Background: an optimization exercise with open tools, aiming at small area and a short achievable clock period. Do not read the settings as production practice. Where RTL was checked, it was by simulation tests only, not by an equivalence proof against the original. Some runs may be left out. An edit can pass the tests and still lose a function that they never use. Function not checked in runs 6 to 9: the RTL went through the layout flow alone.

Run 1, signal wires on met1:
Bar = 50 um.
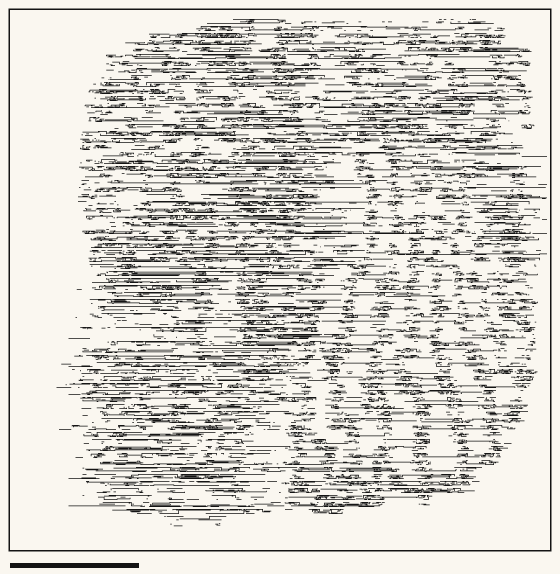
Run 1, met2 routing:
Cells faint in the background.
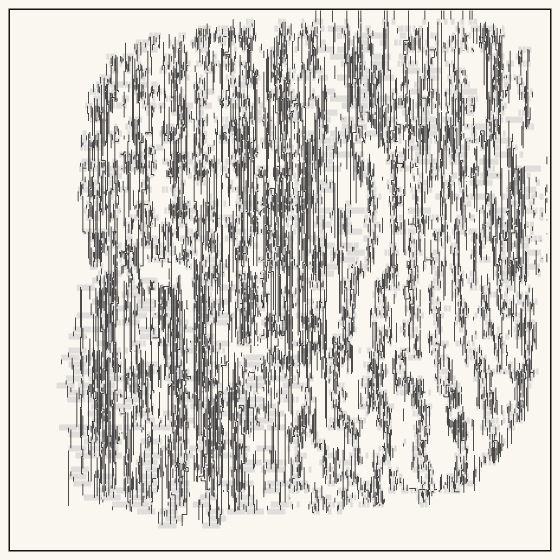
Run 1, metal 4:
Bar = 50 um. Cells faint in the background.
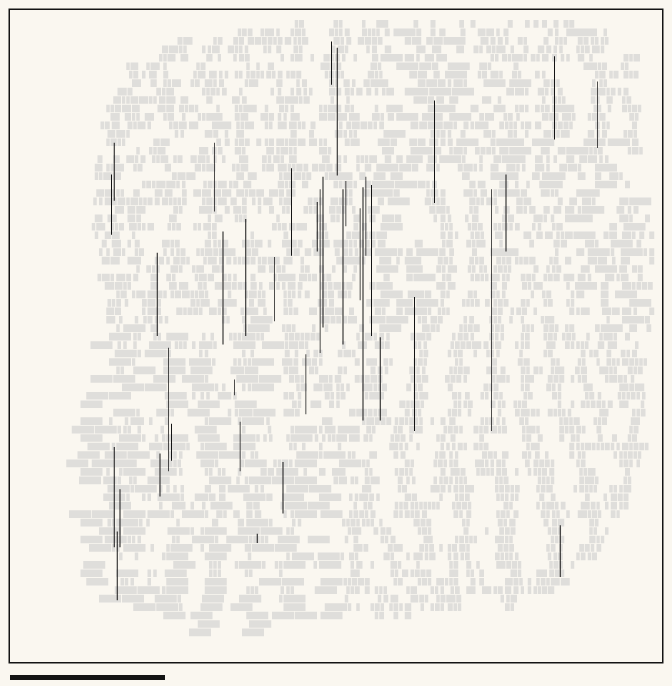
**flow/config.mk**
```make
export PLATFORM = sky130hd
export DESIGN_NAME = work_zyq
export DESIGN_NICKNAME = work_zyq
export VERILOG_FILES = /design/flow/design.v
export SDC_FILE = /design/flow/constraint.sdc
export NUM_CORES = 8
export LEC_CHECK = 0
export CAP_MARGIN = 20
export CORE_MARGIN = 2
export CORE_UTILIZATION = 40
export SLEW_MARGIN = 20
```
**flow/constraint.sdc**
```tcl
create_clock -name core_clock -period 220.0 [get_ports {CLK}]
set_input_delay 44.0000 -clock core_clock [delete_from_list [all_inputs] [get_ports {CLK}]]
set_output_delay 44.0000 -clock core_clock [all_outputs]
set_load 0.01 [all_outputs]
```
**flow/design.v**
```verilog
module work_zyq(CLK,rst,keystat,dataout);
	input CLK;
	input rst;
	input [4:0]keystat;
	output [31:0]dataout;
	reg [31:0]dataout;
	reg [14:0]first;       
	reg [2:0]preop;        
	reg [4:0]prestat;      
	wire [14:0] second;
	zq_v4 uv(.d(dataout[15:0]), .v(second));
	wire subm = preop[0];
	wire [14:0] u;
	wire uco;              
	zq_rca #(15) uas(.a(first), .b(second ^ {15{subm}}), .ci(subm), .s(u), .co(uco));
	wire gt = uco & |u;
	wire [14:0] mag;       
	zq_cneg #(15) uneg(.x(u), .n(~uco), .y(mag));
	wire [15:0] sum = {uco, u};
	wire [28:0] prod;
	zq_mul15 umul(.a(first), .b(second), .p(prod));
	wire [14:0] quo;
	zq_div15 udiv(.n(first), .d(second), .q(quo));
	wire is_add = preop == 3'b110;
	wire is_sub = preop == 3'b111;
	wire is_mul = preop == 3'b100;
	wire is_div = preop == 3'b101;
	wire is_none = ~preop[2];
	wire [28:0] ans = ({29{is_add}} & {13'd0, sum}) |
	                  ({29{is_sub}} & {14'd0, mag}) |
	                  ({29{is_mul}} & prod) |
	                  ({29{is_div}} & {14'd0, quo}) |
	                  ({29{is_none}} & {14'd0, first});
	wire [31:0] bcd;
	zq_bcd29 ubcd(.b(ans), .d(bcd));
	wire neg = is_sub & ~gt;
	wire [4:0] nz;         
	assign nz[0] = |bcd[3:0];
	assign nz[1] = |bcd[7:4];
	assign nz[2] = |bcd[11:8];
	assign nz[3] = |bcd[15:12];
	assign nz[4] = |bcd[19:16];
	wire [5:1] sgn;
	assign sgn[1] = neg & ~|nz[4:1];
	assign sgn[2] = neg & nz[1] & ~|nz[4:2];
	assign sgn[3] = neg & nz[2] & ~|nz[4:3];
	assign sgn[4] = neg & nz[3] & ~nz[4];
	assign sgn[5] = neg & nz[4];
	wire dz = is_div & ~|second;
	wire [31:0] res = dz ? 32'h00000EDD :
		bcd | {8'd0, {4{sgn[5]}}, {4{sgn[4]}}, {4{sgn[3]}}, {4{sgn[2]}}, {4{sgn[1]}}, 4'd0};
	wire [31:0] d_nx;
	wire [14:0] f_nx;
	wire [2:0] p_nx;
	wire [4:0] k_nx;
	zq_ctl uctl(.rst(rst), .keystat(keystat), .prestat(prestat), .dataout(dataout), .res(res),
		.first(first), .second(second), .preop(preop),
		.d_nx(d_nx), .f_nx(f_nx), .p_nx(p_nx), .k_nx(k_nx));
	always @(posedge CLK) begin
		dataout <= d_nx;
		first <= f_nx;
		preop <= p_nx;
		prestat <= k_nx;
	end
endmodule
module zq_rca(a, b, ci, s, co);
	parameter W = 8;
	input [W-1:0] a, b;
	input ci;
	output [W-1:0] s;
	output co;
	wire [W:0] c;
	assign c[0] = ci;
	genvar i;
	generate for (i = 0; i < W; i = i + 1) begin : g
		assign s[i] = a[i] ^ b[i] ^ c[i];
		assign c[i+1] = (a[i] & b[i]) | (a[i] & c[i]) | (b[i] & c[i]);
	end endgenerate
	assign co = c[W];
endmodule
module zq_cneg(x, n, y);
	parameter W = 8;
	input [W-1:0] x;
	input n;
	output [W-1:0] y;
	wire [W:0] c;
	assign c[0] = n;
	genvar i;
	generate for (i = 0; i < W; i = i + 1) begin : g
		wire xi = x[i] ^ n;
		assign y[i] = xi ^ c[i];
		assign c[i+1] = xi & c[i];
	end endgenerate
endmodule
module zq_bcd29(b, d);
	input [28:0] b;
	output [31:0] d;
	function [3:0] ndig;
		input integer i;
		begin
			case (i)
			0: ndig = 4'd8;
			1: ndig = 4'd8;
			2: ndig = 4'd7;
			3: ndig = 4'd7;
			4: ndig = 4'd7;
			5: ndig = 4'd6;
			6: ndig = 4'd6;
			7: ndig = 4'd6;
			8: ndig = 4'd6;
			9: ndig = 4'd5;
			10: ndig = 4'd5;
			11: ndig = 4'd5;
			12: ndig = 4'd4;
			13: ndig = 4'd4;
			14: ndig = 4'd4;
			15: ndig = 4'd3;
			16: ndig = 4'd3;
			17: ndig = 4'd3;
			18: ndig = 4'd3;
			19: ndig = 4'd2;
			20: ndig = 4'd2;
			21: ndig = 4'd2;
			22: ndig = 4'd1;
			23: ndig = 4'd1;
			24: ndig = 4'd1;
			25: ndig = 4'd0;
			26: ndig = 4'd0;
			27: ndig = 4'd0;
			28: ndig = 4'd0;
			default: ndig = 4'd8;
			endcase
		end
	endfunction
	function [3:0] add3;
		input [3:0] a;
		begin
			add3[3] = a[3] | (a[2] & (a[1] | a[0]));
			add3[2] = add3[3] ? (a[3] & a[0]) : a[2];
			add3[1] = add3[3] ? ~(a[1] ^ a[0]) : a[1];
			add3[0] = a[0] ^ add3[3];
		end
	endfunction
	function [31:0] conv;
		input [28:0] b;
		reg [35:0] x;
		integer i, k;
		begin
			x = 36'd0;
			for (i = 28; i >= 0; i = i - 1) begin
				for (k = 0; k < 8; k = k + 1)
					if (k < ndig(i))
						x[4*k +: 4] = add3(x[4*k +: 4]);
				x = {x[34:0], b[i]};
			end
			conv = x[31:0];
		end
	endfunction
	assign d = conv(b);
endmodule
module zq_ctl(rst, keystat, prestat, dataout, res, first, second, preop, d_nx, f_nx, p_nx, k_nx);
	input rst;
	input [4:0] keystat, prestat;
	input [31:0] dataout, res;
	input [14:0] first, second;
	input [2:0] preop;
	output [31:0] d_nx;
	output [14:0] f_nx;
	output [2:0] p_nx;
	output [4:0] k_nx;
	wire kedge = keystat != prestat;
	wire k_num = ~keystat[4];                         
	wire k_dig = k_num & ~(keystat[3] & (keystat[2] | keystat[1]));
	wire k_op  = k_num & keystat[3] & (keystat[2] ^ keystat[1]);
	wire k_eq  = keystat == 5'h0F;
	wire run = ~rst & kedge;
	wire d_keep  = ~rst & ~(kedge & k_num);
	wire d_shift = run & k_dig;
	wire d_res   = run & k_eq;
	wire f_load  = run & k_op;
	wire f_keep  = ~rst & ~f_load;
	assign d_nx = ({32{d_keep}} & dataout) | ({32{d_shift}} & {dataout[27:0], keystat[3:0]}) |
	              ({32{d_res}} & res);
	assign f_nx = ({15{f_keep}} & first) | ({15{f_load}} & second);
	assign p_nx = ({3{f_keep}} & preop) | ({3{f_load}} & {1'b1, keystat[1:0]});
	assign k_nx = rst ? 5'h10 : keystat;
endmodule
module zq_v4(d, v);
	input [15:0] d;
	output [14:0] v;
	wire [3:0] d3 = d[15:12], d2 = d[11:8], d1 = d[7:4], d0 = d[3:0];
	wire v_1, v_2, v_3, v_4, v_5, v_6, v_7, v_8, v_9, v_10, v_11, v_12, v_13, v_14, v_15, v_16;
	wire v_17, v_18, v_19, v_20, v_21, v_22, v_23, v_24, v_25, v_26, v_27, v_28, v_29, v_30, v_31, v_32;
	wire v_33, v_34, v_35, v_36, v_37, v_38, v_39, v_40, v_41, v_42, v_43, v_44, v_45, v_46, v_47, v_48;
	wire v_49, v_50, v_51, v_52, v_53, v_54, v_55, v_56, v_57, v_58, v_59, v_60, v_61, v_62, v_63, v_64;
	wire v_65, v_66, v_67, v_68, v_69, v_70, v_71, v_72, v_73, v_74, v_75, v_76, v_77, v_78, v_79, v_80;
	wire v_81, v_82, v_83, v_84, v_85, v_86, v_87, v_88, v_89, v_90, v_91, v_92, v_93, v_94, v_95, v_96;
	wire v_97, v_98, v_99, v_100, v_101, v_102, v_103, v_104, v_105, v_106, v_107, v_108, v_109, v_110, v_111, v_112;
	wire v_113, v_114, v_115, v_116, v_117, v_118, v_119, v_120, v_121, v_122, v_123, v_124, v_125, v_126, v_127, v_128;
	wire v_129, v_130, v_131, v_132, v_133, v_134, v_135, v_136, v_137, v_138, v_139, v_140, v_141, v_142, v_143, v_144;
	wire v_145, v_146, v_147, v_148, v_149, v_150;
	assign v_1 = d3[0] ^ d2[1];
	assign v_2 = d3[0] & d2[1];
	assign v_3 = d3[1] ^ d2[2];
	assign v_4 = d3[1] & d2[2];
	assign v_5 = d3[2] ^ d3[0] ^ d2[3];
	assign v_6 = (d3[2] & d3[0]) | (d3[2] & d2[3]) | (d3[0] & d2[3]);
	assign v_7 = d3[3] ^ d3[1] ^ d3[0];
	assign v_8 = (d3[3] & d3[1]) | (d3[3] & d3[0]) | (d3[1] & d3[0]);
	assign v_9 = d2[1] ^ d2[0];
	assign v_10 = d2[1] & d2[0];
	assign v_11 = d3[2] ^ d3[1] ^ d3[0];
	assign v_12 = (d3[2] & d3[1]) | (d3[2] & d3[0]) | (d3[1] & d3[0]);
	assign v_13 = d2[2] ^ d2[1];
	assign v_14 = d2[2] & d2[1];
	assign v_15 = d3[3] ^ d3[2] ^ d3[1];
	assign v_16 = (d3[3] & d3[2]) | (d3[3] & d3[1]) | (d3[2] & d3[1]);
	assign v_17 = d3[0] ^ d2[3] ^ d2[2];
	assign v_18 = (d3[0] & d2[3]) | (d3[0] & d2[2]) | (d2[3] & d2[2]);
	assign v_19 = d3[3] ^ d3[2] ^ d3[1];
	assign v_20 = (d3[3] & d3[2]) | (d3[3] & d3[1]) | (d3[2] & d3[1]);
	assign v_21 = d3[0] ^ d2[3];
	assign v_22 = d3[0] & d2[3];
	assign v_23 = d3[3] ^ d3[2];
	assign v_24 = d3[3] & d3[2];
	assign v_25 = v_1 ^ d1[2];
	assign v_26 = v_1 & d1[2];
	assign v_27 = v_3 ^ d1[3] ^ d1[1];
	assign v_28 = (v_3 & d1[3]) | (v_3 & d1[1]) | (d1[3] & d1[1]);
	assign v_29 = v_5 ^ d2[0] ^ d1[2];
	assign v_30 = (v_5 & d2[0]) | (v_5 & d1[2]) | (d2[0] & d1[2]);
	assign v_31 = v_7 ^ v_9 ^ d1[3];
	assign v_32 = (v_7 & v_9) | (v_7 & d1[3]) | (v_9 & d1[3]);
	assign v_33 = v_11 ^ v_13 ^ v_8;
	assign v_34 = (v_11 & v_13) | (v_11 & v_8) | (v_13 & v_8);
	assign v_35 = v_15 ^ v_17 ^ v_12;
	assign v_36 = (v_15 & v_17) | (v_15 & v_12) | (v_17 & v_12);
	assign v_37 = v_19 ^ v_21 ^ v_16;
	assign v_38 = (v_19 & v_21) | (v_19 & v_16) | (v_21 & v_16);
	assign v_39 = v_23 ^ d3[1] ^ v_20;
	assign v_40 = (v_23 & d3[1]) | (v_23 & v_20) | (d3[1] & v_20);
	assign v_41 = d3[3] ^ d3[2];
	assign v_42 = d3[3] & d3[2];
	assign v_43 = d2[0] ^ d1[1];
	assign v_44 = d2[0] & d1[1];
	assign v_45 = v_25 ^ d1[0] ^ d0[3];
	assign v_46 = (v_25 & d1[0]) | (v_25 & d0[3]) | (d1[0] & d0[3]);
	assign v_47 = v_27 ^ v_2 ^ v_26;
	assign v_48 = (v_27 & v_2) | (v_27 & v_26) | (v_2 & v_26);
	assign v_49 = v_29 ^ v_4 ^ v_28;
	assign v_50 = (v_29 & v_4) | (v_29 & v_28) | (v_4 & v_28);
	assign v_51 = v_31 ^ v_6 ^ v_30;
	assign v_52 = (v_31 & v_6) | (v_31 & v_30) | (v_6 & v_30);
	assign v_53 = v_33 ^ v_10 ^ v_32;
	assign v_54 = (v_33 & v_10) | (v_33 & v_32) | (v_10 & v_32);
	assign v_55 = v_35 ^ v_14 ^ v_34;
	assign v_56 = (v_35 & v_14) | (v_35 & v_34) | (v_14 & v_34);
	assign v_57 = v_37 ^ v_18 ^ v_36;
	assign v_58 = (v_37 & v_18) | (v_37 & v_36) | (v_18 & v_36);
	assign v_59 = v_39 ^ v_22 ^ v_38;
	assign v_60 = (v_39 & v_22) | (v_39 & v_38) | (v_22 & v_38);
	assign v_61 = v_41 ^ v_24 ^ v_40;
	assign v_62 = (v_41 & v_24) | (v_41 & v_40) | (v_24 & v_40);
	assign v_63 = d3[3] ^ v_42;
	assign v_64 = d3[3] & v_42;
	assign v_65 = d1[0] & d0[1];
	assign v_66 = d1[0] ^ d0[1];
	assign v_67 = v_43 & d0[2];
	assign v_68 = v_43 ^ d0[2];
	assign v_69 = v_45 & v_44;
	assign v_70 = v_45 ^ v_44;
	assign v_71 = v_47 & v_46;
	assign v_72 = v_47 ^ v_46;
	assign v_73 = v_49 & v_48;
	assign v_74 = v_49 ^ v_48;
	assign v_75 = v_51 & v_50;
	assign v_76 = v_51 ^ v_50;
	assign v_77 = v_53 & v_52;
	assign v_78 = v_53 ^ v_52;
	assign v_79 = v_55 & v_54;
	assign v_80 = v_55 ^ v_54;
	assign v_81 = v_57 & v_56;
	assign v_82 = v_57 ^ v_56;
	assign v_83 = v_59 & v_58;
	assign v_84 = v_59 ^ v_58;
	assign v_85 = v_61 & v_60;
	assign v_86 = v_61 ^ v_60;
	assign v_87 = v_63 & v_62;
	assign v_88 = v_63 ^ v_62;
	assign v_89 = v_66 & d0[0];
	assign v_90 = v_69 | (v_70 & v_67);
	assign v_91 = v_70 & v_68;
	assign v_92 = v_73 | (v_74 & v_71);
	assign v_93 = v_74 & v_72;
	assign v_94 = v_77 | (v_78 & v_75);
	assign v_95 = v_78 & v_76;
	assign v_96 = v_81 | (v_82 & v_79);
	assign v_97 = v_82 & v_80;
	assign v_98 = v_85 | (v_86 & v_83);
	assign v_99 = v_86 & v_84;
	assign v_100 = v_64 & v_87;
	assign v_101 = v_64 & v_88;
	assign v_102 = v_67 | (v_68 & v_65);
	assign v_103 = v_68 & v_89;
	assign v_104 = v_90 | (v_91 & v_65);
	assign v_105 = v_91 & v_89;
	assign v_106 = v_75 | (v_76 & v_92);
	assign v_107 = v_76 & v_93;
	assign v_108 = v_94 | (v_95 & v_92);
	assign v_109 = v_95 & v_93;
	assign v_110 = v_83 | (v_84 & v_96);
	assign v_111 = v_84 & v_97;
	assign v_112 = v_98 | (v_99 & v_96);
	assign v_113 = v_99 & v_97;
	assign v_114 = v_71 | (v_72 & v_104);
	assign v_115 = v_72 & v_105;
	assign v_116 = v_92 | (v_93 & v_104);
	assign v_117 = v_93 & v_105;
	assign v_118 = v_106 | (v_107 & v_104);
	assign v_119 = v_107 & v_105;
	assign v_120 = v_108 | (v_109 & v_104);
	assign v_121 = v_109 & v_105;
	assign v_122 = v_87 | (v_88 & v_112);
	assign v_123 = v_88 & v_113;
	assign v_124 = v_100 | (v_101 & v_112);
	assign v_125 = v_101 & v_113;
	assign v_126 = v_79 | (v_80 & v_120);
	assign v_127 = v_80 & v_121;
	assign v_128 = v_96 | (v_97 & v_120);
	assign v_129 = v_97 & v_121;
	assign v_130 = v_110 | (v_111 & v_120);
	assign v_131 = v_111 & v_121;
	assign v_132 = v_112 | (v_113 & v_120);
	assign v_133 = v_113 & v_121;
	assign v_134 = v_122 | (v_123 & v_120);
	assign v_135 = v_123 & v_121;
	assign v_136 = v_124 | (v_125 & v_120);
	assign v_137 = v_125 & v_121;
	assign v_138 = v_68 ^ v_65;
	assign v_139 = v_70 ^ v_102;
	assign v_140 = v_72 ^ v_104;
	assign v_141 = v_74 ^ v_114;
	assign v_142 = v_76 ^ v_116;
	assign v_143 = v_78 ^ v_118;
	assign v_144 = v_80 ^ v_120;
	assign v_145 = v_82 ^ v_126;
	assign v_146 = v_84 ^ v_128;
	assign v_147 = v_86 ^ v_130;
	assign v_148 = v_88 ^ v_132;
	assign v_149 = v_64 ^ v_134;
	assign v_150 = 1'b0 ^ v_136;
	assign v = {v_150, v_149, v_148, v_147, v_146, v_145, v_144, v_143, v_142, v_141, v_140, v_139, v_138, v_66, d0[0]};
endmodule
module zq_mul15(a, b, p);
	input [14:0] a, b;
	output [28:0] p;
	wire m_1, m_2, m_3, m_4, m_5, m_6, m_7, m_8, m_9, m_10, m_11, m_12, m_13, m_14, m_15, m_16;
	wire m_17, m_18, m_19, m_20, m_21, m_22, m_23, m_24, m_25, m_26, m_27, m_28, m_29, m_30, m_31, m_32;
	wire m_33, m_34, m_35, m_36, m_37, m_38, m_39, m_40, m_41, m_42, m_43, m_44, m_45, m_46, m_47, m_48;
	wire m_49, m_50, m_51, m_52, m_53, m_54, m_55, m_56, m_57, m_58, m_59, m_60, m_61, m_62, m_63, m_64;
	wire m_65, m_66, m_67, m_68, m_69, m_70, m_71, m_72, m_73, m_74, m_75, m_76, m_77, m_78, m_79, m_80;
	wire m_81, m_82, m_83, m_84, m_85, m_86, m_87, m_88, m_89, m_90, m_91, m_92, m_93, m_94, m_95, m_96;
	wire m_97, m_98, m_99, m_100, m_101, m_102, m_103, m_104, m_105, m_106, m_107, m_108, m_109, m_110, m_111, m_112;
	wire m_113, m_114, m_115, m_116, m_117, m_118, m_119, m_120, m_121, m_122, m_123, m_124, m_125, m_126, m_127, m_128;
	wire m_129, m_130, m_131, m_132, m_133, m_134, m_135, m_136, m_137, m_138, m_139, m_140, m_141, m_142, m_143, m_144;
	wire m_145, m_146, m_147, m_148, m_149, m_150, m_151, m_152, m_153, m_154, m_155, m_156, m_157, m_158, m_159, m_160;
	wire m_161, m_162, m_163, m_164, m_165, m_166, m_167, m_168, m_169, m_170, m_171, m_172, m_173, m_174, m_175, m_176;
	wire m_177, m_178, m_179, m_180, m_181, m_182, m_183, m_184, m_185, m_186, m_187, m_188, m_189, m_190, m_191, m_192;
	wire m_193, m_194, m_195, m_196, m_197, m_198, m_199, m_200, m_201, m_202, m_203, m_204, m_205, m_206, m_207, m_208;
	wire m_209, m_210, m_211, m_212, m_213, m_214, m_215, m_216, m_217, m_218, m_219, m_220, m_221, m_222, m_223, m_224;
	wire m_225, m_226, m_227, m_228, m_229, m_230, m_231, m_232, m_233, m_234, m_235, m_236, m_237, m_238, m_239, m_240;
	wire m_241, m_242, m_243, m_244, m_245, m_246, m_247, m_248, m_249, m_250, m_251, m_252, m_253, m_254, m_255, m_256;
	wire m_257, m_258, m_259, m_260, m_261, m_262, m_263, m_264, m_265, m_266, m_267, m_268, m_269, m_270, m_271, m_272;
	wire m_273, m_274, m_275, m_276, m_277, m_278, m_279, m_280, m_281, m_282, m_283, m_284, m_285, m_286, m_287, m_288;
	wire m_289, m_290, m_291, m_292, m_293, m_294, m_295, m_296, m_297, m_298, m_299, m_300, m_301, m_302, m_303, m_304;
	wire m_305, m_306, m_307, m_308, m_309, m_310, m_311, m_312, m_313, m_314, m_315, m_316, m_317, m_318, m_319, m_320;
	wire m_321, m_322, m_323, m_324, m_325, m_326, m_327, m_328, m_329, m_330, m_331, m_332, m_333, m_334, m_335, m_336;
	wire m_337, m_338, m_339, m_340, m_341, m_342, m_343, m_344, m_345, m_346, m_347, m_348, m_349, m_350, m_351, m_352;
	wire m_353, m_354, m_355, m_356, m_357, m_358, m_359, m_360, m_361, m_362, m_363, m_364, m_365, m_366, m_367, m_368;
	wire m_369, m_370, m_371, m_372, m_373, m_374, m_375, m_376, m_377, m_378, m_379, m_380, m_381, m_382, m_383, m_384;
	wire m_385, m_386, m_387, m_388, m_389, m_390, m_391, m_392, m_393, m_394, m_395, m_396, m_397, m_398, m_399, m_400;
	wire m_401, m_402, m_403, m_404, m_405, m_406, m_407, m_408, m_409, m_410, m_411, m_412, m_413, m_414, m_415, m_416;
	wire m_417, m_418, m_419, m_420, m_421, m_422, m_423, m_424, m_425, m_426, m_427, m_428, m_429, m_430, m_431, m_432;
	wire m_433, m_434, m_435, m_436, m_437, m_438, m_439, m_440, m_441, m_442, m_443, m_444, m_445, m_446, m_447, m_448;
	wire m_449, m_450, m_451, m_452, m_453, m_454, m_455, m_456, m_457, m_458, m_459, m_460, m_461, m_462, m_463, m_464;
	wire m_465, m_466, m_467, m_468, m_469, m_470, m_471, m_472, m_473, m_474, m_475, m_476, m_477, m_478, m_479, m_480;
	wire m_481, m_482, m_483, m_484, m_485, m_486, m_487, m_488, m_489, m_490, m_491, m_492, m_493, m_494, m_495, m_496;
	wire m_497, m_498, m_499, m_500, m_501, m_502, m_503, m_504, m_505, m_506, m_507, m_508, m_509, m_510, m_511, m_512;
	wire m_513, m_514, m_515, m_516, m_517, m_518, m_519, m_520, m_521, m_522, m_523, m_524, m_525, m_526, m_527, m_528;
	wire m_529, m_530, m_531, m_532, m_533, m_534, m_535, m_536, m_537, m_538, m_539, m_540, m_541, m_542, m_543, m_544;
	wire m_545, m_546, m_547, m_548, m_549, m_550, m_551, m_552, m_553, m_554, m_555, m_556, m_557, m_558, m_559, m_560;
	wire m_561, m_562, m_563, m_564, m_565, m_566;
	assign m_1 = (a[0] & b[0]);
	assign m_2 = (a[0] & b[1]);
	assign m_3 = (a[1] & b[0]);
	assign m_4 = (a[0] & b[2]);
	assign m_5 = (a[1] & b[1]);
	assign m_6 = (a[2] & b[0]);
	assign m_7 = (a[0] & b[3]);
	assign m_8 = (a[1] & b[2]);
	assign m_9 = (a[2] & b[1]);
	assign m_10 = (a[3] & b[0]);
	assign m_11 = (a[0] & b[4]);
	assign m_12 = (a[1] & b[3]);
	assign m_13 = (a[2] & b[2]);
	assign m_14 = (a[3] & b[1]);
	assign m_15 = (a[4] & b[0]);
	assign m_16 = (a[0] & b[5]);
	assign m_17 = (a[1] & b[4]);
	assign m_18 = (a[2] & b[3]);
	assign m_19 = (a[3] & b[2]);
	assign m_20 = (a[4] & b[1]);
	assign m_21 = (a[5] & b[0]);
	assign m_22 = (a[0] & b[6]);
	assign m_23 = (a[1] & b[5]);
	assign m_24 = (a[2] & b[4]);
	assign m_25 = (a[3] & b[3]);
	assign m_26 = (a[4] & b[2]);
	assign m_27 = (a[5] & b[1]);
	assign m_28 = (a[6] & b[0]);
	assign m_29 = (a[0] & b[7]);
	assign m_30 = (a[1] & b[6]);
	assign m_31 = (a[2] & b[5]);
	assign m_32 = (a[3] & b[4]);
	assign m_33 = (a[4] & b[3]);
	assign m_34 = (a[5] & b[2]);
	assign m_35 = (a[6] & b[1]);
	assign m_36 = (a[7] & b[0]);
	assign m_37 = (a[0] & b[8]);
	assign m_38 = (a[1] & b[7]);
	assign m_39 = (a[2] & b[6]);
	assign m_40 = (a[3] & b[5]);
	assign m_41 = (a[4] & b[4]);
	assign m_42 = (a[5] & b[3]);
	assign m_43 = (a[6] & b[2]);
	assign m_44 = (a[7] & b[1]);
	assign m_45 = (a[8] & b[0]);
	assign m_46 = (a[0] & b[9]);
	assign m_47 = (a[1] & b[8]);
	assign m_48 = (a[2] & b[7]);
	assign m_49 = (a[3] & b[6]);
	assign m_50 = (a[4] & b[5]);
	assign m_51 = (a[5] & b[4]);
	assign m_52 = (a[6] & b[3]);
	assign m_53 = (a[7] & b[2]);
	assign m_54 = (a[8] & b[1]);
	assign m_55 = (a[9] & b[0]);
	assign m_56 = (a[0] & b[10]);
	assign m_57 = (a[1] & b[9]);
	assign m_58 = (a[2] & b[8]);
	assign m_59 = (a[3] & b[7]);
	assign m_60 = (a[4] & b[6]);
	assign m_61 = (a[5] & b[5]);
	assign m_62 = (a[6] & b[4]);
	assign m_63 = (a[7] & b[3]);
	assign m_64 = (a[8] & b[2]);
	assign m_65 = (a[9] & b[1]);
	assign m_66 = (a[10] & b[0]);
	assign m_67 = (a[0] & b[11]);
	assign m_68 = (a[1] & b[10]);
	assign m_69 = (a[2] & b[9]);
	assign m_70 = (a[3] & b[8]);
	assign m_71 = (a[4] & b[7]);
	assign m_72 = (a[5] & b[6]);
	assign m_73 = (a[6] & b[5]);
	assign m_74 = (a[7] & b[4]);
	assign m_75 = (a[8] & b[3]);
	assign m_76 = (a[9] & b[2]);
	assign m_77 = (a[10] & b[1]);
	assign m_78 = (a[11] & b[0]);
	assign m_79 = (a[0] & b[12]);
	assign m_80 = (a[1] & b[11]);
	assign m_81 = (a[2] & b[10]);
	assign m_82 = (a[3] & b[9]);
	assign m_83 = (a[4] & b[8]);
	assign m_84 = (a[5] & b[7]);
	assign m_85 = (a[6] & b[6]);
	assign m_86 = (a[7] & b[5]);
	assign m_87 = (a[8] & b[4]);
	assign m_88 = (a[9] & b[3]);
	assign m_89 = (a[10] & b[2]);
	assign m_90 = (a[11] & b[1]);
	assign m_91 = (a[12] & b[0]);
	assign m_92 = (a[0] & b[13]);
	assign m_93 = (a[1] & b[12]);
	assign m_94 = (a[2] & b[11]);
	assign m_95 = (a[3] & b[10]);
	assign m_96 = (a[4] & b[9]);
	assign m_97 = (a[5] & b[8]);
	assign m_98 = (a[6] & b[7]);
	assign m_99 = (a[7] & b[6]);
	assign m_100 = (a[8] & b[5]);
	assign m_101 = (a[9] & b[4]);
	assign m_102 = (a[10] & b[3]);
	assign m_103 = (a[11] & b[2]);
	assign m_104 = (a[12] & b[1]);
	assign m_105 = (a[13] & b[0]);
	assign m_106 = (a[0] & b[14]) | (a[1] & b[13]);
	assign m_107 = (a[14] & b[0]) | (a[9] & b[5]);
	assign m_108 = (a[2] & b[12]);
	assign m_109 = (a[3] & b[11]);
	assign m_110 = (a[4] & b[10]);
	assign m_111 = (a[5] & b[9]);
	assign m_112 = (a[6] & b[8]);
	assign m_113 = (a[7] & b[7]);
	assign m_114 = (a[8] & b[6]);
	assign m_115 = (a[10] & b[4]);
	assign m_116 = (a[11] & b[3]);
	assign m_117 = (a[12] & b[2]);
	assign m_118 = (a[13] & b[1]);
	assign m_119 = (a[1] & b[14]) | (a[2] & b[13]);
	assign m_120 = (a[14] & b[1]) | (a[9] & b[6]);
	assign m_121 = (a[3] & b[12]);
	assign m_122 = (a[4] & b[11]);
	assign m_123 = (a[5] & b[10]);
	assign m_124 = (a[6] & b[9]);
	assign m_125 = (a[7] & b[8]);
	assign m_126 = (a[8] & b[7]);
	assign m_127 = (a[10] & b[5]);
	assign m_128 = (a[11] & b[4]);
	assign m_129 = (a[12] & b[3]);
	assign m_130 = (a[13] & b[2]);
	assign m_131 = (a[2] & b[14]) | (a[3] & b[13]);
	assign m_132 = (a[14] & b[2]) | (a[9] & b[7]);
	assign m_133 = (a[4] & b[12]);
	assign m_134 = (a[5] & b[11]);
	assign m_135 = (a[6] & b[10]);
	assign m_136 = (a[7] & b[9]);
	assign m_137 = (a[8] & b[8]);
	assign m_138 = (a[10] & b[6]);
	assign m_139 = (a[11] & b[5]);
	assign m_140 = (a[12] & b[4]);
	assign m_141 = (a[13] & b[3]);
	assign m_142 = (a[3] & b[14]) | (a[4] & b[13]);
	assign m_143 = (a[14] & b[3]) | (a[9] & b[8]);
	assign m_144 = (a[5] & b[12]);
	assign m_145 = (a[6] & b[11]);
	assign m_146 = (a[7] & b[10]);
	assign m_147 = (a[8] & b[9]);
	assign m_148 = (a[10] & b[7]);
	assign m_149 = (a[11] & b[6]);
	assign m_150 = (a[12] & b[5]);
	assign m_151 = (a[13] & b[4]);
	assign m_152 = (a[4] & b[14]) | (a[5] & b[13]);
	assign m_153 = (a[14] & b[4]) | (a[9] & b[9]);
	assign m_154 = (a[6] & b[12]);
	assign m_155 = (a[7] & b[11]);
	assign m_156 = (a[8] & b[10]);
	assign m_157 = (a[10] & b[8]);
	assign m_158 = (a[11] & b[7]);
	assign m_159 = (a[12] & b[6]);
	assign m_160 = (a[13] & b[5]);
	assign m_161 = (a[5] & b[14]) | (a[6] & b[13]);
	assign m_162 = (a[14] & b[5]) | (a[9] & b[10]);
	assign m_163 = (a[7] & b[12]);
	assign m_164 = (a[8] & b[11]);
	assign m_165 = (a[10] & b[9]);
	assign m_166 = (a[11] & b[8]);
	assign m_167 = (a[12] & b[7]);
	assign m_168 = (a[13] & b[6]);
	assign m_169 = (a[6] & b[14]) | (a[7] & b[13]);
	assign m_170 = (a[14] & b[6]) | (a[9] & b[11]);
	assign m_171 = (a[8] & b[12]);
	assign m_172 = (a[10] & b[10]);
	assign m_173 = (a[11] & b[9]);
	assign m_174 = (a[12] & b[8]);
	assign m_175 = (a[13] & b[7]);
	assign m_176 = (a[7] & b[14]) | (a[8] & b[13]);
	assign m_177 = (a[14] & b[7]) | (a[9] & b[12]);
	assign m_178 = (a[10] & b[11]);
	assign m_179 = (a[11] & b[10]);
	assign m_180 = (a[12] & b[9]);
	assign m_181 = (a[13] & b[8]);
	assign m_182 = (a[8] & b[14]) | (a[9] & b[13]);
	assign m_183 = (a[14] & b[8]) | (a[10] & b[12]);
	assign m_184 = (a[11] & b[11]);
	assign m_185 = (a[12] & b[10]);
	assign m_186 = (a[13] & b[9]);
	assign m_187 = (a[9] & b[14]) | (a[14] & b[9]) | (a[10] & b[13]);
	assign m_188 = (a[11] & b[12]);
	assign m_189 = (a[12] & b[11]);
	assign m_190 = (a[13] & b[10]);
	assign m_191 = (a[10] & b[14]) | (a[14] & b[10]) | (a[11] & b[13]);
	assign m_192 = (a[12] & b[12]);
	assign m_193 = (a[13] & b[11]);
	assign m_194 = (a[11] & b[14]) | (a[14] & b[11]) | (a[12] & b[13]);
	assign m_195 = (a[13] & b[12]);
	assign m_196 = (a[12] & b[14]) | (a[14] & b[12]) | (a[13] & b[13]);
	assign m_197 = (a[13] & b[14]) | (a[14] & b[13]);
	assign m_198 = (a[14] & b[14]);
	assign m_199 = m_92 ^ m_93;
	assign m_200 = m_92 & m_93;
	assign m_201 = m_106 ^ m_107;
	assign m_202 = m_106 & m_107;
	assign m_203 = m_46 ^ m_47;
	assign m_204 = m_46 & m_47;
	assign m_205 = m_56 ^ m_57 ^ m_58;
	assign m_206 = (m_56 & m_57) | (m_56 & m_58) | (m_57 & m_58);
	assign m_207 = m_59 ^ m_60;
	assign m_208 = m_59 & m_60;
	assign m_209 = m_67 ^ m_68 ^ m_69;
	assign m_210 = (m_67 & m_68) | (m_67 & m_69) | (m_68 & m_69);
	assign m_211 = m_70 ^ m_71 ^ m_72;
	assign m_212 = (m_70 & m_71) | (m_70 & m_72) | (m_71 & m_72);
	assign m_213 = m_73 ^ m_74;
	assign m_214 = m_73 & m_74;
	assign m_215 = m_79 ^ m_80 ^ m_81;
	assign m_216 = (m_79 & m_80) | (m_79 & m_81) | (m_80 & m_81);
	assign m_217 = m_82 ^ m_83 ^ m_84;
	assign m_218 = (m_82 & m_83) | (m_82 & m_84) | (m_83 & m_84);
	assign m_219 = m_85 ^ m_86 ^ m_87;
	assign m_220 = (m_85 & m_86) | (m_85 & m_87) | (m_86 & m_87);
	assign m_221 = m_88 ^ m_89;
	assign m_222 = m_88 & m_89;
	assign m_223 = m_199 ^ m_94 ^ m_95;
	assign m_224 = (m_199 & m_94) | (m_199 & m_95) | (m_94 & m_95);
	assign m_225 = m_96 ^ m_97 ^ m_98;
	assign m_226 = (m_96 & m_97) | (m_96 & m_98) | (m_97 & m_98);
	assign m_227 = m_99 ^ m_100 ^ m_101;
	assign m_228 = (m_99 & m_100) | (m_99 & m_101) | (m_100 & m_101);
	assign m_229 = m_102 ^ m_103 ^ m_104;
	assign m_230 = (m_102 & m_103) | (m_102 & m_104) | (m_103 & m_104);
	assign m_231 = m_201 ^ m_108 ^ m_109;
	assign m_232 = (m_201 & m_108) | (m_201 & m_109) | (m_108 & m_109);
	assign m_233 = m_110 ^ m_111 ^ m_112;
	assign m_234 = (m_110 & m_111) | (m_110 & m_112) | (m_111 & m_112);
	assign m_235 = m_113 ^ m_114 ^ m_115;
	assign m_236 = (m_113 & m_114) | (m_113 & m_115) | (m_114 & m_115);
	assign m_237 = m_116 ^ m_117 ^ m_118;
	assign m_238 = (m_116 & m_117) | (m_116 & m_118) | (m_117 & m_118);
	assign m_239 = m_119 ^ m_120 ^ m_121;
	assign m_240 = (m_119 & m_120) | (m_119 & m_121) | (m_120 & m_121);
	assign m_241 = m_122 ^ m_123 ^ m_124;
	assign m_242 = (m_122 & m_123) | (m_122 & m_124) | (m_123 & m_124);
	assign m_243 = m_125 ^ m_126 ^ m_127;
	assign m_244 = (m_125 & m_126) | (m_125 & m_127) | (m_126 & m_127);
	assign m_245 = m_128 ^ m_129 ^ m_130;
	assign m_246 = (m_128 & m_129) | (m_128 & m_130) | (m_129 & m_130);
	assign m_247 = m_131 ^ m_132 ^ m_133;
	assign m_248 = (m_131 & m_132) | (m_131 & m_133) | (m_132 & m_133);
	assign m_249 = m_134 ^ m_135 ^ m_136;
	assign m_250 = (m_134 & m_135) | (m_134 & m_136) | (m_135 & m_136);
	assign m_251 = m_137 ^ m_138 ^ m_139;
	assign m_252 = (m_137 & m_138) | (m_137 & m_139) | (m_138 & m_139);
	assign m_253 = m_142 ^ m_143 ^ m_144;
	assign m_254 = (m_142 & m_143) | (m_142 & m_144) | (m_143 & m_144);
	assign m_255 = m_145 ^ m_146 ^ m_147;
	assign m_256 = (m_145 & m_146) | (m_145 & m_147) | (m_146 & m_147);
	assign m_257 = m_152 ^ m_153 ^ m_154;
	assign m_258 = (m_152 & m_153) | (m_152 & m_154) | (m_153 & m_154);
	assign m_259 = m_22 ^ m_23;
	assign m_260 = m_22 & m_23;
	assign m_261 = m_29 ^ m_30 ^ m_31;
	assign m_262 = (m_29 & m_30) | (m_29 & m_31) | (m_30 & m_31);
	assign m_263 = m_32 ^ m_33;
	assign m_264 = m_32 & m_33;
	assign m_265 = m_37 ^ m_38 ^ m_39;
	assign m_266 = (m_37 & m_38) | (m_37 & m_39) | (m_38 & m_39);
	assign m_267 = m_40 ^ m_41 ^ m_42;
	assign m_268 = (m_40 & m_41) | (m_40 & m_42) | (m_41 & m_42);
	assign m_269 = m_43 ^ m_44;
	assign m_270 = m_43 & m_44;
	assign m_271 = m_203 ^ m_48 ^ m_49;
	assign m_272 = (m_203 & m_48) | (m_203 & m_49) | (m_48 & m_49);
	assign m_273 = m_50 ^ m_51 ^ m_52;
	assign m_274 = (m_50 & m_51) | (m_50 & m_52) | (m_51 & m_52);
	assign m_275 = m_53 ^ m_54 ^ m_55;
	assign m_276 = (m_53 & m_54) | (m_53 & m_55) | (m_54 & m_55);
	assign m_277 = m_205 ^ m_207 ^ m_61;
	assign m_278 = (m_205 & m_207) | (m_205 & m_61) | (m_207 & m_61);
	assign m_279 = m_62 ^ m_63 ^ m_64;
	assign m_280 = (m_62 & m_63) | (m_62 & m_64) | (m_63 & m_64);
	assign m_281 = m_65 ^ m_66 ^ m_204;
	assign m_282 = (m_65 & m_66) | (m_65 & m_204) | (m_66 & m_204);
	assign m_283 = m_209 ^ m_211 ^ m_213;
	assign m_284 = (m_209 & m_211) | (m_209 & m_213) | (m_211 & m_213);
	assign m_285 = m_75 ^ m_76 ^ m_77;
	assign m_286 = (m_75 & m_76) | (m_75 & m_77) | (m_76 & m_77);
	assign m_287 = m_78 ^ m_206 ^ m_208;
	assign m_288 = (m_78 & m_206) | (m_78 & m_208) | (m_206 & m_208);
	assign m_289 = m_215 ^ m_217 ^ m_219;
	assign m_290 = (m_215 & m_217) | (m_215 & m_219) | (m_217 & m_219);
	assign m_291 = m_221 ^ m_90 ^ m_91;
	assign m_292 = (m_221 & m_90) | (m_221 & m_91) | (m_90 & m_91);
	assign m_293 = m_210 ^ m_212 ^ m_214;
	assign m_294 = (m_210 & m_212) | (m_210 & m_214) | (m_212 & m_214);
	assign m_295 = m_223 ^ m_225 ^ m_227;
	assign m_296 = (m_223 & m_225) | (m_223 & m_227) | (m_225 & m_227);
	assign m_297 = m_229 ^ m_105 ^ m_216;
	assign m_298 = (m_229 & m_105) | (m_229 & m_216) | (m_105 & m_216);
	assign m_299 = m_218 ^ m_220 ^ m_222;
	assign m_300 = (m_218 & m_220) | (m_218 & m_222) | (m_220 & m_222);
	assign m_301 = m_231 ^ m_233 ^ m_235;
	assign m_302 = (m_231 & m_233) | (m_231 & m_235) | (m_233 & m_235);
	assign m_303 = m_237 ^ m_200 ^ m_224;
	assign m_304 = (m_237 & m_200) | (m_237 & m_224) | (m_200 & m_224);
	assign m_305 = m_226 ^ m_228 ^ m_230;
	assign m_306 = (m_226 & m_228) | (m_226 & m_230) | (m_228 & m_230);
	assign m_307 = m_239 ^ m_241 ^ m_243;
	assign m_308 = (m_239 & m_241) | (m_239 & m_243) | (m_241 & m_243);
	assign m_309 = m_245 ^ m_202 ^ m_232;
	assign m_310 = (m_245 & m_202) | (m_245 & m_232) | (m_202 & m_232);
	assign m_311 = m_234 ^ m_236 ^ m_238;
	assign m_312 = (m_234 & m_236) | (m_234 & m_238) | (m_236 & m_238);
	assign m_313 = m_247 ^ m_249 ^ m_251;
	assign m_314 = (m_247 & m_249) | (m_247 & m_251) | (m_249 & m_251);
	assign m_315 = m_140 ^ m_141 ^ m_240;
	assign m_316 = (m_140 & m_141) | (m_140 & m_240) | (m_141 & m_240);
	assign m_317 = m_242 ^ m_244 ^ m_246;
	assign m_318 = (m_242 & m_244) | (m_242 & m_246) | (m_244 & m_246);
	assign m_319 = m_253 ^ m_255 ^ m_148;
	assign m_320 = (m_253 & m_255) | (m_253 & m_148) | (m_255 & m_148);
	assign m_321 = m_149 ^ m_150 ^ m_151;
	assign m_322 = (m_149 & m_150) | (m_149 & m_151) | (m_150 & m_151);
	assign m_323 = m_248 ^ m_250 ^ m_252;
	assign m_324 = (m_248 & m_250) | (m_248 & m_252) | (m_250 & m_252);
	assign m_325 = m_257 ^ m_155 ^ m_156;
	assign m_326 = (m_257 & m_155) | (m_257 & m_156) | (m_155 & m_156);
	assign m_327 = m_157 ^ m_158 ^ m_159;
	assign m_328 = (m_157 & m_158) | (m_157 & m_159) | (m_158 & m_159);
	assign m_329 = m_160 ^ m_254 ^ m_256;
	assign m_330 = (m_160 & m_254) | (m_160 & m_256) | (m_254 & m_256);
	assign m_331 = m_161 ^ m_162 ^ m_163;
	assign m_332 = (m_161 & m_162) | (m_161 & m_163) | (m_162 & m_163);
	assign m_333 = m_164 ^ m_165 ^ m_166;
	assign m_334 = (m_164 & m_165) | (m_164 & m_166) | (m_165 & m_166);
	assign m_335 = m_167 ^ m_168 ^ m_258;
	assign m_336 = (m_167 & m_168) | (m_167 & m_258) | (m_168 & m_258);
	assign m_337 = m_169 ^ m_170 ^ m_171;
	assign m_338 = (m_169 & m_170) | (m_169 & m_171) | (m_170 & m_171);
	assign m_339 = m_172 ^ m_173 ^ m_174;
	assign m_340 = (m_172 & m_173) | (m_172 & m_174) | (m_173 & m_174);
	assign m_341 = m_176 ^ m_177 ^ m_178;
	assign m_342 = (m_176 & m_177) | (m_176 & m_178) | (m_177 & m_178);
	assign m_343 = m_11 ^ m_12;
	assign m_344 = m_11 & m_12;
	assign m_345 = m_16 ^ m_17 ^ m_18;
	assign m_346 = (m_16 & m_17) | (m_16 & m_18) | (m_17 & m_18);
	assign m_347 = m_19 ^ m_20;
	assign m_348 = m_19 & m_20;
	assign m_349 = m_259 ^ m_24 ^ m_25;
	assign m_350 = (m_259 & m_24) | (m_259 & m_25) | (m_24 & m_25);
	assign m_351 = m_26 ^ m_27 ^ m_28;
	assign m_352 = (m_26 & m_27) | (m_26 & m_28) | (m_27 & m_28);
	assign m_353 = m_261 ^ m_263 ^ m_34;
	assign m_354 = (m_261 & m_263) | (m_261 & m_34) | (m_263 & m_34);
	assign m_355 = m_35 ^ m_36 ^ m_260;
	assign m_356 = (m_35 & m_36) | (m_35 & m_260) | (m_36 & m_260);
	assign m_357 = m_265 ^ m_267 ^ m_269;
	assign m_358 = (m_265 & m_267) | (m_265 & m_269) | (m_267 & m_269);
	assign m_359 = m_45 ^ m_262 ^ m_264;
	assign m_360 = (m_45 & m_262) | (m_45 & m_264) | (m_262 & m_264);
	assign m_361 = m_271 ^ m_273 ^ m_275;
	assign m_362 = (m_271 & m_273) | (m_271 & m_275) | (m_273 & m_275);
	assign m_363 = m_266 ^ m_268 ^ m_270;
	assign m_364 = (m_266 & m_268) | (m_266 & m_270) | (m_268 & m_270);
	assign m_365 = m_277 ^ m_279 ^ m_281;
	assign m_366 = (m_277 & m_279) | (m_277 & m_281) | (m_279 & m_281);
	assign m_367 = m_272 ^ m_274 ^ m_276;
	assign m_368 = (m_272 & m_274) | (m_272 & m_276) | (m_274 & m_276);
	assign m_369 = m_283 ^ m_285 ^ m_287;
	assign m_370 = (m_283 & m_285) | (m_283 & m_287) | (m_285 & m_287);
	assign m_371 = m_278 ^ m_280 ^ m_282;
	assign m_372 = (m_278 & m_280) | (m_278 & m_282) | (m_280 & m_282);
	assign m_373 = m_289 ^ m_291 ^ m_293;
	assign m_374 = (m_289 & m_291) | (m_289 & m_293) | (m_291 & m_293);
	assign m_375 = m_284 ^ m_286 ^ m_288;
	assign m_376 = (m_284 & m_286) | (m_284 & m_288) | (m_286 & m_288);
	assign m_377 = m_295 ^ m_297 ^ m_299;
	assign m_378 = (m_295 & m_297) | (m_295 & m_299) | (m_297 & m_299);
	assign m_379 = m_290 ^ m_292 ^ m_294;
	assign m_380 = (m_290 & m_292) | (m_290 & m_294) | (m_292 & m_294);
	assign m_381 = m_301 ^ m_303 ^ m_305;
	assign m_382 = (m_301 & m_303) | (m_301 & m_305) | (m_303 & m_305);
	assign m_383 = m_296 ^ m_298 ^ m_300;
	assign m_384 = (m_296 & m_298) | (m_296 & m_300) | (m_298 & m_300);
	assign m_385 = m_307 ^ m_309 ^ m_311;
	assign m_386 = (m_307 & m_309) | (m_307 & m_311) | (m_309 & m_311);
	assign m_387 = m_302 ^ m_304 ^ m_306;
	assign m_388 = (m_302 & m_304) | (m_302 & m_306) | (m_304 & m_306);
	assign m_389 = m_313 ^ m_315 ^ m_317;
	assign m_390 = (m_313 & m_315) | (m_313 & m_317) | (m_315 & m_317);
	assign m_391 = m_308 ^ m_310 ^ m_312;
	assign m_392 = (m_308 & m_310) | (m_308 & m_312) | (m_310 & m_312);
	assign m_393 = m_319 ^ m_321 ^ m_323;
	assign m_394 = (m_319 & m_321) | (m_319 & m_323) | (m_321 & m_323);
	assign m_395 = m_314 ^ m_316 ^ m_318;
	assign m_396 = (m_314 & m_316) | (m_314 & m_318) | (m_316 & m_318);
	assign m_397 = m_325 ^ m_327 ^ m_329;
	assign m_398 = (m_325 & m_327) | (m_325 & m_329) | (m_327 & m_329);
	assign m_399 = m_320 ^ m_322 ^ m_324;
	assign m_400 = (m_320 & m_322) | (m_320 & m_324) | (m_322 & m_324);
	assign m_401 = m_331 ^ m_333 ^ m_335;
	assign m_402 = (m_331 & m_333) | (m_331 & m_335) | (m_333 & m_335);
	assign m_403 = m_326 ^ m_328 ^ m_330;
	assign m_404 = (m_326 & m_328) | (m_326 & m_330) | (m_328 & m_330);
	assign m_405 = m_337 ^ m_339 ^ m_175;
	assign m_406 = (m_337 & m_339) | (m_337 & m_175) | (m_339 & m_175);
	assign m_407 = m_332 ^ m_334 ^ m_336;
	assign m_408 = (m_332 & m_334) | (m_332 & m_336) | (m_334 & m_336);
	assign m_409 = m_341 ^ m_179 ^ m_180;
	assign m_410 = (m_341 & m_179) | (m_341 & m_180) | (m_179 & m_180);
	assign m_411 = m_181 ^ m_338 ^ m_340;
	assign m_412 = (m_181 & m_338) | (m_181 & m_340) | (m_338 & m_340);
	assign m_413 = m_182 ^ m_183 ^ m_184;
	assign m_414 = (m_182 & m_183) | (m_182 & m_184) | (m_183 & m_184);
	assign m_415 = m_185 ^ m_186 ^ m_342;
	assign m_416 = (m_185 & m_186) | (m_185 & m_342) | (m_186 & m_342);
	assign m_417 = m_187 ^ m_188 ^ m_189;
	assign m_418 = (m_187 & m_188) | (m_187 & m_189) | (m_188 & m_189);
	assign m_419 = m_7 ^ m_8;
	assign m_420 = m_7 & m_8;
	assign m_421 = m_343 ^ m_13 ^ m_14;
	assign m_422 = (m_343 & m_13) | (m_343 & m_14) | (m_13 & m_14);
	assign m_423 = m_345 ^ m_347 ^ m_21;
	assign m_424 = (m_345 & m_347) | (m_345 & m_21) | (m_347 & m_21);
	assign m_425 = m_349 ^ m_351 ^ m_346;
	assign m_426 = (m_349 & m_351) | (m_349 & m_346) | (m_351 & m_346);
	assign m_427 = m_353 ^ m_355 ^ m_350;
	assign m_428 = (m_353 & m_355) | (m_353 & m_350) | (m_355 & m_350);
	assign m_429 = m_357 ^ m_359 ^ m_354;
	assign m_430 = (m_357 & m_359) | (m_357 & m_354) | (m_359 & m_354);
	assign m_431 = m_361 ^ m_363 ^ m_358;
	assign m_432 = (m_361 & m_363) | (m_361 & m_358) | (m_363 & m_358);
	assign m_433 = m_365 ^ m_367 ^ m_362;
	assign m_434 = (m_365 & m_367) | (m_365 & m_362) | (m_367 & m_362);
	assign m_435 = m_369 ^ m_371 ^ m_366;
	assign m_436 = (m_369 & m_371) | (m_369 & m_366) | (m_371 & m_366);
	assign m_437 = m_373 ^ m_375 ^ m_370;
	assign m_438 = (m_373 & m_375) | (m_373 & m_370) | (m_375 & m_370);
	assign m_439 = m_377 ^ m_379 ^ m_374;
	assign m_440 = (m_377 & m_379) | (m_377 & m_374) | (m_379 & m_374);
	assign m_441 = m_381 ^ m_383 ^ m_378;
	assign m_442 = (m_381 & m_383) | (m_381 & m_378) | (m_383 & m_378);
	assign m_443 = m_385 ^ m_387 ^ m_382;
	assign m_444 = (m_385 & m_387) | (m_385 & m_382) | (m_387 & m_382);
	assign m_445 = m_389 ^ m_391 ^ m_386;
	assign m_446 = (m_389 & m_391) | (m_389 & m_386) | (m_391 & m_386);
	assign m_447 = m_393 ^ m_395 ^ m_390;
	assign m_448 = (m_393 & m_395) | (m_393 & m_390) | (m_395 & m_390);
	assign m_449 = m_397 ^ m_399 ^ m_394;
	assign m_450 = (m_397 & m_399) | (m_397 & m_394) | (m_399 & m_394);
	assign m_451 = m_401 ^ m_403 ^ m_398;
	assign m_452 = (m_401 & m_403) | (m_401 & m_398) | (m_403 & m_398);
	assign m_453 = m_405 ^ m_407 ^ m_402;
	assign m_454 = (m_405 & m_407) | (m_405 & m_402) | (m_407 & m_402);
	assign m_455 = m_409 ^ m_411 ^ m_406;
	assign m_456 = (m_409 & m_411) | (m_409 & m_406) | (m_411 & m_406);
	assign m_457 = m_413 ^ m_415 ^ m_410;
	assign m_458 = (m_413 & m_415) | (m_413 & m_410) | (m_415 & m_410);
	assign m_459 = m_417 ^ m_190 ^ m_414;
	assign m_460 = (m_417 & m_190) | (m_417 & m_414) | (m_190 & m_414);
	assign m_461 = m_191 ^ m_192 ^ m_193;
	assign m_462 = (m_191 & m_192) | (m_191 & m_193) | (m_192 & m_193);
	assign m_463 = m_4 ^ m_5;
	assign m_464 = m_4 & m_5;
	assign m_465 = m_419 ^ m_9 ^ m_10;
	assign m_466 = (m_419 & m_9) | (m_419 & m_10) | (m_9 & m_10);
	assign m_467 = m_421 ^ m_15 ^ m_420;
	assign m_468 = (m_421 & m_15) | (m_421 & m_420) | (m_15 & m_420);
	assign m_469 = m_423 ^ m_344 ^ m_422;
	assign m_470 = (m_423 & m_344) | (m_423 & m_422) | (m_344 & m_422);
	assign m_471 = m_425 ^ m_348 ^ m_424;
	assign m_472 = (m_425 & m_348) | (m_425 & m_424) | (m_348 & m_424);
	assign m_473 = m_427 ^ m_352 ^ m_426;
	assign m_474 = (m_427 & m_352) | (m_427 & m_426) | (m_352 & m_426);
	assign m_475 = m_429 ^ m_356 ^ m_428;
	assign m_476 = (m_429 & m_356) | (m_429 & m_428) | (m_356 & m_428);
	assign m_477 = m_431 ^ m_360 ^ m_430;
	assign m_478 = (m_431 & m_360) | (m_431 & m_430) | (m_360 & m_430);
	assign m_479 = m_433 ^ m_364 ^ m_432;
	assign m_480 = (m_433 & m_364) | (m_433 & m_432) | (m_364 & m_432);
	assign m_481 = m_435 ^ m_368 ^ m_434;
	assign m_482 = (m_435 & m_368) | (m_435 & m_434) | (m_368 & m_434);
	assign m_483 = m_437 ^ m_372 ^ m_436;
	assign m_484 = (m_437 & m_372) | (m_437 & m_436) | (m_372 & m_436);
	assign m_485 = m_439 ^ m_376 ^ m_438;
	assign m_486 = (m_439 & m_376) | (m_439 & m_438) | (m_376 & m_438);
	assign m_487 = m_441 ^ m_380 ^ m_440;
	assign m_488 = (m_441 & m_380) | (m_441 & m_440) | (m_380 & m_440);
	assign m_489 = m_443 ^ m_384 ^ m_442;
	assign m_490 = (m_443 & m_384) | (m_443 & m_442) | (m_384 & m_442);
	assign m_491 = m_445 ^ m_388 ^ m_444;
	assign m_492 = (m_445 & m_388) | (m_445 & m_444) | (m_388 & m_444);
	assign m_493 = m_447 ^ m_392 ^ m_446;
	assign m_494 = (m_447 & m_392) | (m_447 & m_446) | (m_392 & m_446);
	assign m_495 = m_449 ^ m_396 ^ m_448;
	assign m_496 = (m_449 & m_396) | (m_449 & m_448) | (m_396 & m_448);
	assign m_497 = m_451 ^ m_400 ^ m_450;
	assign m_498 = (m_451 & m_400) | (m_451 & m_450) | (m_400 & m_450);
	assign m_499 = m_453 ^ m_404 ^ m_452;
	assign m_500 = (m_453 & m_404) | (m_453 & m_452) | (m_404 & m_452);
	assign m_501 = m_455 ^ m_408 ^ m_454;
	assign m_502 = (m_455 & m_408) | (m_455 & m_454) | (m_408 & m_454);
	assign m_503 = m_457 ^ m_412 ^ m_456;
	assign m_504 = (m_457 & m_412) | (m_457 & m_456) | (m_412 & m_456);
	assign m_505 = m_459 ^ m_416 ^ m_458;
	assign m_506 = (m_459 & m_416) | (m_459 & m_458) | (m_416 & m_458);
	assign m_507 = m_461 ^ m_418 ^ m_460;
	assign m_508 = (m_461 & m_418) | (m_461 & m_460) | (m_418 & m_460);
	assign m_509 = m_194 ^ m_195 ^ m_462;
	assign m_510 = (m_194 & m_195) | (m_194 & m_462) | (m_195 & m_462);
	assign m_511 = m_2 ^ m_3;
	assign m_512 = m_2 & m_3;
	assign m_513 = m_463 ^ m_6 ^ m_512;
	assign m_514 = (m_463 & m_6) | (m_463 & m_512) | (m_6 & m_512);
	assign m_515 = m_465 ^ m_464 ^ m_514;
	assign m_516 = (m_465 & m_464) | (m_465 & m_514) | (m_464 & m_514);
	assign m_517 = m_467 ^ m_466 ^ m_516;
	assign m_518 = (m_467 & m_466) | (m_467 & m_516) | (m_466 & m_516);
	assign m_519 = m_469 ^ m_468 ^ m_518;
	assign m_520 = (m_469 & m_468) | (m_469 & m_518) | (m_468 & m_518);
	assign m_521 = m_471 ^ m_470 ^ m_520;
	assign m_522 = (m_471 & m_470) | (m_471 & m_520) | (m_470 & m_520);
	assign m_523 = m_473 ^ m_472 ^ m_522;
	assign m_524 = (m_473 & m_472) | (m_473 & m_522) | (m_472 & m_522);
	assign m_525 = m_475 ^ m_474 ^ m_524;
	assign m_526 = (m_475 & m_474) | (m_475 & m_524) | (m_474 & m_524);
	assign m_527 = m_477 ^ m_476 ^ m_526;
	assign m_528 = (m_477 & m_476) | (m_477 & m_526) | (m_476 & m_526);
	assign m_529 = m_479 ^ m_478 ^ m_528;
	assign m_530 = (m_479 & m_478) | (m_479 & m_528) | (m_478 & m_528);
	assign m_531 = m_481 ^ m_480 ^ m_530;
	assign m_532 = (m_481 & m_480) | (m_481 & m_530) | (m_480 & m_530);
	assign m_533 = m_483 ^ m_482 ^ m_532;
	assign m_534 = (m_483 & m_482) | (m_483 & m_532) | (m_482 & m_532);
	assign m_535 = m_485 ^ m_484 ^ m_534;
	assign m_536 = (m_485 & m_484) | (m_485 & m_534) | (m_484 & m_534);
	assign m_537 = m_487 ^ m_486 ^ m_536;
	assign m_538 = (m_487 & m_486) | (m_487 & m_536) | (m_486 & m_536);
	assign m_539 = m_489 ^ m_488 ^ m_538;
	assign m_540 = (m_489 & m_488) | (m_489 & m_538) | (m_488 & m_538);
	assign m_541 = m_491 ^ m_490 ^ m_540;
	assign m_542 = (m_491 & m_490) | (m_491 & m_540) | (m_490 & m_540);
	assign m_543 = m_493 ^ m_492 ^ m_542;
	assign m_544 = (m_493 & m_492) | (m_493 & m_542) | (m_492 & m_542);
	assign m_545 = m_495 ^ m_494 ^ m_544;
	assign m_546 = (m_495 & m_494) | (m_495 & m_544) | (m_494 & m_544);
	assign m_547 = m_497 ^ m_496 ^ m_546;
	assign m_548 = (m_497 & m_496) | (m_497 & m_546) | (m_496 & m_546);
	assign m_549 = m_499 ^ m_498 ^ m_548;
	assign m_550 = (m_499 & m_498) | (m_499 & m_548) | (m_498 & m_548);
	assign m_551 = m_501 ^ m_500 ^ m_550;
	assign m_552 = (m_501 & m_500) | (m_501 & m_550) | (m_500 & m_550);
	assign m_553 = m_503 ^ m_502 ^ m_552;
	assign m_554 = (m_503 & m_502) | (m_503 & m_552) | (m_502 & m_552);
	assign m_555 = m_505 ^ m_504 ^ m_554;
	assign m_556 = (m_505 & m_504) | (m_505 & m_554) | (m_504 & m_554);
	assign m_557 = m_507 ^ m_506 ^ m_556;
	assign m_558 = (m_507 & m_506) | (m_507 & m_556) | (m_506 & m_556);
	assign m_559 = m_509 ^ m_508 ^ m_558;
	assign m_560 = (m_509 & m_508) | (m_509 & m_558) | (m_508 & m_558);
	assign m_561 = m_196 ^ m_510 ^ m_560;
	assign m_562 = (m_196 & m_510) | (m_196 & m_560) | (m_510 & m_560);
	assign m_563 = m_197 ^ m_562;
	assign m_564 = m_197 & m_562;
	assign m_565 = m_198 ^ m_564;
	assign m_566 = m_198 & m_564;
	assign p = {m_565, m_563, m_561, m_559, m_557, m_555, m_553, m_551, m_549, m_547, m_545, m_543, m_541, m_539, m_537, m_535, m_533, m_531, m_529, m_527, m_525, m_523, m_521, m_519, m_517, m_515, m_513, m_511, m_1};
endmodule
module zq_div15(n, d, q);
	input [14:0] n, d;
	output [14:0] q;
	wire q_1, q_2, q_3, q_4, q_5, q_6, q_7, q_8, q_9, q_10, q_11, q_12, q_13, q_14, q_15, q_16;
	wire q_17, q_18, q_19, q_20, q_21, q_22, q_23, q_24, q_25, q_26, q_27, q_28, q_29, q_30, q_31, q_32;
	wire q_33, q_34, q_35, q_36, q_37, q_38, q_39, q_40, q_41, q_42, q_43, q_44, q_45, q_46, q_47, q_48;
	wire q_49, q_50, q_51, q_52, q_53, q_54, q_55, q_56, q_57, q_58, q_59, q_60, q_61, q_62, q_63, q_64;
	wire q_65, q_66, q_67, q_68, q_69, q_70, q_71, q_72, q_73, q_74, q_75, q_76, q_77, q_78, q_79, q_80;
	wire q_81, q_82, q_83, q_84, q_85, q_86, q_87, q_88, q_89, q_90, q_91, q_92, q_93, q_94, q_95, q_96;
	wire q_97, q_98, q_99, q_100, q_101, q_102, q_103, q_104, q_105, q_106, q_107, q_108, q_109, q_110, q_111, q_112;
	wire q_113, q_114, q_115, q_116, q_117, q_118, q_119, q_120, q_121, q_122, q_123, q_124, q_125, q_126, q_127, q_128;
	wire q_129, q_130, q_131, q_132, q_133, q_134, q_135, q_136, q_137, q_138, q_139, q_140, q_141, q_142, q_143, q_144;
	wire q_145, q_146, q_147, q_148, q_149, q_150, q_151, q_152, q_153, q_154, q_155, q_156, q_157, q_158, q_159, q_160;
	wire q_161, q_162, q_163, q_164, q_165, q_166, q_167, q_168, q_169, q_170, q_171, q_172, q_173, q_174, q_175, q_176;
	wire q_177, q_178, q_179, q_180, q_181, q_182, q_183, q_184, q_185, q_186, q_187, q_188, q_189, q_190, q_191, q_192;
	wire q_193, q_194, q_195, q_196, q_197, q_198, q_199, q_200, q_201, q_202, q_203, q_204, q_205, q_206, q_207, q_208;
	wire q_209, q_210, q_211, q_212, q_213, q_214, q_215, q_216, q_217, q_218, q_219, q_220, q_221, q_222, q_223, q_224;
	wire q_225, q_226, q_227, q_228, q_229, q_230, q_231, q_232, q_233, q_234, q_235, q_236, q_237, q_238, q_239, q_240;
	wire q_241, q_242, q_243, q_244, q_245, q_246, q_247, q_248, q_249, q_250, q_251, q_252, q_253, q_254, q_255, q_256;
	wire q_257, q_258, q_259, q_260, q_261, q_262, q_263, q_264, q_265, q_266, q_267, q_268, q_269, q_270, q_271, q_272;
	wire q_273, q_274, q_275, q_276, q_277, q_278, q_279, q_280, q_281, q_282, q_283, q_284, q_285, q_286, q_287, q_288;
	wire q_289, q_290, q_291, q_292, q_293, q_294, q_295, q_296, q_297, q_298, q_299, q_300, q_301, q_302, q_303, q_304;
	wire q_305, q_306, q_307, q_308, q_309, q_310, q_311, q_312, q_313, q_314, q_315, q_316, q_317, q_318, q_319, q_320;
	wire q_321, q_322, q_323, q_324, q_325, q_326, q_327, q_328, q_329, q_330, q_331, q_332, q_333, q_334, q_335, q_336;
	wire q_337, q_338, q_339, q_340, q_341, q_342, q_343, q_344, q_345, q_346, q_347, q_348, q_349, q_350, q_351, q_352;
	wire q_353, q_354, q_355, q_356, q_357, q_358, q_359, q_360, q_361, q_362, q_363, q_364, q_365, q_366, q_367, q_368;
	wire q_369, q_370, q_371, q_372, q_373, q_374, q_375, q_376, q_377, q_378, q_379, q_380, q_381, q_382, q_383, q_384;
	wire q_385, q_386, q_387, q_388, q_389, q_390, q_391, q_392, q_393, q_394, q_395, q_396, q_397, q_398, q_399, q_400;
	wire q_401, q_402, q_403, q_404, q_405, q_406, q_407, q_408, q_409, q_410, q_411, q_412, q_413, q_414, q_415, q_416;
	wire q_417, q_418, q_419, q_420, q_421, q_422, q_423, q_424, q_425, q_426, q_427, q_428, q_429, q_430, q_431, q_432;
	wire q_433, q_434, q_435, q_436, q_437, q_438, q_439, q_440, q_441, q_442, q_443, q_444, q_445, q_446, q_447, q_448;
	wire q_449, q_450, q_451, q_452, q_453, q_454, q_455, q_456, q_457, q_458, q_459, q_460, q_461, q_462, q_463, q_464;
	wire q_465, q_466, q_467, q_468, q_469, q_470, q_471, q_472, q_473, q_474, q_475, q_476, q_477, q_478, q_479, q_480;
	wire q_481, q_482, q_483, q_484, q_485, q_486, q_487, q_488, q_489, q_490, q_491, q_492, q_493, q_494, q_495, q_496;
	wire q_497, q_498, q_499, q_500, q_501, q_502, q_503, q_504, q_505, q_506, q_507, q_508, q_509, q_510, q_511, q_512;
	wire q_513, q_514, q_515, q_516, q_517, q_518, q_519, q_520, q_521, q_522, q_523, q_524, q_525, q_526, q_527, q_528;
	wire q_529, q_530, q_531, q_532, q_533, q_534, q_535, q_536, q_537, q_538, q_539, q_540, q_541, q_542, q_543, q_544;
	wire q_545, q_546, q_547, q_548, q_549, q_550, q_551, q_552, q_553, q_554, q_555, q_556, q_557, q_558, q_559, q_560;
	wire q_561, q_562, q_563, q_564, q_565, q_566, q_567, q_568, q_569, q_570, q_571, q_572, q_573, q_574, q_575, q_576;
	wire q_577, q_578, q_579, q_580, q_581, q_582, q_583, q_584, q_585, q_586, q_587, q_588, q_589, q_590, q_591, q_592;
	wire q_593, q_594, q_595;
	assign q_1 = ~d[0];
	assign q_2 = n[14] ^ q_1 ^ 1'b1;
	assign q_3 = (n[14] & q_1) | (n[14] & 1'b1) | (q_1 & 1'b1);
	assign q_4 = q_3 & ~|d[14:1];
	assign q_5 = q_4 ? q_2 : n[14];
	assign q_6 = ~d[0];
	assign q_7 = ~d[1];
	assign q_8 = n[13] ^ q_6 ^ 1'b1;
	assign q_9 = (n[13] & q_6) | (n[13] & 1'b1) | (q_6 & 1'b1);
	assign q_10 = q_5 ^ q_7 ^ q_9;
	assign q_11 = (q_5 & q_7) | (q_5 & q_9) | (q_7 & q_9);
	assign q_12 = q_11 & ~|d[14:2];
	assign q_13 = q_12 ? q_8 : n[13];
	assign q_14 = q_12 ? q_10 : q_5;
	assign q_15 = ~d[0];
	assign q_16 = ~d[1];
	assign q_17 = ~d[2];
	assign q_18 = n[12] ^ q_15 ^ 1'b1;
	assign q_19 = (n[12] & q_15) | (n[12] & 1'b1) | (q_15 & 1'b1);
	assign q_20 = q_13 ^ q_16 ^ q_19;
	assign q_21 = (q_13 & q_16) | (q_13 & q_19) | (q_16 & q_19);
	assign q_22 = q_14 ^ q_17 ^ q_21;
	assign q_23 = (q_14 & q_17) | (q_14 & q_21) | (q_17 & q_21);
	assign q_24 = q_23 & ~|d[14:3];
	assign q_25 = q_24 ? q_18 : n[12];
	assign q_26 = q_24 ? q_20 : q_13;
	assign q_27 = q_24 ? q_22 : q_14;
	assign q_28 = ~d[0];
	assign q_29 = ~d[1];
	assign q_30 = ~d[2];
	assign q_31 = ~d[3];
	assign q_32 = n[11] ^ q_28 ^ 1'b1;
	assign q_33 = (n[11] & q_28) | (n[11] & 1'b1) | (q_28 & 1'b1);
	assign q_34 = q_25 ^ q_29 ^ q_33;
	assign q_35 = (q_25 & q_29) | (q_25 & q_33) | (q_29 & q_33);
	assign q_36 = q_26 ^ q_30 ^ q_35;
	assign q_37 = (q_26 & q_30) | (q_26 & q_35) | (q_30 & q_35);
	assign q_38 = q_27 ^ q_31 ^ q_37;
	assign q_39 = (q_27 & q_31) | (q_27 & q_37) | (q_31 & q_37);
	assign q_40 = q_39 & ~|d[14:4];
	assign q_41 = q_40 ? q_32 : n[11];
	assign q_42 = q_40 ? q_34 : q_25;
	assign q_43 = q_40 ? q_36 : q_26;
	assign q_44 = q_40 ? q_38 : q_27;
	assign q_45 = ~d[0];
	assign q_46 = ~d[1];
	assign q_47 = ~d[2];
	assign q_48 = ~d[3];
	assign q_49 = ~d[4];
	assign q_50 = n[10] ^ q_45 ^ 1'b1;
	assign q_51 = (n[10] & q_45) | (n[10] & 1'b1) | (q_45 & 1'b1);
	assign q_52 = q_41 ^ q_46 ^ q_51;
	assign q_53 = (q_41 & q_46) | (q_41 & q_51) | (q_46 & q_51);
	assign q_54 = q_42 ^ q_47 ^ q_53;
	assign q_55 = (q_42 & q_47) | (q_42 & q_53) | (q_47 & q_53);
	assign q_56 = q_43 ^ q_48 ^ q_55;
	assign q_57 = (q_43 & q_48) | (q_43 & q_55) | (q_48 & q_55);
	assign q_58 = q_44 ^ q_49 ^ q_57;
	assign q_59 = (q_44 & q_49) | (q_44 & q_57) | (q_49 & q_57);
	assign q_60 = q_59 & ~|d[14:5];
	assign q_61 = q_60 ? q_50 : n[10];
	assign q_62 = q_60 ? q_52 : q_41;
	assign q_63 = q_60 ? q_54 : q_42;
	assign q_64 = q_60 ? q_56 : q_43;
	assign q_65 = q_60 ? q_58 : q_44;
	assign q_66 = ~d[0];
	assign q_67 = ~d[1];
	assign q_68 = ~d[2];
	assign q_69 = ~d[3];
	assign q_70 = ~d[4];
	assign q_71 = ~d[5];
	assign q_72 = n[9] ^ q_66 ^ 1'b1;
	assign q_73 = (n[9] & q_66) | (n[9] & 1'b1) | (q_66 & 1'b1);
	assign q_74 = q_61 ^ q_67 ^ q_73;
	assign q_75 = (q_61 & q_67) | (q_61 & q_73) | (q_67 & q_73);
	assign q_76 = q_62 ^ q_68 ^ q_75;
	assign q_77 = (q_62 & q_68) | (q_62 & q_75) | (q_68 & q_75);
	assign q_78 = q_63 ^ q_69 ^ q_77;
	assign q_79 = (q_63 & q_69) | (q_63 & q_77) | (q_69 & q_77);
	assign q_80 = q_64 ^ q_70 ^ q_79;
	assign q_81 = (q_64 & q_70) | (q_64 & q_79) | (q_70 & q_79);
	assign q_82 = q_65 ^ q_71 ^ q_81;
	assign q_83 = (q_65 & q_71) | (q_65 & q_81) | (q_71 & q_81);
	assign q_84 = q_83 & ~|d[14:6];
	assign q_85 = q_84 ? q_72 : n[9];
	assign q_86 = q_84 ? q_74 : q_61;
	assign q_87 = q_84 ? q_76 : q_62;
	assign q_88 = q_84 ? q_78 : q_63;
	assign q_89 = q_84 ? q_80 : q_64;
	assign q_90 = q_84 ? q_82 : q_65;
	assign q_91 = ~d[0];
	assign q_92 = ~d[1];
	assign q_93 = ~d[2];
	assign q_94 = ~d[3];
	assign q_95 = ~d[4];
	assign q_96 = ~d[5];
	assign q_97 = ~d[6];
	assign q_98 = n[8] ^ q_91 ^ 1'b1;
	assign q_99 = (n[8] & q_91) | (n[8] & 1'b1) | (q_91 & 1'b1);
	assign q_100 = q_85 ^ q_92 ^ q_99;
	assign q_101 = (q_85 & q_92) | (q_85 & q_99) | (q_92 & q_99);
	assign q_102 = q_86 ^ q_93 ^ q_101;
	assign q_103 = (q_86 & q_93) | (q_86 & q_101) | (q_93 & q_101);
	assign q_104 = q_87 ^ q_94 ^ q_103;
	assign q_105 = (q_87 & q_94) | (q_87 & q_103) | (q_94 & q_103);
	assign q_106 = q_88 ^ q_95 ^ q_105;
	assign q_107 = (q_88 & q_95) | (q_88 & q_105) | (q_95 & q_105);
	assign q_108 = q_89 ^ q_96 ^ q_107;
	assign q_109 = (q_89 & q_96) | (q_89 & q_107) | (q_96 & q_107);
	assign q_110 = q_90 ^ q_97 ^ q_109;
	assign q_111 = (q_90 & q_97) | (q_90 & q_109) | (q_97 & q_109);
	assign q_112 = q_111 & ~|d[14:7];
	assign q_113 = q_112 ? q_98 : n[8];
	assign q_114 = q_112 ? q_100 : q_85;
	assign q_115 = q_112 ? q_102 : q_86;
	assign q_116 = q_112 ? q_104 : q_87;
	assign q_117 = q_112 ? q_106 : q_88;
	assign q_118 = q_112 ? q_108 : q_89;
	assign q_119 = q_112 ? q_110 : q_90;
	assign q_120 = ~d[0];
	assign q_121 = ~d[1];
	assign q_122 = ~d[2];
	assign q_123 = ~d[3];
	assign q_124 = ~d[4];
	assign q_125 = ~d[5];
	assign q_126 = ~d[6];
	assign q_127 = ~d[7];
	assign q_128 = n[7] ^ q_120 ^ 1'b1;
	assign q_129 = (n[7] & q_120) | (n[7] & 1'b1) | (q_120 & 1'b1);
	assign q_130 = q_113 ^ q_121 ^ q_129;
	assign q_131 = (q_113 & q_121) | (q_113 & q_129) | (q_121 & q_129);
	assign q_132 = q_114 ^ q_122 ^ q_131;
	assign q_133 = (q_114 & q_122) | (q_114 & q_131) | (q_122 & q_131);
	assign q_134 = q_115 ^ q_123 ^ q_133;
	assign q_135 = (q_115 & q_123) | (q_115 & q_133) | (q_123 & q_133);
	assign q_136 = q_116 ^ q_124 ^ q_135;
	assign q_137 = (q_116 & q_124) | (q_116 & q_135) | (q_124 & q_135);
	assign q_138 = q_117 ^ q_125 ^ q_137;
	assign q_139 = (q_117 & q_125) | (q_117 & q_137) | (q_125 & q_137);
	assign q_140 = q_118 ^ q_126 ^ q_139;
	assign q_141 = (q_118 & q_126) | (q_118 & q_139) | (q_126 & q_139);
	assign q_142 = q_119 ^ q_127 ^ q_141;
	assign q_143 = (q_119 & q_127) | (q_119 & q_141) | (q_127 & q_141);
	assign q_144 = q_143 & ~|d[14:8];
	assign q_145 = q_144 ? q_128 : n[7];
	assign q_146 = q_144 ? q_130 : q_113;
	assign q_147 = q_144 ? q_132 : q_114;
	assign q_148 = q_144 ? q_134 : q_115;
	assign q_149 = q_144 ? q_136 : q_116;
	assign q_150 = q_144 ? q_138 : q_117;
	assign q_151 = q_144 ? q_140 : q_118;
	assign q_152 = q_144 ? q_142 : q_119;
	assign q_153 = ~d[0];
	assign q_154 = ~d[1];
	assign q_155 = ~d[2];
	assign q_156 = ~d[3];
	assign q_157 = ~d[4];
	assign q_158 = ~d[5];
	assign q_159 = ~d[6];
	assign q_160 = ~d[7];
	assign q_161 = ~d[8];
	assign q_162 = n[6] ^ q_153 ^ 1'b1;
	assign q_163 = (n[6] & q_153) | (n[6] & 1'b1) | (q_153 & 1'b1);
	assign q_164 = q_145 ^ q_154 ^ q_163;
	assign q_165 = (q_145 & q_154) | (q_145 & q_163) | (q_154 & q_163);
	assign q_166 = q_146 ^ q_155 ^ q_165;
	assign q_167 = (q_146 & q_155) | (q_146 & q_165) | (q_155 & q_165);
	assign q_168 = q_147 ^ q_156 ^ q_167;
	assign q_169 = (q_147 & q_156) | (q_147 & q_167) | (q_156 & q_167);
	assign q_170 = q_148 ^ q_157 ^ q_169;
	assign q_171 = (q_148 & q_157) | (q_148 & q_169) | (q_157 & q_169);
	assign q_172 = q_149 ^ q_158 ^ q_171;
	assign q_173 = (q_149 & q_158) | (q_149 & q_171) | (q_158 & q_171);
	assign q_174 = q_150 ^ q_159 ^ q_173;
	assign q_175 = (q_150 & q_159) | (q_150 & q_173) | (q_159 & q_173);
	assign q_176 = q_151 ^ q_160 ^ q_175;
	assign q_177 = (q_151 & q_160) | (q_151 & q_175) | (q_160 & q_175);
	assign q_178 = q_152 ^ q_161 ^ q_177;
	assign q_179 = (q_152 & q_161) | (q_152 & q_177) | (q_161 & q_177);
	assign q_180 = q_179 & ~|d[14:9];
	assign q_181 = q_180 ? q_162 : n[6];
	assign q_182 = q_180 ? q_164 : q_145;
	assign q_183 = q_180 ? q_166 : q_146;
	assign q_184 = q_180 ? q_168 : q_147;
	assign q_185 = q_180 ? q_170 : q_148;
	assign q_186 = q_180 ? q_172 : q_149;
	assign q_187 = q_180 ? q_174 : q_150;
	assign q_188 = q_180 ? q_176 : q_151;
	assign q_189 = q_180 ? q_178 : q_152;
	assign q_190 = ~d[0];
	assign q_191 = ~d[1];
	assign q_192 = ~d[2];
	assign q_193 = ~d[3];
	assign q_194 = ~d[4];
	assign q_195 = ~d[5];
	assign q_196 = ~d[6];
	assign q_197 = ~d[7];
	assign q_198 = ~d[8];
	assign q_199 = ~d[9];
	assign q_200 = n[5] ^ q_190 ^ 1'b1;
	assign q_201 = (n[5] & q_190) | (n[5] & 1'b1) | (q_190 & 1'b1);
	assign q_202 = q_181 ^ q_191 ^ q_201;
	assign q_203 = (q_181 & q_191) | (q_181 & q_201) | (q_191 & q_201);
	assign q_204 = q_182 ^ q_192 ^ q_203;
	assign q_205 = (q_182 & q_192) | (q_182 & q_203) | (q_192 & q_203);
	assign q_206 = q_183 ^ q_193 ^ q_205;
	assign q_207 = (q_183 & q_193) | (q_183 & q_205) | (q_193 & q_205);
	assign q_208 = q_184 ^ q_194 ^ q_207;
	assign q_209 = (q_184 & q_194) | (q_184 & q_207) | (q_194 & q_207);
	assign q_210 = q_185 ^ q_195 ^ q_209;
	assign q_211 = (q_185 & q_195) | (q_185 & q_209) | (q_195 & q_209);
	assign q_212 = q_186 ^ q_196 ^ q_211;
	assign q_213 = (q_186 & q_196) | (q_186 & q_211) | (q_196 & q_211);
	assign q_214 = q_187 ^ q_197 ^ q_213;
	assign q_215 = (q_187 & q_197) | (q_187 & q_213) | (q_197 & q_213);
	assign q_216 = q_188 ^ q_198 ^ q_215;
	assign q_217 = (q_188 & q_198) | (q_188 & q_215) | (q_198 & q_215);
	assign q_218 = q_189 ^ q_199 ^ q_217;
	assign q_219 = (q_189 & q_199) | (q_189 & q_217) | (q_199 & q_217);
	assign q_220 = q_219 & ~|d[14:10];
	assign q_221 = q_220 ? q_200 : n[5];
	assign q_222 = q_220 ? q_202 : q_181;
	assign q_223 = q_220 ? q_204 : q_182;
	assign q_224 = q_220 ? q_206 : q_183;
	assign q_225 = q_220 ? q_208 : q_184;
	assign q_226 = q_220 ? q_210 : q_185;
	assign q_227 = q_220 ? q_212 : q_186;
	assign q_228 = q_220 ? q_214 : q_187;
	assign q_229 = q_220 ? q_216 : q_188;
	assign q_230 = q_220 ? q_218 : q_189;
	assign q_231 = ~d[0];
	assign q_232 = ~d[1];
	assign q_233 = ~d[2];
	assign q_234 = ~d[3];
	assign q_235 = ~d[4];
	assign q_236 = ~d[5];
	assign q_237 = ~d[6];
	assign q_238 = ~d[7];
	assign q_239 = ~d[8];
	assign q_240 = ~d[9];
	assign q_241 = ~d[10];
	assign q_242 = n[4] ^ q_231 ^ 1'b1;
	assign q_243 = (n[4] & q_231) | (n[4] & 1'b1) | (q_231 & 1'b1);
	assign q_244 = q_221 ^ q_232 ^ q_243;
	assign q_245 = (q_221 & q_232) | (q_221 & q_243) | (q_232 & q_243);
	assign q_246 = q_222 ^ q_233 ^ q_245;
	assign q_247 = (q_222 & q_233) | (q_222 & q_245) | (q_233 & q_245);
	assign q_248 = q_223 ^ q_234 ^ q_247;
	assign q_249 = (q_223 & q_234) | (q_223 & q_247) | (q_234 & q_247);
	assign q_250 = q_224 ^ q_235 ^ q_249;
	assign q_251 = (q_224 & q_235) | (q_224 & q_249) | (q_235 & q_249);
	assign q_252 = q_225 ^ q_236 ^ q_251;
	assign q_253 = (q_225 & q_236) | (q_225 & q_251) | (q_236 & q_251);
	assign q_254 = q_226 ^ q_237 ^ q_253;
	assign q_255 = (q_226 & q_237) | (q_226 & q_253) | (q_237 & q_253);
	assign q_256 = q_227 ^ q_238 ^ q_255;
	assign q_257 = (q_227 & q_238) | (q_227 & q_255) | (q_238 & q_255);
	assign q_258 = q_228 ^ q_239 ^ q_257;
	assign q_259 = (q_228 & q_239) | (q_228 & q_257) | (q_239 & q_257);
	assign q_260 = q_229 ^ q_240 ^ q_259;
	assign q_261 = (q_229 & q_240) | (q_229 & q_259) | (q_240 & q_259);
	assign q_262 = q_230 ^ q_241 ^ q_261;
	assign q_263 = (q_230 & q_241) | (q_230 & q_261) | (q_241 & q_261);
	assign q_264 = q_263 & ~|d[14:11];
	assign q_265 = q_264 ? q_242 : n[4];
	assign q_266 = q_264 ? q_244 : q_221;
	assign q_267 = q_264 ? q_246 : q_222;
	assign q_268 = q_264 ? q_248 : q_223;
	assign q_269 = q_264 ? q_250 : q_224;
	assign q_270 = q_264 ? q_252 : q_225;
	assign q_271 = q_264 ? q_254 : q_226;
	assign q_272 = q_264 ? q_256 : q_227;
	assign q_273 = q_264 ? q_258 : q_228;
	assign q_274 = q_264 ? q_260 : q_229;
	assign q_275 = q_264 ? q_262 : q_230;
	assign q_276 = ~d[0];
	assign q_277 = ~d[1];
	assign q_278 = ~d[2];
	assign q_279 = ~d[3];
	assign q_280 = ~d[4];
	assign q_281 = ~d[5];
	assign q_282 = ~d[6];
	assign q_283 = ~d[7];
	assign q_284 = ~d[8];
	assign q_285 = ~d[9];
	assign q_286 = ~d[10];
	assign q_287 = ~d[11];
	assign q_288 = n[3] ^ q_276 ^ 1'b1;
	assign q_289 = (n[3] & q_276) | (n[3] & 1'b1) | (q_276 & 1'b1);
	assign q_290 = q_265 ^ q_277 ^ q_289;
	assign q_291 = (q_265 & q_277) | (q_265 & q_289) | (q_277 & q_289);
	assign q_292 = q_266 ^ q_278 ^ q_291;
	assign q_293 = (q_266 & q_278) | (q_266 & q_291) | (q_278 & q_291);
	assign q_294 = q_267 ^ q_279 ^ q_293;
	assign q_295 = (q_267 & q_279) | (q_267 & q_293) | (q_279 & q_293);
	assign q_296 = q_268 ^ q_280 ^ q_295;
	assign q_297 = (q_268 & q_280) | (q_268 & q_295) | (q_280 & q_295);
	assign q_298 = q_269 ^ q_281 ^ q_297;
	assign q_299 = (q_269 & q_281) | (q_269 & q_297) | (q_281 & q_297);
	assign q_300 = q_270 ^ q_282 ^ q_299;
	assign q_301 = (q_270 & q_282) | (q_270 & q_299) | (q_282 & q_299);
	assign q_302 = q_271 ^ q_283 ^ q_301;
	assign q_303 = (q_271 & q_283) | (q_271 & q_301) | (q_283 & q_301);
	assign q_304 = q_272 ^ q_284 ^ q_303;
	assign q_305 = (q_272 & q_284) | (q_272 & q_303) | (q_284 & q_303);
	assign q_306 = q_273 ^ q_285 ^ q_305;
	assign q_307 = (q_273 & q_285) | (q_273 & q_305) | (q_285 & q_305);
	assign q_308 = q_274 ^ q_286 ^ q_307;
	assign q_309 = (q_274 & q_286) | (q_274 & q_307) | (q_286 & q_307);
	assign q_310 = q_275 ^ q_287 ^ q_309;
	assign q_311 = (q_275 & q_287) | (q_275 & q_309) | (q_287 & q_309);
	assign q_312 = q_311 & ~|d[14:12];
	assign q_313 = q_312 ? q_288 : n[3];
	assign q_314 = q_312 ? q_290 : q_265;
	assign q_315 = q_312 ? q_292 : q_266;
	assign q_316 = q_312 ? q_294 : q_267;
	assign q_317 = q_312 ? q_296 : q_268;
	assign q_318 = q_312 ? q_298 : q_269;
	assign q_319 = q_312 ? q_300 : q_270;
	assign q_320 = q_312 ? q_302 : q_271;
	assign q_321 = q_312 ? q_304 : q_272;
	assign q_322 = q_312 ? q_306 : q_273;
	assign q_323 = q_312 ? q_308 : q_274;
	assign q_324 = q_312 ? q_310 : q_275;
	assign q_325 = ~d[0];
	assign q_326 = ~d[1];
	assign q_327 = ~d[2];
	assign q_328 = ~d[3];
	assign q_329 = ~d[4];
	assign q_330 = ~d[5];
	assign q_331 = ~d[6];
	assign q_332 = ~d[7];
	assign q_333 = ~d[8];
	assign q_334 = ~d[9];
	assign q_335 = ~d[10];
	assign q_336 = ~d[11];
	assign q_337 = ~d[12];
	assign q_338 = n[2] ^ q_325 ^ 1'b1;
	assign q_339 = (n[2] & q_325) | (n[2] & 1'b1) | (q_325 & 1'b1);
	assign q_340 = q_313 ^ q_326 ^ q_339;
	assign q_341 = (q_313 & q_326) | (q_313 & q_339) | (q_326 & q_339);
	assign q_342 = q_314 ^ q_327 ^ q_341;
	assign q_343 = (q_314 & q_327) | (q_314 & q_341) | (q_327 & q_341);
	assign q_344 = q_315 ^ q_328 ^ q_343;
	assign q_345 = (q_315 & q_328) | (q_315 & q_343) | (q_328 & q_343);
	assign q_346 = q_316 ^ q_329 ^ q_345;
	assign q_347 = (q_316 & q_329) | (q_316 & q_345) | (q_329 & q_345);
	assign q_348 = q_317 ^ q_330 ^ q_347;
	assign q_349 = (q_317 & q_330) | (q_317 & q_347) | (q_330 & q_347);
	assign q_350 = q_318 ^ q_331;
	assign q_351 = q_318 & q_331;
	assign q_352 = q_319 ^ q_332 ^ q_351;
	assign q_353 = (q_319 & q_332) | (q_319 & q_351) | (q_332 & q_351);
	assign q_354 = q_320 ^ q_333 ^ q_353;
	assign q_355 = (q_320 & q_333) | (q_320 & q_353) | (q_333 & q_353);
	assign q_356 = q_321 ^ q_334 ^ q_355;
	assign q_357 = (q_321 & q_334) | (q_321 & q_355) | (q_334 & q_355);
	assign q_358 = q_322 ^ q_335 ^ q_357;
	assign q_359 = (q_322 & q_335) | (q_322 & q_357) | (q_335 & q_357);
	assign q_360 = q_323 ^ q_336 ^ q_359;
	assign q_361 = (q_323 & q_336) | (q_323 & q_359) | (q_336 & q_359);
	assign q_362 = q_324 ^ q_337 ^ q_361;
	assign q_363 = (q_324 & q_337) | (q_324 & q_361) | (q_337 & q_361);
	assign q_364 = q_318 ^ q_331 ^ 1'b1;
	assign q_365 = (q_318 & q_331) | (q_318 & 1'b1) | (q_331 & 1'b1);
	assign q_366 = q_319 ^ q_332 ^ q_365;
	assign q_367 = (q_319 & q_332) | (q_319 & q_365) | (q_332 & q_365);
	assign q_368 = q_320 ^ q_333 ^ q_367;
	assign q_369 = (q_320 & q_333) | (q_320 & q_367) | (q_333 & q_367);
	assign q_370 = q_321 ^ q_334 ^ q_369;
	assign q_371 = (q_321 & q_334) | (q_321 & q_369) | (q_334 & q_369);
	assign q_372 = q_322 ^ q_335 ^ q_371;
	assign q_373 = (q_322 & q_335) | (q_322 & q_371) | (q_335 & q_371);
	assign q_374 = q_323 ^ q_336 ^ q_373;
	assign q_375 = (q_323 & q_336) | (q_323 & q_373) | (q_336 & q_373);
	assign q_376 = q_324 ^ q_337 ^ q_375;
	assign q_377 = (q_324 & q_337) | (q_324 & q_375) | (q_337 & q_375);
	assign q_378 = q_349 ? q_364 : q_350;
	assign q_379 = q_349 ? q_366 : q_352;
	assign q_380 = q_349 ? q_368 : q_354;
	assign q_381 = q_349 ? q_370 : q_356;
	assign q_382 = q_349 ? q_372 : q_358;
	assign q_383 = q_349 ? q_374 : q_360;
	assign q_384 = q_349 ? q_376 : q_362;
	assign q_385 = q_349 ? q_377 : q_363;
	assign q_386 = q_385 & ~|d[14:13];
	assign q_387 = q_386 ? q_338 : n[2];
	assign q_388 = q_386 ? q_340 : q_313;
	assign q_389 = q_386 ? q_342 : q_314;
	assign q_390 = q_386 ? q_344 : q_315;
	assign q_391 = q_386 ? q_346 : q_316;
	assign q_392 = q_386 ? q_348 : q_317;
	assign q_393 = q_386 ? q_378 : q_318;
	assign q_394 = q_386 ? q_379 : q_319;
	assign q_395 = q_386 ? q_380 : q_320;
	assign q_396 = q_386 ? q_381 : q_321;
	assign q_397 = q_386 ? q_382 : q_322;
	assign q_398 = q_386 ? q_383 : q_323;
	assign q_399 = q_386 ? q_384 : q_324;
	assign q_400 = ~d[0];
	assign q_401 = ~d[1];
	assign q_402 = ~d[2];
	assign q_403 = ~d[3];
	assign q_404 = ~d[4];
	assign q_405 = ~d[5];
	assign q_406 = ~d[6];
	assign q_407 = ~d[7];
	assign q_408 = ~d[8];
	assign q_409 = ~d[9];
	assign q_410 = ~d[10];
	assign q_411 = ~d[11];
	assign q_412 = ~d[12];
	assign q_413 = ~d[13];
	assign q_414 = n[1] ^ q_400 ^ 1'b1;
	assign q_415 = (n[1] & q_400) | (n[1] & 1'b1) | (q_400 & 1'b1);
	assign q_416 = q_387 ^ q_401 ^ q_415;
	assign q_417 = (q_387 & q_401) | (q_387 & q_415) | (q_401 & q_415);
	assign q_418 = q_388 ^ q_402 ^ q_417;
	assign q_419 = (q_388 & q_402) | (q_388 & q_417) | (q_402 & q_417);
	assign q_420 = q_389 ^ q_403 ^ q_419;
	assign q_421 = (q_389 & q_403) | (q_389 & q_419) | (q_403 & q_419);
	assign q_422 = q_390 ^ q_404 ^ q_421;
	assign q_423 = (q_390 & q_404) | (q_390 & q_421) | (q_404 & q_421);
	assign q_424 = q_391 ^ q_405 ^ q_423;
	assign q_425 = (q_391 & q_405) | (q_391 & q_423) | (q_405 & q_423);
	assign q_426 = q_392 ^ q_406 ^ q_425;
	assign q_427 = (q_392 & q_406) | (q_392 & q_425) | (q_406 & q_425);
	assign q_428 = q_393 ^ q_407;
	assign q_429 = q_393 & q_407;
	assign q_430 = q_394 ^ q_408 ^ q_429;
	assign q_431 = (q_394 & q_408) | (q_394 & q_429) | (q_408 & q_429);
	assign q_432 = q_395 ^ q_409 ^ q_431;
	assign q_433 = (q_395 & q_409) | (q_395 & q_431) | (q_409 & q_431);
	assign q_434 = q_396 ^ q_410 ^ q_433;
	assign q_435 = (q_396 & q_410) | (q_396 & q_433) | (q_410 & q_433);
	assign q_436 = q_397 ^ q_411 ^ q_435;
	assign q_437 = (q_397 & q_411) | (q_397 & q_435) | (q_411 & q_435);
	assign q_438 = q_398 ^ q_412 ^ q_437;
	assign q_439 = (q_398 & q_412) | (q_398 & q_437) | (q_412 & q_437);
	assign q_440 = q_399 ^ q_413 ^ q_439;
	assign q_441 = (q_399 & q_413) | (q_399 & q_439) | (q_413 & q_439);
	assign q_442 = q_393 ^ q_407 ^ 1'b1;
	assign q_443 = (q_393 & q_407) | (q_393 & 1'b1) | (q_407 & 1'b1);
	assign q_444 = q_394 ^ q_408 ^ q_443;
	assign q_445 = (q_394 & q_408) | (q_394 & q_443) | (q_408 & q_443);
	assign q_446 = q_395 ^ q_409 ^ q_445;
	assign q_447 = (q_395 & q_409) | (q_395 & q_445) | (q_409 & q_445);
	assign q_448 = q_396 ^ q_410 ^ q_447;
	assign q_449 = (q_396 & q_410) | (q_396 & q_447) | (q_410 & q_447);
	assign q_450 = q_397 ^ q_411 ^ q_449;
	assign q_451 = (q_397 & q_411) | (q_397 & q_449) | (q_411 & q_449);
	assign q_452 = q_398 ^ q_412 ^ q_451;
	assign q_453 = (q_398 & q_412) | (q_398 & q_451) | (q_412 & q_451);
	assign q_454 = q_399 ^ q_413 ^ q_453;
	assign q_455 = (q_399 & q_413) | (q_399 & q_453) | (q_413 & q_453);
	assign q_456 = q_427 ? q_442 : q_428;
	assign q_457 = q_427 ? q_444 : q_430;
	assign q_458 = q_427 ? q_446 : q_432;
	assign q_459 = q_427 ? q_448 : q_434;
	assign q_460 = q_427 ? q_450 : q_436;
	assign q_461 = q_427 ? q_452 : q_438;
	assign q_462 = q_427 ? q_454 : q_440;
	assign q_463 = q_427 ? q_455 : q_441;
	assign q_464 = q_463 & ~|d[14:14];
	assign q_465 = q_464 ? q_414 : n[1];
	assign q_466 = q_464 ? q_416 : q_387;
	assign q_467 = q_464 ? q_418 : q_388;
	assign q_468 = q_464 ? q_420 : q_389;
	assign q_469 = q_464 ? q_422 : q_390;
	assign q_470 = q_464 ? q_424 : q_391;
	assign q_471 = q_464 ? q_426 : q_392;
	assign q_472 = q_464 ? q_456 : q_393;
	assign q_473 = q_464 ? q_457 : q_394;
	assign q_474 = q_464 ? q_458 : q_395;
	assign q_475 = q_464 ? q_459 : q_396;
	assign q_476 = q_464 ? q_460 : q_397;
	assign q_477 = q_464 ? q_461 : q_398;
	assign q_478 = q_464 ? q_462 : q_399;
	assign q_479 = ~d[0];
	assign q_480 = ~d[1];
	assign q_481 = ~d[2];
	assign q_482 = ~d[3];
	assign q_483 = ~d[4];
	assign q_484 = ~d[5];
	assign q_485 = ~d[6];
	assign q_486 = ~d[7];
	assign q_487 = ~d[8];
	assign q_488 = ~d[9];
	assign q_489 = ~d[10];
	assign q_490 = ~d[11];
	assign q_491 = ~d[12];
	assign q_492 = ~d[13];
	assign q_493 = ~d[14];
	assign q_494 = n[0] & q_479;
	assign q_495 = n[0] ^ q_479;
	assign q_496 = q_465 & q_480;
	assign q_497 = q_465 ^ q_480;
	assign q_498 = q_466 & q_481;
	assign q_499 = q_466 ^ q_481;
	assign q_500 = q_467 & q_482;
	assign q_501 = q_467 ^ q_482;
	assign q_502 = q_468 & q_483;
	assign q_503 = q_468 ^ q_483;
	assign q_504 = q_469 & q_484;
	assign q_505 = q_469 ^ q_484;
	assign q_506 = q_470 & q_485;
	assign q_507 = q_470 ^ q_485;
	assign q_508 = q_471 & q_486;
	assign q_509 = q_471 ^ q_486;
	assign q_510 = q_472 & q_487;
	assign q_511 = q_472 ^ q_487;
	assign q_512 = q_473 & q_488;
	assign q_513 = q_473 ^ q_488;
	assign q_514 = q_474 & q_489;
	assign q_515 = q_474 ^ q_489;
	assign q_516 = q_475 & q_490;
	assign q_517 = q_475 ^ q_490;
	assign q_518 = q_476 & q_491;
	assign q_519 = q_476 ^ q_491;
	assign q_520 = q_477 & q_492;
	assign q_521 = q_477 ^ q_492;
	assign q_522 = q_478 & q_493;
	assign q_523 = q_478 ^ q_493;
	assign q_524 = q_494 | (q_495 & 1'b1);
	assign q_525 = q_496 | (q_497 & q_524);
	assign q_526 = q_497 & q_495;
	assign q_527 = q_500 | (q_501 & q_498);
	assign q_528 = q_501 & q_499;
	assign q_529 = q_504 | (q_505 & q_502);
	assign q_530 = q_505 & q_503;
	assign q_531 = q_508 | (q_509 & q_506);
	assign q_532 = q_509 & q_507;
	assign q_533 = q_512 | (q_513 & q_510);
	assign q_534 = q_513 & q_511;
	assign q_535 = q_516 | (q_517 & q_514);
	assign q_536 = q_517 & q_515;
	assign q_537 = q_520 | (q_521 & q_518);
	assign q_538 = q_521 & q_519;
	assign q_539 = q_498 | (q_499 & q_525);
	assign q_540 = q_499 & q_526;
	assign q_541 = q_527 | (q_528 & q_525);
	assign q_542 = q_528 & q_526;
	assign q_543 = q_506 | (q_507 & q_529);
	assign q_544 = q_507 & q_530;
	assign q_545 = q_531 | (q_532 & q_529);
	assign q_546 = q_532 & q_530;
	assign q_547 = q_514 | (q_515 & q_533);
	assign q_548 = q_515 & q_534;
	assign q_549 = q_535 | (q_536 & q_533);
	assign q_550 = q_536 & q_534;
	assign q_551 = q_522 | (q_523 & q_537);
	assign q_552 = q_523 & q_538;
	assign q_553 = q_502 | (q_503 & q_541);
	assign q_554 = q_503 & q_542;
	assign q_555 = q_529 | (q_530 & q_541);
	assign q_556 = q_530 & q_542;
	assign q_557 = q_543 | (q_544 & q_541);
	assign q_558 = q_544 & q_542;
	assign q_559 = q_545 | (q_546 & q_541);
	assign q_560 = q_546 & q_542;
	assign q_561 = q_518 | (q_519 & q_549);
	assign q_562 = q_519 & q_550;
	assign q_563 = q_537 | (q_538 & q_549);
	assign q_564 = q_538 & q_550;
	assign q_565 = q_551 | (q_552 & q_549);
	assign q_566 = q_552 & q_550;
	assign q_567 = q_510 | (q_511 & q_559);
	assign q_568 = q_511 & q_560;
	assign q_569 = q_533 | (q_534 & q_559);
	assign q_570 = q_534 & q_560;
	assign q_571 = q_547 | (q_548 & q_559);
	assign q_572 = q_548 & q_560;
	assign q_573 = q_549 | (q_550 & q_559);
	assign q_574 = q_550 & q_560;
	assign q_575 = q_561 | (q_562 & q_559);
	assign q_576 = q_562 & q_560;
	assign q_577 = q_563 | (q_564 & q_559);
	assign q_578 = q_564 & q_560;
	assign q_579 = q_565 | (q_566 & q_559);
	assign q_580 = q_566 & q_560;
	assign q_581 = q_495 ^ 1'b1;
	assign q_582 = q_497 ^ q_524;
	assign q_583 = q_499 ^ q_525;
	assign q_584 = q_501 ^ q_539;
	assign q_585 = q_503 ^ q_541;
	assign q_586 = q_505 ^ q_553;
	assign q_587 = q_507 ^ q_555;
	assign q_588 = q_509 ^ q_557;
	assign q_589 = q_511 ^ q_559;
	assign q_590 = q_513 ^ q_567;
	assign q_591 = q_515 ^ q_569;
	assign q_592 = q_517 ^ q_571;
	assign q_593 = q_519 ^ q_573;
	assign q_594 = q_521 ^ q_575;
	assign q_595 = q_523 ^ q_577;
	assign q = {q_4, q_12, q_24, q_40, q_60, q_84, q_112, q_144, q_180, q_220, q_264, q_312, q_386, q_464, q_579};
endmodule
```
**flow/flow/run.sh**
```bash
#!/bin/bash
# Own layout flow: the standard synthesis and layout, except that
#  - Yosys skips the quick ABC pass inside synth (-noabc), extracts full/half adder
#    cells only in the modules listed in flow/fa_modules.txt (kept apart until mapping,
#    then flattened like the rest), and maps the logic with the area-oriented ABC script
#    in flow/abc.script (no gate upsizing); the next-state module zq_ctl is mapped with
#    ORFS's speed script;
#  - port buffers are buf_2 cells;
#  - the resizer's repair_timing aims at the slack in flow/margin.txt (the SDC's clock is
#    unchanged).
# Each tool's full output goes to a log file in the work folder.
set -euo pipefail
WORK=$(pwd)
FL=$WORK/flow
MARGIN=$(cat "$FL/margin.txt")
FAMODS=$(cat "$FL/fa_modules.txt")

sed -e "s#^source \$::env(SCRIPTS_DIR)/synth_preamble.tcl#source \$::env(SCRIPTS_DIR)/synth_preamble.tcl\nset abc_fast \$abc_args\nset abc_args [lreplace \$abc_args 1 1 $FL/abc.script]#" \
    -e "s#^  extract_fa {\*}\[dont_use_extract_fa_args\]\$#  extract_fa {*}[dont_use_extract_fa_args] $FAMODS#" \
    -e "s#^  log_cmd abc {\*}\$abc_args\$#  log_cmd abc {*}\$abc_fast zq_ctl\n  log_cmd abc {*}\$abc_args \$::env(DESIGN_NAME) $FAMODS#" \
  "$FLOW_HOME/scripts/synth.tcl" > "$WORK/own_synth.tcl"
grep -q "lreplace \$abc_args 1 1" "$WORK/own_synth.tcl"
grep -q "abc_fast zq_ctl" "$WORK/own_synth.tcl"
grep -q "extract_fa {\*}\[dont_use_extract_fa_args\] $FAMODS" "$WORK/own_synth.tcl"
sed "s#\$::env(SCRIPTS_DIR)/synth.tcl#$WORK/own_synth.tcl#" "$WORK/synth_recipe.tcl" > "$WORK/own_synth_recipe.tcl"
grep -q "own_synth.tcl" "$WORK/own_synth_recipe.tcl"
sed "s#SYNTH_SCRIPT=[^ ]*#SYNTH_SCRIPT=$WORK/own_synth_recipe.tcl#" "$WORK/standard.sh" > "$WORK/own_synth.sh"
grep -q "own_synth_recipe.tcl" "$WORK/own_synth.sh"

SYNTH_KEEP_MODULES="zq_ctl $FAMODS" SYNTH_ARGS=-noabc bash "$WORK/own_synth.sh" synth > "$WORK/synth.log" 2>&1
export BUFFER_PORTS_ARGS="-buffer_cell sky130_fd_sc_hd__buf_2"
export SETUP_SLACK_MARGIN=$MARGIN
bash "$WORK/standard.sh" > "$WORK/layout.log" 2>&1
test -f "$WORK/out/final.def"
```
**flow/flow/abc.script**
```
strash
dch
amap
topo
```
**flow/flow/fa_modules.txt**
```
zq_mul15
```
**flow/flow/margin.txt**
```
174.6
```
**flow/standard.sh**
```bash
#!/bin/bash
# synth_recipe.tcl (not shown) runs the flow's synth.tcl, then flattens the netlist and writes it again
# the make line also repeats each setting of config.mk as NAME=value (left out here)
make -C /OpenROAD-flow-scripts/flow DESIGN_CONFIG=/design/flow/config.mk WORK_HOME=/design/flow/orfs CLKGATE_MAP_FILE= SYNTH_SCRIPT=/design/flow/synth_recipe.tcl "${@:-finish}"
```
==> run summary, run 1 <==
MaxCap Viol Count 0; CP max stage delay between 0.6 and 0.7 ns; Die X 210 um; tap cell count about 540; Synth Net Count approximately 2900; FF+latch area 1110 um^2; H-tree depth 2; count leader, synth nor2_1; fraction of cell area in non-clock buffers 2.88%; WHS 0.474 ns; Slowest-stage cell, CP dfxtp_1; Non-clock buffers 80; worst setup margin 174.76 ns; worst path bufs/invs 1; max reg flops 32; CTS Sinks 55; worst setup path endpoint dataout[0]; slew at the pin closest to its max-slew limit 0.889 ns; Placeable Area between 40000 and 50000 um^2; Data required, critical path 176.00 ns; R2R Setup Slk around 180 ns; placed cells 3235; met3 GRT Util 1.35%; Data arrival, critical path about 1.2 ns; Post-CTS Setup Inserts 0; Worst R2R End dataout[0]; minimum clock period between 40 and 50 ns; inverter count 306; Area Growth Syn to Fin 7.27%; fin area 18200 um^2; Max Fclk 22.1 MHz; share of layout cells above drive strength 1 5.41%; post-DP HPWL 39900 um; Resized cells post-CTS 3; Max Used Layer met4; GRT Total Usage 23.1%; clock-pin slew on the worst setup and hold paths 0.08 ns; R2R Path Start dataout[11]; final core utilization 43.4%; largest family of logic cells by synthesized area compound AO/OA/AOI/OAI gates; vias in the first global route 17300; Fillers 4327; met1 wire length 23400 um; Worst Setup End Kind primary output; FF-to-FF path depth ~260; diode count 0; GR Overflow Total 0; synth cell count leaders nor2_1, o21ai_0, clkinv_1, a21oi_1, nand2_1; status finished clean; most frequent cells in the layout nor2_1, o21ai_0, clkinv_1; Slew headroom 40.5%; Seq/Total Area, Yosys 6.50%; first-pass GRT wire length about 85000 um; clock buffers 6; CTS tree yes; Mapped Avg Cell Area 6.32 um^2; met3 WL 2610 um; Tcrit/Tclk final about a fifth; post-synthesis mux area share 1.33%; top post-synthesis cells by area fa_1, nor2_1, o21ai_0; largest net degree at the start of global routing 57
Notes on 'signal wires on met1' above:
longest straight run: 53.8 um
wire length on this layer: 23.4 mm
nets with wire on the layer: 2739
met1 Use GR: 31.3%
total number of vias: 18900
drt total wl: 51700 um

Notes on 'met2 routing' above:
wire length on this layer: 24.7 mm
longest straight run: 65.3 um
share of all routed wire: 48%
main direction: vertical
GR Layer Usage met2: 40.3%

Notes on 'metal 4' above:
longest straight run: 77.5 um
nets with wire on the layer: 35
wire length on this layer: 1080 um
main direction: vertical

==> run 2: changes to the inputs <==
--- a/flow/design.v
+++ b/flow/design.v
@@ -15,8 +15,8 @@
 	zq_rca #(15) uas(.a(first), .b(second ^ {15{subm}}), .ci(subm), .s(u), .co(uco));
 	wire gt = uco & |u;
 	wire [14:0] mag;       
-	zq_cneg #(15) uneg(.x(u), .n(~uco), .y(mag));
-	wire [15:0] sum = {uco, u};
+	zq_cneg #(15) uneg(.x(u), .n(subm & ~uco), .y(mag));
+	wire [15:0] sum = {uco, mag};
 	wire [28:0] prod;
 	zq_mul15 umul(.a(first), .b(second), .p(prod));
 	wire [14:0] quo;
@@ -26,11 +26,11 @@
 	wire is_mul = preop == 3'b100;
 	wire is_div = preop == 3'b101;
 	wire is_none = ~preop[2];
-	wire [28:0] ans = ({29{is_add}} & {13'd0, sum}) |
-	                  ({29{is_sub}} & {14'd0, mag}) |
+	wire [28:0] ans = ({29{is_add}} & {13'd0, uco, 15'd0}) |
+	                  ({29{is_add | is_sub}} & {14'd0, mag}) |
 	                  ({29{is_mul}} & prod) |
 	                  ({29{is_div}} & {14'd0, quo}) |
-	                  ({29{is_none}} & {14'd0, first});
+	                  29'd0;    
 	wire [31:0] bcd;
 	zq_bcd29 ubcd(.b(ans), .d(bcd));
 	wire neg = is_sub & ~gt;
@@ -49,17 +49,15 @@
 	wire dz = is_div & ~|second;
 	wire [31:0] res = dz ? 32'h00000EDD :
 		bcd | {8'd0, {4{sgn[5]}}, {4{sgn[4]}}, {4{sgn[3]}}, {4{sgn[2]}}, {4{sgn[1]}}, 4'd0};
-	wire [31:0] d_nx;
-	wire [14:0] f_nx;
-	wire [2:0] p_nx;
+	wire d_keep, d_shift, d_res, f_load, f_keep;
 	wire [4:0] k_nx;
-	zq_ctl uctl(.rst(rst), .keystat(keystat), .prestat(prestat), .dataout(dataout), .res(res),
-		.first(first), .second(second), .preop(preop),
-		.d_nx(d_nx), .f_nx(f_nx), .p_nx(p_nx), .k_nx(k_nx));
+	zq_ctl uctl(.rst(rst), .keystat(keystat), .prestat(prestat),
+		.d_keep(d_keep), .d_shift(d_shift), .d_res(d_res), .f_load(f_load), .f_keep(f_keep), .k_nx(k_nx));
 	always @(posedge CLK) begin
-		dataout <= d_nx;
-		first <= f_nx;
-		preop <= p_nx;
+		dataout <= ({32{d_keep}} & dataout) | ({32{d_shift}} & {dataout[27:0], keystat[3:0]}) |
+		           ({32{d_res}} & res);
+		first <= ({15{f_keep}} & first) | ({15{f_load}} & second);
+		preop <= ({3{f_keep}} & preop) | ({3{f_load}} & {1'b1, keystat[1:0]});
 		prestat <= k_nx;
 	end
 endmodule
@@ -158,15 +156,10 @@
 	endfunction
 	assign d = conv(b);
 endmodule
-module zq_ctl(rst, keystat, prestat, dataout, res, first, second, preop, d_nx, f_nx, p_nx, k_nx);
+module zq_ctl(rst, keystat, prestat, d_keep, d_shift, d_res, f_load, f_keep, k_nx);
 	input rst;
 	input [4:0] keystat, prestat;
-	input [31:0] dataout, res;
-	input [14:0] first, second;
-	input [2:0] preop;
-	output [31:0] d_nx;
-	output [14:0] f_nx;
-	output [2:0] p_nx;
+	output d_keep, d_shift, d_res, f_load, f_keep;
 	output [4:0] k_nx;
 	wire kedge = keystat != prestat;
 	wire k_num = ~keystat[4];                         
@@ -174,15 +167,11 @@
 	wire k_op  = k_num & keystat[3] & (keystat[2] ^ keystat[1]);
 	wire k_eq  = keystat == 5'h0F;
 	wire run = ~rst & kedge;
-	wire d_keep  = ~rst & ~(kedge & k_num);
-	wire d_shift = run & k_dig;
-	wire d_res   = run & k_eq;
-	wire f_load  = run & k_op;
-	wire f_keep  = ~rst & ~f_load;
-	assign d_nx = ({32{d_keep}} & dataout) | ({32{d_shift}} & {dataout[27:0], keystat[3:0]}) |
-	              ({32{d_res}} & res);
-	assign f_nx = ({15{f_keep}} & first) | ({15{f_load}} & second);
-	assign p_nx = ({3{f_keep}} & preop) | ({3{f_load}} & {1'b1, keystat[1:0]});
+	assign d_keep  = ~rst & ~(kedge & k_num);
+	assign d_shift = run & k_dig;
+	assign d_res   = run & k_eq;
+	assign f_load  = run & k_op;
+	assign f_keep  = ~rst & ~f_load;
 	assign k_nx = rst ? 5'h10 : keystat;
 endmodule
 module zq_v4(d, v);
Run 2, met2 routing:
Cells faint in the background.
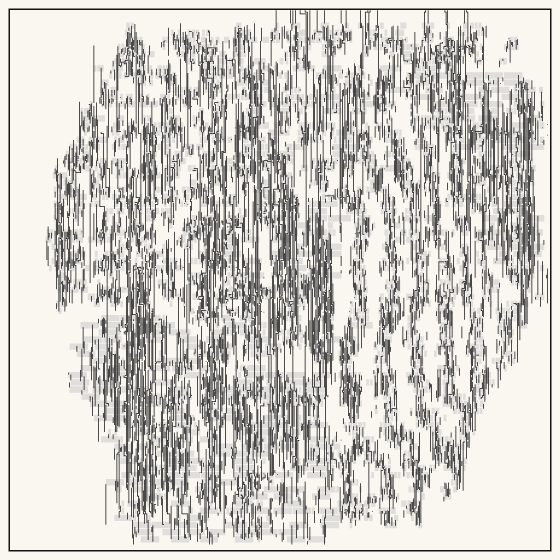
share of all routed wire: 46%
wire length on this layer: 24.4 mm
drt total wl: 53000 um
total number of vias: 18700
GR Layer Usage met2: 41.7%

Run 2, track usage over the die:
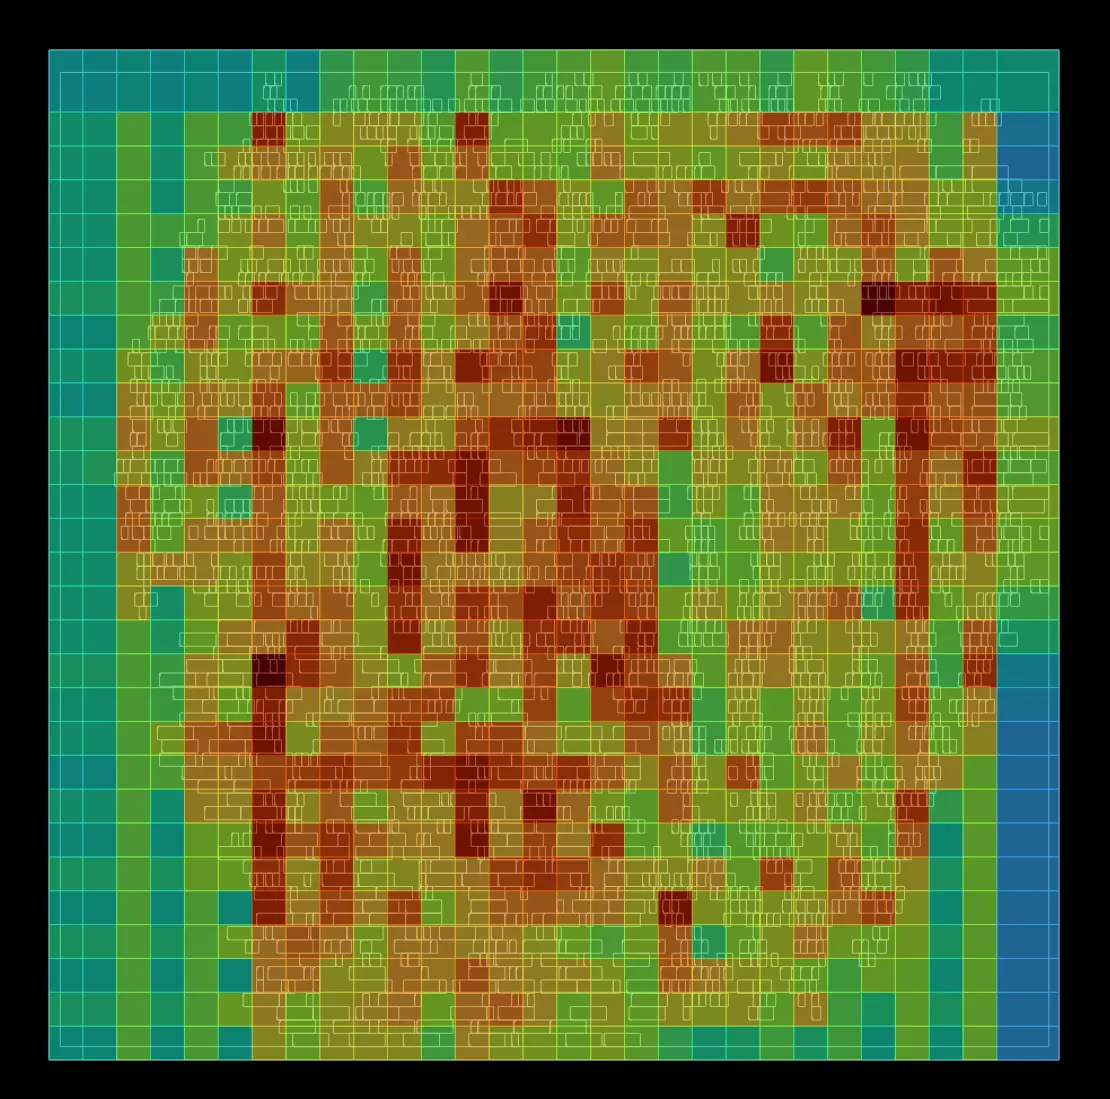
met1 Use GR: 33.5%
GRT busiest layer: met2
routed length per instance: 16.5 um
final core utilization: 44.3%
met3 GRT Util: 3.42%

Run 2, pin map:
Pins as bars across the die edge, other pins in grey.
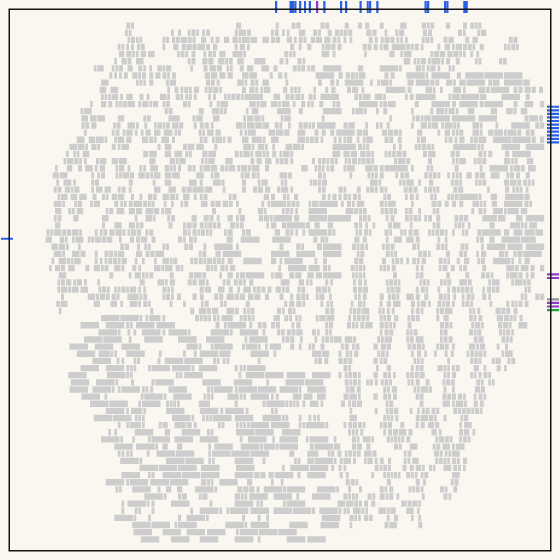
| port | colour | pins | direction | edge |
|---|---|---|---|---|
| keystat | purple | 5 | input | 4 right, 1 top |
| CLK | green | 1 | input | right |
| dataout | blue | 32 | output | 20 top, 11 right, 1 left |
all pins by edge: 21 top, 17 right, 1 left
Die X: 206 um
Die H: 206 um
buffers added on ports: 38

==> run 2 against run 1 <==
Compared with the run above:
- critical path depth grew 6
- hold slack gained 0.014 ns
- register-to-register slack lost 0.42 ns
- clock skew shrank 0.0031 ns
- critical path type is now in -> reg
- critical endpoint is now dataout[29]
==> run summary, run 2 <==
post-synthesis xor/xnor area fraction 2.73%; CTS Sinks 55 (unchanged); multi-input gates 2250; inverter count 292 (-4.6%); Final TNS setup 0 ns; Non-clock buffers 84 (+5.0%); clock latency (worst-skew pair) 0.30 ns; hold crit path type reg -> reg; worst setup path endpoint dataout[29]; Post-CTS Setup Inserts 4 (+4); vias in the first global route 17400 (+0.39%); gpl congestion 0.912; area leader, netlist fa_1; Tcrit/Tclk final 20.6% (+0.055 points); Area Growth Syn to Fin 8.76%; most frequent cells in the layout nor2_1, o21ai_0, clkinv_1; Yosys reg bits 55; met1 wire length 23600 um (+0.83%); Main synth FF type dfxtp_1; met3 WL 3660 um (+40%); Multi-input gate area 14100 um^2; diode count 0 (unchanged); Non-Filler Instances ~3200; placed cells 3181 (-1.7%); seq_cells between 50 and 60; GRT Total Usage 24.9% (+1.8 points); top post-synthesis cells by area fa_1, nor2_1, o21ai_0; post-DP HPWL 40400 um (+1.4%); worst path bufs/invs 1 (unchanged); Hold Fails Final Rpt 0; Worst Setup End Kind flop; Slowest-stage cell, CP a211oi_4; tap cell count 525 (-2.6%); drt first pass iters 8; fraction of area in multi-input gates 79.8%; Synth top area share between 20% and 30%; largest family of logic cells by synthesized area compound AO/OA/AOI/OAI gates; fraction of cell area in non-clock buffers 3.09% (+0.21 points); CTS Buf Count 5; H-tree depth 2 (unchanged); die area 42400 um^2; pre-CTS setup slack 173.79 ns; max-slew violations 0; status finished clean; share of layout cells above drive strength 1 5.43% (+0.021 points); largest reg by FF count dataout; Starting Density between 40% and 50%; biggest regs dataout: 32 flops, first: 15 flops, prestat: 5 flops; ClkCell Share 0.819%; Data required, critical path 220.24 ns (+44.24 ns); Simple-Gate Fraction of Synth Area approximately a quarter; CP Launch Type input port; Resized cells post-CTS 10 (+7); DRC errors left 0; critical path, cell by cell buf_2 -> xnor2_2 -> and3_4 -> a211oi_4 -> nand2_2 -> a211oi_1 -> a221o_1; R2R Setup Slk 179.83 ns (-0.42 ns); count leader, synth nor2_1; CTS hold repair buffers 0; CTS tree yes; fin area 17700 um^2 (-2.5%); largest net degree at the start of global routing 38 (-33%); Min-Delay Endpoint dataout[28]; CP max stage delay 0.37 ns (-0.30 ns); unrepaired setup endpoints after global routing yes; Worst Setup SP keystat[1]; initial antenna violation count 0; Placed Area 17200 um^2; Max Used Layer met4; Final #Nets 2878; # IOs 39; Synth Net Count 2813 (-2.0%); setup violators final 0; Clock Path Buffers 2; synth cell count leaders nor2_1, o21ai_0, clkinv_1, a21oi_1, nand2_1; DR iter-0 viols 1582; HP Start dataout[28]; Synth Cell Area between 15000 and 20000 um^2; Placeable Area 40000 um^2 (-4.4%); Max Fclk 22.0 MHz (-0.27%); delay-heaviest family, CP compound AO/OA/AOI/OAI gates; worst setup margin 174.64 ns (-0.122 ns); FF-to-FF path depth 259 (-1.1%); slew at the pin closest to its max-slew limit 0.873 ns (-0.0155 ns); Data arrival, critical path 45.60 ns (+44.36 ns); Yosys Warn Count 2; GR Overflow Total 0 (unchanged); met2 wire length 24400 um; clock buffers 6 (unchanged); FF+latch area 1100 um^2 (-0.23%); sequential portion of the cell area 6.23%; skew final approximately 0.0075 ns; dominant kind of cell multi-input gates; DR vias/cell 5.83; commonest non-fill, non-tap cell in the layout nor2_1; post-synthesis mux area share 0% (-1.3 points); Worst R2R End dataout[0]; number of synthesized flops with an enable pin 0; root buf cell clkbuf_16; Syn Inst Count 2623; Mapped Avg Cell Area 6.21 um^2 (-1.7%); WHS 0.488 ns (+0.0136 ns); Post-Synth Adder-Cell Area ~22%; Max FO, Critical Path 7; Post-synth ARST share 0%; Seq/Total Area, Yosys 6.76% (+0.26 points); Slew headroom 41.6% (+1.0 points); Fillers 4148 (-4.1%); minimum clock period 45.36 ns (+0.122 ns); first-pass GRT wire length 86200 um (+1.8%); Setup CP Type in -> reg; Worst path depth 7; Row Count 73; Compound-Gate Fraction of Synth Area between 30% and 40%; Distinct cells, synth 54; Final ANT Viol Nets 0; R2R Path Start dataout[12]; max reg flops 32 (unchanged); WHS Path Cells 2; clock-pin slew on the worst setup and hold paths 0.08 ns (about the same); MaxCap Viol Count 0 (unchanged)
==> run 3: changes to the inputs <==
--- a/flow/flow/run.sh
+++ b/flow/flow/run.sh
@@ -5,6 +5,7 @@
 #    then flattened like the rest), and maps the logic with the area-oriented ABC script
 #    in flow/abc.script (no gate upsizing); the next-state module zq_ctl is mapped with
 #    ORFS's speed script;
+#  - no buffers for module pass-through wires (modules are flattened after mapping);
 #  - port buffers are buf_2 cells;
 #  - the resizer's repair_timing aims at the slack in flow/margin.txt (the SDC's clock is
 #    unchanged).
@@ -27,7 +28,7 @@
 sed "s#SYNTH_SCRIPT=[^ ]*#SYNTH_SCRIPT=$WORK/own_synth_recipe.tcl#" "$WORK/standard.sh" > "$WORK/own_synth.sh"
 grep -q "own_synth_recipe.tcl" "$WORK/own_synth.sh"
 
-SYNTH_KEEP_MODULES="zq_ctl $FAMODS" SYNTH_ARGS=-noabc bash "$WORK/own_synth.sh" synth > "$WORK/synth.log" 2>&1
+SYNTH_KEEP_MODULES="zq_ctl $FAMODS" SYNTH_ARGS=-noabc SYNTH_INSBUF=0 bash "$WORK/own_synth.sh" synth > "$WORK/synth.log" 2>&1
 export BUFFER_PORTS_ARGS="-buffer_cell sky130_fd_sc_hd__buf_2"
 export SETUP_SLACK_MARGIN=$MARGIN
 bash "$WORK/standard.sh" > "$WORK/layout.log" 2>&1
==> run 3 against run 2 <==
Compared with the run above:
- critical path depth unchanged
- global-route usage rose by 0.42 points
- die area down 1.3%
- count of clock-buffer cells in the layout stayed put
- first-iteration DRC count shrank 2.8%
- still clean on timing, DRC and antenna
- largest cell class unchanged
- worst setup slack improved by 0.0020 ns
- synthesized cell count is 1.1% lower
- register-to-register slack improved by 0.29 ns
- hold slack worse by 0.00097 ns
- maximum frequency hardly changed
==> run summary, run 3 <==
diode count 0 (unchanged); met2 wire length 24900 um (+2.1%); Clock Path Buffers 2 (unchanged); largest net degree at the start of global routing 38 (unchanged); FF+latch area 1100 um^2 (unchanged); met3 WL 3220 um (-12%); setup violators final 0 (unchanged); first-pass GRT wire length 87000 um (+0.92%); Final ANT Viol Nets 0 (unchanged); met1 wire length 24000 um (+2.0%); Final TNS setup 0 ns (unchanged); synth cell count leaders nor2_1, o21ai_0, clkinv_1, a21oi_1, nand2_1; Fillers 4186 (+0.92%); Post-synth ARST share 0% (unchanged); WHS 0.487 ns (-0.000972 ns); Main synth FF type dfxtp_1; seq_cells 55 (unchanged); Post-CTS Setup Inserts 6 (+2); Min-Delay Endpoint dataout[30]; worst path bufs/invs 1 (unchanged); skew final 0.0110 ns (+0.00347 ns); worst setup margin 174.64 ns (+0.00200 ns); top post-synthesis cells by area fa_1, nor2_1, o21ai_0; initial antenna violation count 0 (unchanged); CP Launch Type input port; # IOs 39 (unchanged); Yosys Warn Count 2 (unchanged); Starting Density 40.5% (-0.27 points); Placeable Area 39700 um^2 (-0.68%); Resized cells post-CTS 9 (-1); clock-pin slew on the worst setup and hold paths 0.08 ns (about the same); tap cell count 525 (unchanged); count leader, synth nor2_1; HP Start dataout[30]; Setup CP Type in -> reg; met3 GRT Util 2.47% (-0.96 points); FF-to-FF path depth 258 (-0.39%); GR Overflow Total 0 (unchanged); Synth Cell Area 16100 um^2 (-1.3%); DR vias/cell 5.84 (+0.23%); Placed Area 17100 um^2 (-0.11%); root buf cell clkbuf_16; max-slew violations 0 (unchanged); CP max stage delay 0.37 ns (about the same); fin area 17700 um^2 (-0.32%); GRT busiest layer met2; worst setup path endpoint dataout[29]; H-tree depth 2 (unchanged); clock buffers 6 (unchanged); Max Used Layer met4; status finished clean; Data arrival, critical path 45.61 ns (about the same); dominant kind of cell multi-input gates; fraction of cell area in non-clock buffers 2.94% (-0.15 points); WHS Path Cells 1 (-1); buffers added on ports 38 (unchanged); commonest non-fill, non-tap cell in the layout nor2_1
Run 3, signal wires on met1:
Bar = 50 um.
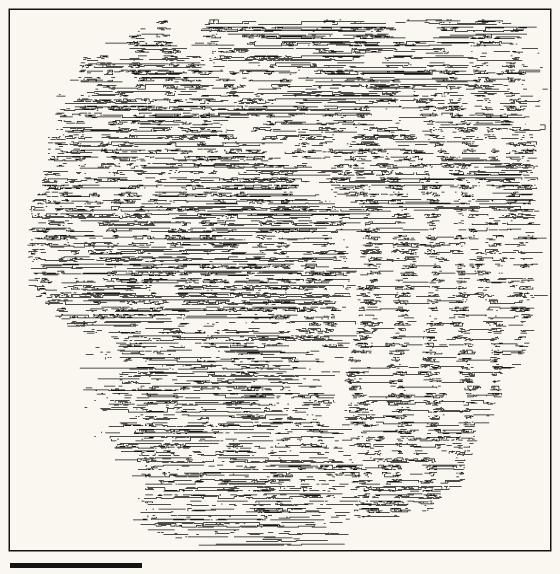
longest straight run: 54.3 um
share of all routed wire: 45%
main direction: horizontal
nets with wire on the layer: 2727
drt total wl: 53000 um
total number of vias: 18700
met1 Use GR: 34.2%

Run 3, met2 routing:
Cells faint in the background.
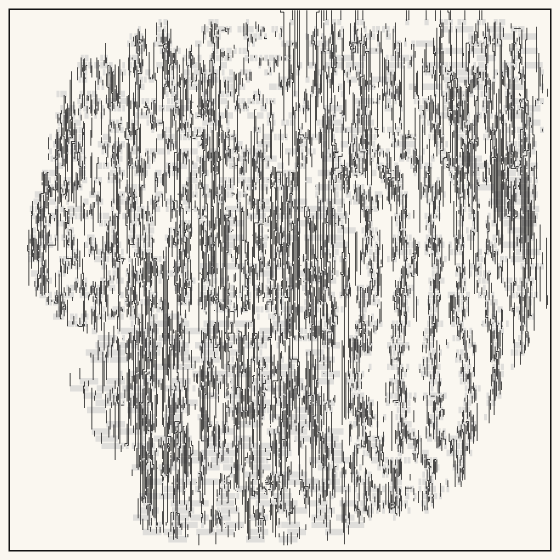
main direction: vertical
share of all routed wire: 47%
nets with wire on the layer: 2457
longest straight run: 58.6 um
wire length on this layer: 24.9 mm
GR Layer Usage met2: 43.8%

Run 3, metal 4:
Bar = 50 um. Cells faint in the background.
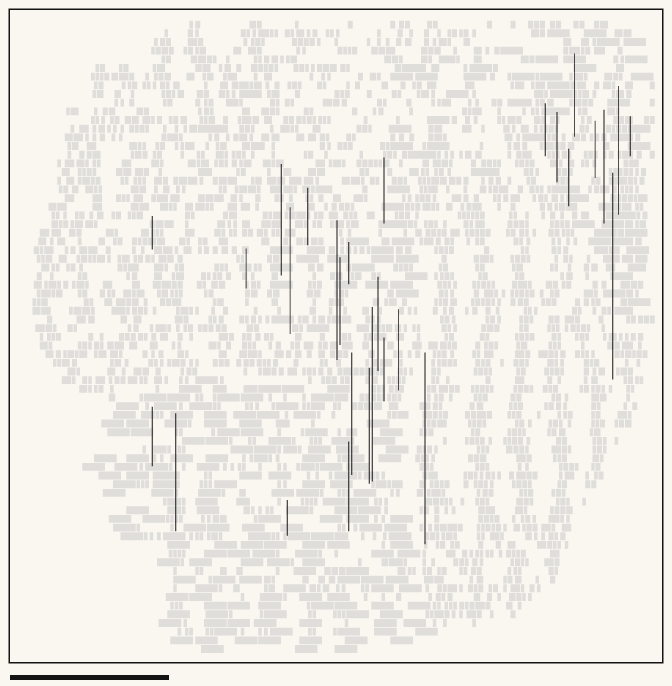
wire length on this layer: 826 um
nets with wire on the layer: 28
longest straight run: 64.6 um
share of all routed wire: 1.6%

==> run 4: changes to the inputs <==
--- a/flow/config.mk
+++ b/flow/config.mk
@@ -8,4 +8,5 @@
 export CAP_MARGIN = 20
 export CORE_MARGIN = 2
 export CORE_UTILIZATION = 40
+export CTS_BUF_LIST = sky130_fd_sc_hd__clkbuf_8
 export SLEW_MARGIN = 20
Run 4, pin map:
Pins as bars across the die edge, other pins in grey.
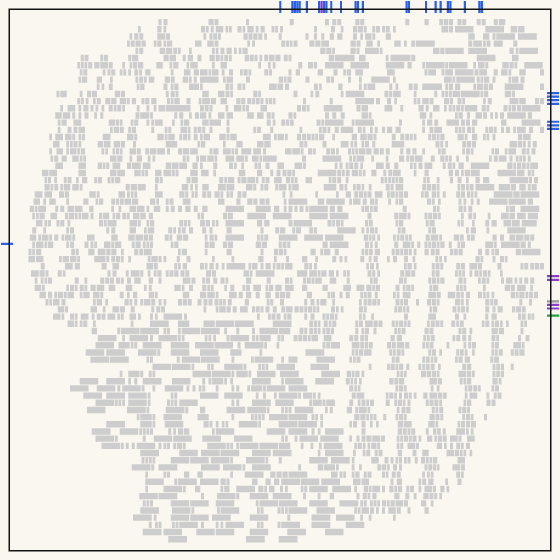
Die X: 205 um
Die H: 205 um

Run 4, track usage over the die:
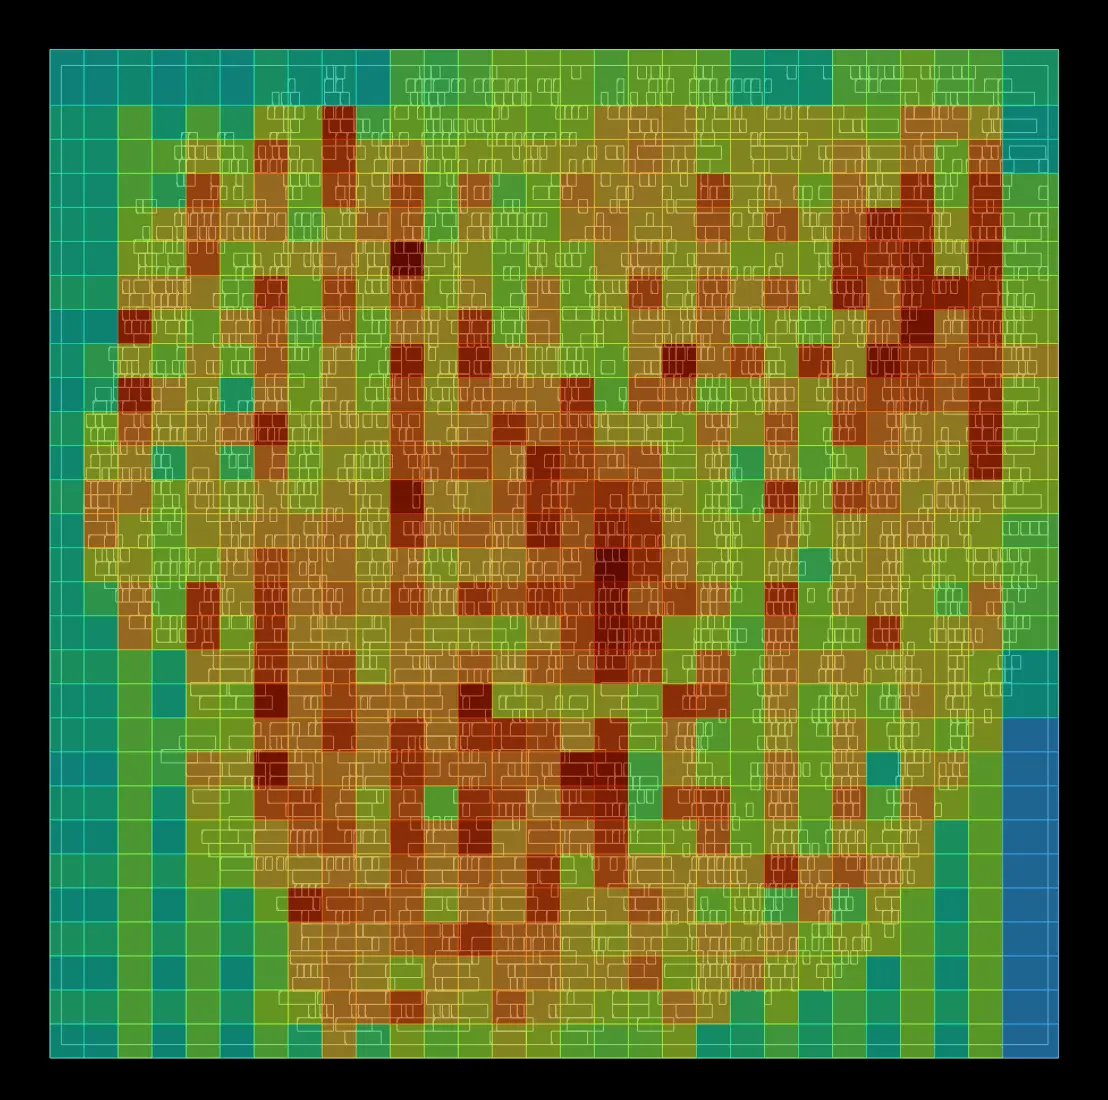
final core utilization: 44.3%
GR Layer Usage met2: 43.7%
GRT Total Usage: 25.2%
met1 Use GR: 33.9%

Run 4, met2 routing:
Cells faint in the background.
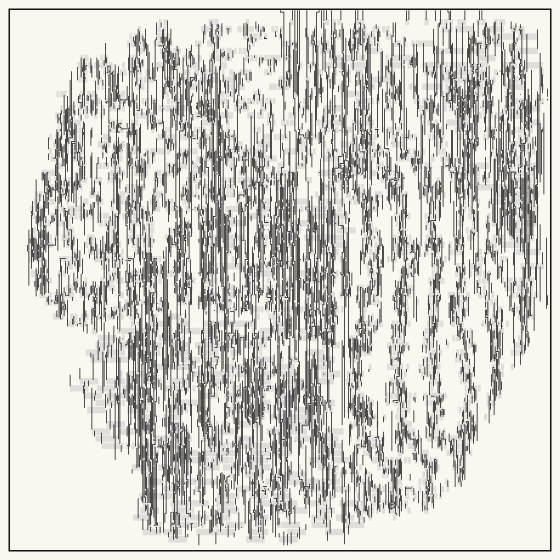
total number of vias: 18700
drt total wl: 52900 um

==> run 4 against run 3 <==
Compared with the run above:
- largest cell class unchanged
- still clean on timing, DRC and antenna
- utilization shrank 0.18 points
- synthesized cell count is the same
- synthesized area unchanged
- maximum frequency barely moved
- critical endpoint is now dataout[15]
==> run summary, run 4 <==
Fillers 4207 (+0.50%); clock-pin slew on the worst setup and hold paths 0.11 ns (+0.03 ns); Clock Path Buffers 2 (unchanged); tap cell count 525 (unchanged); Max FO, Critical Path 15; Synth Cell Area 16100 um^2 (unchanged); max-slew violations 0 (unchanged); met1 wire length 24200 um (+0.48%); worst path bufs/invs 1 (unchanged); Placed Area 17100 um^2 (unchanged); skew final 0.0161 ns (+0.00510 ns); R2R Path Start dataout[12]; seq_cells 55 (unchanged); commonest non-fill, non-tap cell in the layout nor2_1; minimum clock period about 45 ns; Hold Fails Final Rpt 0; FF-to-FF path depth 259 (+0.39%); post-synthesis xor/xnor area fraction 2.77%; count leader, synth nor2_1; Min-Delay Endpoint dataout[30]; DR vias/cell 5.84 (about the same); worst setup path endpoint dataout[15]; HP Start dataout[30]; Main synth FF type dfxtp_1; met3 WL 2970 um (-7.9%); max reg flops 32; FF+latch area 1100 um^2 (+0.11%); WHS Path Cells 1 (unchanged); Yosys Warn Count 2 (unchanged); CP Launch Type input port; CTS hold repair buffers 0; biggest regs dataout: 32 flops, first: 15 flops, prestat: 5 flops; die area 41800 um^2; first-pass GRT wire length 86900 um (about the same); Tcrit/Tclk final 20.6%; drt first pass iters 5; number of synthesized flops with an enable pin 0; Setup CP Type in -> reg; Data arrival, critical path 45.60 ns (about the same); worst setup margin 174.67 ns (+0.0240 ns); largest reg by FF count dataout; setup violators final 0 (unchanged); initial antenna violation count 0 (unchanged); CP max stage delay 0.52 ns (+0.15 ns); routed length per instance 16.5 um; CTS Sinks 55; H-tree depth 2 (unchanged); # IOs 39 (unchanged); dominant kind of cell multi-input gates; Compound-Gate Fraction of Synth Area 36.5%; GR Overflow Total 0 (unchanged); buffers added on ports 38 (unchanged); Final ANT Viol Nets 0 (unchanged); fraction of cell area in non-clock buffers 2.91% (-0.031 points); Data required, critical path 220.26 ns; Yosys reg bits 55; met2 wire length 25000 um (+0.45%); root buf cell clkbuf_8; Post-CTS Setup Inserts 4 (-2); fin area 17600 um^2 (-0.40%); critical path, cell by cell buf_2 -> xor2_1 -> or3_1 -> o22ai_4 -> a22oi_1 -> o21ai_0; slew at the pin closest to its max-slew limit slightly below 0.9 ns; GRT busiest layer met2; Worst path depth 6; Worst Setup SP keystat[2]; synth cell count leaders nor2_1, o21ai_0, clkinv_1, a21oi_1, nand2_1; Post-synth ARST share 0% (unchanged); status finished clean; largest net degree at the start of global routing 38 (unchanged); inverter count around 290; WHS 0.497 ns (+0.00999 ns); clock buffers 5 (-1); hold crit path type reg -> reg; Resized cells post-CTS 9 (unchanged); Max Used Layer met4; Final #Nets 2871; sequential portion of the cell area 6.28%; Final TNS setup 0 ns (unchanged); top post-synthesis cells by area fa_1, nor2_1, o21ai_0; Starting Density 40.5% (unchanged); met3 GRT Util 2.53% (+0.064 points); diode count 0 (unchanged); Placeable Area 39700 um^2 (unchanged)
==> run 5: changes to the inputs <==
==> flow/flow/run.sh (replaced) <==
#!/bin/bash
# Own layout flow: the standard synthesis and layout, except that
#  - Yosys skips the quick ABC pass inside synth (-noabc) and extracts full/half adder
#    cells only in the modules listed in flow/fa_modules.txt (kept apart until mapping,
#    then flattened like the rest);
#  - ABC maps the logic with the area-oriented script flow/abc.script (no gate upsizing),
#    except the modules in flow/fast_modules.txt (if any), mapped with ORFS's speed script;
#  - port buffers are buf_2 cells;
#  - the resizer's repair_timing aims at the slack in flow/margin.txt (the SDC's clock is
#    unchanged).
# Each tool's full output goes to a log file in the work folder.
set -euo pipefail
WORK=$(pwd)
FL=$WORK/flow
MARGIN=$(cat "$FL/margin.txt")
FAMODS=$(cat "$FL/fa_modules.txt")
FASTMODS=$(cat "$FL/fast_modules.txt" 2>/dev/null || true)

ABCCALL="  log_cmd abc {*}\$abc_args \$::env(DESIGN_NAME) $FAMODS"
if [[ -n "$FASTMODS" ]]; then
  ABCCALL="  log_cmd abc {*}\$abc_fast $FASTMODS\n$ABCCALL"
fi
sed -e "s#^source \$::env(SCRIPTS_DIR)/synth_preamble.tcl#source \$::env(SCRIPTS_DIR)/synth_preamble.tcl\nset abc_fast \$abc_args\nset abc_args [lreplace \$abc_args 1 1 $FL/abc.script]#" \
    -e "s#^  extract_fa {\*}\[dont_use_extract_fa_args\]\$#  extract_fa {*}[dont_use_extract_fa_args] $FAMODS#" \
    -e "s#^  log_cmd abc {\*}\$abc_args\$#$ABCCALL#" \
  "$FLOW_HOME/scripts/synth.tcl" > "$WORK/own_synth.tcl"
grep -q "lreplace \$abc_args 1 1" "$WORK/own_synth.tcl"
grep -q "log_cmd abc {\*}\$abc_args \$::env(DESIGN_NAME)" "$WORK/own_synth.tcl"
grep -q "extract_fa {\*}\[dont_use_extract_fa_args\] $FAMODS" "$WORK/own_synth.tcl"
sed "s#\$::env(SCRIPTS_DIR)/synth.tcl#$WORK/own_synth.tcl#" "$WORK/synth_recipe.tcl" > "$WORK/own_synth_recipe.tcl"
grep -q "own_synth.tcl" "$WORK/own_synth_recipe.tcl"
sed "s#SYNTH_SCRIPT=[^ ]*#SYNTH_SCRIPT=$WORK/own_synth_recipe.tcl#" "$WORK/standard.sh" > "$WORK/own_synth.sh"
grep -q "own_synth_recipe.tcl" "$WORK/own_synth.sh"

SYNTH_KEEP_MODULES="$FASTMODS $FAMODS" SYNTH_ARGS=-noabc bash "$WORK/own_synth.sh" synth > "$WORK/synth.log" 2>&1
export BUFFER_PORTS_ARGS="-buffer_cell sky130_fd_sc_hd__buf_2"
export SETUP_SLACK_MARGIN=$MARGIN
bash "$WORK/standard.sh" > "$WORK/layout.log" 2>&1
test -f "$WORK/out/final.def"
--- a/flow/config.mk
+++ b/flow/config.mk
@@ -8,5 +8,4 @@
 export CAP_MARGIN = 20
 export CORE_MARGIN = 2
 export CORE_UTILIZATION = 40
-export CTS_BUF_LIST = sky130_fd_sc_hd__clkbuf_8
 export SLEW_MARGIN = 20
Run 5, metal 4:
Bar = 50 um. Cells faint in the background.
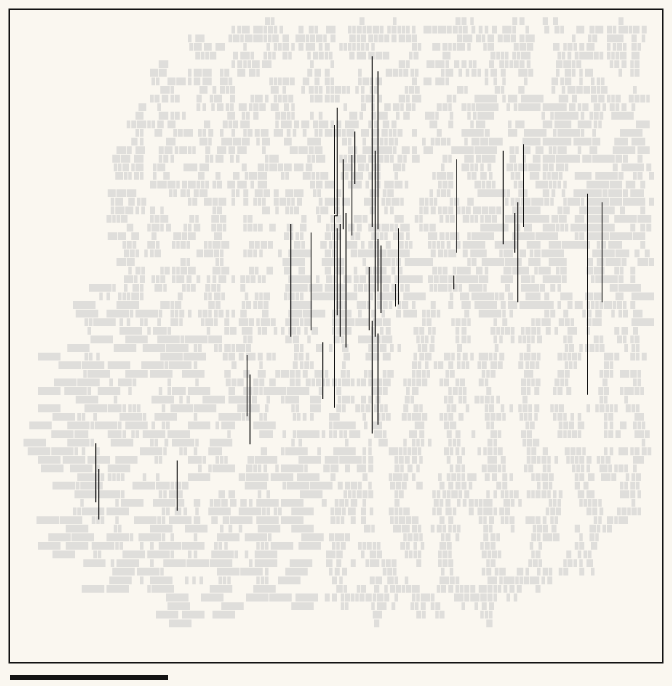
total number of vias: 18900
drt total wl: 53200 um

Run 5, met2 routing:
Cells faint in the background.
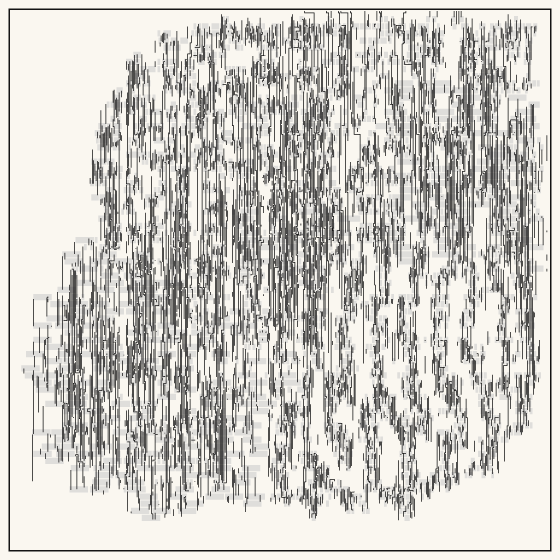
share of all routed wire: 48%
longest straight run: 52.5 um
GR Layer Usage met2: 42.5%

==> run 5 against run 4 <==
Compared with the run above:
- largest cell class unchanged
- count of clock-buffer cells in the layout did not move
- synthesized area rose by 1.6%
- clock skew fell by 0.0098 ns
- final cell count rose by 1.4%
- utilization rose by 0.65 points
- sequential share of layout area fell by 0.22 points
- via count rose by 0.96%
- still clean
==> run summary, run 5 <==
critical path, cell by cell buf_12 -> clkinv_16 -> nand2_4 -> o21ai_2 -> a221oi_2 -> o221ai_2 -> a2111oi_4 -> or3_4 -> nor3_4 -> or2_4 -> o22ai_1; Yosys Warn Count 2 (unchanged); initial antenna violation count 0 (unchanged); final core utilization 44.9% (+0.65 points); Worst path depth 11 (+5); post-DP HPWL approximately 40000 um; met3 WL 3160 um (+6.4%); pre-CTS setup slack 173.72 ns; Clock Path Buffers 2 (unchanged); buffers added on ports 38 (unchanged); seq_cells 55 (unchanged); Tcrit/Tclk final 20.7% (+0.050 points); tap cell count 532 (+1.3%); Fillers 4154 (-1.3%); fraction of cell area in non-clock buffers 3.94% (+1.0 points); commonest non-fill, non-tap cell in the layout nor2_1; die area 42500 um^2 (+1.6%); area leader, netlist fa_1; MaxCap Viol Count 0; Non-Filler Instances 3251; Die H 206 um (+0.80%); Min-Delay Endpoint dataout[31]; Hold Fails Final Rpt 0 (unchanged); R2R Path Start dataout[13]; clock latency (worst-skew pair) approximately 0.3 ns; max-slew violations 0 (unchanged); Post-synth ARST share 0% (unchanged); met3 GRT Util 2.96% (+0.43 points); post-synthesis mux area share 0%; hold crit path type reg -> reg; inverter count 310 (+6.5%); status finished clean; CTS tree yes; drt first pass iters 6 (+1); CTS hold repair buffers 0 (unchanged); worst path bufs/invs 2 (+1); R2R Setup Slk roughly 180 ns; Resized cells post-CTS 29 (+20); Worst R2R End dataout[0]; worst setup margin 174.56 ns (-0.110 ns); Post-CTS Setup Inserts 10 (+6); top post-synthesis cells by area fa_1, nor2_1, o21ai_0; clock-pin slew on the worst setup and hold paths 0.07 ns (-0.04 ns); WHS 0.487 ns (-0.00997 ns); slew at the pin closest to its max-slew limit 0.986 ns (+0.117 ns); Synth top area share about a fifth; Worst Setup SP keystat[1]; FF+latch area 1100 um^2 (unchanged); clock buffers 5 (unchanged); dominant kind of cell multi-input gates; max reg flops 32 (unchanged); Data arrival, critical path 45.65 ns (+0.05 ns); Max FO, Critical Path 5 (-10); HP Start dataout[31]; delay-heaviest family, CP compound AO/OA/AOI/OAI gates; minimum clock period 45.44 ns (+0.110 ns); worst setup path endpoint first[3]; skew final 0.00629 ns (-0.00980 ns); Slowest-stage cell, CP or2_4; Setup CP Type in -> reg; synth cell count leaders nor2_1, o21ai_0, clkinv_1, a21oi_1, nand2_1; Max Used Layer met4; count leader, synth nor2_1; largest net degree at the start of global routing 38 (unchanged); Compound-Gate Fraction of Synth Area 35.6% (-0.88 points); Starting Density 40.3% (-0.17 points); first-pass GRT wire length 85100 um (-2.1%); Main synth FF type dfxtp_1; met1 wire length 23600 um (-2.3%); Final TNS setup 0 ns (unchanged); CP Launch Type input port; Placeable Area 40600 um^2 (+2.1%); ClkCell Share 0.762%; CTS Sinks 55 (unchanged); CP max stage delay 0.34 ns (-0.18 ns); Seq/Total Area, Yosys 6.74%; Distinct cells, synth between 40 and 50; Multi-input gate area 14300 um^2; setup violators final 0 (unchanged); unrepaired setup endpoints after global routing yes; GR Overflow Total 0 (unchanged); Final #Nets 2909 (+1.3%); number of synthesized flops with an enable pin 0 (unchanged); FF-to-FF path depth 263 (+1.5%); largest reg by FF count dataout; # IOs 39 (unchanged); Yosys reg bits 55 (unchanged); Final ANT Viol Nets 0 (unchanged); Die X 206 um (+0.80%); met2 wire length 25400 um (+1.7%); biggest regs dataout: 32 flops, first: 15 flops, prestat: 5 flops; DR vias/cell 5.82 (-0.41%); H-tree depth 2 (unchanged); GRT busiest layer met2; fraction of area in multi-input gates 78.7%; Non-clock buffers a little over 90; Synth Cell Area 16300 um^2 (+1.6%); sequential portion of the cell area 6.06% (-0.22 points); Slew headroom between 30% and 40%; Placed Area 17300 um^2 (+0.83%); post-synthesis xor/xnor area fraction 2.57% (-0.20 points); WHS Path Cells 2 (+1); root buf cell clkbuf_16; diode count 0 (unchanged); Data required, critical path 220.21 ns (-0.05 ns); fin area 18200 um^2 (+3.6%); Worst Setup End Kind flop
Run 5, track usage over the die:
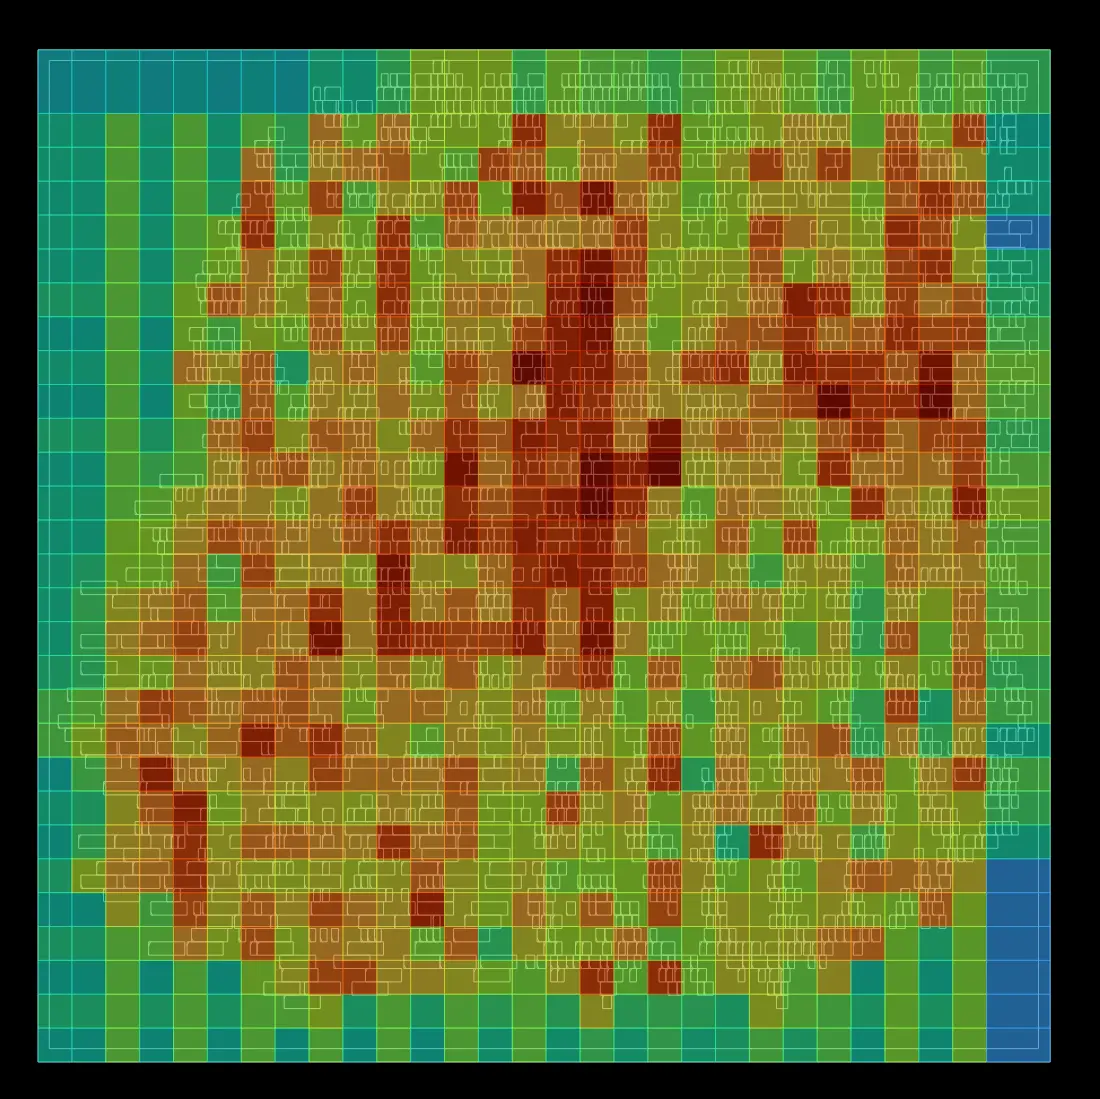
met1 Use GR: 32.1%
routed length per instance: 16.4 um
GRT Total Usage: 24.5%

Run 5, pin map:
Pins as bars across the die edge, other pins in grey.
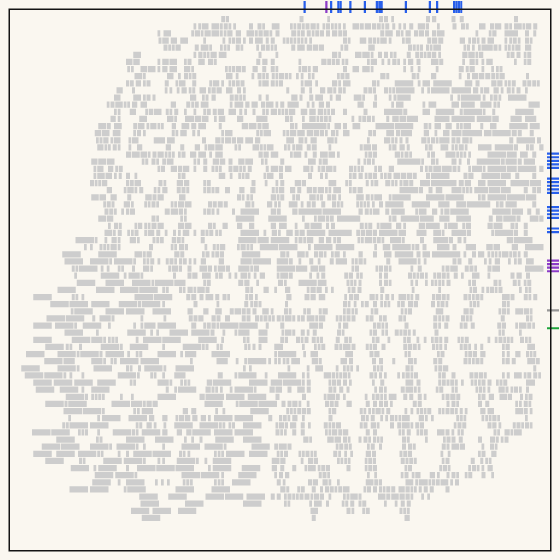

==> run 6: changes to the inputs <==
--- a/flow/design.v
+++ b/flow/design.v
@@ -15,8 +15,8 @@
 	zq_rca #(15) uas(.a(first), .b(second ^ {15{subm}}), .ci(subm), .s(u), .co(uco));
 	wire gt = uco & |u;
 	wire [14:0] mag;       
-	zq_cneg #(15) uneg(.x(u), .n(subm & ~uco), .y(mag));
-	wire [15:0] sum = {uco, mag};
+	zq_cneg #(15) uneg(.x(u), .n(~uco), .y(mag));
+	wire [15:0] sum = {uco, u};
 	wire [28:0] prod;
 	zq_mul15 umul(.a(first), .b(second), .p(prod));
 	wire [14:0] quo;
@@ -26,11 +26,11 @@
 	wire is_mul = preop == 3'b100;
 	wire is_div = preop == 3'b101;
 	wire is_none = ~preop[2];
-	wire [28:0] ans = ({29{is_add}} & {13'd0, uco, 15'd0}) |
-	                  ({29{is_add | is_sub}} & {14'd0, mag}) |
+	wire [28:0] ans = ({29{is_add}} & {13'd0, sum}) |
+	                  ({29{is_sub}} & {14'd0, mag}) |
 	                  ({29{is_mul}} & prod) |
 	                  ({29{is_div}} & {14'd0, quo}) |
-	                  29'd0;    
+	                  ({29{is_none}} & {14'd0, first});
 	wire [31:0] bcd;
 	zq_bcd29 ubcd(.b(ans), .d(bcd));
 	wire neg = is_sub & ~gt;
@@ -49,15 +49,17 @@
 	wire dz = is_div & ~|second;
 	wire [31:0] res = dz ? 32'h00000EDD :
 		bcd | {8'd0, {4{sgn[5]}}, {4{sgn[4]}}, {4{sgn[3]}}, {4{sgn[2]}}, {4{sgn[1]}}, 4'd0};
-	wire d_keep, d_shift, d_res, f_load, f_keep;
+	wire [31:0] d_nx;
+	wire [14:0] f_nx;
+	wire [2:0] p_nx;
 	wire [4:0] k_nx;
-	zq_ctl uctl(.rst(rst), .keystat(keystat), .prestat(prestat),
-		.d_keep(d_keep), .d_shift(d_shift), .d_res(d_res), .f_load(f_load), .f_keep(f_keep), .k_nx(k_nx));
+	zq_ctl uctl(.rst(rst), .keystat(keystat), .prestat(prestat), .dataout(dataout), .res(res),
+		.first(first), .second(second), .preop(preop),
+		.d_nx(d_nx), .f_nx(f_nx), .p_nx(p_nx), .k_nx(k_nx));
 	always @(posedge CLK) begin
-		dataout <= ({32{d_keep}} & dataout) | ({32{d_shift}} & {dataout[27:0], keystat[3:0]}) |
-		           ({32{d_res}} & res);
-		first <= ({15{f_keep}} & first) | ({15{f_load}} & second);
-		preop <= ({3{f_keep}} & preop) | ({3{f_load}} & {1'b1, keystat[1:0]});
+		dataout <= d_nx;
+		first <= f_nx;
+		preop <= p_nx;
 		prestat <= k_nx;
 	end
 endmodule
@@ -156,10 +158,15 @@
 	endfunction
 	assign d = conv(b);
 endmodule
-module zq_ctl(rst, keystat, prestat, d_keep, d_shift, d_res, f_load, f_keep, k_nx);
+module zq_ctl(rst, keystat, prestat, dataout, res, first, second, preop, d_nx, f_nx, p_nx, k_nx);
 	input rst;
 	input [4:0] keystat, prestat;
-	output d_keep, d_shift, d_res, f_load, f_keep;
+	input [31:0] dataout, res;
+	input [14:0] first, second;
+	input [2:0] preop;
+	output [31:0] d_nx;
+	output [14:0] f_nx;
+	output [2:0] p_nx;
 	output [4:0] k_nx;
 	wire kedge = keystat != prestat;
 	wire k_num = ~keystat[4];                         
@@ -167,11 +174,15 @@
 	wire k_op  = k_num & keystat[3] & (keystat[2] ^ keystat[1]);
 	wire k_eq  = keystat == 5'h0F;
 	wire run = ~rst & kedge;
-	assign d_keep  = ~rst & ~(kedge & k_num);
-	assign d_shift = run & k_dig;
-	assign d_res   = run & k_eq;
-	assign f_load  = run & k_op;
-	assign f_keep  = ~rst & ~f_load;
+	wire d_keep  = ~rst & ~(kedge & k_num);
+	wire d_shift = run & k_dig;
+	wire d_res   = run & k_eq;
+	wire f_load  = run & k_op;
+	wire f_keep  = ~rst & ~f_load;
+	assign d_nx = ({32{d_keep}} & dataout) | ({32{d_shift}} & {dataout[27:0], keystat[3:0]}) |
+	              ({32{d_res}} & res);
+	assign f_nx = ({15{f_keep}} & first) | ({15{f_load}} & second);
+	assign p_nx = ({3{f_keep}} & preop) | ({3{f_load}} & {1'b1, keystat[1:0]});
 	assign k_nx = rst ? 5'h10 : keystat;
 endmodule
 module zq_v4(d, v);
@@ -984,10 +995,7 @@
 	wire q_497, q_498, q_499, q_500, q_501, q_502, q_503, q_504, q_505, q_506, q_507, q_508, q_509, q_510, q_511, q_512;
 	wire q_513, q_514, q_515, q_516, q_517, q_518, q_519, q_520, q_521, q_522, q_523, q_524, q_525, q_526, q_527, q_528;
 	wire q_529, q_530, q_531, q_532, q_533, q_534, q_535, q_536, q_537, q_538, q_539, q_540, q_541, q_542, q_543, q_544;
-	wire q_545, q_546, q_547, q_548, q_549, q_550, q_551, q_552, q_553, q_554, q_555, q_556, q_557, q_558, q_559, q_560;
-	wire q_561, q_562, q_563, q_564, q_565, q_566, q_567, q_568, q_569, q_570, q_571, q_572, q_573, q_574, q_575, q_576;
-	wire q_577, q_578, q_579, q_580, q_581, q_582, q_583, q_584, q_585, q_586, q_587, q_588, q_589, q_590, q_591, q_592;
-	wire q_593, q_594, q_595;
+	wire q_545, q_546, q_547, q_548, q_549, q_550, q_551;
 	assign q_1 = ~d[0];
 	assign q_2 = n[14] ^ q_1 ^ 1'b1;
 	assign q_3 = (n[14] & q_1) | (n[14] & 1'b1) | (q_1 & 1'b1);
@@ -1337,8 +1345,8 @@
 	assign q_347 = (q_316 & q_329) | (q_316 & q_345) | (q_329 & q_345);
 	assign q_348 = q_317 ^ q_330 ^ q_347;
 	assign q_349 = (q_317 & q_330) | (q_317 & q_347) | (q_330 & q_347);
-	assign q_350 = q_318 ^ q_331;
-	assign q_351 = q_318 & q_331;
+	assign q_350 = q_318 ^ q_331 ^ q_349;
+	assign q_351 = (q_318 & q_331) | (q_318 & q_349) | (q_331 & q_349);
 	assign q_352 = q_319 ^ q_332 ^ q_351;
 	assign q_353 = (q_319 & q_332) | (q_319 & q_351) | (q_332 & q_351);
 	assign q_354 = q_320 ^ q_333 ^ q_353;
@@ -1351,237 +1359,193 @@
 	assign q_361 = (q_323 & q_336) | (q_323 & q_359) | (q_336 & q_359);
 	assign q_362 = q_324 ^ q_337 ^ q_361;
 	assign q_363 = (q_324 & q_337) | (q_324 & q_361) | (q_337 & q_361);
-	assign q_364 = q_318 ^ q_331 ^ 1'b1;
-	assign q_365 = (q_318 & q_331) | (q_318 & 1'b1) | (q_331 & 1'b1);
-	assign q_366 = q_319 ^ q_332 ^ q_365;
-	assign q_367 = (q_319 & q_332) | (q_319 & q_365) | (q_332 & q_365);
-	assign q_368 = q_320 ^ q_333 ^ q_367;
-	assign q_369 = (q_320 & q_333) | (q_320 & q_367) | (q_333 & q_367);
-	assign q_370 = q_321 ^ q_334 ^ q_369;
-	assign q_371 = (q_321 & q_334) | (q_321 & q_369) | (q_334 & q_369);
-	assign q_372 = q_322 ^ q_335 ^ q_371;
-	assign q_373 = (q_322 & q_335) | (q_322 & q_371) | (q_335 & q_371);
-	assign q_374 = q_323 ^ q_336 ^ q_373;
-	assign q_375 = (q_323 & q_336) | (q_323 & q_373) | (q_336 & q_373);
-	assign q_376 = q_324 ^ q_337 ^ q_375;
-	assign q_377 = (q_324 & q_337) | (q_324 & q_375) | (q_337 & q_375);
-	assign q_378 = q_349 ? q_364 : q_350;
-	assign q_379 = q_349 ? q_366 : q_352;
-	assign q_380 = q_349 ? q_368 : q_354;
-	assign q_381 = q_349 ? q_370 : q_356;
-	assign q_382 = q_349 ? q_372 : q_358;
-	assign q_383 = q_349 ? q_374 : q_360;
-	assign q_384 = q_349 ? q_376 : q_362;
-	assign q_385 = q_349 ? q_377 : q_363;
-	assign q_386 = q_385 & ~|d[14:13];
-	assign q_387 = q_386 ? q_338 : n[2];
-	assign q_388 = q_386 ? q_340 : q_313;
-	assign q_389 = q_386 ? q_342 : q_314;
-	assign q_390 = q_386 ? q_344 : q_315;
-	assign q_391 = q_386 ? q_346 : q_316;
-	assign q_392 = q_386 ? q_348 : q_317;
-	assign q_393 = q_386 ? q_378 : q_318;
-	assign q_394 = q_386 ? q_379 : q_319;
-	assign q_395 = q_386 ? q_380 : q_320;
-	assign q_396 = q_386 ? q_381 : q_321;
-	assign q_397 = q_386 ? q_382 : q_322;
-	assign q_398 = q_386 ? q_383 : q_323;
-	assign q_399 = q_386 ? q_384 : q_324;
-	assign q_400 = ~d[0];
-	assign q_401 = ~d[1];
-	assign q_402 = ~d[2];
-	assign q_403 = ~d[3];
-	assign q_404 = ~d[4];
-	assign q_405 = ~d[5];
-	assign q_406 = ~d[6];
-	assign q_407 = ~d[7];
-	assign q_408 = ~d[8];
-	assign q_409 = ~d[9];
-	assign q_410 = ~d[10];
-	assign q_411 = ~d[11];
-	assign q_412 = ~d[12];
-	assign q_413 = ~d[13];
-	assign q_414 = n[1] ^ q_400 ^ 1'b1;
-	assign q_415 = (n[1] & q_400) | (n[1] & 1'b1) | (q_400 & 1'b1);
-	assign q_416 = q_387 ^ q_401 ^ q_415;
-	assign q_417 = (q_387 & q_401) | (q_387 & q_415) | (q_401 & q_415);
-	assign q_418 = q_388 ^ q_402 ^ q_417;
-	assign q_419 = (q_388 & q_402) | (q_388 & q_417) | (q_402 & q_417);
-	assign q_420 = q_389 ^ q_403 ^ q_419;
-	assign q_421 = (q_389 & q_403) | (q_389 & q_419) | (q_403 & q_419);
-	assign q_422 = q_390 ^ q_404 ^ q_421;
-	assign q_423 = (q_390 & q_404) | (q_390 & q_421) | (q_404 & q_421);
-	assign q_424 = q_391 ^ q_405 ^ q_423;
-	assign q_425 = (q_391 & q_405) | (q_391 & q_423) | (q_405 & q_423);
-	assign q_426 = q_392 ^ q_406 ^ q_425;
-	assign q_427 = (q_392 & q_406) | (q_392 & q_425) | (q_406 & q_425);
-	assign q_428 = q_393 ^ q_407;
-	assign q_429 = q_393 & q_407;
-	assign q_430 = q_394 ^ q_408 ^ q_429;
-	assign q_431 = (q_394 & q_408) | (q_394 & q_429) | (q_408 & q_429);
-	assign q_432 = q_395 ^ q_409 ^ q_431;
-	assign q_433 = (q_395 & q_409) | (q_395 & q_431) | (q_409 & q_431);
-	assign q_434 = q_396 ^ q_410 ^ q_433;
-	assign q_435 = (q_396 & q_410) | (q_396 & q_433) | (q_410 & q_433);
-	assign q_436 = q_397 ^ q_411 ^ q_435;
-	assign q_437 = (q_397 & q_411) | (q_397 & q_435) | (q_411 & q_435);
-	assign q_438 = q_398 ^ q_412 ^ q_437;
-	assign q_439 = (q_398 & q_412) | (q_398 & q_437) | (q_412 & q_437);
-	assign q_440 = q_399 ^ q_413 ^ q_439;
-	assign q_441 = (q_399 & q_413) | (q_399 & q_439) | (q_413 & q_439);
-	assign q_442 = q_393 ^ q_407 ^ 1'b1;
-	assign q_443 = (q_393 & q_407) | (q_393 & 1'b1) | (q_407 & 1'b1);
-	assign q_444 = q_394 ^ q_408 ^ q_443;
-	assign q_445 = (q_394 & q_408) | (q_394 & q_443) | (q_408 & q_443);
-	assign q_446 = q_395 ^ q_409 ^ q_445;
-	assign q_447 = (q_395 & q_409) | (q_395 & q_445) | (q_409 & q_445);
-	assign q_448 = q_396 ^ q_410 ^ q_447;
-	assign q_449 = (q_396 & q_410) | (q_396 & q_447) | (q_410 & q_447);
-	assign q_450 = q_397 ^ q_411 ^ q_449;
-	assign q_451 = (q_397 & q_411) | (q_397 & q_449) | (q_411 & q_449);
-	assign q_452 = q_398 ^ q_412 ^ q_451;
-	assign q_453 = (q_398 & q_412) | (q_398 & q_451) | (q_412 & q_451);
-	assign q_454 = q_399 ^ q_413 ^ q_453;
-	assign q_455 = (q_399 & q_413) | (q_399 & q_453) | (q_413 & q_453);
-	assign q_456 = q_427 ? q_442 : q_428;
-	assign q_457 = q_427 ? q_444 : q_430;
-	assign q_458 = q_427 ? q_446 : q_432;
-	assign q_459 = q_427 ? q_448 : q_434;
-	assign q_460 = q_427 ? q_450 : q_436;
-	assign q_461 = q_427 ? q_452 : q_438;
-	assign q_462 = q_427 ? q_454 : q_440;
-	assign q_463 = q_427 ? q_455 : q_441;
-	assign q_464 = q_463 & ~|d[14:14];
-	assign q_465 = q_464 ? q_414 : n[1];
-	assign q_466 = q_464 ? q_416 : q_387;
-	assign q_467 = q_464 ? q_418 : q_388;
-	assign q_468 = q_464 ? q_420 : q_389;
-	assign q_469 = q_464 ? q_422 : q_390;
-	assign q_470 = q_464 ? q_424 : q_391;
-	assign q_471 = q_464 ? q_426 : q_392;
-	assign q_472 = q_464 ? q_456 : q_393;
-	assign q_473 = q_464 ? q_457 : q_394;
-	assign q_474 = q_464 ? q_458 : q_395;
-	assign q_475 = q_464 ? q_459 : q_396;
-	assign q_476 = q_464 ? q_460 : q_397;
-	assign q_477 = q_464 ? q_461 : q_398;
-	assign q_478 = q_464 ? q_462 : q_399;
-	assign q_479 = ~d[0];
-	assign q_480 = ~d[1];
-	assign q_481 = ~d[2];
-	assign q_482 = ~d[3];
-	assign q_483 = ~d[4];
-	assign q_484 = ~d[5];
-	assign q_485 = ~d[6];
-	assign q_486 = ~d[7];
-	assign q_487 = ~d[8];
-	assign q_488 = ~d[9];
-	assign q_489 = ~d[10];
-	assign q_490 = ~d[11];
-	assign q_491 = ~d[12];
-	assign q_492 = ~d[13];
-	assign q_493 = ~d[14];
-	assign q_494 = n[0] & q_479;
-	assign q_495 = n[0] ^ q_479;
-	assign q_496 = q_465 & q_480;
-	assign q_497 = q_465 ^ q_480;
-	assign q_498 = q_466 & q_481;
-	assign q_499 = q_466 ^ q_481;
-	assign q_500 = q_467 & q_482;
-	assign q_501 = q_467 ^ q_482;
-	assign q_502 = q_468 & q_483;
-	assign q_503 = q_468 ^ q_483;
-	assign q_504 = q_469 & q_484;
-	assign q_505 = q_469 ^ q_484;
-	assign q_506 = q_470 & q_485;
-	assign q_507 = q_470 ^ q_485;
-	assign q_508 = q_471 & q_486;
-	assign q_509 = q_471 ^ q_486;
-	assign q_510 = q_472 & q_487;
-	assign q_511 = q_472 ^ q_487;
-	assign q_512 = q_473 & q_488;
-	assign q_513 = q_473 ^ q_488;
-	assign q_514 = q_474 & q_489;
-	assign q_515 = q_474 ^ q_489;
-	assign q_516 = q_475 & q_490;
-	assign q_517 = q_475 ^ q_490;
-	assign q_518 = q_476 & q_491;
-	assign q_519 = q_476 ^ q_491;
-	assign q_520 = q_477 & q_492;
-	assign q_521 = q_477 ^ q_492;
-	assign q_522 = q_478 & q_493;
-	assign q_523 = q_478 ^ q_493;
-	assign q_524 = q_494 | (q_495 & 1'b1);
-	assign q_525 = q_496 | (q_497 & q_524);
-	assign q_526 = q_497 & q_495;
-	assign q_527 = q_500 | (q_501 & q_498);
-	assign q_528 = q_501 & q_499;
-	assign q_529 = q_504 | (q_505 & q_502);
-	assign q_530 = q_505 & q_503;
-	assign q_531 = q_508 | (q_509 & q_506);
-	assign q_532 = q_509 & q_507;
-	assign q_533 = q_512 | (q_513 & q_510);
-	assign q_534 = q_513 & q_511;
-	assign q_535 = q_516 | (q_517 & q_514);
-	assign q_536 = q_517 & q_515;
-	assign q_537 = q_520 | (q_521 & q_518);
-	assign q_538 = q_521 & q_519;
-	assign q_539 = q_498 | (q_499 & q_525);
-	assign q_540 = q_499 & q_526;
-	assign q_541 = q_527 | (q_528 & q_525);
-	assign q_542 = q_528 & q_526;
-	assign q_543 = q_506 | (q_507 & q_529);
-	assign q_544 = q_507 & q_530;
-	assign q_545 = q_531 | (q_532 & q_529);
-	assign q_546 = q_532 & q_530;
-	assign q_547 = q_514 | (q_515 & q_533);
-	assign q_548 = q_515 & q_534;
-	assign q_549 = q_535 | (q_536 & q_533);
-	assign q_550 = q_536 & q_534;
-	assign q_551 = q_522 | (q_523 & q_537);
-	assign q_552 = q_523 & q_538;
-	assign q_553 = q_502 | (q_503 & q_541);
-	assign q_554 = q_503 & q_542;
-	assign q_555 = q_529 | (q_530 & q_541);
-	assign q_556 = q_530 & q_542;
-	assign q_557 = q_543 | (q_544 & q_541);
-	assign q_558 = q_544 & q_542;
-	assign q_559 = q_545 | (q_546 & q_541);
-	assign q_560 = q_546 & q_542;
-	assign q_561 = q_518 | (q_519 & q_549);
-	assign q_562 = q_519 & q_550;
-	assign q_563 = q_537 | (q_538 & q_549);
-	assign q_564 = q_538 & q_550;
-	assign q_565 = q_551 | (q_552 & q_549);
-	assign q_566 = q_552 & q_550;
-	assign q_567 = q_510 | (q_511 & q_559);
-	assign q_568 = q_511 & q_560;
-	assign q_569 = q_533 | (q_534 & q_559);
-	assign q_570 = q_534 & q_560;
-	assign q_571 = q_547 | (q_548 & q_559);
-	assign q_572 = q_548 & q_560;
-	assign q_573 = q_549 | (q_550 & q_559);
-	assign q_574 = q_550 & q_560;
-	assign q_575 = q_561 | (q_562 & q_559);
-	assign q_576 = q_562 & q_560;
-	assign q_577 = q_563 | (q_564 & q_559);
-	assign q_578 = q_564 & q_560;
-	assign q_579 = q_565 | (q_566 & q_559);
-	assign q_580 = q_566 & q_560;
-	assign q_581 = q_495 ^ 1'b1;
-	assign q_582 = q_497 ^ q_524;
-	assign q_583 = q_499 ^ q_525;
-	assign q_584 = q_501 ^ q_539;
-	assign q_585 = q_503 ^ q_541;
-	assign q_586 = q_505 ^ q_553;
-	assign q_587 = q_507 ^ q_555;
-	assign q_588 = q_509 ^ q_557;
-	assign q_589 = q_511 ^ q_559;
-	assign q_590 = q_513 ^ q_567;
-	assign q_591 = q_515 ^ q_569;
-	assign q_592 = q_517 ^ q_571;
-	assign q_593 = q_519 ^ q_573;
-	assign q_594 = q_521 ^ q_575;
-	assign q_595 = q_523 ^ q_577;
-	assign q = {q_4, q_12, q_24, q_40, q_60, q_84, q_112, q_144, q_180, q_220, q_264, q_312, q_386, q_464, q_579};
+	assign q_364 = q_363 & ~|d[14:13];
+	assign q_365 = q_364 ? q_338 : n[2];
+	assign q_366 = q_364 ? q_340 : q_313;
+	assign q_367 = q_364 ? q_342 : q_314;
+	assign q_368 = q_364 ? q_344 : q_315;
+	assign q_369 = q_364 ? q_346 : q_316;
+	assign q_370 = q_364 ? q_348 : q_317;
+	assign q_371 = q_364 ? q_350 : q_318;
+	assign q_372 = q_364 ? q_352 : q_319;
+	assign q_373 = q_364 ? q_354 : q_320;
+	assign q_374 = q_364 ? q_356 : q_321;
+	assign q_375 = q_364 ? q_358 : q_322;
+	assign q_376 = q_364 ? q_360 : q_323;
+	assign q_377 = q_364 ? q_362 : q_324;
+	assign q_378 = ~d[0];
+	assign q_379 = ~d[1];
+	assign q_380 = ~d[2];
+	assign q_381 = ~d[3];
+	assign q_382 = ~d[4];
+	assign q_383 = ~d[5];
+	assign q_384 = ~d[6];
+	assign q_385 = ~d[7];
+	assign q_386 = ~d[8];
+	assign q_387 = ~d[9];
+	assign q_388 = ~d[10];
+	assign q_389 = ~d[11];
+	assign q_390 = ~d[12];
+	assign q_391 = ~d[13];
+	assign q_392 = n[1] ^ q_378 ^ 1'b1;
+	assign q_393 = (n[1] & q_378) | (n[1] & 1'b1) | (q_378 & 1'b1);
+	assign q_394 = q_365 ^ q_379 ^ q_393;
+	assign q_395 = (q_365 & q_379) | (q_365 & q_393) | (q_379 & q_393);
+	assign q_396 = q_366 ^ q_380 ^ q_395;
+	assign q_397 = (q_366 & q_380) | (q_366 & q_395) | (q_380 & q_395);
+	assign q_398 = q_367 ^ q_381 ^ q_397;
+	assign q_399 = (q_367 & q_381) | (q_367 & q_397) | (q_381 & q_397);
+	assign q_400 = q_368 ^ q_382 ^ q_399;
+	assign q_401 = (q_368 & q_382) | (q_368 & q_399) | (q_382 & q_399);
+	assign q_402 = q_369 ^ q_383 ^ q_401;
+	assign q_403 = (q_369 & q_383) | (q_369 & q_401) | (q_383 & q_401);
+	assign q_404 = q_370 ^ q_384 ^ q_403;
+	assign q_405 = (q_370 & q_384) | (q_370 & q_403) | (q_384 & q_403);
+	assign q_406 = q_371 ^ q_385 ^ q_405;
+	assign q_407 = (q_371 & q_385) | (q_371 & q_405) | (q_385 & q_405);
+	assign q_408 = q_372 ^ q_386 ^ q_407;
+	assign q_409 = (q_372 & q_386) | (q_372 & q_407) | (q_386 & q_407);
+	assign q_410 = q_373 ^ q_387 ^ q_409;
+	assign q_411 = (q_373 & q_387) | (q_373 & q_409) | (q_387 & q_409);
+	assign q_412 = q_374 ^ q_388 ^ q_411;
+	assign q_413 = (q_374 & q_388) | (q_374 & q_411) | (q_388 & q_411);
+	assign q_414 = q_375 ^ q_389 ^ q_413;
+	assign q_415 = (q_375 & q_389) | (q_375 & q_413) | (q_389 & q_413);
+	assign q_416 = q_376 ^ q_390 ^ q_415;
+	assign q_417 = (q_376 & q_390) | (q_376 & q_415) | (q_390 & q_415);
+	assign q_418 = q_377 ^ q_391 ^ q_417;
+	assign q_419 = (q_377 & q_391) | (q_377 & q_417) | (q_391 & q_417);
+	assign q_420 = q_419 & ~|d[14:14];
+	assign q_421 = q_420 ? q_392 : n[1];
+	assign q_422 = q_420 ? q_394 : q_365;
+	assign q_423 = q_420 ? q_396 : q_366;
+	assign q_424 = q_420 ? q_398 : q_367;
+	assign q_425 = q_420 ? q_400 : q_368;
+	assign q_426 = q_420 ? q_402 : q_369;
+	assign q_427 = q_420 ? q_404 : q_370;
+	assign q_428 = q_420 ? q_406 : q_371;
+	assign q_429 = q_420 ? q_408 : q_372;
+	assign q_430 = q_420 ? q_410 : q_373;
+	assign q_431 = q_420 ? q_412 : q_374;
+	assign q_432 = q_420 ? q_414 : q_375;
+	assign q_433 = q_420 ? q_416 : q_376;
+	assign q_434 = q_420 ? q_418 : q_377;
+	assign q_435 = ~d[0];
+	assign q_436 = ~d[1];
+	assign q_437 = ~d[2];
+	assign q_438 = ~d[3];
+	assign q_439 = ~d[4];
+	assign q_440 = ~d[5];
+	assign q_441 = ~d[6];
+	assign q_442 = ~d[7];
+	assign q_443 = ~d[8];
+	assign q_444 = ~d[9];
+	assign q_445 = ~d[10];
+	assign q_446 = ~d[11];
+	assign q_447 = ~d[12];
+	assign q_448 = ~d[13];
+	assign q_449 = ~d[14];
+	assign q_450 = n[0] & q_435;
+	assign q_451 = n[0] ^ q_435;
+	assign q_452 = q_421 & q_436;
+	assign q_453 = q_421 ^ q_436;
+	assign q_454 = q_422 & q_437;
+	assign q_455 = q_422 ^ q_437;
+	assign q_456 = q_423 & q_438;
+	assign q_457 = q_423 ^ q_438;
+	assign q_458 = q_424 & q_439;
+	assign q_459 = q_424 ^ q_439;
+	assign q_460 = q_425 & q_440;
+	assign q_461 = q_425 ^ q_440;
+	assign q_462 = q_426 & q_441;
+	assign q_463 = q_426 ^ q_441;
+	assign q_464 = q_427 & q_442;
+	assign q_465 = q_427 ^ q_442;
+	assign q_466 = q_428 & q_443;
+	assign q_467 = q_428 ^ q_443;
+	assign q_468 = q_429 & q_444;
+	assign q_469 = q_429 ^ q_444;
+	assign q_470 = q_430 & q_445;
+	assign q_471 = q_430 ^ q_445;
+	assign q_472 = q_431 & q_446;
+	assign q_473 = q_431 ^ q_446;
+	assign q_474 = q_432 & q_447;
+	assign q_475 = q_432 ^ q_447;
+	assign q_476 = q_433 & q_448;
+	assign q_477 = q_433 ^ q_448;
+	assign q_478 = q_434 & q_449;
+	assign q_479 = q_434 ^ q_449;
+	assign q_480 = q_450 | (q_451 & 1'b1);
+	assign q_481 = q_452 | (q_453 & q_480);
+	assign q_482 = q_453 & q_451;
+	assign q_483 = q_456 | (q_457 & q_454);
+	assign q_484 = q_457 & q_455;
+	assign q_485 = q_460 | (q_461 & q_458);
+	assign q_486 = q_461 & q_459;
+	assign q_487 = q_464 | (q_465 & q_462);
+	assign q_488 = q_465 & q_463;
+	assign q_489 = q_468 | (q_469 & q_466);
+	assign q_490 = q_469 & q_467;
+	assign q_491 = q_472 | (q_473 & q_470);
+	assign q_492 = q_473 & q_471;
+	assign q_493 = q_476 | (q_477 & q_474);
+	assign q_494 = q_477 & q_475;
+	assign q_495 = q_454 | (q_455 & q_481);
+	assign q_496 = q_455 & q_482;
+	assign q_497 = q_483 | (q_484 & q_481);
+	assign q_498 = q_484 & q_482;
+	assign q_499 = q_462 | (q_463 & q_485);
+	assign q_500 = q_463 & q_486;
+	assign q_501 = q_487 | (q_488 & q_485);
+	assign q_502 = q_488 & q_486;
+	assign q_503 = q_470 | (q_471 & q_489);
+	assign q_504 = q_471 & q_490;
+	assign q_505 = q_491 | (q_492 & q_489);
+	assign q_506 = q_492 & q_490;
+	assign q_507 = q_478 | (q_479 & q_493);
+	assign q_508 = q_479 & q_494;
+	assign q_509 = q_458 | (q_459 & q_497);
+	assign q_510 = q_459 & q_498;
+	assign q_511 = q_485 | (q_486 & q_497);
+	assign q_512 = q_486 & q_498;
+	assign q_513 = q_499 | (q_500 & q_497);
+	assign q_514 = q_500 & q_498;
+	assign q_515 = q_501 | (q_502 & q_497);
+	assign q_516 = q_502 & q_498;
+	assign q_517 = q_474 | (q_475 & q_505);
+	assign q_518 = q_475 & q_506;
+	assign q_519 = q_493 | (q_494 & q_505);
+	assign q_520 = q_494 & q_506;
+	assign q_521 = q_507 | (q_508 & q_505);
+	assign q_522 = q_508 & q_506;
+	assign q_523 = q_466 | (q_467 & q_515);
+	assign q_524 = q_467 & q_516;
+	assign q_525 = q_489 | (q_490 & q_515);
+	assign q_526 = q_490 & q_516;
+	assign q_527 = q_503 | (q_504 & q_515);
+	assign q_528 = q_504 & q_516;
+	assign q_529 = q_505 | (q_506 & q_515);
+	assign q_530 = q_506 & q_516;
+	assign q_531 = q_517 | (q_518 & q_515);
+	assign q_532 = q_518 & q_516;
+	assign q_533 = q_519 | (q_520 & q_515);
+	assign q_534 = q_520 & q_516;
+	assign q_535 = q_521 | (q_522 & q_515);
+	assign q_536 = q_522 & q_516;
+	assign q_537 = q_451 ^ 1'b1;
+	assign q_538 = q_453 ^ q_480;
+	assign q_539 = q_455 ^ q_481;
+	assign q_540 = q_457 ^ q_495;
+	assign q_541 = q_459 ^ q_497;
+	assign q_542 = q_461 ^ q_509;
+	assign q_543 = q_463 ^ q_511;
+	assign q_544 = q_465 ^ q_513;
+	assign q_545 = q_467 ^ q_515;
+	assign q_546 = q_469 ^ q_523;
+	assign q_547 = q_471 ^ q_525;
+	assign q_548 = q_473 ^ q_527;
+	assign q_549 = q_475 ^ q_529;
+	assign q_550 = q_477 ^ q_531;
+	assign q_551 = q_479 ^ q_533;
+	assign q = {q_4, q_12, q_24, q_40, q_60, q_84, q_112, q_144, q_180, q_220, q_264, q_312, q_364, q_420, q_535};
 endmodule
==> flow/flow/fast_modules.txt (new file) <==
Run 6, pin map:
Pins as bars across the die edge, other pins in grey.
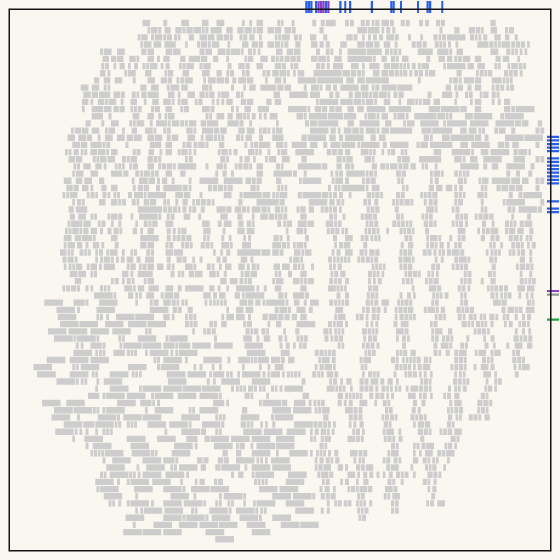
| port | colour | pins | direction | edge |
|---|---|---|---|---|
| dataout | blue | 32 | output | 16 top, 16 right |
| keystat | purple | 5 | input | 4 top, 1 right |
| CLK | green | 1 | input | right |
all pins by edge: 20 top, 19 right
Die H: 205 um
Die X: 205 um

Run 6, met2 routing:
Cells faint in the background.
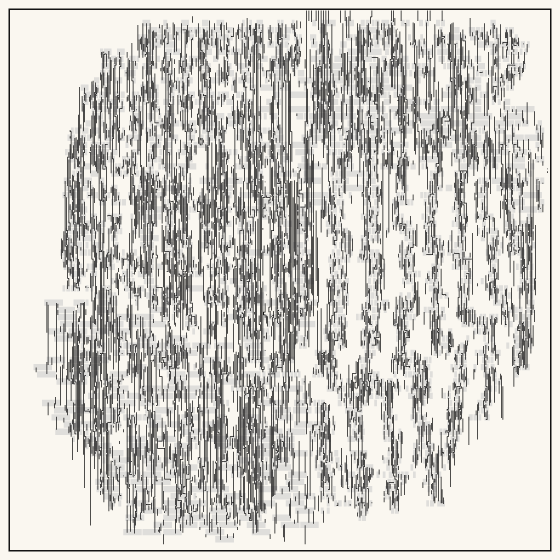
share of all routed wire: 48%
main direction: vertical
nets with wire on the layer: 2484
longest straight run: 62.2 um
drt total wl: 52500 um
total number of vias: 18600

==> run 6 against run 5 <==
Compared with the run above:
- synthesized cell count shrank 2.5%
- via count fell by 1.5%
- utilization grew 1.8 points
- largest cell class unchanged
- flip-flop and latch count did not move
==> run summary, run 6 <==
status finished clean; Final #Nets 2876 (-1.1%); CP Launch Type input port; Worst path depth 9 (-2); Hold Fails Final Rpt 0 (unchanged); tap cell count 525 (-1.3%); met1 Use GR 32.1% (about the same); initial antenna violation count 0 (unchanged); final core utilization 46.7% (+1.8 points); fraction of area in multi-input gates 78.4% (-0.27 points); GR Layer Usage met2 41.8% (-0.71 points); post-DP HPWL 39200 um (-2.2%); H-tree depth 2 (unchanged); MaxCap Viol Count 0 (unchanged); fin area 18600 um^2 (+2.1%); Final TNS setup 0 ns (unchanged); minimum clock period 45.40 ns (-0.0460 ns); Resized cells post-CTS 23 (-21%); GR Overflow Total 0 (unchanged); number of synthesized flops with an enable pin 0 (unchanged); CP max stage delay 0.37 ns (+0.03 ns); Placeable Area 39800 um^2 (-1.8%); area leader, netlist fa_1; WHS 0.486 ns (-0.00115 ns); critical path, cell by cell buf_2 -> clkinv_2 -> nor2_2 -> a2111oi_4 -> a31oi_4 -> nand4_1 -> buf_6 -> or2_2 -> o221ai_1; met3 WL 2430 um (-23%); GRT Total Usage 24.2% (-0.22 points); count leader, synth nor2_1; Synth Cell Area 16100 um^2 (-1.3%); buffers added on ports 38 (unchanged); Worst Setup SP keystat[0]; R2R Setup Slk 178.09 ns (-1.69 ns); delay-heaviest family, CP simple AND/OR/NAND/NOR gates; fraction of cell area in non-clock buffers 5.19% (+1.2 points); hold crit path type reg -> reg; top post-synthesis cells by area fa_1, nor2_1, o21ai_0; routed length per instance 16.3 um (about the same); largest net degree at the start of global routing 45 (+18%); R2R Path Start dataout[12]; Data required, critical path 220.23 ns (+0.02 ns); slew at the pin closest to its max-slew limit 1.04 ns (+0.0541 ns); clock latency (worst-skew pair) 0.32 ns (+0.02 ns); setup violators final 0 (unchanged); unrepaired setup endpoints after global routing no; Fillers 4131 (-0.55%); FF-to-FF path depth 313 (+19%); first-pass GRT wire length 83700 um (-1.6%); HP Start dataout[28]; Yosys reg bits 55 (unchanged); biggest regs dataout: 32 flops, first: 15 flops, prestat: 5 flops; drt first pass iters 6 (unchanged); seq_cells 55 (unchanged); CTS hold repair buffers 0 (unchanged); die area 42000 um^2 (-1.2%); met1 wire length 23600 um (about the same); clock buffers 5 (unchanged); dominant kind of cell multi-input gates; Seq/Total Area, Yosys 6.82% (+0.087 points); pre-CTS setup slack 173.08 ns (-0.643 ns); Max FO, Critical Path 5 (unchanged); WHS Path Cells 2 (unchanged); Starting Density 40.5% (+0.22 points); max reg flops 32 (unchanged); synth cell count leaders nor2_1, o21ai_0, clkinv_1, a21oi_1, nand2_1; Non-Filler Instances 3212 (-1.2%); CTS tree yes; Post-CTS Setup Inserts 7 (-3); worst path bufs/invs 3 (+1); Distinct cells, synth 45 (-4.3%); skew final 0.0168 ns (+0.0105 ns); # IOs 39 (unchanged)
Run 6, metal 4:
Bar = 50 um. Cells faint in the background.
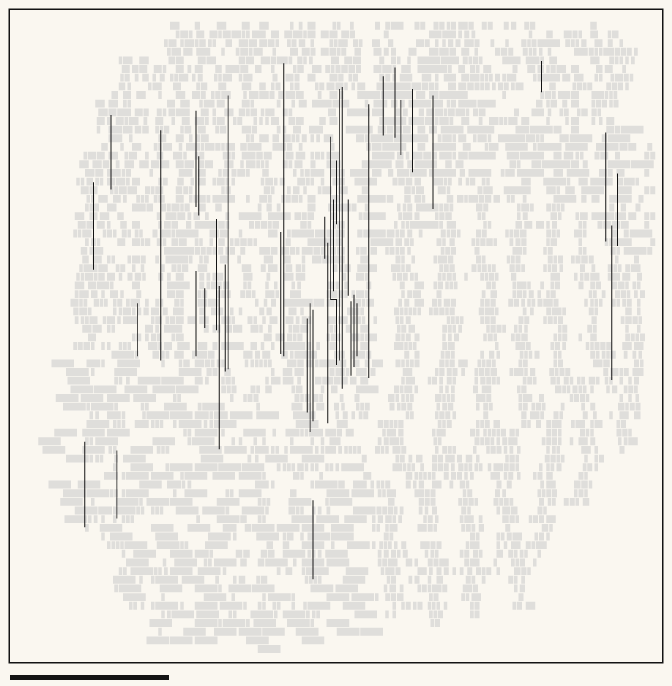

==> run 7: changes to the inputs <==
==> flow/flow/run.sh (replaced) <==
#!/bin/bash
# Own layout flow: the standard synthesis and layout, except that
#  - Yosys skips the quick ABC pass inside synth (-noabc), extracts full/half adder
#    cells only in the modules listed in flow/fa_modules.txt (kept apart until mapping,
#    then flattened like the rest), and maps the logic with the area-oriented ABC script
#    in flow/abc.script (no gate upsizing); the next-state module zq_ctl is mapped with
#    ORFS's speed script;
#  - port buffers are buf_2 cells;
#  - the resizer's repair_timing aims at the slack in flow/margin.txt (the SDC's clock is
#    unchanged).
# Each tool's full output goes to a log file in the work folder.
set -euo pipefail
WORK=$(pwd)
FL=$WORK/flow
MARGIN=$(cat "$FL/margin.txt")
FAMODS=$(cat "$FL/fa_modules.txt")

sed -e "s#^source \$::env(SCRIPTS_DIR)/synth_preamble.tcl#source \$::env(SCRIPTS_DIR)/synth_preamble.tcl\nset abc_fast \$abc_args\nset abc_args [lreplace \$abc_args 1 1 $FL/abc.script]#" \
    -e "s#^  extract_fa {\*}\[dont_use_extract_fa_args\]\$#  extract_fa {*}[dont_use_extract_fa_args] $FAMODS#" \
    -e "s#^  log_cmd abc {\*}\$abc_args\$#  log_cmd abc {*}\$abc_fast zq_ctl\n  log_cmd abc {*}\$abc_args \$::env(DESIGN_NAME) $FAMODS#" \
  "$FLOW_HOME/scripts/synth.tcl" > "$WORK/own_synth.tcl"
grep -q "lreplace \$abc_args 1 1" "$WORK/own_synth.tcl"
grep -q "abc_fast zq_ctl" "$WORK/own_synth.tcl"
grep -q "extract_fa {\*}\[dont_use_extract_fa_args\] $FAMODS" "$WORK/own_synth.tcl"
sed "s#\$::env(SCRIPTS_DIR)/synth.tcl#$WORK/own_synth.tcl#" "$WORK/synth_recipe.tcl" > "$WORK/own_synth_recipe.tcl"
grep -q "own_synth.tcl" "$WORK/own_synth_recipe.tcl"
sed "s#SYNTH_SCRIPT=[^ ]*#SYNTH_SCRIPT=$WORK/own_synth_recipe.tcl#" "$WORK/standard.sh" > "$WORK/own_synth.sh"
grep -q "own_synth_recipe.tcl" "$WORK/own_synth.sh"

SYNTH_KEEP_MODULES="zq_ctl $FAMODS" SYNTH_ARGS=-noabc bash "$WORK/own_synth.sh" synth > "$WORK/synth.log" 2>&1
export BUFFER_PORTS_ARGS="-buffer_cell sky130_fd_sc_hd__buf_2"
export SETUP_SLACK_MARGIN=$MARGIN
bash "$WORK/standard.sh" > "$WORK/layout.log" 2>&1
test -f "$WORK/out/final.def"
removed: flow/flow/fast_modules.txt
Run 7, track usage over the die:
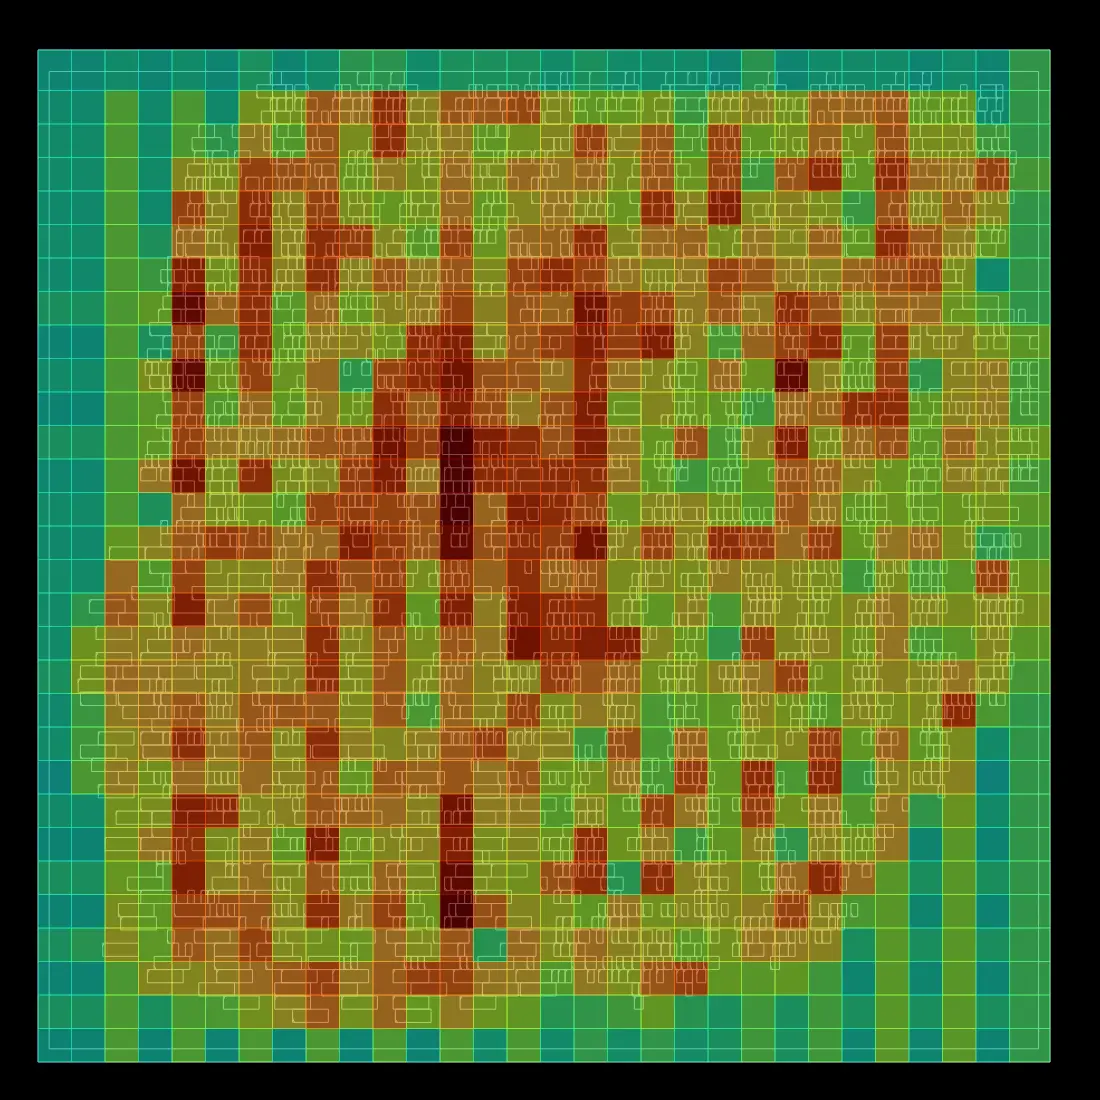
met1 Use GR: 31.1%
routed length per instance: 16.8 um
GRT Total Usage: 23.7%

Run 7, met2 routing:
Cells faint in the background.
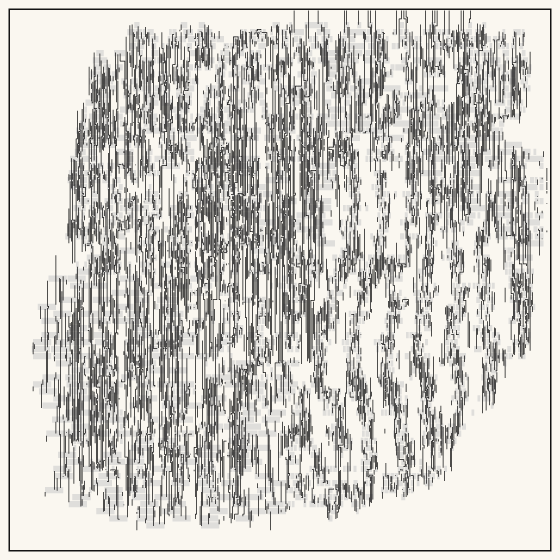
share of all routed wire: 48%
longest straight run: 77.2 um
nets with wire on the layer: 2478
wire length on this layer: 26.2 mm
total number of vias: 18900
GR Layer Usage met2: 41.5%
drt total wl: 54300 um

==> run 7 against run 6 <==
Compared with the run above:
- count of clock-buffer cells in the layout is the same
- first-iteration DRC count grew 24%
- flip-flop and latch count is the same
- critical endpoint is now dataout[17]
- highest routed layer is now met5
==> run summary, run 7 <==
WHS Path Cells 2 (unchanged); DR vias/cell 5.86; Starting Density 40.8% (+0.23 points); post-DP HPWL 40600 um (+3.5%); diode count 0; # IOs 39 (unchanged); Max FO, Critical Path 56 (+51); clock buffers 5 (unchanged); status finished clean; largest net degree at the start of global routing 57 (+27%); synth cell count leaders nor2_1, o21ai_0, clkinv_1, a21oi_1, nand2_1; Synth Net Count 2821; largest family of logic cells by synthesized area compound AO/OA/AOI/OAI gates; Data arrival, critical path approximately 45 ns; final core utilization 45.5% (-1.2 points); Simple-Gate Fraction of Synth Area between 20% and 30%; Post-CTS Setup Inserts 2 (-5); CTS Sinks 55; met3 WL 3190 um (+31%); CP max stage delay 0.41 ns (+0.04 ns); GR Overflow Total 0 (unchanged); minimum clock period 45.32 ns (-0.0820 ns); Compound-Gate Fraction of Synth Area 35.0%; Yosys reg bits 55 (unchanged); top post-synthesis cells by area fa_1, nor2_1, o21ai_0; buffers added on ports 38 (unchanged); Placed Area 17500 um^2; DRC errors left 0; setup violators final 0 (unchanged); unrepaired setup endpoints after global routing yes; hold crit path type reg -> reg; Worst Setup SP rst; Distinct cells, synth 61 (+36%); slew at the pin closest to its max-slew limit 1.21 ns (+0.170 ns); Non-Filler Instances 3228 (+0.50%); worst path bufs/invs 1 (-2); Worst path depth 5 (-4); share of layout cells above drive strength 1 10.8%; die area 43400 um^2 (+3.5%); Post-Synth Adder-Cell Area 21.2%; Post-synth ARST share 0%; Mapped Avg Cell Area 6.35 um^2; Yosys Warn Count 2; GRT busiest layer met2; fraction of area in multi-input gates 79.3% (+0.89 points); met2 wire length approximately 26000 um; delay-heaviest family, CP simple AND/OR/NAND/NOR gates; drt first pass iters 7 (+1); critical path, cell by cell buf_6 -> and4bb_2 -> and3_2 -> a22oi_1 -> o32ai_1; Hold Fails Final Rpt 0 (unchanged); Fillers 4227 (+2.3%); Row Count 74; clock-pin slew on the worst setup and hold paths 0.07 ns; Slew headroom 18.8%; FF-to-FF path depth 291 (-7.0%); Final TNS setup 0 ns (unchanged); Final #Nets 2886 (+0.35%); number of synthesized flops with an enable pin 0 (unchanged); skew final 0.0122 ns (-0.00464 ns); dominant kind of cell multi-input gates; ClkCell Share less than 1%; pre-CTS setup slack 173.55 ns (+0.473 ns); Max Fclk 22.1 MHz; WHS 0.472 ns (-0.0141 ns); Min-Delay Endpoint dataout[28]; Setup CP Type in -> reg; H-tree depth 2 (unchanged); sequential portion of the cell area ~6.0%; Non-clock buffers 108; CTS hold repair buffers 0 (unchanged); CTS tree yes; placed cells 3180; CP Launch Type input port; gpl congestion 0.925; Resized cells post-CTS 11 (-52%); most frequent cells in the layout nor2_1, o21ai_0, clkinv_1; R2R Setup Slk 178.22 ns (+0.13 ns); Data required, critical path 220.15 ns (-0.08 ns); largest reg by FF count dataout; max reg flops 32 (unchanged); biggest regs dataout: 32 flops, first: 15 flops, prestat: 5 flops; initial antenna violation count 1 (+1); area leader, netlist fa_1; max-slew violations 0; Placeable Area 41000 um^2 (+3.0%); Tcrit/Tclk final 20.6%; MaxCap Viol Count 0 (unchanged); clock latency (worst-skew pair) 0.30 ns (-0.02 ns); Clock Path Buffers 2; Max Used Layer met5; inverter count 303; Area Growth Syn to Fin 11.6%; vias in the first global route 17200; worst setup margin between 150 and 200 ns; CTS Buf Count 5; seq_cells 55 (unchanged); post-synthesis mux area share 1.35%; Final ANT Viol Nets 0; Synth Cell Area 16700 um^2 (+3.6%); Worst Setup End Kind flop; DR iter-0 viols approximately 1400; HP Start dataout[28]; fin area 18700 um^2 (+0.28%); FF+latch area around 1100 um^2; fraction of cell area in non-clock buffers 3.96% (-1.2 points); Seq/Total Area, Yosys 6.59% (-0.24 points); tap cell count 532 (+1.3%); R2R Path Start dataout[12]; count leader, synth nor2_1; Syn Inst Count 2631; met3 GRT Util 2.51%; met1 wire length 23600 um (about the same); root buf cell clkbuf_16; first-pass GRT wire length 85700 um (+2.3%)
Run 7, pin map:
Pins as bars across the die edge, other pins in grey.
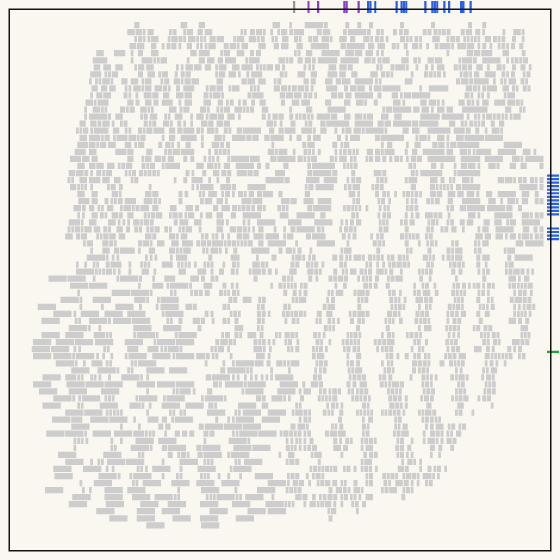
| port | colour | pins | direction | edge |
|---|---|---|---|---|
| dataout | blue | 32 | output | 16 top, 16 right |
| keystat | purple | 5 | input | top |
| CLK | green | 1 | input | right |
Die H: 208 um
Die X: 208 um

Run 7, signal wires on met1:
Bar = 50 um.
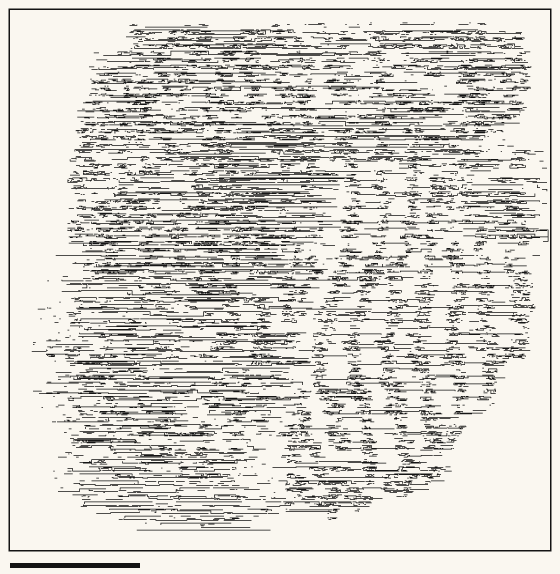

==> run 8: changes to the inputs <==
--- a/flow/design.v
+++ b/flow/design.v
@@ -15,8 +15,8 @@
 	zq_rca #(15) uas(.a(first), .b(second ^ {15{subm}}), .ci(subm), .s(u), .co(uco));
 	wire gt = uco & |u;
 	wire [14:0] mag;       
-	zq_cneg #(15) uneg(.x(u), .n(~uco), .y(mag));
-	wire [15:0] sum = {uco, u};
+	zq_cneg #(15) uneg(.x(u), .n(subm & ~uco), .y(mag));
+	wire [15:0] sum = {uco, mag};
 	wire [28:0] prod;
 	zq_mul15 umul(.a(first), .b(second), .p(prod));
 	wire [14:0] quo;
@@ -26,8 +26,8 @@
 	wire is_mul = preop == 3'b100;
 	wire is_div = preop == 3'b101;
 	wire is_none = ~preop[2];
-	wire [28:0] ans = ({29{is_add}} & {13'd0, sum}) |
-	                  ({29{is_sub}} & {14'd0, mag}) |
+	wire [28:0] ans = ({29{is_add}} & {13'd0, uco, 15'd0}) |
+	                  ({29{is_add | is_sub}} & {14'd0, mag}) |
 	                  ({29{is_mul}} & prod) |
 	                  ({29{is_div}} & {14'd0, quo}) |
 	                  ({29{is_none}} & {14'd0, first});
@@ -995,7 +995,8 @@
 	wire q_497, q_498, q_499, q_500, q_501, q_502, q_503, q_504, q_505, q_506, q_507, q_508, q_509, q_510, q_511, q_512;
 	wire q_513, q_514, q_515, q_516, q_517, q_518, q_519, q_520, q_521, q_522, q_523, q_524, q_525, q_526, q_527, q_528;
 	wire q_529, q_530, q_531, q_532, q_533, q_534, q_535, q_536, q_537, q_538, q_539, q_540, q_541, q_542, q_543, q_544;
-	wire q_545, q_546, q_547, q_548, q_549, q_550, q_551;
+	wire q_545, q_546, q_547, q_548, q_549, q_550, q_551, q_552, q_553, q_554, q_555, q_556, q_557, q_558, q_559, q_560;
+	wire q_561, q_562, q_563, q_564, q_565, q_566, q_567, q_568, q_569, q_570, q_571, q_572, q_573;
 	assign q_1 = ~d[0];
 	assign q_2 = n[14] ^ q_1 ^ 1'b1;
 	assign q_3 = (n[14] & q_1) | (n[14] & 1'b1) | (q_1 & 1'b1);
@@ -1401,8 +1402,8 @@
 	assign q_403 = (q_369 & q_383) | (q_369 & q_401) | (q_383 & q_401);
 	assign q_404 = q_370 ^ q_384 ^ q_403;
 	assign q_405 = (q_370 & q_384) | (q_370 & q_403) | (q_384 & q_403);
-	assign q_406 = q_371 ^ q_385 ^ q_405;
-	assign q_407 = (q_371 & q_385) | (q_371 & q_405) | (q_385 & q_405);
+	assign q_406 = q_371 ^ q_385;
+	assign q_407 = q_371 & q_385;
 	assign q_408 = q_372 ^ q_386 ^ q_407;
 	assign q_409 = (q_372 & q_386) | (q_372 & q_407) | (q_386 & q_407);
 	assign q_410 = q_373 ^ q_387 ^ q_409;
@@ -1415,137 +1416,159 @@
 	assign q_417 = (q_376 & q_390) | (q_376 & q_415) | (q_390 & q_415);
 	assign q_418 = q_377 ^ q_391 ^ q_417;
 	assign q_419 = (q_377 & q_391) | (q_377 & q_417) | (q_391 & q_417);
-	assign q_420 = q_419 & ~|d[14:14];
-	assign q_421 = q_420 ? q_392 : n[1];
-	assign q_422 = q_420 ? q_394 : q_365;
-	assign q_423 = q_420 ? q_396 : q_366;
-	assign q_424 = q_420 ? q_398 : q_367;
-	assign q_425 = q_420 ? q_400 : q_368;
-	assign q_426 = q_420 ? q_402 : q_369;
-	assign q_427 = q_420 ? q_404 : q_370;
-	assign q_428 = q_420 ? q_406 : q_371;
-	assign q_429 = q_420 ? q_408 : q_372;
-	assign q_430 = q_420 ? q_410 : q_373;
-	assign q_431 = q_420 ? q_412 : q_374;
-	assign q_432 = q_420 ? q_414 : q_375;
-	assign q_433 = q_420 ? q_416 : q_376;
-	assign q_434 = q_420 ? q_418 : q_377;
-	assign q_435 = ~d[0];
-	assign q_436 = ~d[1];
-	assign q_437 = ~d[2];
-	assign q_438 = ~d[3];
-	assign q_439 = ~d[4];
-	assign q_440 = ~d[5];
-	assign q_441 = ~d[6];
-	assign q_442 = ~d[7];
-	assign q_443 = ~d[8];
-	assign q_444 = ~d[9];
-	assign q_445 = ~d[10];
-	assign q_446 = ~d[11];
-	assign q_447 = ~d[12];
-	assign q_448 = ~d[13];
-	assign q_449 = ~d[14];
-	assign q_450 = n[0] & q_435;
-	assign q_451 = n[0] ^ q_435;
-	assign q_452 = q_421 & q_436;
-	assign q_453 = q_421 ^ q_436;
-	assign q_454 = q_422 & q_437;
-	assign q_455 = q_422 ^ q_437;
-	assign q_456 = q_423 & q_438;
-	assign q_457 = q_423 ^ q_438;
-	assign q_458 = q_424 & q_439;
-	assign q_459 = q_424 ^ q_439;
-	assign q_460 = q_425 & q_440;
-	assign q_461 = q_425 ^ q_440;
-	assign q_462 = q_426 & q_441;
-	assign q_463 = q_426 ^ q_441;
-	assign q_464 = q_427 & q_442;
-	assign q_465 = q_427 ^ q_442;
-	assign q_466 = q_428 & q_443;
-	assign q_467 = q_428 ^ q_443;
-	assign q_468 = q_429 & q_444;
-	assign q_469 = q_429 ^ q_444;
-	assign q_470 = q_430 & q_445;
-	assign q_471 = q_430 ^ q_445;
-	assign q_472 = q_431 & q_446;
-	assign q_473 = q_431 ^ q_446;
-	assign q_474 = q_432 & q_447;
-	assign q_475 = q_432 ^ q_447;
-	assign q_476 = q_433 & q_448;
-	assign q_477 = q_433 ^ q_448;
-	assign q_478 = q_434 & q_449;
-	assign q_479 = q_434 ^ q_449;
-	assign q_480 = q_450 | (q_451 & 1'b1);
-	assign q_481 = q_452 | (q_453 & q_480);
-	assign q_482 = q_453 & q_451;
-	assign q_483 = q_456 | (q_457 & q_454);
-	assign q_484 = q_457 & q_455;
-	assign q_485 = q_460 | (q_461 & q_458);
-	assign q_486 = q_461 & q_459;
-	assign q_487 = q_464 | (q_465 & q_462);
-	assign q_488 = q_465 & q_463;
-	assign q_489 = q_468 | (q_469 & q_466);
-	assign q_490 = q_469 & q_467;
-	assign q_491 = q_472 | (q_473 & q_470);
-	assign q_492 = q_473 & q_471;
-	assign q_493 = q_476 | (q_477 & q_474);
-	assign q_494 = q_477 & q_475;
-	assign q_495 = q_454 | (q_455 & q_481);
-	assign q_496 = q_455 & q_482;
-	assign q_497 = q_483 | (q_484 & q_481);
-	assign q_498 = q_484 & q_482;
-	assign q_499 = q_462 | (q_463 & q_485);
-	assign q_500 = q_463 & q_486;
-	assign q_501 = q_487 | (q_488 & q_485);
-	assign q_502 = q_488 & q_486;
-	assign q_503 = q_470 | (q_471 & q_489);
-	assign q_504 = q_471 & q_490;
-	assign q_505 = q_491 | (q_492 & q_489);
-	assign q_506 = q_492 & q_490;
-	assign q_507 = q_478 | (q_479 & q_493);
-	assign q_508 = q_479 & q_494;
-	assign q_509 = q_458 | (q_459 & q_497);
-	assign q_510 = q_459 & q_498;
-	assign q_511 = q_485 | (q_486 & q_497);
-	assign q_512 = q_486 & q_498;
-	assign q_513 = q_499 | (q_500 & q_497);
-	assign q_514 = q_500 & q_498;
-	assign q_515 = q_501 | (q_502 & q_497);
-	assign q_516 = q_502 & q_498;
-	assign q_517 = q_474 | (q_475 & q_505);
-	assign q_518 = q_475 & q_506;
-	assign q_519 = q_493 | (q_494 & q_505);
-	assign q_520 = q_494 & q_506;
-	assign q_521 = q_507 | (q_508 & q_505);
-	assign q_522 = q_508 & q_506;
-	assign q_523 = q_466 | (q_467 & q_515);
-	assign q_524 = q_467 & q_516;
-	assign q_525 = q_489 | (q_490 & q_515);
-	assign q_526 = q_490 & q_516;
-	assign q_527 = q_503 | (q_504 & q_515);
-	assign q_528 = q_504 & q_516;
-	assign q_529 = q_505 | (q_506 & q_515);
-	assign q_530 = q_506 & q_516;
-	assign q_531 = q_517 | (q_518 & q_515);
-	assign q_532 = q_518 & q_516;
-	assign q_533 = q_519 | (q_520 & q_515);
-	assign q_534 = q_520 & q_516;
-	assign q_535 = q_521 | (q_522 & q_515);
-	assign q_536 = q_522 & q_516;
-	assign q_537 = q_451 ^ 1'b1;
-	assign q_538 = q_453 ^ q_480;
-	assign q_539 = q_455 ^ q_481;
-	assign q_540 = q_457 ^ q_495;
-	assign q_541 = q_459 ^ q_497;
-	assign q_542 = q_461 ^ q_509;
-	assign q_543 = q_463 ^ q_511;
-	assign q_544 = q_465 ^ q_513;
-	assign q_545 = q_467 ^ q_515;
-	assign q_546 = q_469 ^ q_523;
-	assign q_547 = q_471 ^ q_525;
-	assign q_548 = q_473 ^ q_527;
-	assign q_549 = q_475 ^ q_529;
-	assign q_550 = q_477 ^ q_531;
-	assign q_551 = q_479 ^ q_533;
-	assign q = {q_4, q_12, q_24, q_40, q_60, q_84, q_112, q_144, q_180, q_220, q_264, q_312, q_364, q_420, q_535};
+	assign q_420 = q_371 ^ q_385 ^ 1'b1;
+	assign q_421 = (q_371 & q_385) | (q_371 & 1'b1) | (q_385 & 1'b1);
+	assign q_422 = q_372 ^ q_386 ^ q_421;
+	assign q_423 = (q_372 & q_386) | (q_372 & q_421) | (q_386 & q_421);
+	assign q_424 = q_373 ^ q_387 ^ q_423;
+	assign q_425 = (q_373 & q_387) | (q_373 & q_423) | (q_387 & q_423);
+	assign q_426 = q_374 ^ q_388 ^ q_425;
+	assign q_427 = (q_374 & q_388) | (q_374 & q_425) | (q_388 & q_425);
+	assign q_428 = q_375 ^ q_389 ^ q_427;
+	assign q_429 = (q_375 & q_389) | (q_375 & q_427) | (q_389 & q_427);
+	assign q_430 = q_376 ^ q_390 ^ q_429;
+	assign q_431 = (q_376 & q_390) | (q_376 & q_429) | (q_390 & q_429);
+	assign q_432 = q_377 ^ q_391 ^ q_431;
+	assign q_433 = (q_377 & q_391) | (q_377 & q_431) | (q_391 & q_431);
+	assign q_434 = q_405 ? q_420 : q_406;
+	assign q_435 = q_405 ? q_422 : q_408;
+	assign q_436 = q_405 ? q_424 : q_410;
+	assign q_437 = q_405 ? q_426 : q_412;
+	assign q_438 = q_405 ? q_428 : q_414;
+	assign q_439 = q_405 ? q_430 : q_416;
+	assign q_440 = q_405 ? q_432 : q_418;
+	assign q_441 = q_405 ? q_433 : q_419;
+	assign q_442 = q_441 & ~|d[14:14];
+	assign q_443 = q_442 ? q_392 : n[1];
+	assign q_444 = q_442 ? q_394 : q_365;
+	assign q_445 = q_442 ? q_396 : q_366;
+	assign q_446 = q_442 ? q_398 : q_367;
+	assign q_447 = q_442 ? q_400 : q_368;
+	assign q_448 = q_442 ? q_402 : q_369;
+	assign q_449 = q_442 ? q_404 : q_370;
+	assign q_450 = q_442 ? q_434 : q_371;
+	assign q_451 = q_442 ? q_435 : q_372;
+	assign q_452 = q_442 ? q_436 : q_373;
+	assign q_453 = q_442 ? q_437 : q_374;
+	assign q_454 = q_442 ? q_438 : q_375;
+	assign q_455 = q_442 ? q_439 : q_376;
+	assign q_456 = q_442 ? q_440 : q_377;
+	assign q_457 = ~d[0];
+	assign q_458 = ~d[1];
+	assign q_459 = ~d[2];
+	assign q_460 = ~d[3];
+	assign q_461 = ~d[4];
+	assign q_462 = ~d[5];
+	assign q_463 = ~d[6];
+	assign q_464 = ~d[7];
+	assign q_465 = ~d[8];
+	assign q_466 = ~d[9];
+	assign q_467 = ~d[10];
+	assign q_468 = ~d[11];
+	assign q_469 = ~d[12];
+	assign q_470 = ~d[13];
+	assign q_471 = ~d[14];
+	assign q_472 = n[0] & q_457;
+	assign q_473 = n[0] ^ q_457;
+	assign q_474 = q_443 & q_458;
+	assign q_475 = q_443 ^ q_458;
+	assign q_476 = q_444 & q_459;
+	assign q_477 = q_444 ^ q_459;
+	assign q_478 = q_445 & q_460;
+	assign q_479 = q_445 ^ q_460;
+	assign q_480 = q_446 & q_461;
+	assign q_481 = q_446 ^ q_461;
+	assign q_482 = q_447 & q_462;
+	assign q_483 = q_447 ^ q_462;
+	assign q_484 = q_448 & q_463;
+	assign q_485 = q_448 ^ q_463;
+	assign q_486 = q_449 & q_464;
+	assign q_487 = q_449 ^ q_464;
+	assign q_488 = q_450 & q_465;
+	assign q_489 = q_450 ^ q_465;
+	assign q_490 = q_451 & q_466;
+	assign q_491 = q_451 ^ q_466;
+	assign q_492 = q_452 & q_467;
+	assign q_493 = q_452 ^ q_467;
+	assign q_494 = q_453 & q_468;
+	assign q_495 = q_453 ^ q_468;
+	assign q_496 = q_454 & q_469;
+	assign q_497 = q_454 ^ q_469;
+	assign q_498 = q_455 & q_470;
+	assign q_499 = q_455 ^ q_470;
+	assign q_500 = q_456 & q_471;
+	assign q_501 = q_456 ^ q_471;
+	assign q_502 = q_472 | (q_473 & 1'b1);
+	assign q_503 = q_474 | (q_475 & q_502);
+	assign q_504 = q_475 & q_473;
+	assign q_505 = q_478 | (q_479 & q_476);
+	assign q_506 = q_479 & q_477;
+	assign q_507 = q_482 | (q_483 & q_480);
+	assign q_508 = q_483 & q_481;
+	assign q_509 = q_486 | (q_487 & q_484);
+	assign q_510 = q_487 & q_485;
+	assign q_511 = q_490 | (q_491 & q_488);
+	assign q_512 = q_491 & q_489;
+	assign q_513 = q_494 | (q_495 & q_492);
+	assign q_514 = q_495 & q_493;
+	assign q_515 = q_498 | (q_499 & q_496);
+	assign q_516 = q_499 & q_497;
+	assign q_517 = q_476 | (q_477 & q_503);
+	assign q_518 = q_477 & q_504;
+	assign q_519 = q_505 | (q_506 & q_503);
+	assign q_520 = q_506 & q_504;
+	assign q_521 = q_484 | (q_485 & q_507);
+	assign q_522 = q_485 & q_508;
+	assign q_523 = q_509 | (q_510 & q_507);
+	assign q_524 = q_510 & q_508;
+	assign q_525 = q_492 | (q_493 & q_511);
+	assign q_526 = q_493 & q_512;
+	assign q_527 = q_513 | (q_514 & q_511);
+	assign q_528 = q_514 & q_512;
+	assign q_529 = q_500 | (q_501 & q_515);
+	assign q_530 = q_501 & q_516;
+	assign q_531 = q_480 | (q_481 & q_519);
+	assign q_532 = q_481 & q_520;
+	assign q_533 = q_507 | (q_508 & q_519);
+	assign q_534 = q_508 & q_520;
+	assign q_535 = q_521 | (q_522 & q_519);
+	assign q_536 = q_522 & q_520;
+	assign q_537 = q_523 | (q_524 & q_519);
+	assign q_538 = q_524 & q_520;
+	assign q_539 = q_496 | (q_497 & q_527);
+	assign q_540 = q_497 & q_528;
+	assign q_541 = q_515 | (q_516 & q_527);
+	assign q_542 = q_516 & q_528;
+	assign q_543 = q_529 | (q_530 & q_527);
+	assign q_544 = q_530 & q_528;
+	assign q_545 = q_488 | (q_489 & q_537);
+	assign q_546 = q_489 & q_538;
+	assign q_547 = q_511 | (q_512 & q_537);
+	assign q_548 = q_512 & q_538;
+	assign q_549 = q_525 | (q_526 & q_537);
+	assign q_550 = q_526 & q_538;
+	assign q_551 = q_527 | (q_528 & q_537);
+	assign q_552 = q_528 & q_538;
+	assign q_553 = q_539 | (q_540 & q_537);
+	assign q_554 = q_540 & q_538;
+	assign q_555 = q_541 | (q_542 & q_537);
+	assign q_556 = q_542 & q_538;
+	assign q_557 = q_543 | (q_544 & q_537);
+	assign q_558 = q_544 & q_538;
+	assign q_559 = q_473 ^ 1'b1;
+	assign q_560 = q_475 ^ q_502;
+	assign q_561 = q_477 ^ q_503;
+	assign q_562 = q_479 ^ q_517;
+	assign q_563 = q_481 ^ q_519;
+	assign q_564 = q_483 ^ q_531;
+	assign q_565 = q_485 ^ q_533;
+	assign q_566 = q_487 ^ q_535;
+	assign q_567 = q_489 ^ q_537;
+	assign q_568 = q_491 ^ q_545;
+	assign q_569 = q_493 ^ q_547;
+	assign q_570 = q_495 ^ q_549;
+	assign q_571 = q_497 ^ q_551;
+	assign q_572 = q_499 ^ q_553;
+	assign q_573 = q_501 ^ q_555;
+	assign q = {q_4, q_12, q_24, q_40, q_60, q_84, q_112, q_144, q_180, q_220, q_264, q_312, q_364, q_442, q_557};
 endmodule
Run 8, signal wires on met1:
Bar = 50 um.
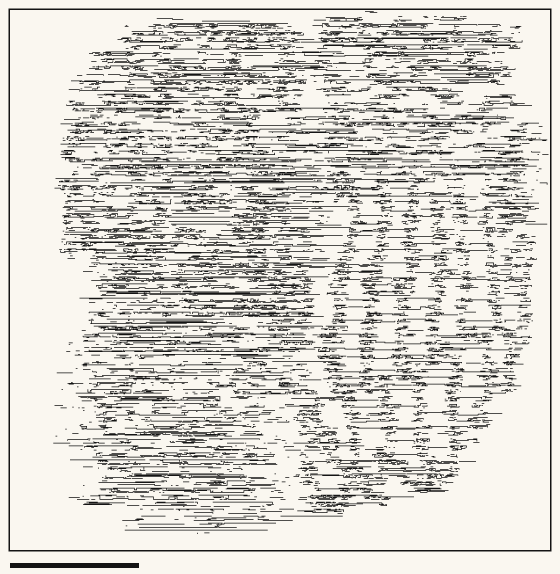
met1 Use GR: 30.4%
total number of vias: 18700

Run 8, track usage over the die:
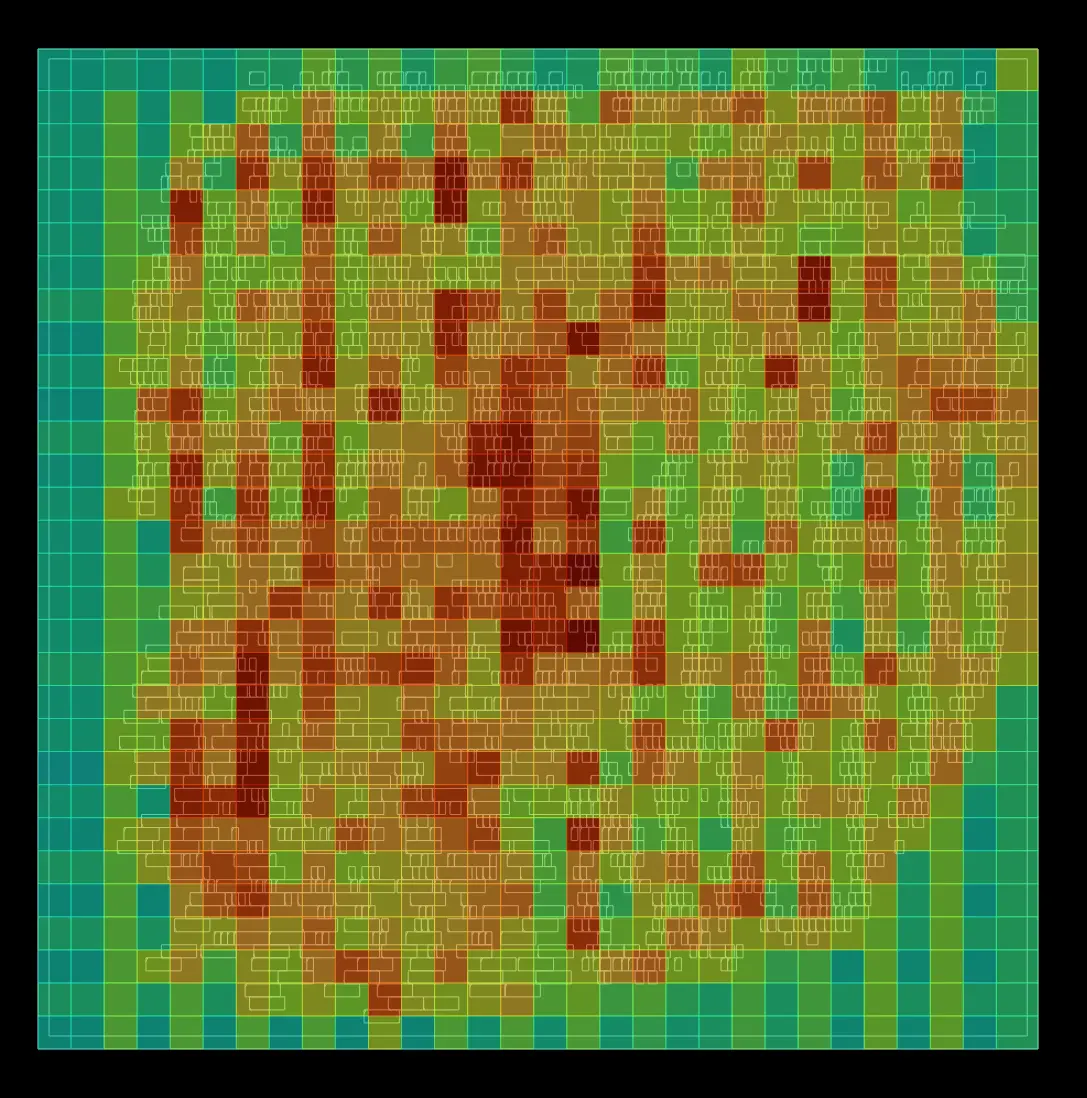
GR Layer Usage met2: 40.9%
met3 GRT Util: 2.43%
GRT Total Usage: 23.2%
final core utilization: 43.4%
routed length per instance: 16.1 um

==> run 8 against run 7 <==
Compared with the run above:
- die area grew 0.33%
- synthesized area rose by 0.34%
- worst setup slack improved by 0.0070 ns
- first-iteration DRC count down 2.3%
- hold slack gained 0.0043 ns
- final cell count fell by 0.15%
- still clean
- design area decreased by 3.1%
- clock skew is 0.0029 ns lower
==> run summary, run 8 <==
HP Start dataout[31]; Tcrit/Tclk final 20.6% (about the same); CTS hold repair buffers 0 (unchanged); Clock Path Buffers 2 (unchanged); ClkCell Share 0.983% (+0.11 points); Row Count 75 (+1.4%); post-synthesis mux area share 1.34% (-0.0045 points); Final TNS setup 0 ns (unchanged); Max Fclk 22.1 MHz (about the same); max-slew violations 0 (unchanged); WHS Path Cells 2 (unchanged); seq_cells 55 (unchanged); DR iter-0 viols 1395 (-2.3%); R2R Path Start dataout[12]; max reg flops 32 (unchanged); Max FO, Critical Path 56 (unchanged); clock latency (worst-skew pair) 0.30 ns (about the same); CP Launch Type input port; Area Growth Syn to Fin 7.73%; Worst R2R End dataout[0]; sequential portion of the cell area 6.13% (+0.12 points); Setup CP Type in -> reg; first-pass GRT wire length 84400 um (-1.5%); worst path bufs/invs 1 (unchanged); share of layout cells above drive strength 1 6.26% (-4.5 points); biggest regs dataout: 32 flops, first: 15 flops, prestat: 5 flops; inverter count 312 (+3.0%); Worst Setup SP rst; Synth Cell Area 16800 um^2 (+0.34%); MaxCap Viol Count 0 (unchanged); pre-CTS setup slack 173.71 ns (+0.156 ns); buffers added on ports 38 (unchanged); most frequent cells in the layout nor2_1, clkinv_1, o21ai_0; Worst Setup End Kind flop; multi-input gates between 2000 and 2500; Final #Nets 2872 (-0.49%); tap cell count 539 (+1.3%); setup violators final 0 (unchanged); worst setup margin 174.69 ns (+0.00700 ns); critical path, cell by cell buf_6 -> and4bb_2 -> and3_2 -> a22oi_1 -> o32ai_1; fraction of area in multi-input gates 79.8% (+0.48 points); Data required, critical path 220.14 ns (about the same); Max Used Layer met4; met1 wire length 23200 um (-1.7%); Compound-Gate Fraction of Synth Area 34.9% (-0.10 points); CTS Sinks 55 (unchanged); clock buffers 6 (+1); hold crit path type reg -> reg; post-DP HPWL 39600 um (-2.3%); R2R Setup Slk 179.43 ns (+1.21 ns); WHS 0.476 ns (+0.00433 ns); dominant kind of cell multi-input gates; commonest non-fill, non-tap cell in the layout nor2_1; Slowest-stage cell, CP and3_2; Synth top area share 20.0%; Seq/Total Area, Yosys 6.56% (-0.022 points); Post-CTS Setup Inserts 0 (-2); post-synthesis xor/xnor area fraction 3.34%; Hold Fails Final Rpt 0 (unchanged); area leader, netlist fa_1; Data arrival, critical path 45.45 ns (-0.02 ns); top post-synthesis cells by area fa_1, nor2_1, o21ai_0; Starting Density 40.3% (-0.50 points); Synth Net Count 2835 (+0.50%); synth cell count leaders nor2_1, o21ai_0, clkinv_1, a21oi_1, nand2_1; met2 wire length 25000 um (-4.8%); fraction of cell area in non-clock buffers 2.86% (-1.1 points); largest net degree at the start of global routing 57 (unchanged); gpl congestion 0.925 (about the same); FF+latch area 1110 um^2 (-1.2%); DR vias/cell 5.81 (-0.99%); DRC errors left 0 (unchanged); GRT busiest layer met2; Post-synth ARST share 0% (unchanged); fin area 18100 um^2 (-3.1%); Yosys reg bits 55 (unchanged); placed cells 3191 (+0.35%); Slew headroom 39.4% (+21 points); Placed Area 17500 um^2 (about the same); die area 43600 um^2 (+0.33%); number of synthesized flops with an enable pin 0 (unchanged); Worst path depth 5 (unchanged); clock-pin slew on the worst setup and hold paths 0.07 ns (about the same); Final ANT Viol Nets 0 (unchanged); CP max stage delay 0.42 ns (about the same); vias in the first global route 17300 (+0.61%); Yosys Warn Count 2 (unchanged); CTS tree yes; slew at the pin closest to its max-slew limit 0.907 ns (-0.304 ns); Placeable Area 41700 um^2 (+1.6%); largest reg by FF count dataout; CTS Buf Count 5 (unchanged); status finished clean; diode count 1 (+1); initial antenna violation count 2 (+1); Min-Delay Endpoint dataout[31]; skew final 0.00931 ns (-0.00288 ns); count leader, synth nor2_1; met3 WL 2600 um (-18%); root buf cell clkbuf_16; Post-Synth Adder-Cell Area 21.2% (-0.071 points); worst setup path endpoint dataout[28]; Resized cells post-CTS 7 (-4); Multi-input gate area around 14000 um^2; # IOs 39 (unchanged); Main synth FF type dfxtp_1; Syn Inst Count 2645 (+0.53%); Mapped Avg Cell Area 6.34 um^2 (-0.19%); GR Overflow Total 0 (unchanged); Simple-Gate Fraction of Synth Area 23.8% (-0.17 points); Distinct cells, synth 64 (+4.9%); drt total wl 51900 um (-4.4%); FF-to-FF path depth 268 (-7.9%); Fillers 4382 (+3.7%); Non-clock buffers 79 (-27%); Non-Filler Instances 3223 (-0.15%); delay-heaviest family, CP simple AND/OR/NAND/NOR gates; drt first pass iters 6 (-1); H-tree depth 2 (unchanged); largest family of logic cells by synthesized area compound AO/OA/AOI/OAI gates; unrepaired setup endpoints after global routing yes; minimum clock period 45.31 ns (-0.00700 ns)
Run 8, pin map:
Pins as bars across the die edge, other pins in grey.
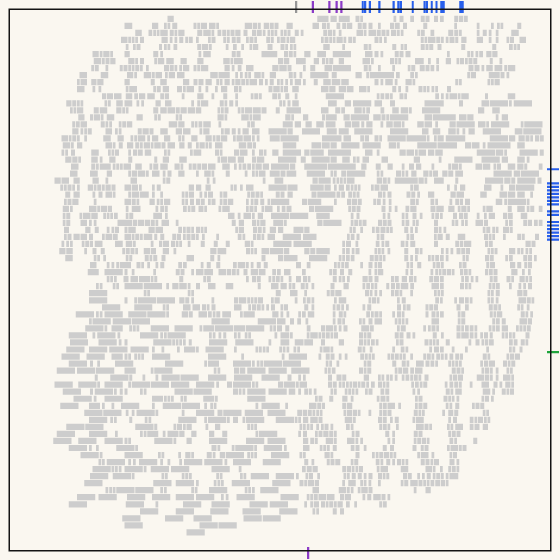
| port | colour | pins | direction | edge |
|---|---|---|---|---|
| CLK | green | 1 | input | right |
| dataout | blue | 32 | output | 16 top, 16 right |
| keystat | purple | 5 | input | 4 top, 1 bottom |
Die H: 209 um
Die X: 209 um

==> run 9: too many edits to list; what changed since run 8 <==
flow/design.v: 1574 -> 1618 lines; modules unchanged: 7
  zq_div15: edited, 614 -> 658 lines
Run 9, track usage over the die:
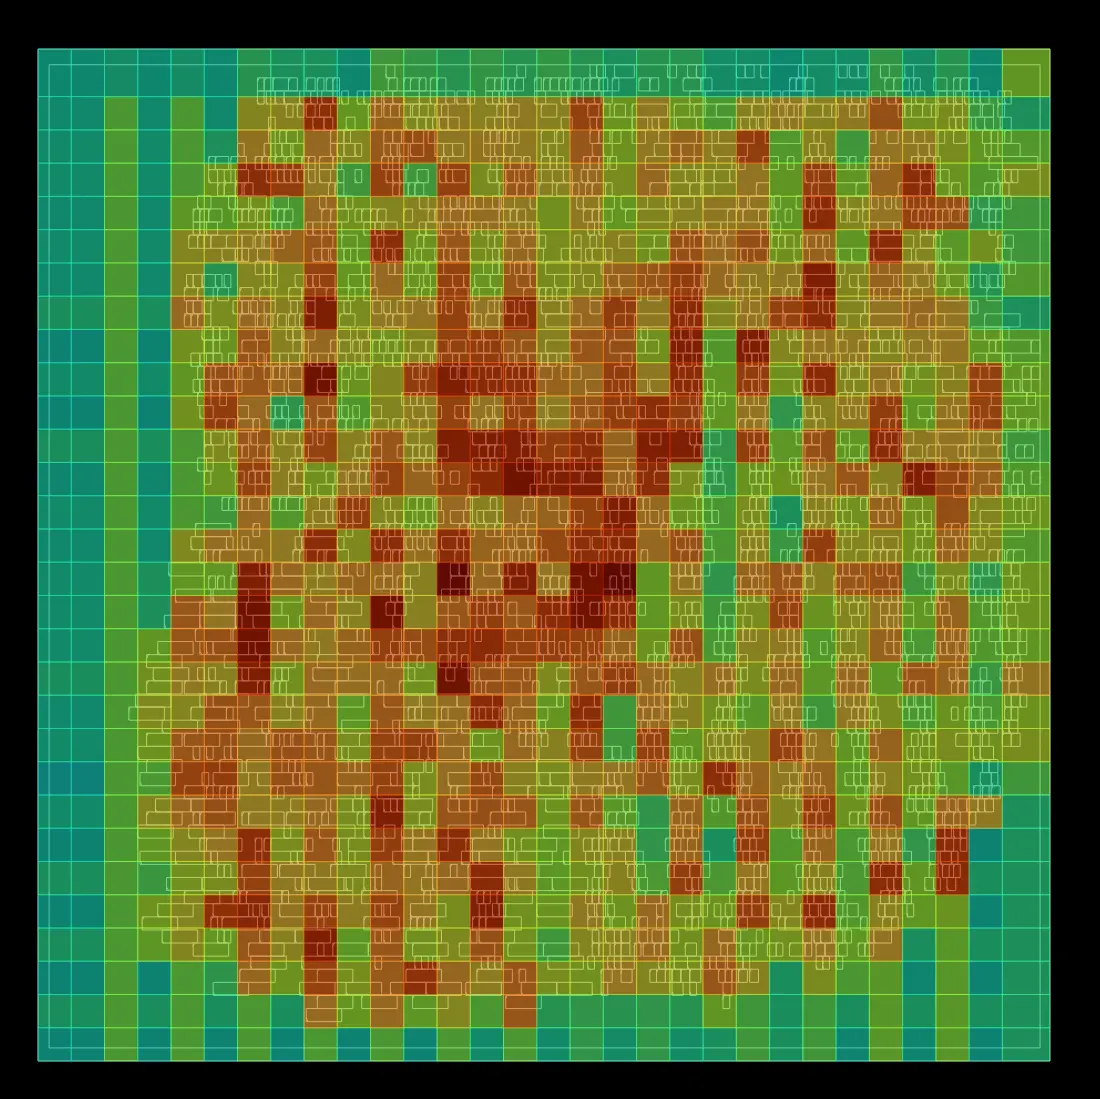
final core utilization: 43.0%
GR Layer Usage met2: 41.8%
met1 Use GR: 30.5%
routed length per instance: 16.0 um
met3 GRT Util: 2.16%

Run 9, pin map:
Pins as bars across the die edge, other pins in grey.
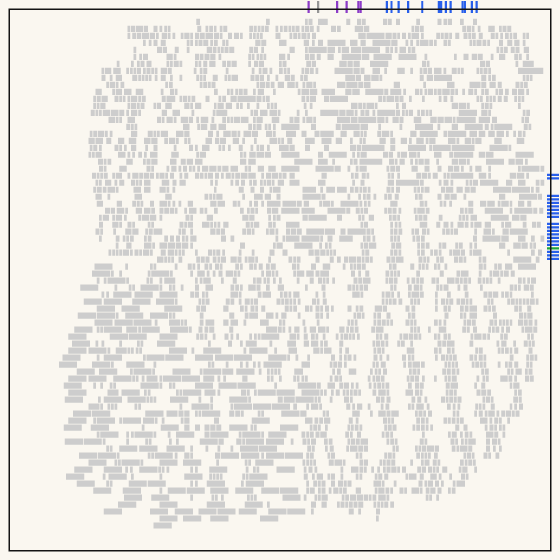
Die X: 210 um
Die H: 210 um

==> run 9 against run 8 <==
Compared with the run above:
- design area decreased by 0.27%
- die area up 1.1%
- register-to-register slack improved by 0.96 ns
- first-iteration DRC count grew 8.0%
- clock skew up 0.00095 ns
- via count increased by 1.6%
- synthesized cell count grew 1.9%
- final cell count is 1.2% higher
- still clean on timing, DRC and antenna
- largest cell class unchanged
- highest routed layer unchanged
- worst setup slack better by 0.13 ns
- count of clock-buffer cells in the layout rose by 1
==> run summary, run 9 <==
status finished clean; DR iter-0 viols 1506 (+8.0%); CTS Buf Count 5 (unchanged); DRC errors left 0 (unchanged); slew at the pin closest to its max-slew limit 0.922 ns (+0.0145 ns); diode count 0 (-1); FF-to-FF path depth 249 (-7.1%); Worst path depth 5 (unchanged); met2 wire length 24900 um (-0.47%); CTS tree yes; vias in the first global route 17800 (+2.8%); met3 WL 3160 um (+21%); max reg flops 32 (unchanged); dominant kind of cell multi-input gates; Placeable Area 41900 um^2 (+0.68%); Slew headroom 37.0% (-2.4 points); delay-heaviest family, CP compound AO/OA/AOI/OAI gates; Synth top area share 19.8% (-0.23 points); drt first pass iters 6 (unchanged); Resized cells post-CTS 3 (-4); Non-clock buffers 70 (-11%); biggest regs dataout: 32 flops, first: 15 flops, prestat: 5 flops; skew final 0.0103 ns (+0.000949 ns); post-DP HPWL 40400 um (+1.9%); Post-synth ARST share 0% (unchanged); CTS hold repair buffers 0 (unchanged); fraction of area in multi-input gates 80.3% (+0.56 points); synth cell count leaders nor2_1, o21ai_0, clkinv_1, a21oi_1, nand2_1; Distinct cells, synth 61 (-4.7%); Seq/Total Area, Yosys 6.49% (-0.075 points); clock latency (worst-skew pair) 0.29 ns (about the same); met1 wire length 23000 um (-0.90%); top post-synthesis cells by area fa_1, nor2_1, o21ai_0; GRT Total Usage 23.4% (+0.24 points); count leader, synth nor2_1; largest net degree at the start of global routing 57 (unchanged); worst setup margin 174.82 ns (+0.132 ns); Compound-Gate Fraction of Synth Area 35.3% (+0.45 points); buffers added on ports 38 (unchanged); inverter count 314 (+0.64%); post-synthesis mux area share 1.33% (-0.015 points); Post-CTS Setup Inserts 1 (+1); Final #Nets 2913 (+1.4%); Data required, critical path 220.18 ns (+0.04 ns); R2R Path Start dataout[9]; Fillers 4343 (-0.89%); Placed Area 17700 um^2 (+1.4%); placed cells 3249 (+1.8%); GRT busiest layer met2; area leader, netlist fa_1; CTS Sinks 55 (unchanged); WHS 0.478 ns (+0.00163 ns); CP Launch Type input port; most frequent cells in the layout nor2_1, o21ai_0, clkinv_1; Tcrit/Tclk final 20.5% (-0.060 points); seq_cells 55 (unchanged); Max Fclk 22.1 MHz (+0.29%); multi-input gates 2277 (+2.2%); HP Start dataout[29]; number of synthesized flops with an enable pin 0 (unchanged)
Run 9, met2 routing:
Cells faint in the background.
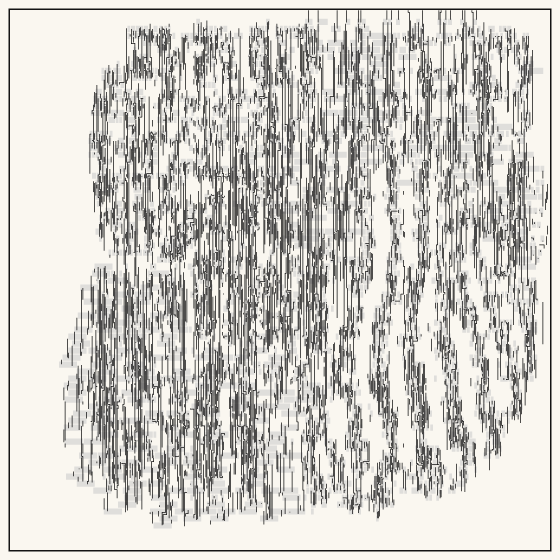
wire length on this layer: 24.9 mm
share of all routed wire: 48%
drt total wl: 52300 um
total number of vias: 19000

Run 9, signal wires on met1:
Bar = 50 um.
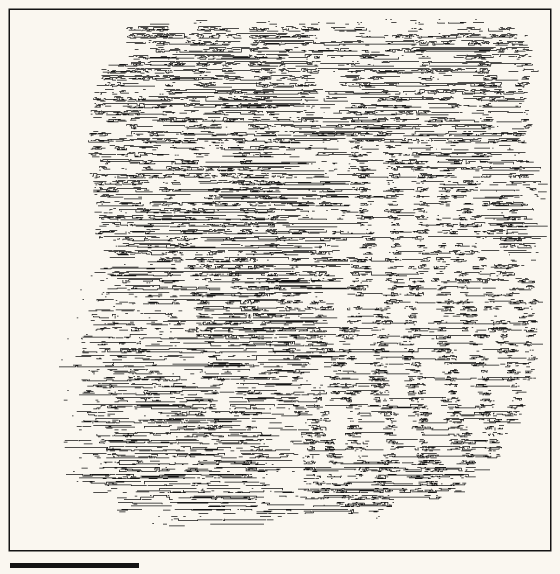

==> run 10: too many edits to list; what changed since run 9 <==
flow/design.v: 1618 -> 1585 lines; modules unchanged: 4
  work_zyq: edited, 65 -> 62 lines
  zq_ctl: edited, 27 -> 20 lines
  zq_v4: edited, 166 -> 163 lines
  zq_div15: edited, 658 -> 638 lines
==> module work_zyq as of run 10 <==
module work_zyq(CLK,rst,keystat,dataout);
	input CLK;
	input rst;
	input [4:0]keystat;
	output [31:0]dataout;
	reg [31:0]dataout;
	reg [14:0]first;       
	reg [2:0]preop;        
	reg [4:0]prestat;      
	wire is_add = preop == 3'b110;
	wire is_sub = preop == 3'b111;
	wire is_mul = preop == 3'b100;
	wire is_div = preop == 3'b101;
	wire is_none = ~preop[2];
	wire [14:0] second;
	zq_v4 uv(.d(dataout[15:0]), .v(second));
	wire subm = preop[0];
	wire [14:0] u;
	wire uco;              
	zq_rca #(15) uas(.a(first), .b(second ^ {15{subm}}), .ci(subm), .s(u), .co(uco));
	wire gt = uco & |u;
	wire [14:0] mag;       
	zq_cneg #(15) uneg(.x(u), .n(subm & ~uco), .y(mag));
	wire [15:0] sum = {uco, mag};
	wire [28:0] prod;
	zq_mul15 umul(.a(first), .b(second & {15{is_mul}}), .p(prod));
	wire [14:0] quo;
	zq_div15 udiv(.n(first), .d(second), .q(quo));
	wire [28:0] ans = ({29{is_add}} & {13'd0, uco, 15'd0}) |
	                  ({29{is_add | is_sub}} & {14'd0, mag}) |
	                  prod |
	                  ({29{is_div}} & {14'd0, quo}) |
	                  29'd0;    
	wire [31:0] bcd;
	zq_bcd29 ubcd(.b(ans), .d(bcd));
	wire neg = is_sub & ~gt;
	wire [4:0] nz;         
	assign nz[0] = |bcd[3:0];
	assign nz[1] = |bcd[7:4];
	assign nz[2] = |bcd[11:8];
	assign nz[3] = |bcd[15:12];
	assign nz[4] = |bcd[19:16];
	wire [5:1] sgn;
	assign sgn[1] = neg & ~|nz[4:1];
	assign sgn[2] = neg & nz[1] & ~|nz[4:2];
	assign sgn[3] = neg & nz[2] & ~|nz[4:3];
	assign sgn[4] = neg & nz[3] & ~nz[4];
	assign sgn[5] = neg & nz[4];
	wire dz = is_div & ~|second;
	wire [31:0] res = bcd | {8'd0, {4{sgn[5]}}, {4{sgn[4]}}, {4{sgn[3]}}, {4{sgn[2]}}, {4{sgn[1]}}, 4'd0};
	wire d_keep, d_shift, d_res, d_err, f_load, f_keep;
	wire [4:0] k_nx;
	zq_ctl uctl(.rst(rst), .keystat(keystat), .prestat(prestat), .dz(dz),
		.d_keep(d_keep), .d_shift(d_shift), .d_res(d_res), .d_err(d_err), .f_load(f_load), .f_keep(f_keep), .k_nx(k_nx));
	always @(posedge CLK) begin
		dataout <= ({32{d_keep}} & dataout) | ({32{d_shift}} & {dataout[27:0], keystat[3:0]}) |
		           ({32{d_res}} & res) | ({32{d_err}} & 32'h00000EDD);
		first <= ({15{f_keep}} & first) | ({15{f_load}} & second);
		preop <= ({3{f_keep}} & preop) | ({3{f_load}} & {1'b1, keystat[1:0]});
		prestat <= k_nx;
	end
endmodule
==> module zq_ctl as of run 10 <==
module zq_ctl(rst, keystat, prestat, dz, d_keep, d_shift, d_res, d_err, f_load, f_keep, k_nx);
	input rst;
	input [4:0] keystat, prestat;
	input dz;
	output d_keep, d_shift, d_res, d_err, f_load, f_keep;
	output [4:0] k_nx;
	wire kedge = keystat != prestat;
	wire k_num = ~keystat[4];                         
	wire k_dig = k_num & ~(keystat[3] & (keystat[2] | keystat[1]));
	wire k_op  = k_num & keystat[3] & (keystat[2] ^ keystat[1]);
	wire k_eq  = keystat == 5'h0F;
	wire run = ~rst & kedge;
	assign d_keep  = ~rst & ~(kedge & k_num);
	assign d_shift = run & k_dig;
	assign d_res   = run & k_eq & ~dz;
	assign d_err   = run & k_eq & dz;
	assign f_load  = run & k_op;
	assign f_keep  = ~rst & ~f_load;
	assign k_nx = rst ? 5'h10 : keystat;
endmodule
--- a/flow/flow/run.sh
+++ b/flow/flow/run.sh
@@ -6,4 +6,5 @@
 #    in flow/abc.script (no gate upsizing); the next-state module zq_ctl is mapped with
 #    ORFS's speed script;
+#  - no buffers for module pass-through wires (modules are flattened after mapping);
 #  - port buffers are buf_2 cells;
 #  - the resizer's repair_timing aims at the slack in flow/margin.txt (the SDC's clock is
@@ -28,5 +29,5 @@
 grep -q "own_synth_recipe.tcl" "$WORK/own_synth.sh"
 
-SYNTH_KEEP_MODULES="zq_ctl $FAMODS" SYNTH_ARGS=-noabc bash "$WORK/own_synth.sh" synth > "$WORK/synth.log" 2>&1
+SYNTH_KEEP_MODULES="zq_ctl $FAMODS" SYNTH_ARGS=-noabc SYNTH_INSBUF=0 bash "$WORK/own_synth.sh" synth > "$WORK/synth.log" 2>&1
 export BUFFER_PORTS_ARGS="-buffer_cell sky130_fd_sc_hd__buf_2"
 export SETUP_SLACK_MARGIN=$MARGIN
--- a/flow/config.mk
+++ b/flow/config.mk
@@ -8,4 +8,5 @@
 export CAP_MARGIN = 20
 export CORE_MARGIN = 2
-export CORE_UTILIZATION = 40
+export CORE_UTILIZATION = 55
+export PLACE_DENSITY = 0.7
 export SLEW_MARGIN = 20
Run 10, signal wires on met1:
Bar = 50 um.
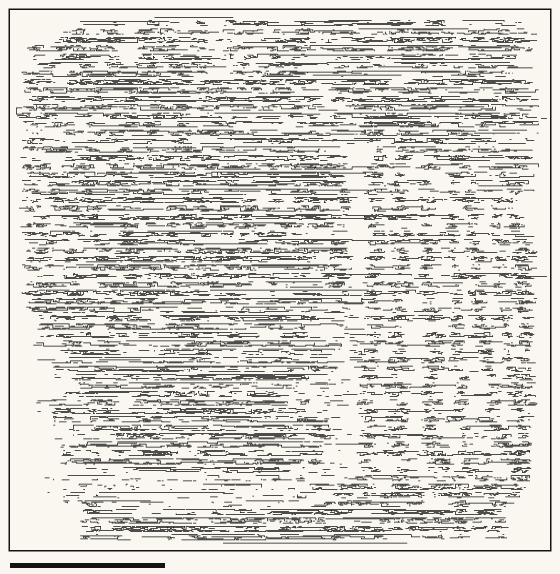
main direction: horizontal
wire length on this layer: 21.4 mm
drt total wl: 49600 um
met1 Use GR: 42.7%
total number of vias: 18700

Run 10, metal 4:
Bar = 50 um. Cells faint in the background.
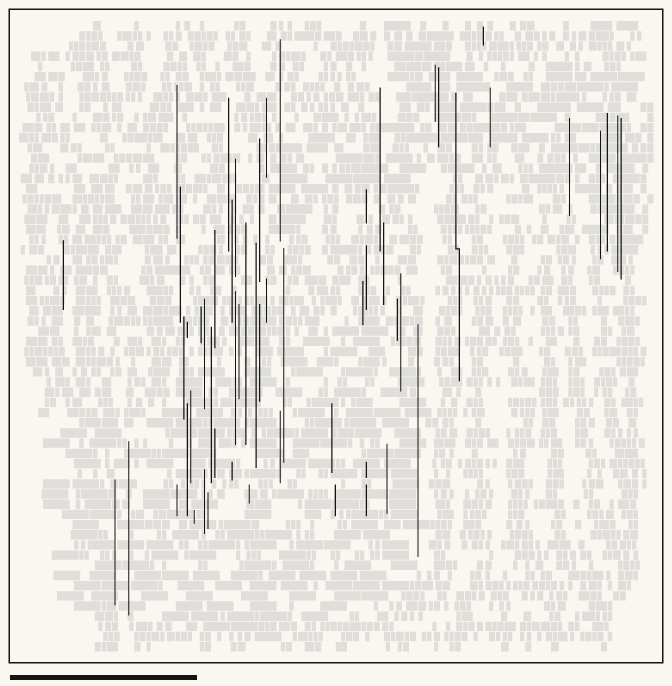

Run 10, pin map:
Pins as bars across the die edge, other pins in grey.
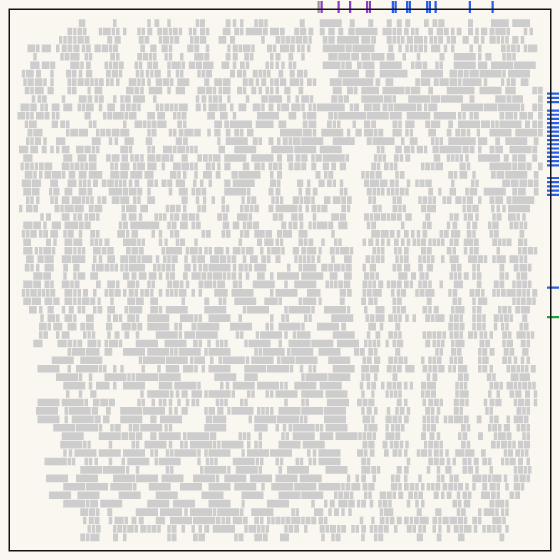
| port | colour | pins | direction | edge |
|---|---|---|---|---|
| keystat | purple | 5 | input | top |
| CLK | green | 1 | input | right |
| dataout | blue | 32 | output | 23 right, 9 top |
all pins by edge: 24 right, 15 top
Die H: 174 um
Die X: 174 um

==> run 10 against run 9 <==
Compared with the run above:
- hold slack got worse by 0.0050 ns
- flip-flop and latch count did not move
- first-iteration DRC count up 7.3%
- count of clock-buffer cells in the layout fell by 1
==> run summary, run 10 <==
status finished clean; DR iter-0 viols 1616 (+7.3%); Post-CTS Setup Inserts 1 (unchanged); vias in the first global route 16800 (-5.9%); Slew headroom 28.0% (-9.0 points); met3 WL 4090 um (+29%); Max Used Layer met4; Post-Synth Adder-Cell Area 22.3%; Placeable Area 28600 um^2 (-32%); Clock Path Buffers 2; WHS Path Cells 2; final core utilization 60.9% (+18 points); commonest non-fill, non-tap cell in the layout nor2_1; Mapped Avg Cell Area between 6 and 7 um^2; WHS 0.473 ns (-0.00505 ns); Max FO, Critical Path 6; share of layout cells above drive strength 1 5.88%; critical path, cell by cell buf_2 -> xor2_1 -> or3_4 -> o21bai_4 -> clkinvlp_2 -> o22ai_1; area leader, netlist fa_1; diode count 0 (unchanged); CTS hold repair buffers 0 (unchanged); tap cell count 384; post-synthesis xor/xnor area fraction 3.41%; Compound-Gate Fraction of Synth Area 35.9% (+0.64 points); Max Fclk 22.1 MHz (-0.37%); drt first pass iters 6 (unchanged); met2 wire length 22600 um (-9.0%); H-tree depth 2; most frequent cells in the layout nor2_1, o21ai_0, clkinv_1; Yosys reg bits 55; Worst Setup SP keystat[0]; slew at the pin closest to its max-slew limit 1.07 ns (+0.152 ns); Resized cells post-CTS 1 (-2); synth cell count leaders nor2_1, o21ai_0, clkinv_1, a21oi_1, nand2_1; R2R Path Start dataout[12]; Main synth FF type dfxtp_1; Min-Delay Endpoint dataout[29]; top post-synthesis cells by area fa_1, nor2_1, o21ai_0; clock latency (worst-skew pair) 0.29 ns (about the same); multi-input gates 2214 (-2.8%); CP max stage delay 0.45 ns; Data required, critical path 220.22 ns (+0.04 ns); DRC errors left 0 (unchanged); Final #Nets 2843 (-2.4%); FF-to-FF path depth 273 (+9.6%); Seq/Total Area, Yosys 6.91% (+0.42 points); Setup CP Type in -> reg; CP Launch Type input port; inverter count 294 (-6.4%); met3 GRT Util 4.81% (+2.7 points); worst setup path endpoint first[14]; seq_cells 55 (unchanged); Worst path depth 6 (+1); Multi-input gate area 14100 um^2; Row Count 62; Yosys Warn Count 2; met1 wire length 21400 um (-7.0%); dominant kind of cell multi-input gates; Placed Area 16800 um^2 (-5.3%); # IOs 39; largest net degree at the start of global routing 38 (-33%); Post-synth ARST share 0% (unchanged); worst setup margin 174.66 ns (-0.168 ns); HP Start dataout[29]; Area Growth Syn to Fin 9.41%; Final ANT Viol Nets 0; Simple-Gate Fraction of Synth Area 24.6%; DR vias/cell 6.16; first-pass GRT wire length 80200 um; biggest regs dataout: 32 flops, first: 15 flops, prestat: 5 flops; Non-clock buffers 83 (+19%); Tcrit/Tclk final 20.6% (+0.076 points); worst path bufs/invs 2; GRT Total Usage 31.8% (+8.3 points); post-synthesis mux area share 0% (-1.3 points); Data arrival, critical path ~46 ns; Distinct cells, synth 49 (-20%); delay-heaviest family, CP compound AO/OA/AOI/OAI gates; hold crit path type reg -> reg; Synth Cell Area 15900 um^2; buffers added on ports 38 (unchanged); Final TNS setup 0 ns; max reg flops 32 (unchanged); number of synthesized flops with an enable pin 0 (unchanged); clock buffers 6; GR Layer Usage met2 52.9% (+11 points); setup violators final 0; post-DP HPWL 37500 um (-7.2%); Synth top area share 21.1% (+1.3 points); Hold Fails Final Rpt 0; fraction of area in multi-input gates 80.6% (+0.26 points); Starting Density between 50% and 60%; CTS tree yes; CTS Buf Count 5 (unchanged); GRT busiest layer met2; Syn Inst Count 2559; MaxCap Viol Count 0; CTS Sinks 55 (unchanged); routed length per instance 16.3 um (+2.0%); Fillers 2766 (-36%); skew final 0.00759 ns (-0.00266 ns); placed cells 2996 (-7.8%); count leader, synth nor2_1
==> run 11: changes to the inputs <==
--- a/flow/config.mk
+++ b/flow/config.mk
@@ -7,6 +7,5 @@
 export LEC_CHECK = 0
 export CAP_MARGIN = 20
 export CORE_MARGIN = 2
-export CORE_UTILIZATION = 55
-export PLACE_DENSITY = 0.7
+export CORE_UTILIZATION = 40
 export SLEW_MARGIN = 20
Run 11, signal wires on met1:
Bar = 50 um.
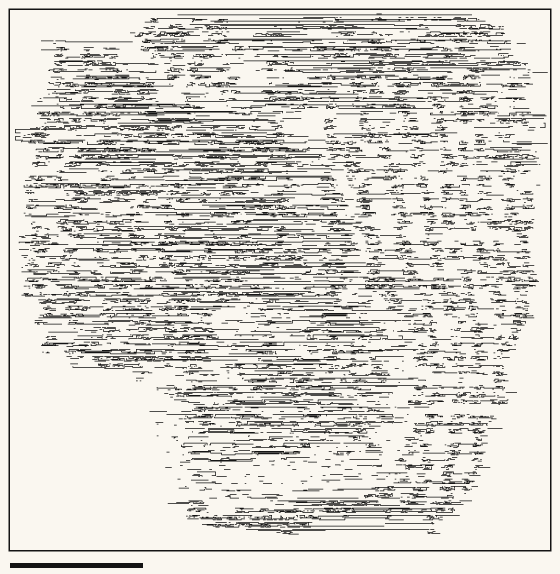
share of all routed wire: 45%
wire length on this layer: 22.5 mm
met1 Use GR: 30.8%
total number of vias: 18200
drt total wl: 50000 um

Run 11, pin map:
Pins as bars across the die edge, other pins in grey.
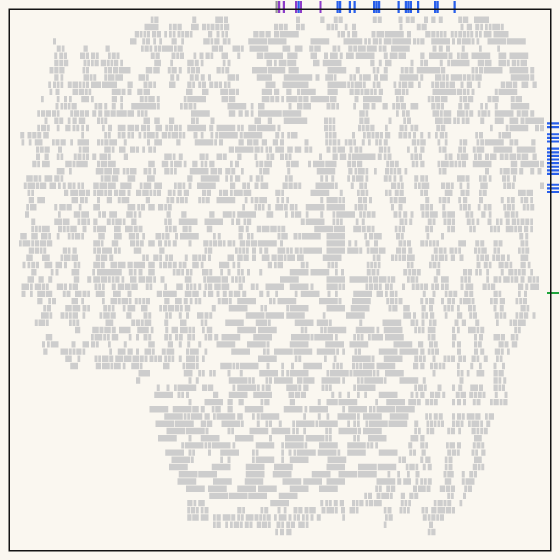
Die H: 204 um
Die X: 204 um

Run 11, metal 4:
Bar = 50 um. Cells faint in the background.
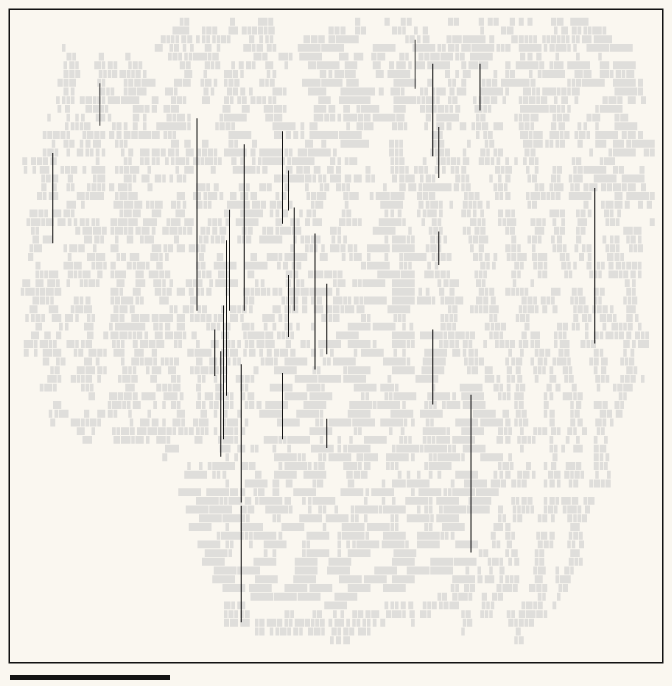

==> run 11 against run 10 <==
Compared with the run above:
- still clean on timing, DRC and antenna
- clock skew is 0.0012 ns lower
- utilization down 16 points
- worst setup slack worse by 0.043 ns
- sequential share of layout area is 0.093 points lower
- synthesized cell count unchanged
- flip-flop and latch count stayed put
- via count is 2.6% lower
- register-to-register slack improved by 0.30 ns
- global-route usage down 8.0 points
- maximum frequency barely moved
- critical path type unchanged
- critical endpoint is now dataout[28]
- highest routed layer unchanged
==> run summary, run 11 <==
Max Used Layer met4; R2R Path Start dataout[13]; Max Fclk 22.0 MHz (about the same); met1 wire length 22500 um (+5.4%); met2 wire length 23900 um (+5.4%); count leader, synth nor2_1; post-synthesis xor/xnor area fraction 3.41% (unchanged); Hold Fails Final Rpt 0 (unchanged); Row Count 73 (+18%); Seq/Total Area, Yosys 6.91% (unchanged); GRT busiest layer met2; Worst path depth 8 (+2); Simple-Gate Fraction of Synth Area 24.6% (unchanged); met3 GRT Util 3.13% (-1.7 points); GRT Total Usage 23.7% (-8.0 points); commonest non-fill, non-tap cell in the layout nor2_1; top post-synthesis cells by area fa_1, nor2_1, o21ai_0; Final #Nets 2845 (+0.070%); Setup CP Type in -> reg; Non-clock buffers 86 (+3.6%); Final ANT Viol Nets 0 (unchanged); vias in the first global route 17000 (+1.4%); Distinct cells, synth 49 (unchanged); delay-heaviest family, CP buffers and inverters; post-synthesis mux area share 0% (unchanged); largest net degree at the start of global routing 38 (unchanged); post-DP HPWL 38500 um (+2.8%); dominant kind of cell multi-input gates; hold crit path type reg -> reg; clock latency (worst-skew pair) 0.30 ns (about the same); CTS Buf Count 5 (unchanged); Slew headroom 41.5% (+14 points); Multi-input gate area 14100 um^2 (+0.16%); WHS 0.489 ns (+0.0159 ns); Area Growth Syn to Fin 10.9%; biggest regs dataout: 32 flops, first: 15 flops, prestat: 5 flops; fraction of area in multi-input gates 79.6% (-0.96 points); routed length per instance 15.7 um (-3.7%); worst setup path endpoint dataout[28]; skew final 0.00639 ns (-0.00120 ns); WHS Path Cells 2 (unchanged); Mapped Avg Cell Area 6.23 um^2 (unchanged); multi-input gates 2213 (-0.045%); Worst Setup SP keystat[1]; first-pass GRT wire length 81300 um (+1.4%); slew at the pin closest to its max-slew limit 0.869 ns (-0.204 ns); Yosys Warn Count 2 (unchanged); setup violators final 0 (unchanged); Final TNS setup 0 ns (unchanged); Resized cells post-CTS 4 (+3); Compound-Gate Fraction of Synth Area 35.9% (unchanged); DR iter-0 viols 1123 (-31%); met3 WL 2840 um (-30%); Placed Area 17000 um^2 (+1.2%); share of layout cells above drive strength 1 5.95% (+0.073 points); status finished clean; Data required, critical path 220.18 ns (-0.04 ns); placed cells 3140 (+4.8%); Post-synth ARST share 0% (unchanged); HP Start dataout[29]; Main synth FF type dfxtp_1; Max FO, Critical Path 7 (+1); worst path bufs/invs 4 (+2); MaxCap Viol Count 0 (unchanged); number of synthesized flops with an enable pin 0 (unchanged); H-tree depth 2 (unchanged); Post-CTS Setup Inserts 4 (+3); synth cell count leaders nor2_1, o21ai_0, clkinv_1, a21oi_1, nand2_1; GR Layer Usage met2 41.9% (-11 points); most frequent cells in the layout nor2_1, o21ai_0, clkinv_1; # IOs 39 (unchanged); FF-to-FF path depth 273 (unchanged); Yosys reg bits 55 (unchanged); Syn Inst Count 2559 (unchanged); Synth top area share 21.1% (unchanged); CP max stage delay 0.31 ns (-0.14 ns); CTS hold repair buffers 0 (unchanged); CTS tree yes; drt first pass iters 5 (-1); seq_cells 55 (unchanged); area leader, netlist fa_1; Post-Synth Adder-Cell Area 22.3% (unchanged); Synth Cell Area 15900 um^2 (unchanged); buffers added on ports 38 (unchanged); inverter count 294 (unchanged)

## Gallery

Signal wires on met1.
Bar = 50 um.
image #1
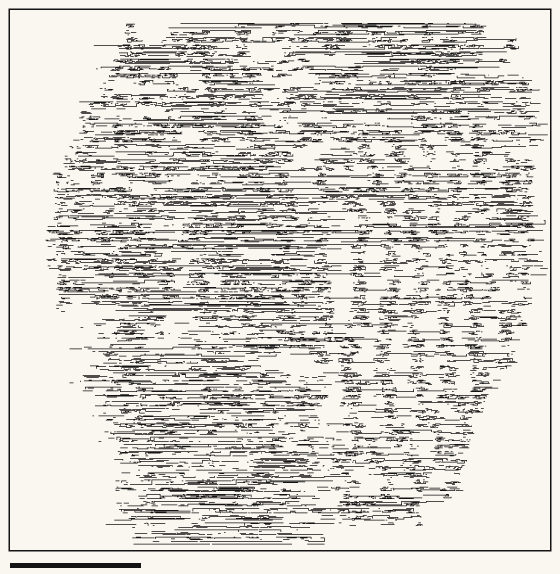
image #2
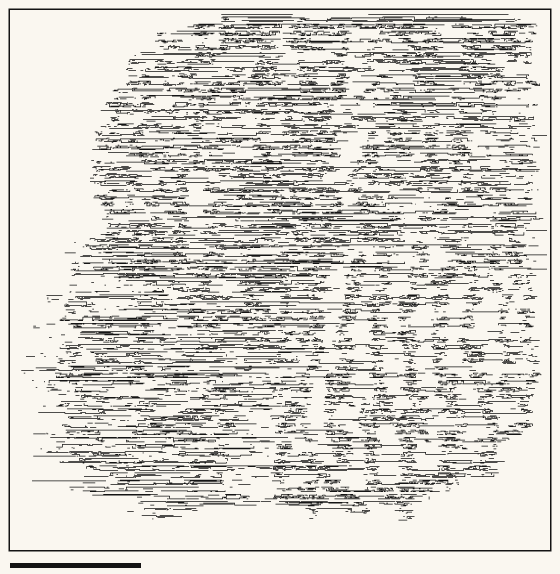
- image #2 = run 5
- image #1 = run 2

Key to image #1:
share of all routed wire: 44%
wire length on this layer: 23.6 mm
nets with wire on the layer: 2739


==> gallery <==
Met2 routing.
Cells faint in the background.
Plate I
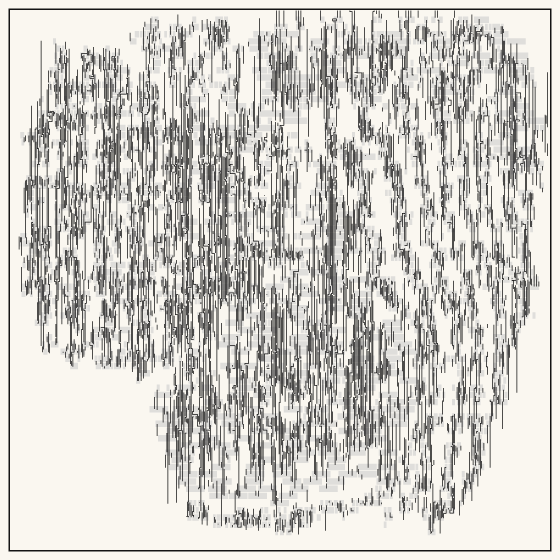
Plate II
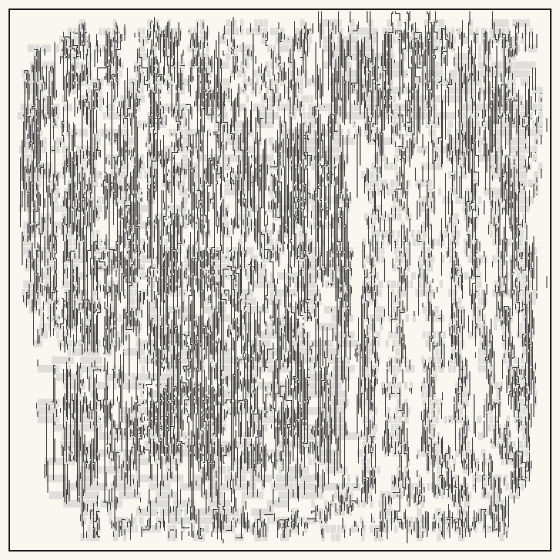
Plate III
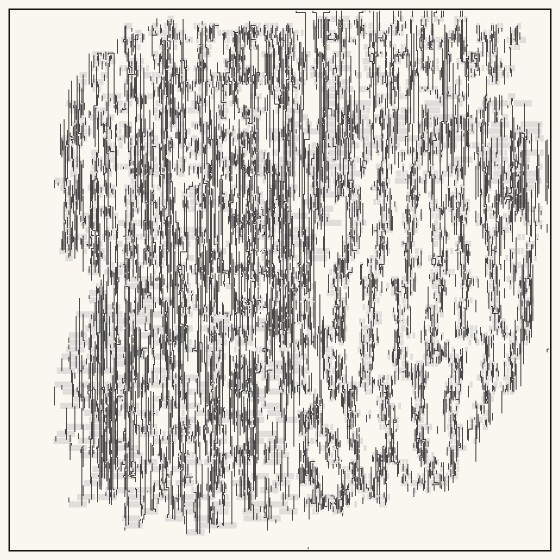
| from | picture |
|---|---|
| run 11 | Plate I |
| run 8 | Plate III |
| run 10 | Plate II |

Key to Plate I:
share of all routed wire: 48%
wire length on this layer: 23.9 mm

## port drivers added, routing unchanged
How much do the figures lean on ideal ports? The routed layouts below were timed once more, with nothing changed but the port constraints. Step 1 sets driving cells, clkbuf_16 on the clock port and buf_2 on the other inputs (assumed; they add their load-dependent delay and slew). Step 2 moves the port delays by t, midway between the first and last clock arrival at a register: inputs arrive t later, outputs are due t later. That takes back most of the time a late clock gives input paths. a / b / c = no drivers / after step 1 / after step 2; a / b = the first two.
run	shift t [ns]	setup WS [ns]	worst setup path after step 2	clock arrival spread, ns	cell pins on the clock port's net
run 1	0.342	174.762 / 174.715 / 174.474	input to register	0.010 / 0.010	1
run 2	0.340	174.640 / 174.657 / 174.317	input to register	0.007 / 0.008	1
run 3	0.344	174.642 / 174.661 / 174.317	input to register	0.011 / 0.011	1
run 4	0.361	174.666 / 174.685 / 174.324	input to register	0.016 / 0.016	1
run 5	0.344	174.556 / 174.536 / 174.193	input to register	0.006 / 0.007	1
run 6	0.358	174.602 / 174.583 / 174.225	input to register	0.018 / 0.018	1
run 7	0.343	174.684 / 174.695 / 174.352	input to register	0.012 / 0.012	1
run 8	0.338	174.691 / 174.684 / 174.347	input to register	0.009 / 0.009	1
run 9	0.324	174.823 / 174.822 / 174.518	input to register	0.010 / 0.010	1
run 10	0.335	174.655 / 174.681 / 174.346	input to register	0.008 / 0.008	1
run 11	0.340	174.612 / 174.639 / 174.299	input to register	0.006 / 0.006	1
After both steps every run listed still meets setup and hold. For run 6, which loses most, drivers alone change the setup slack by -0.019 ns; drivers and shift together by -0.377 ns.
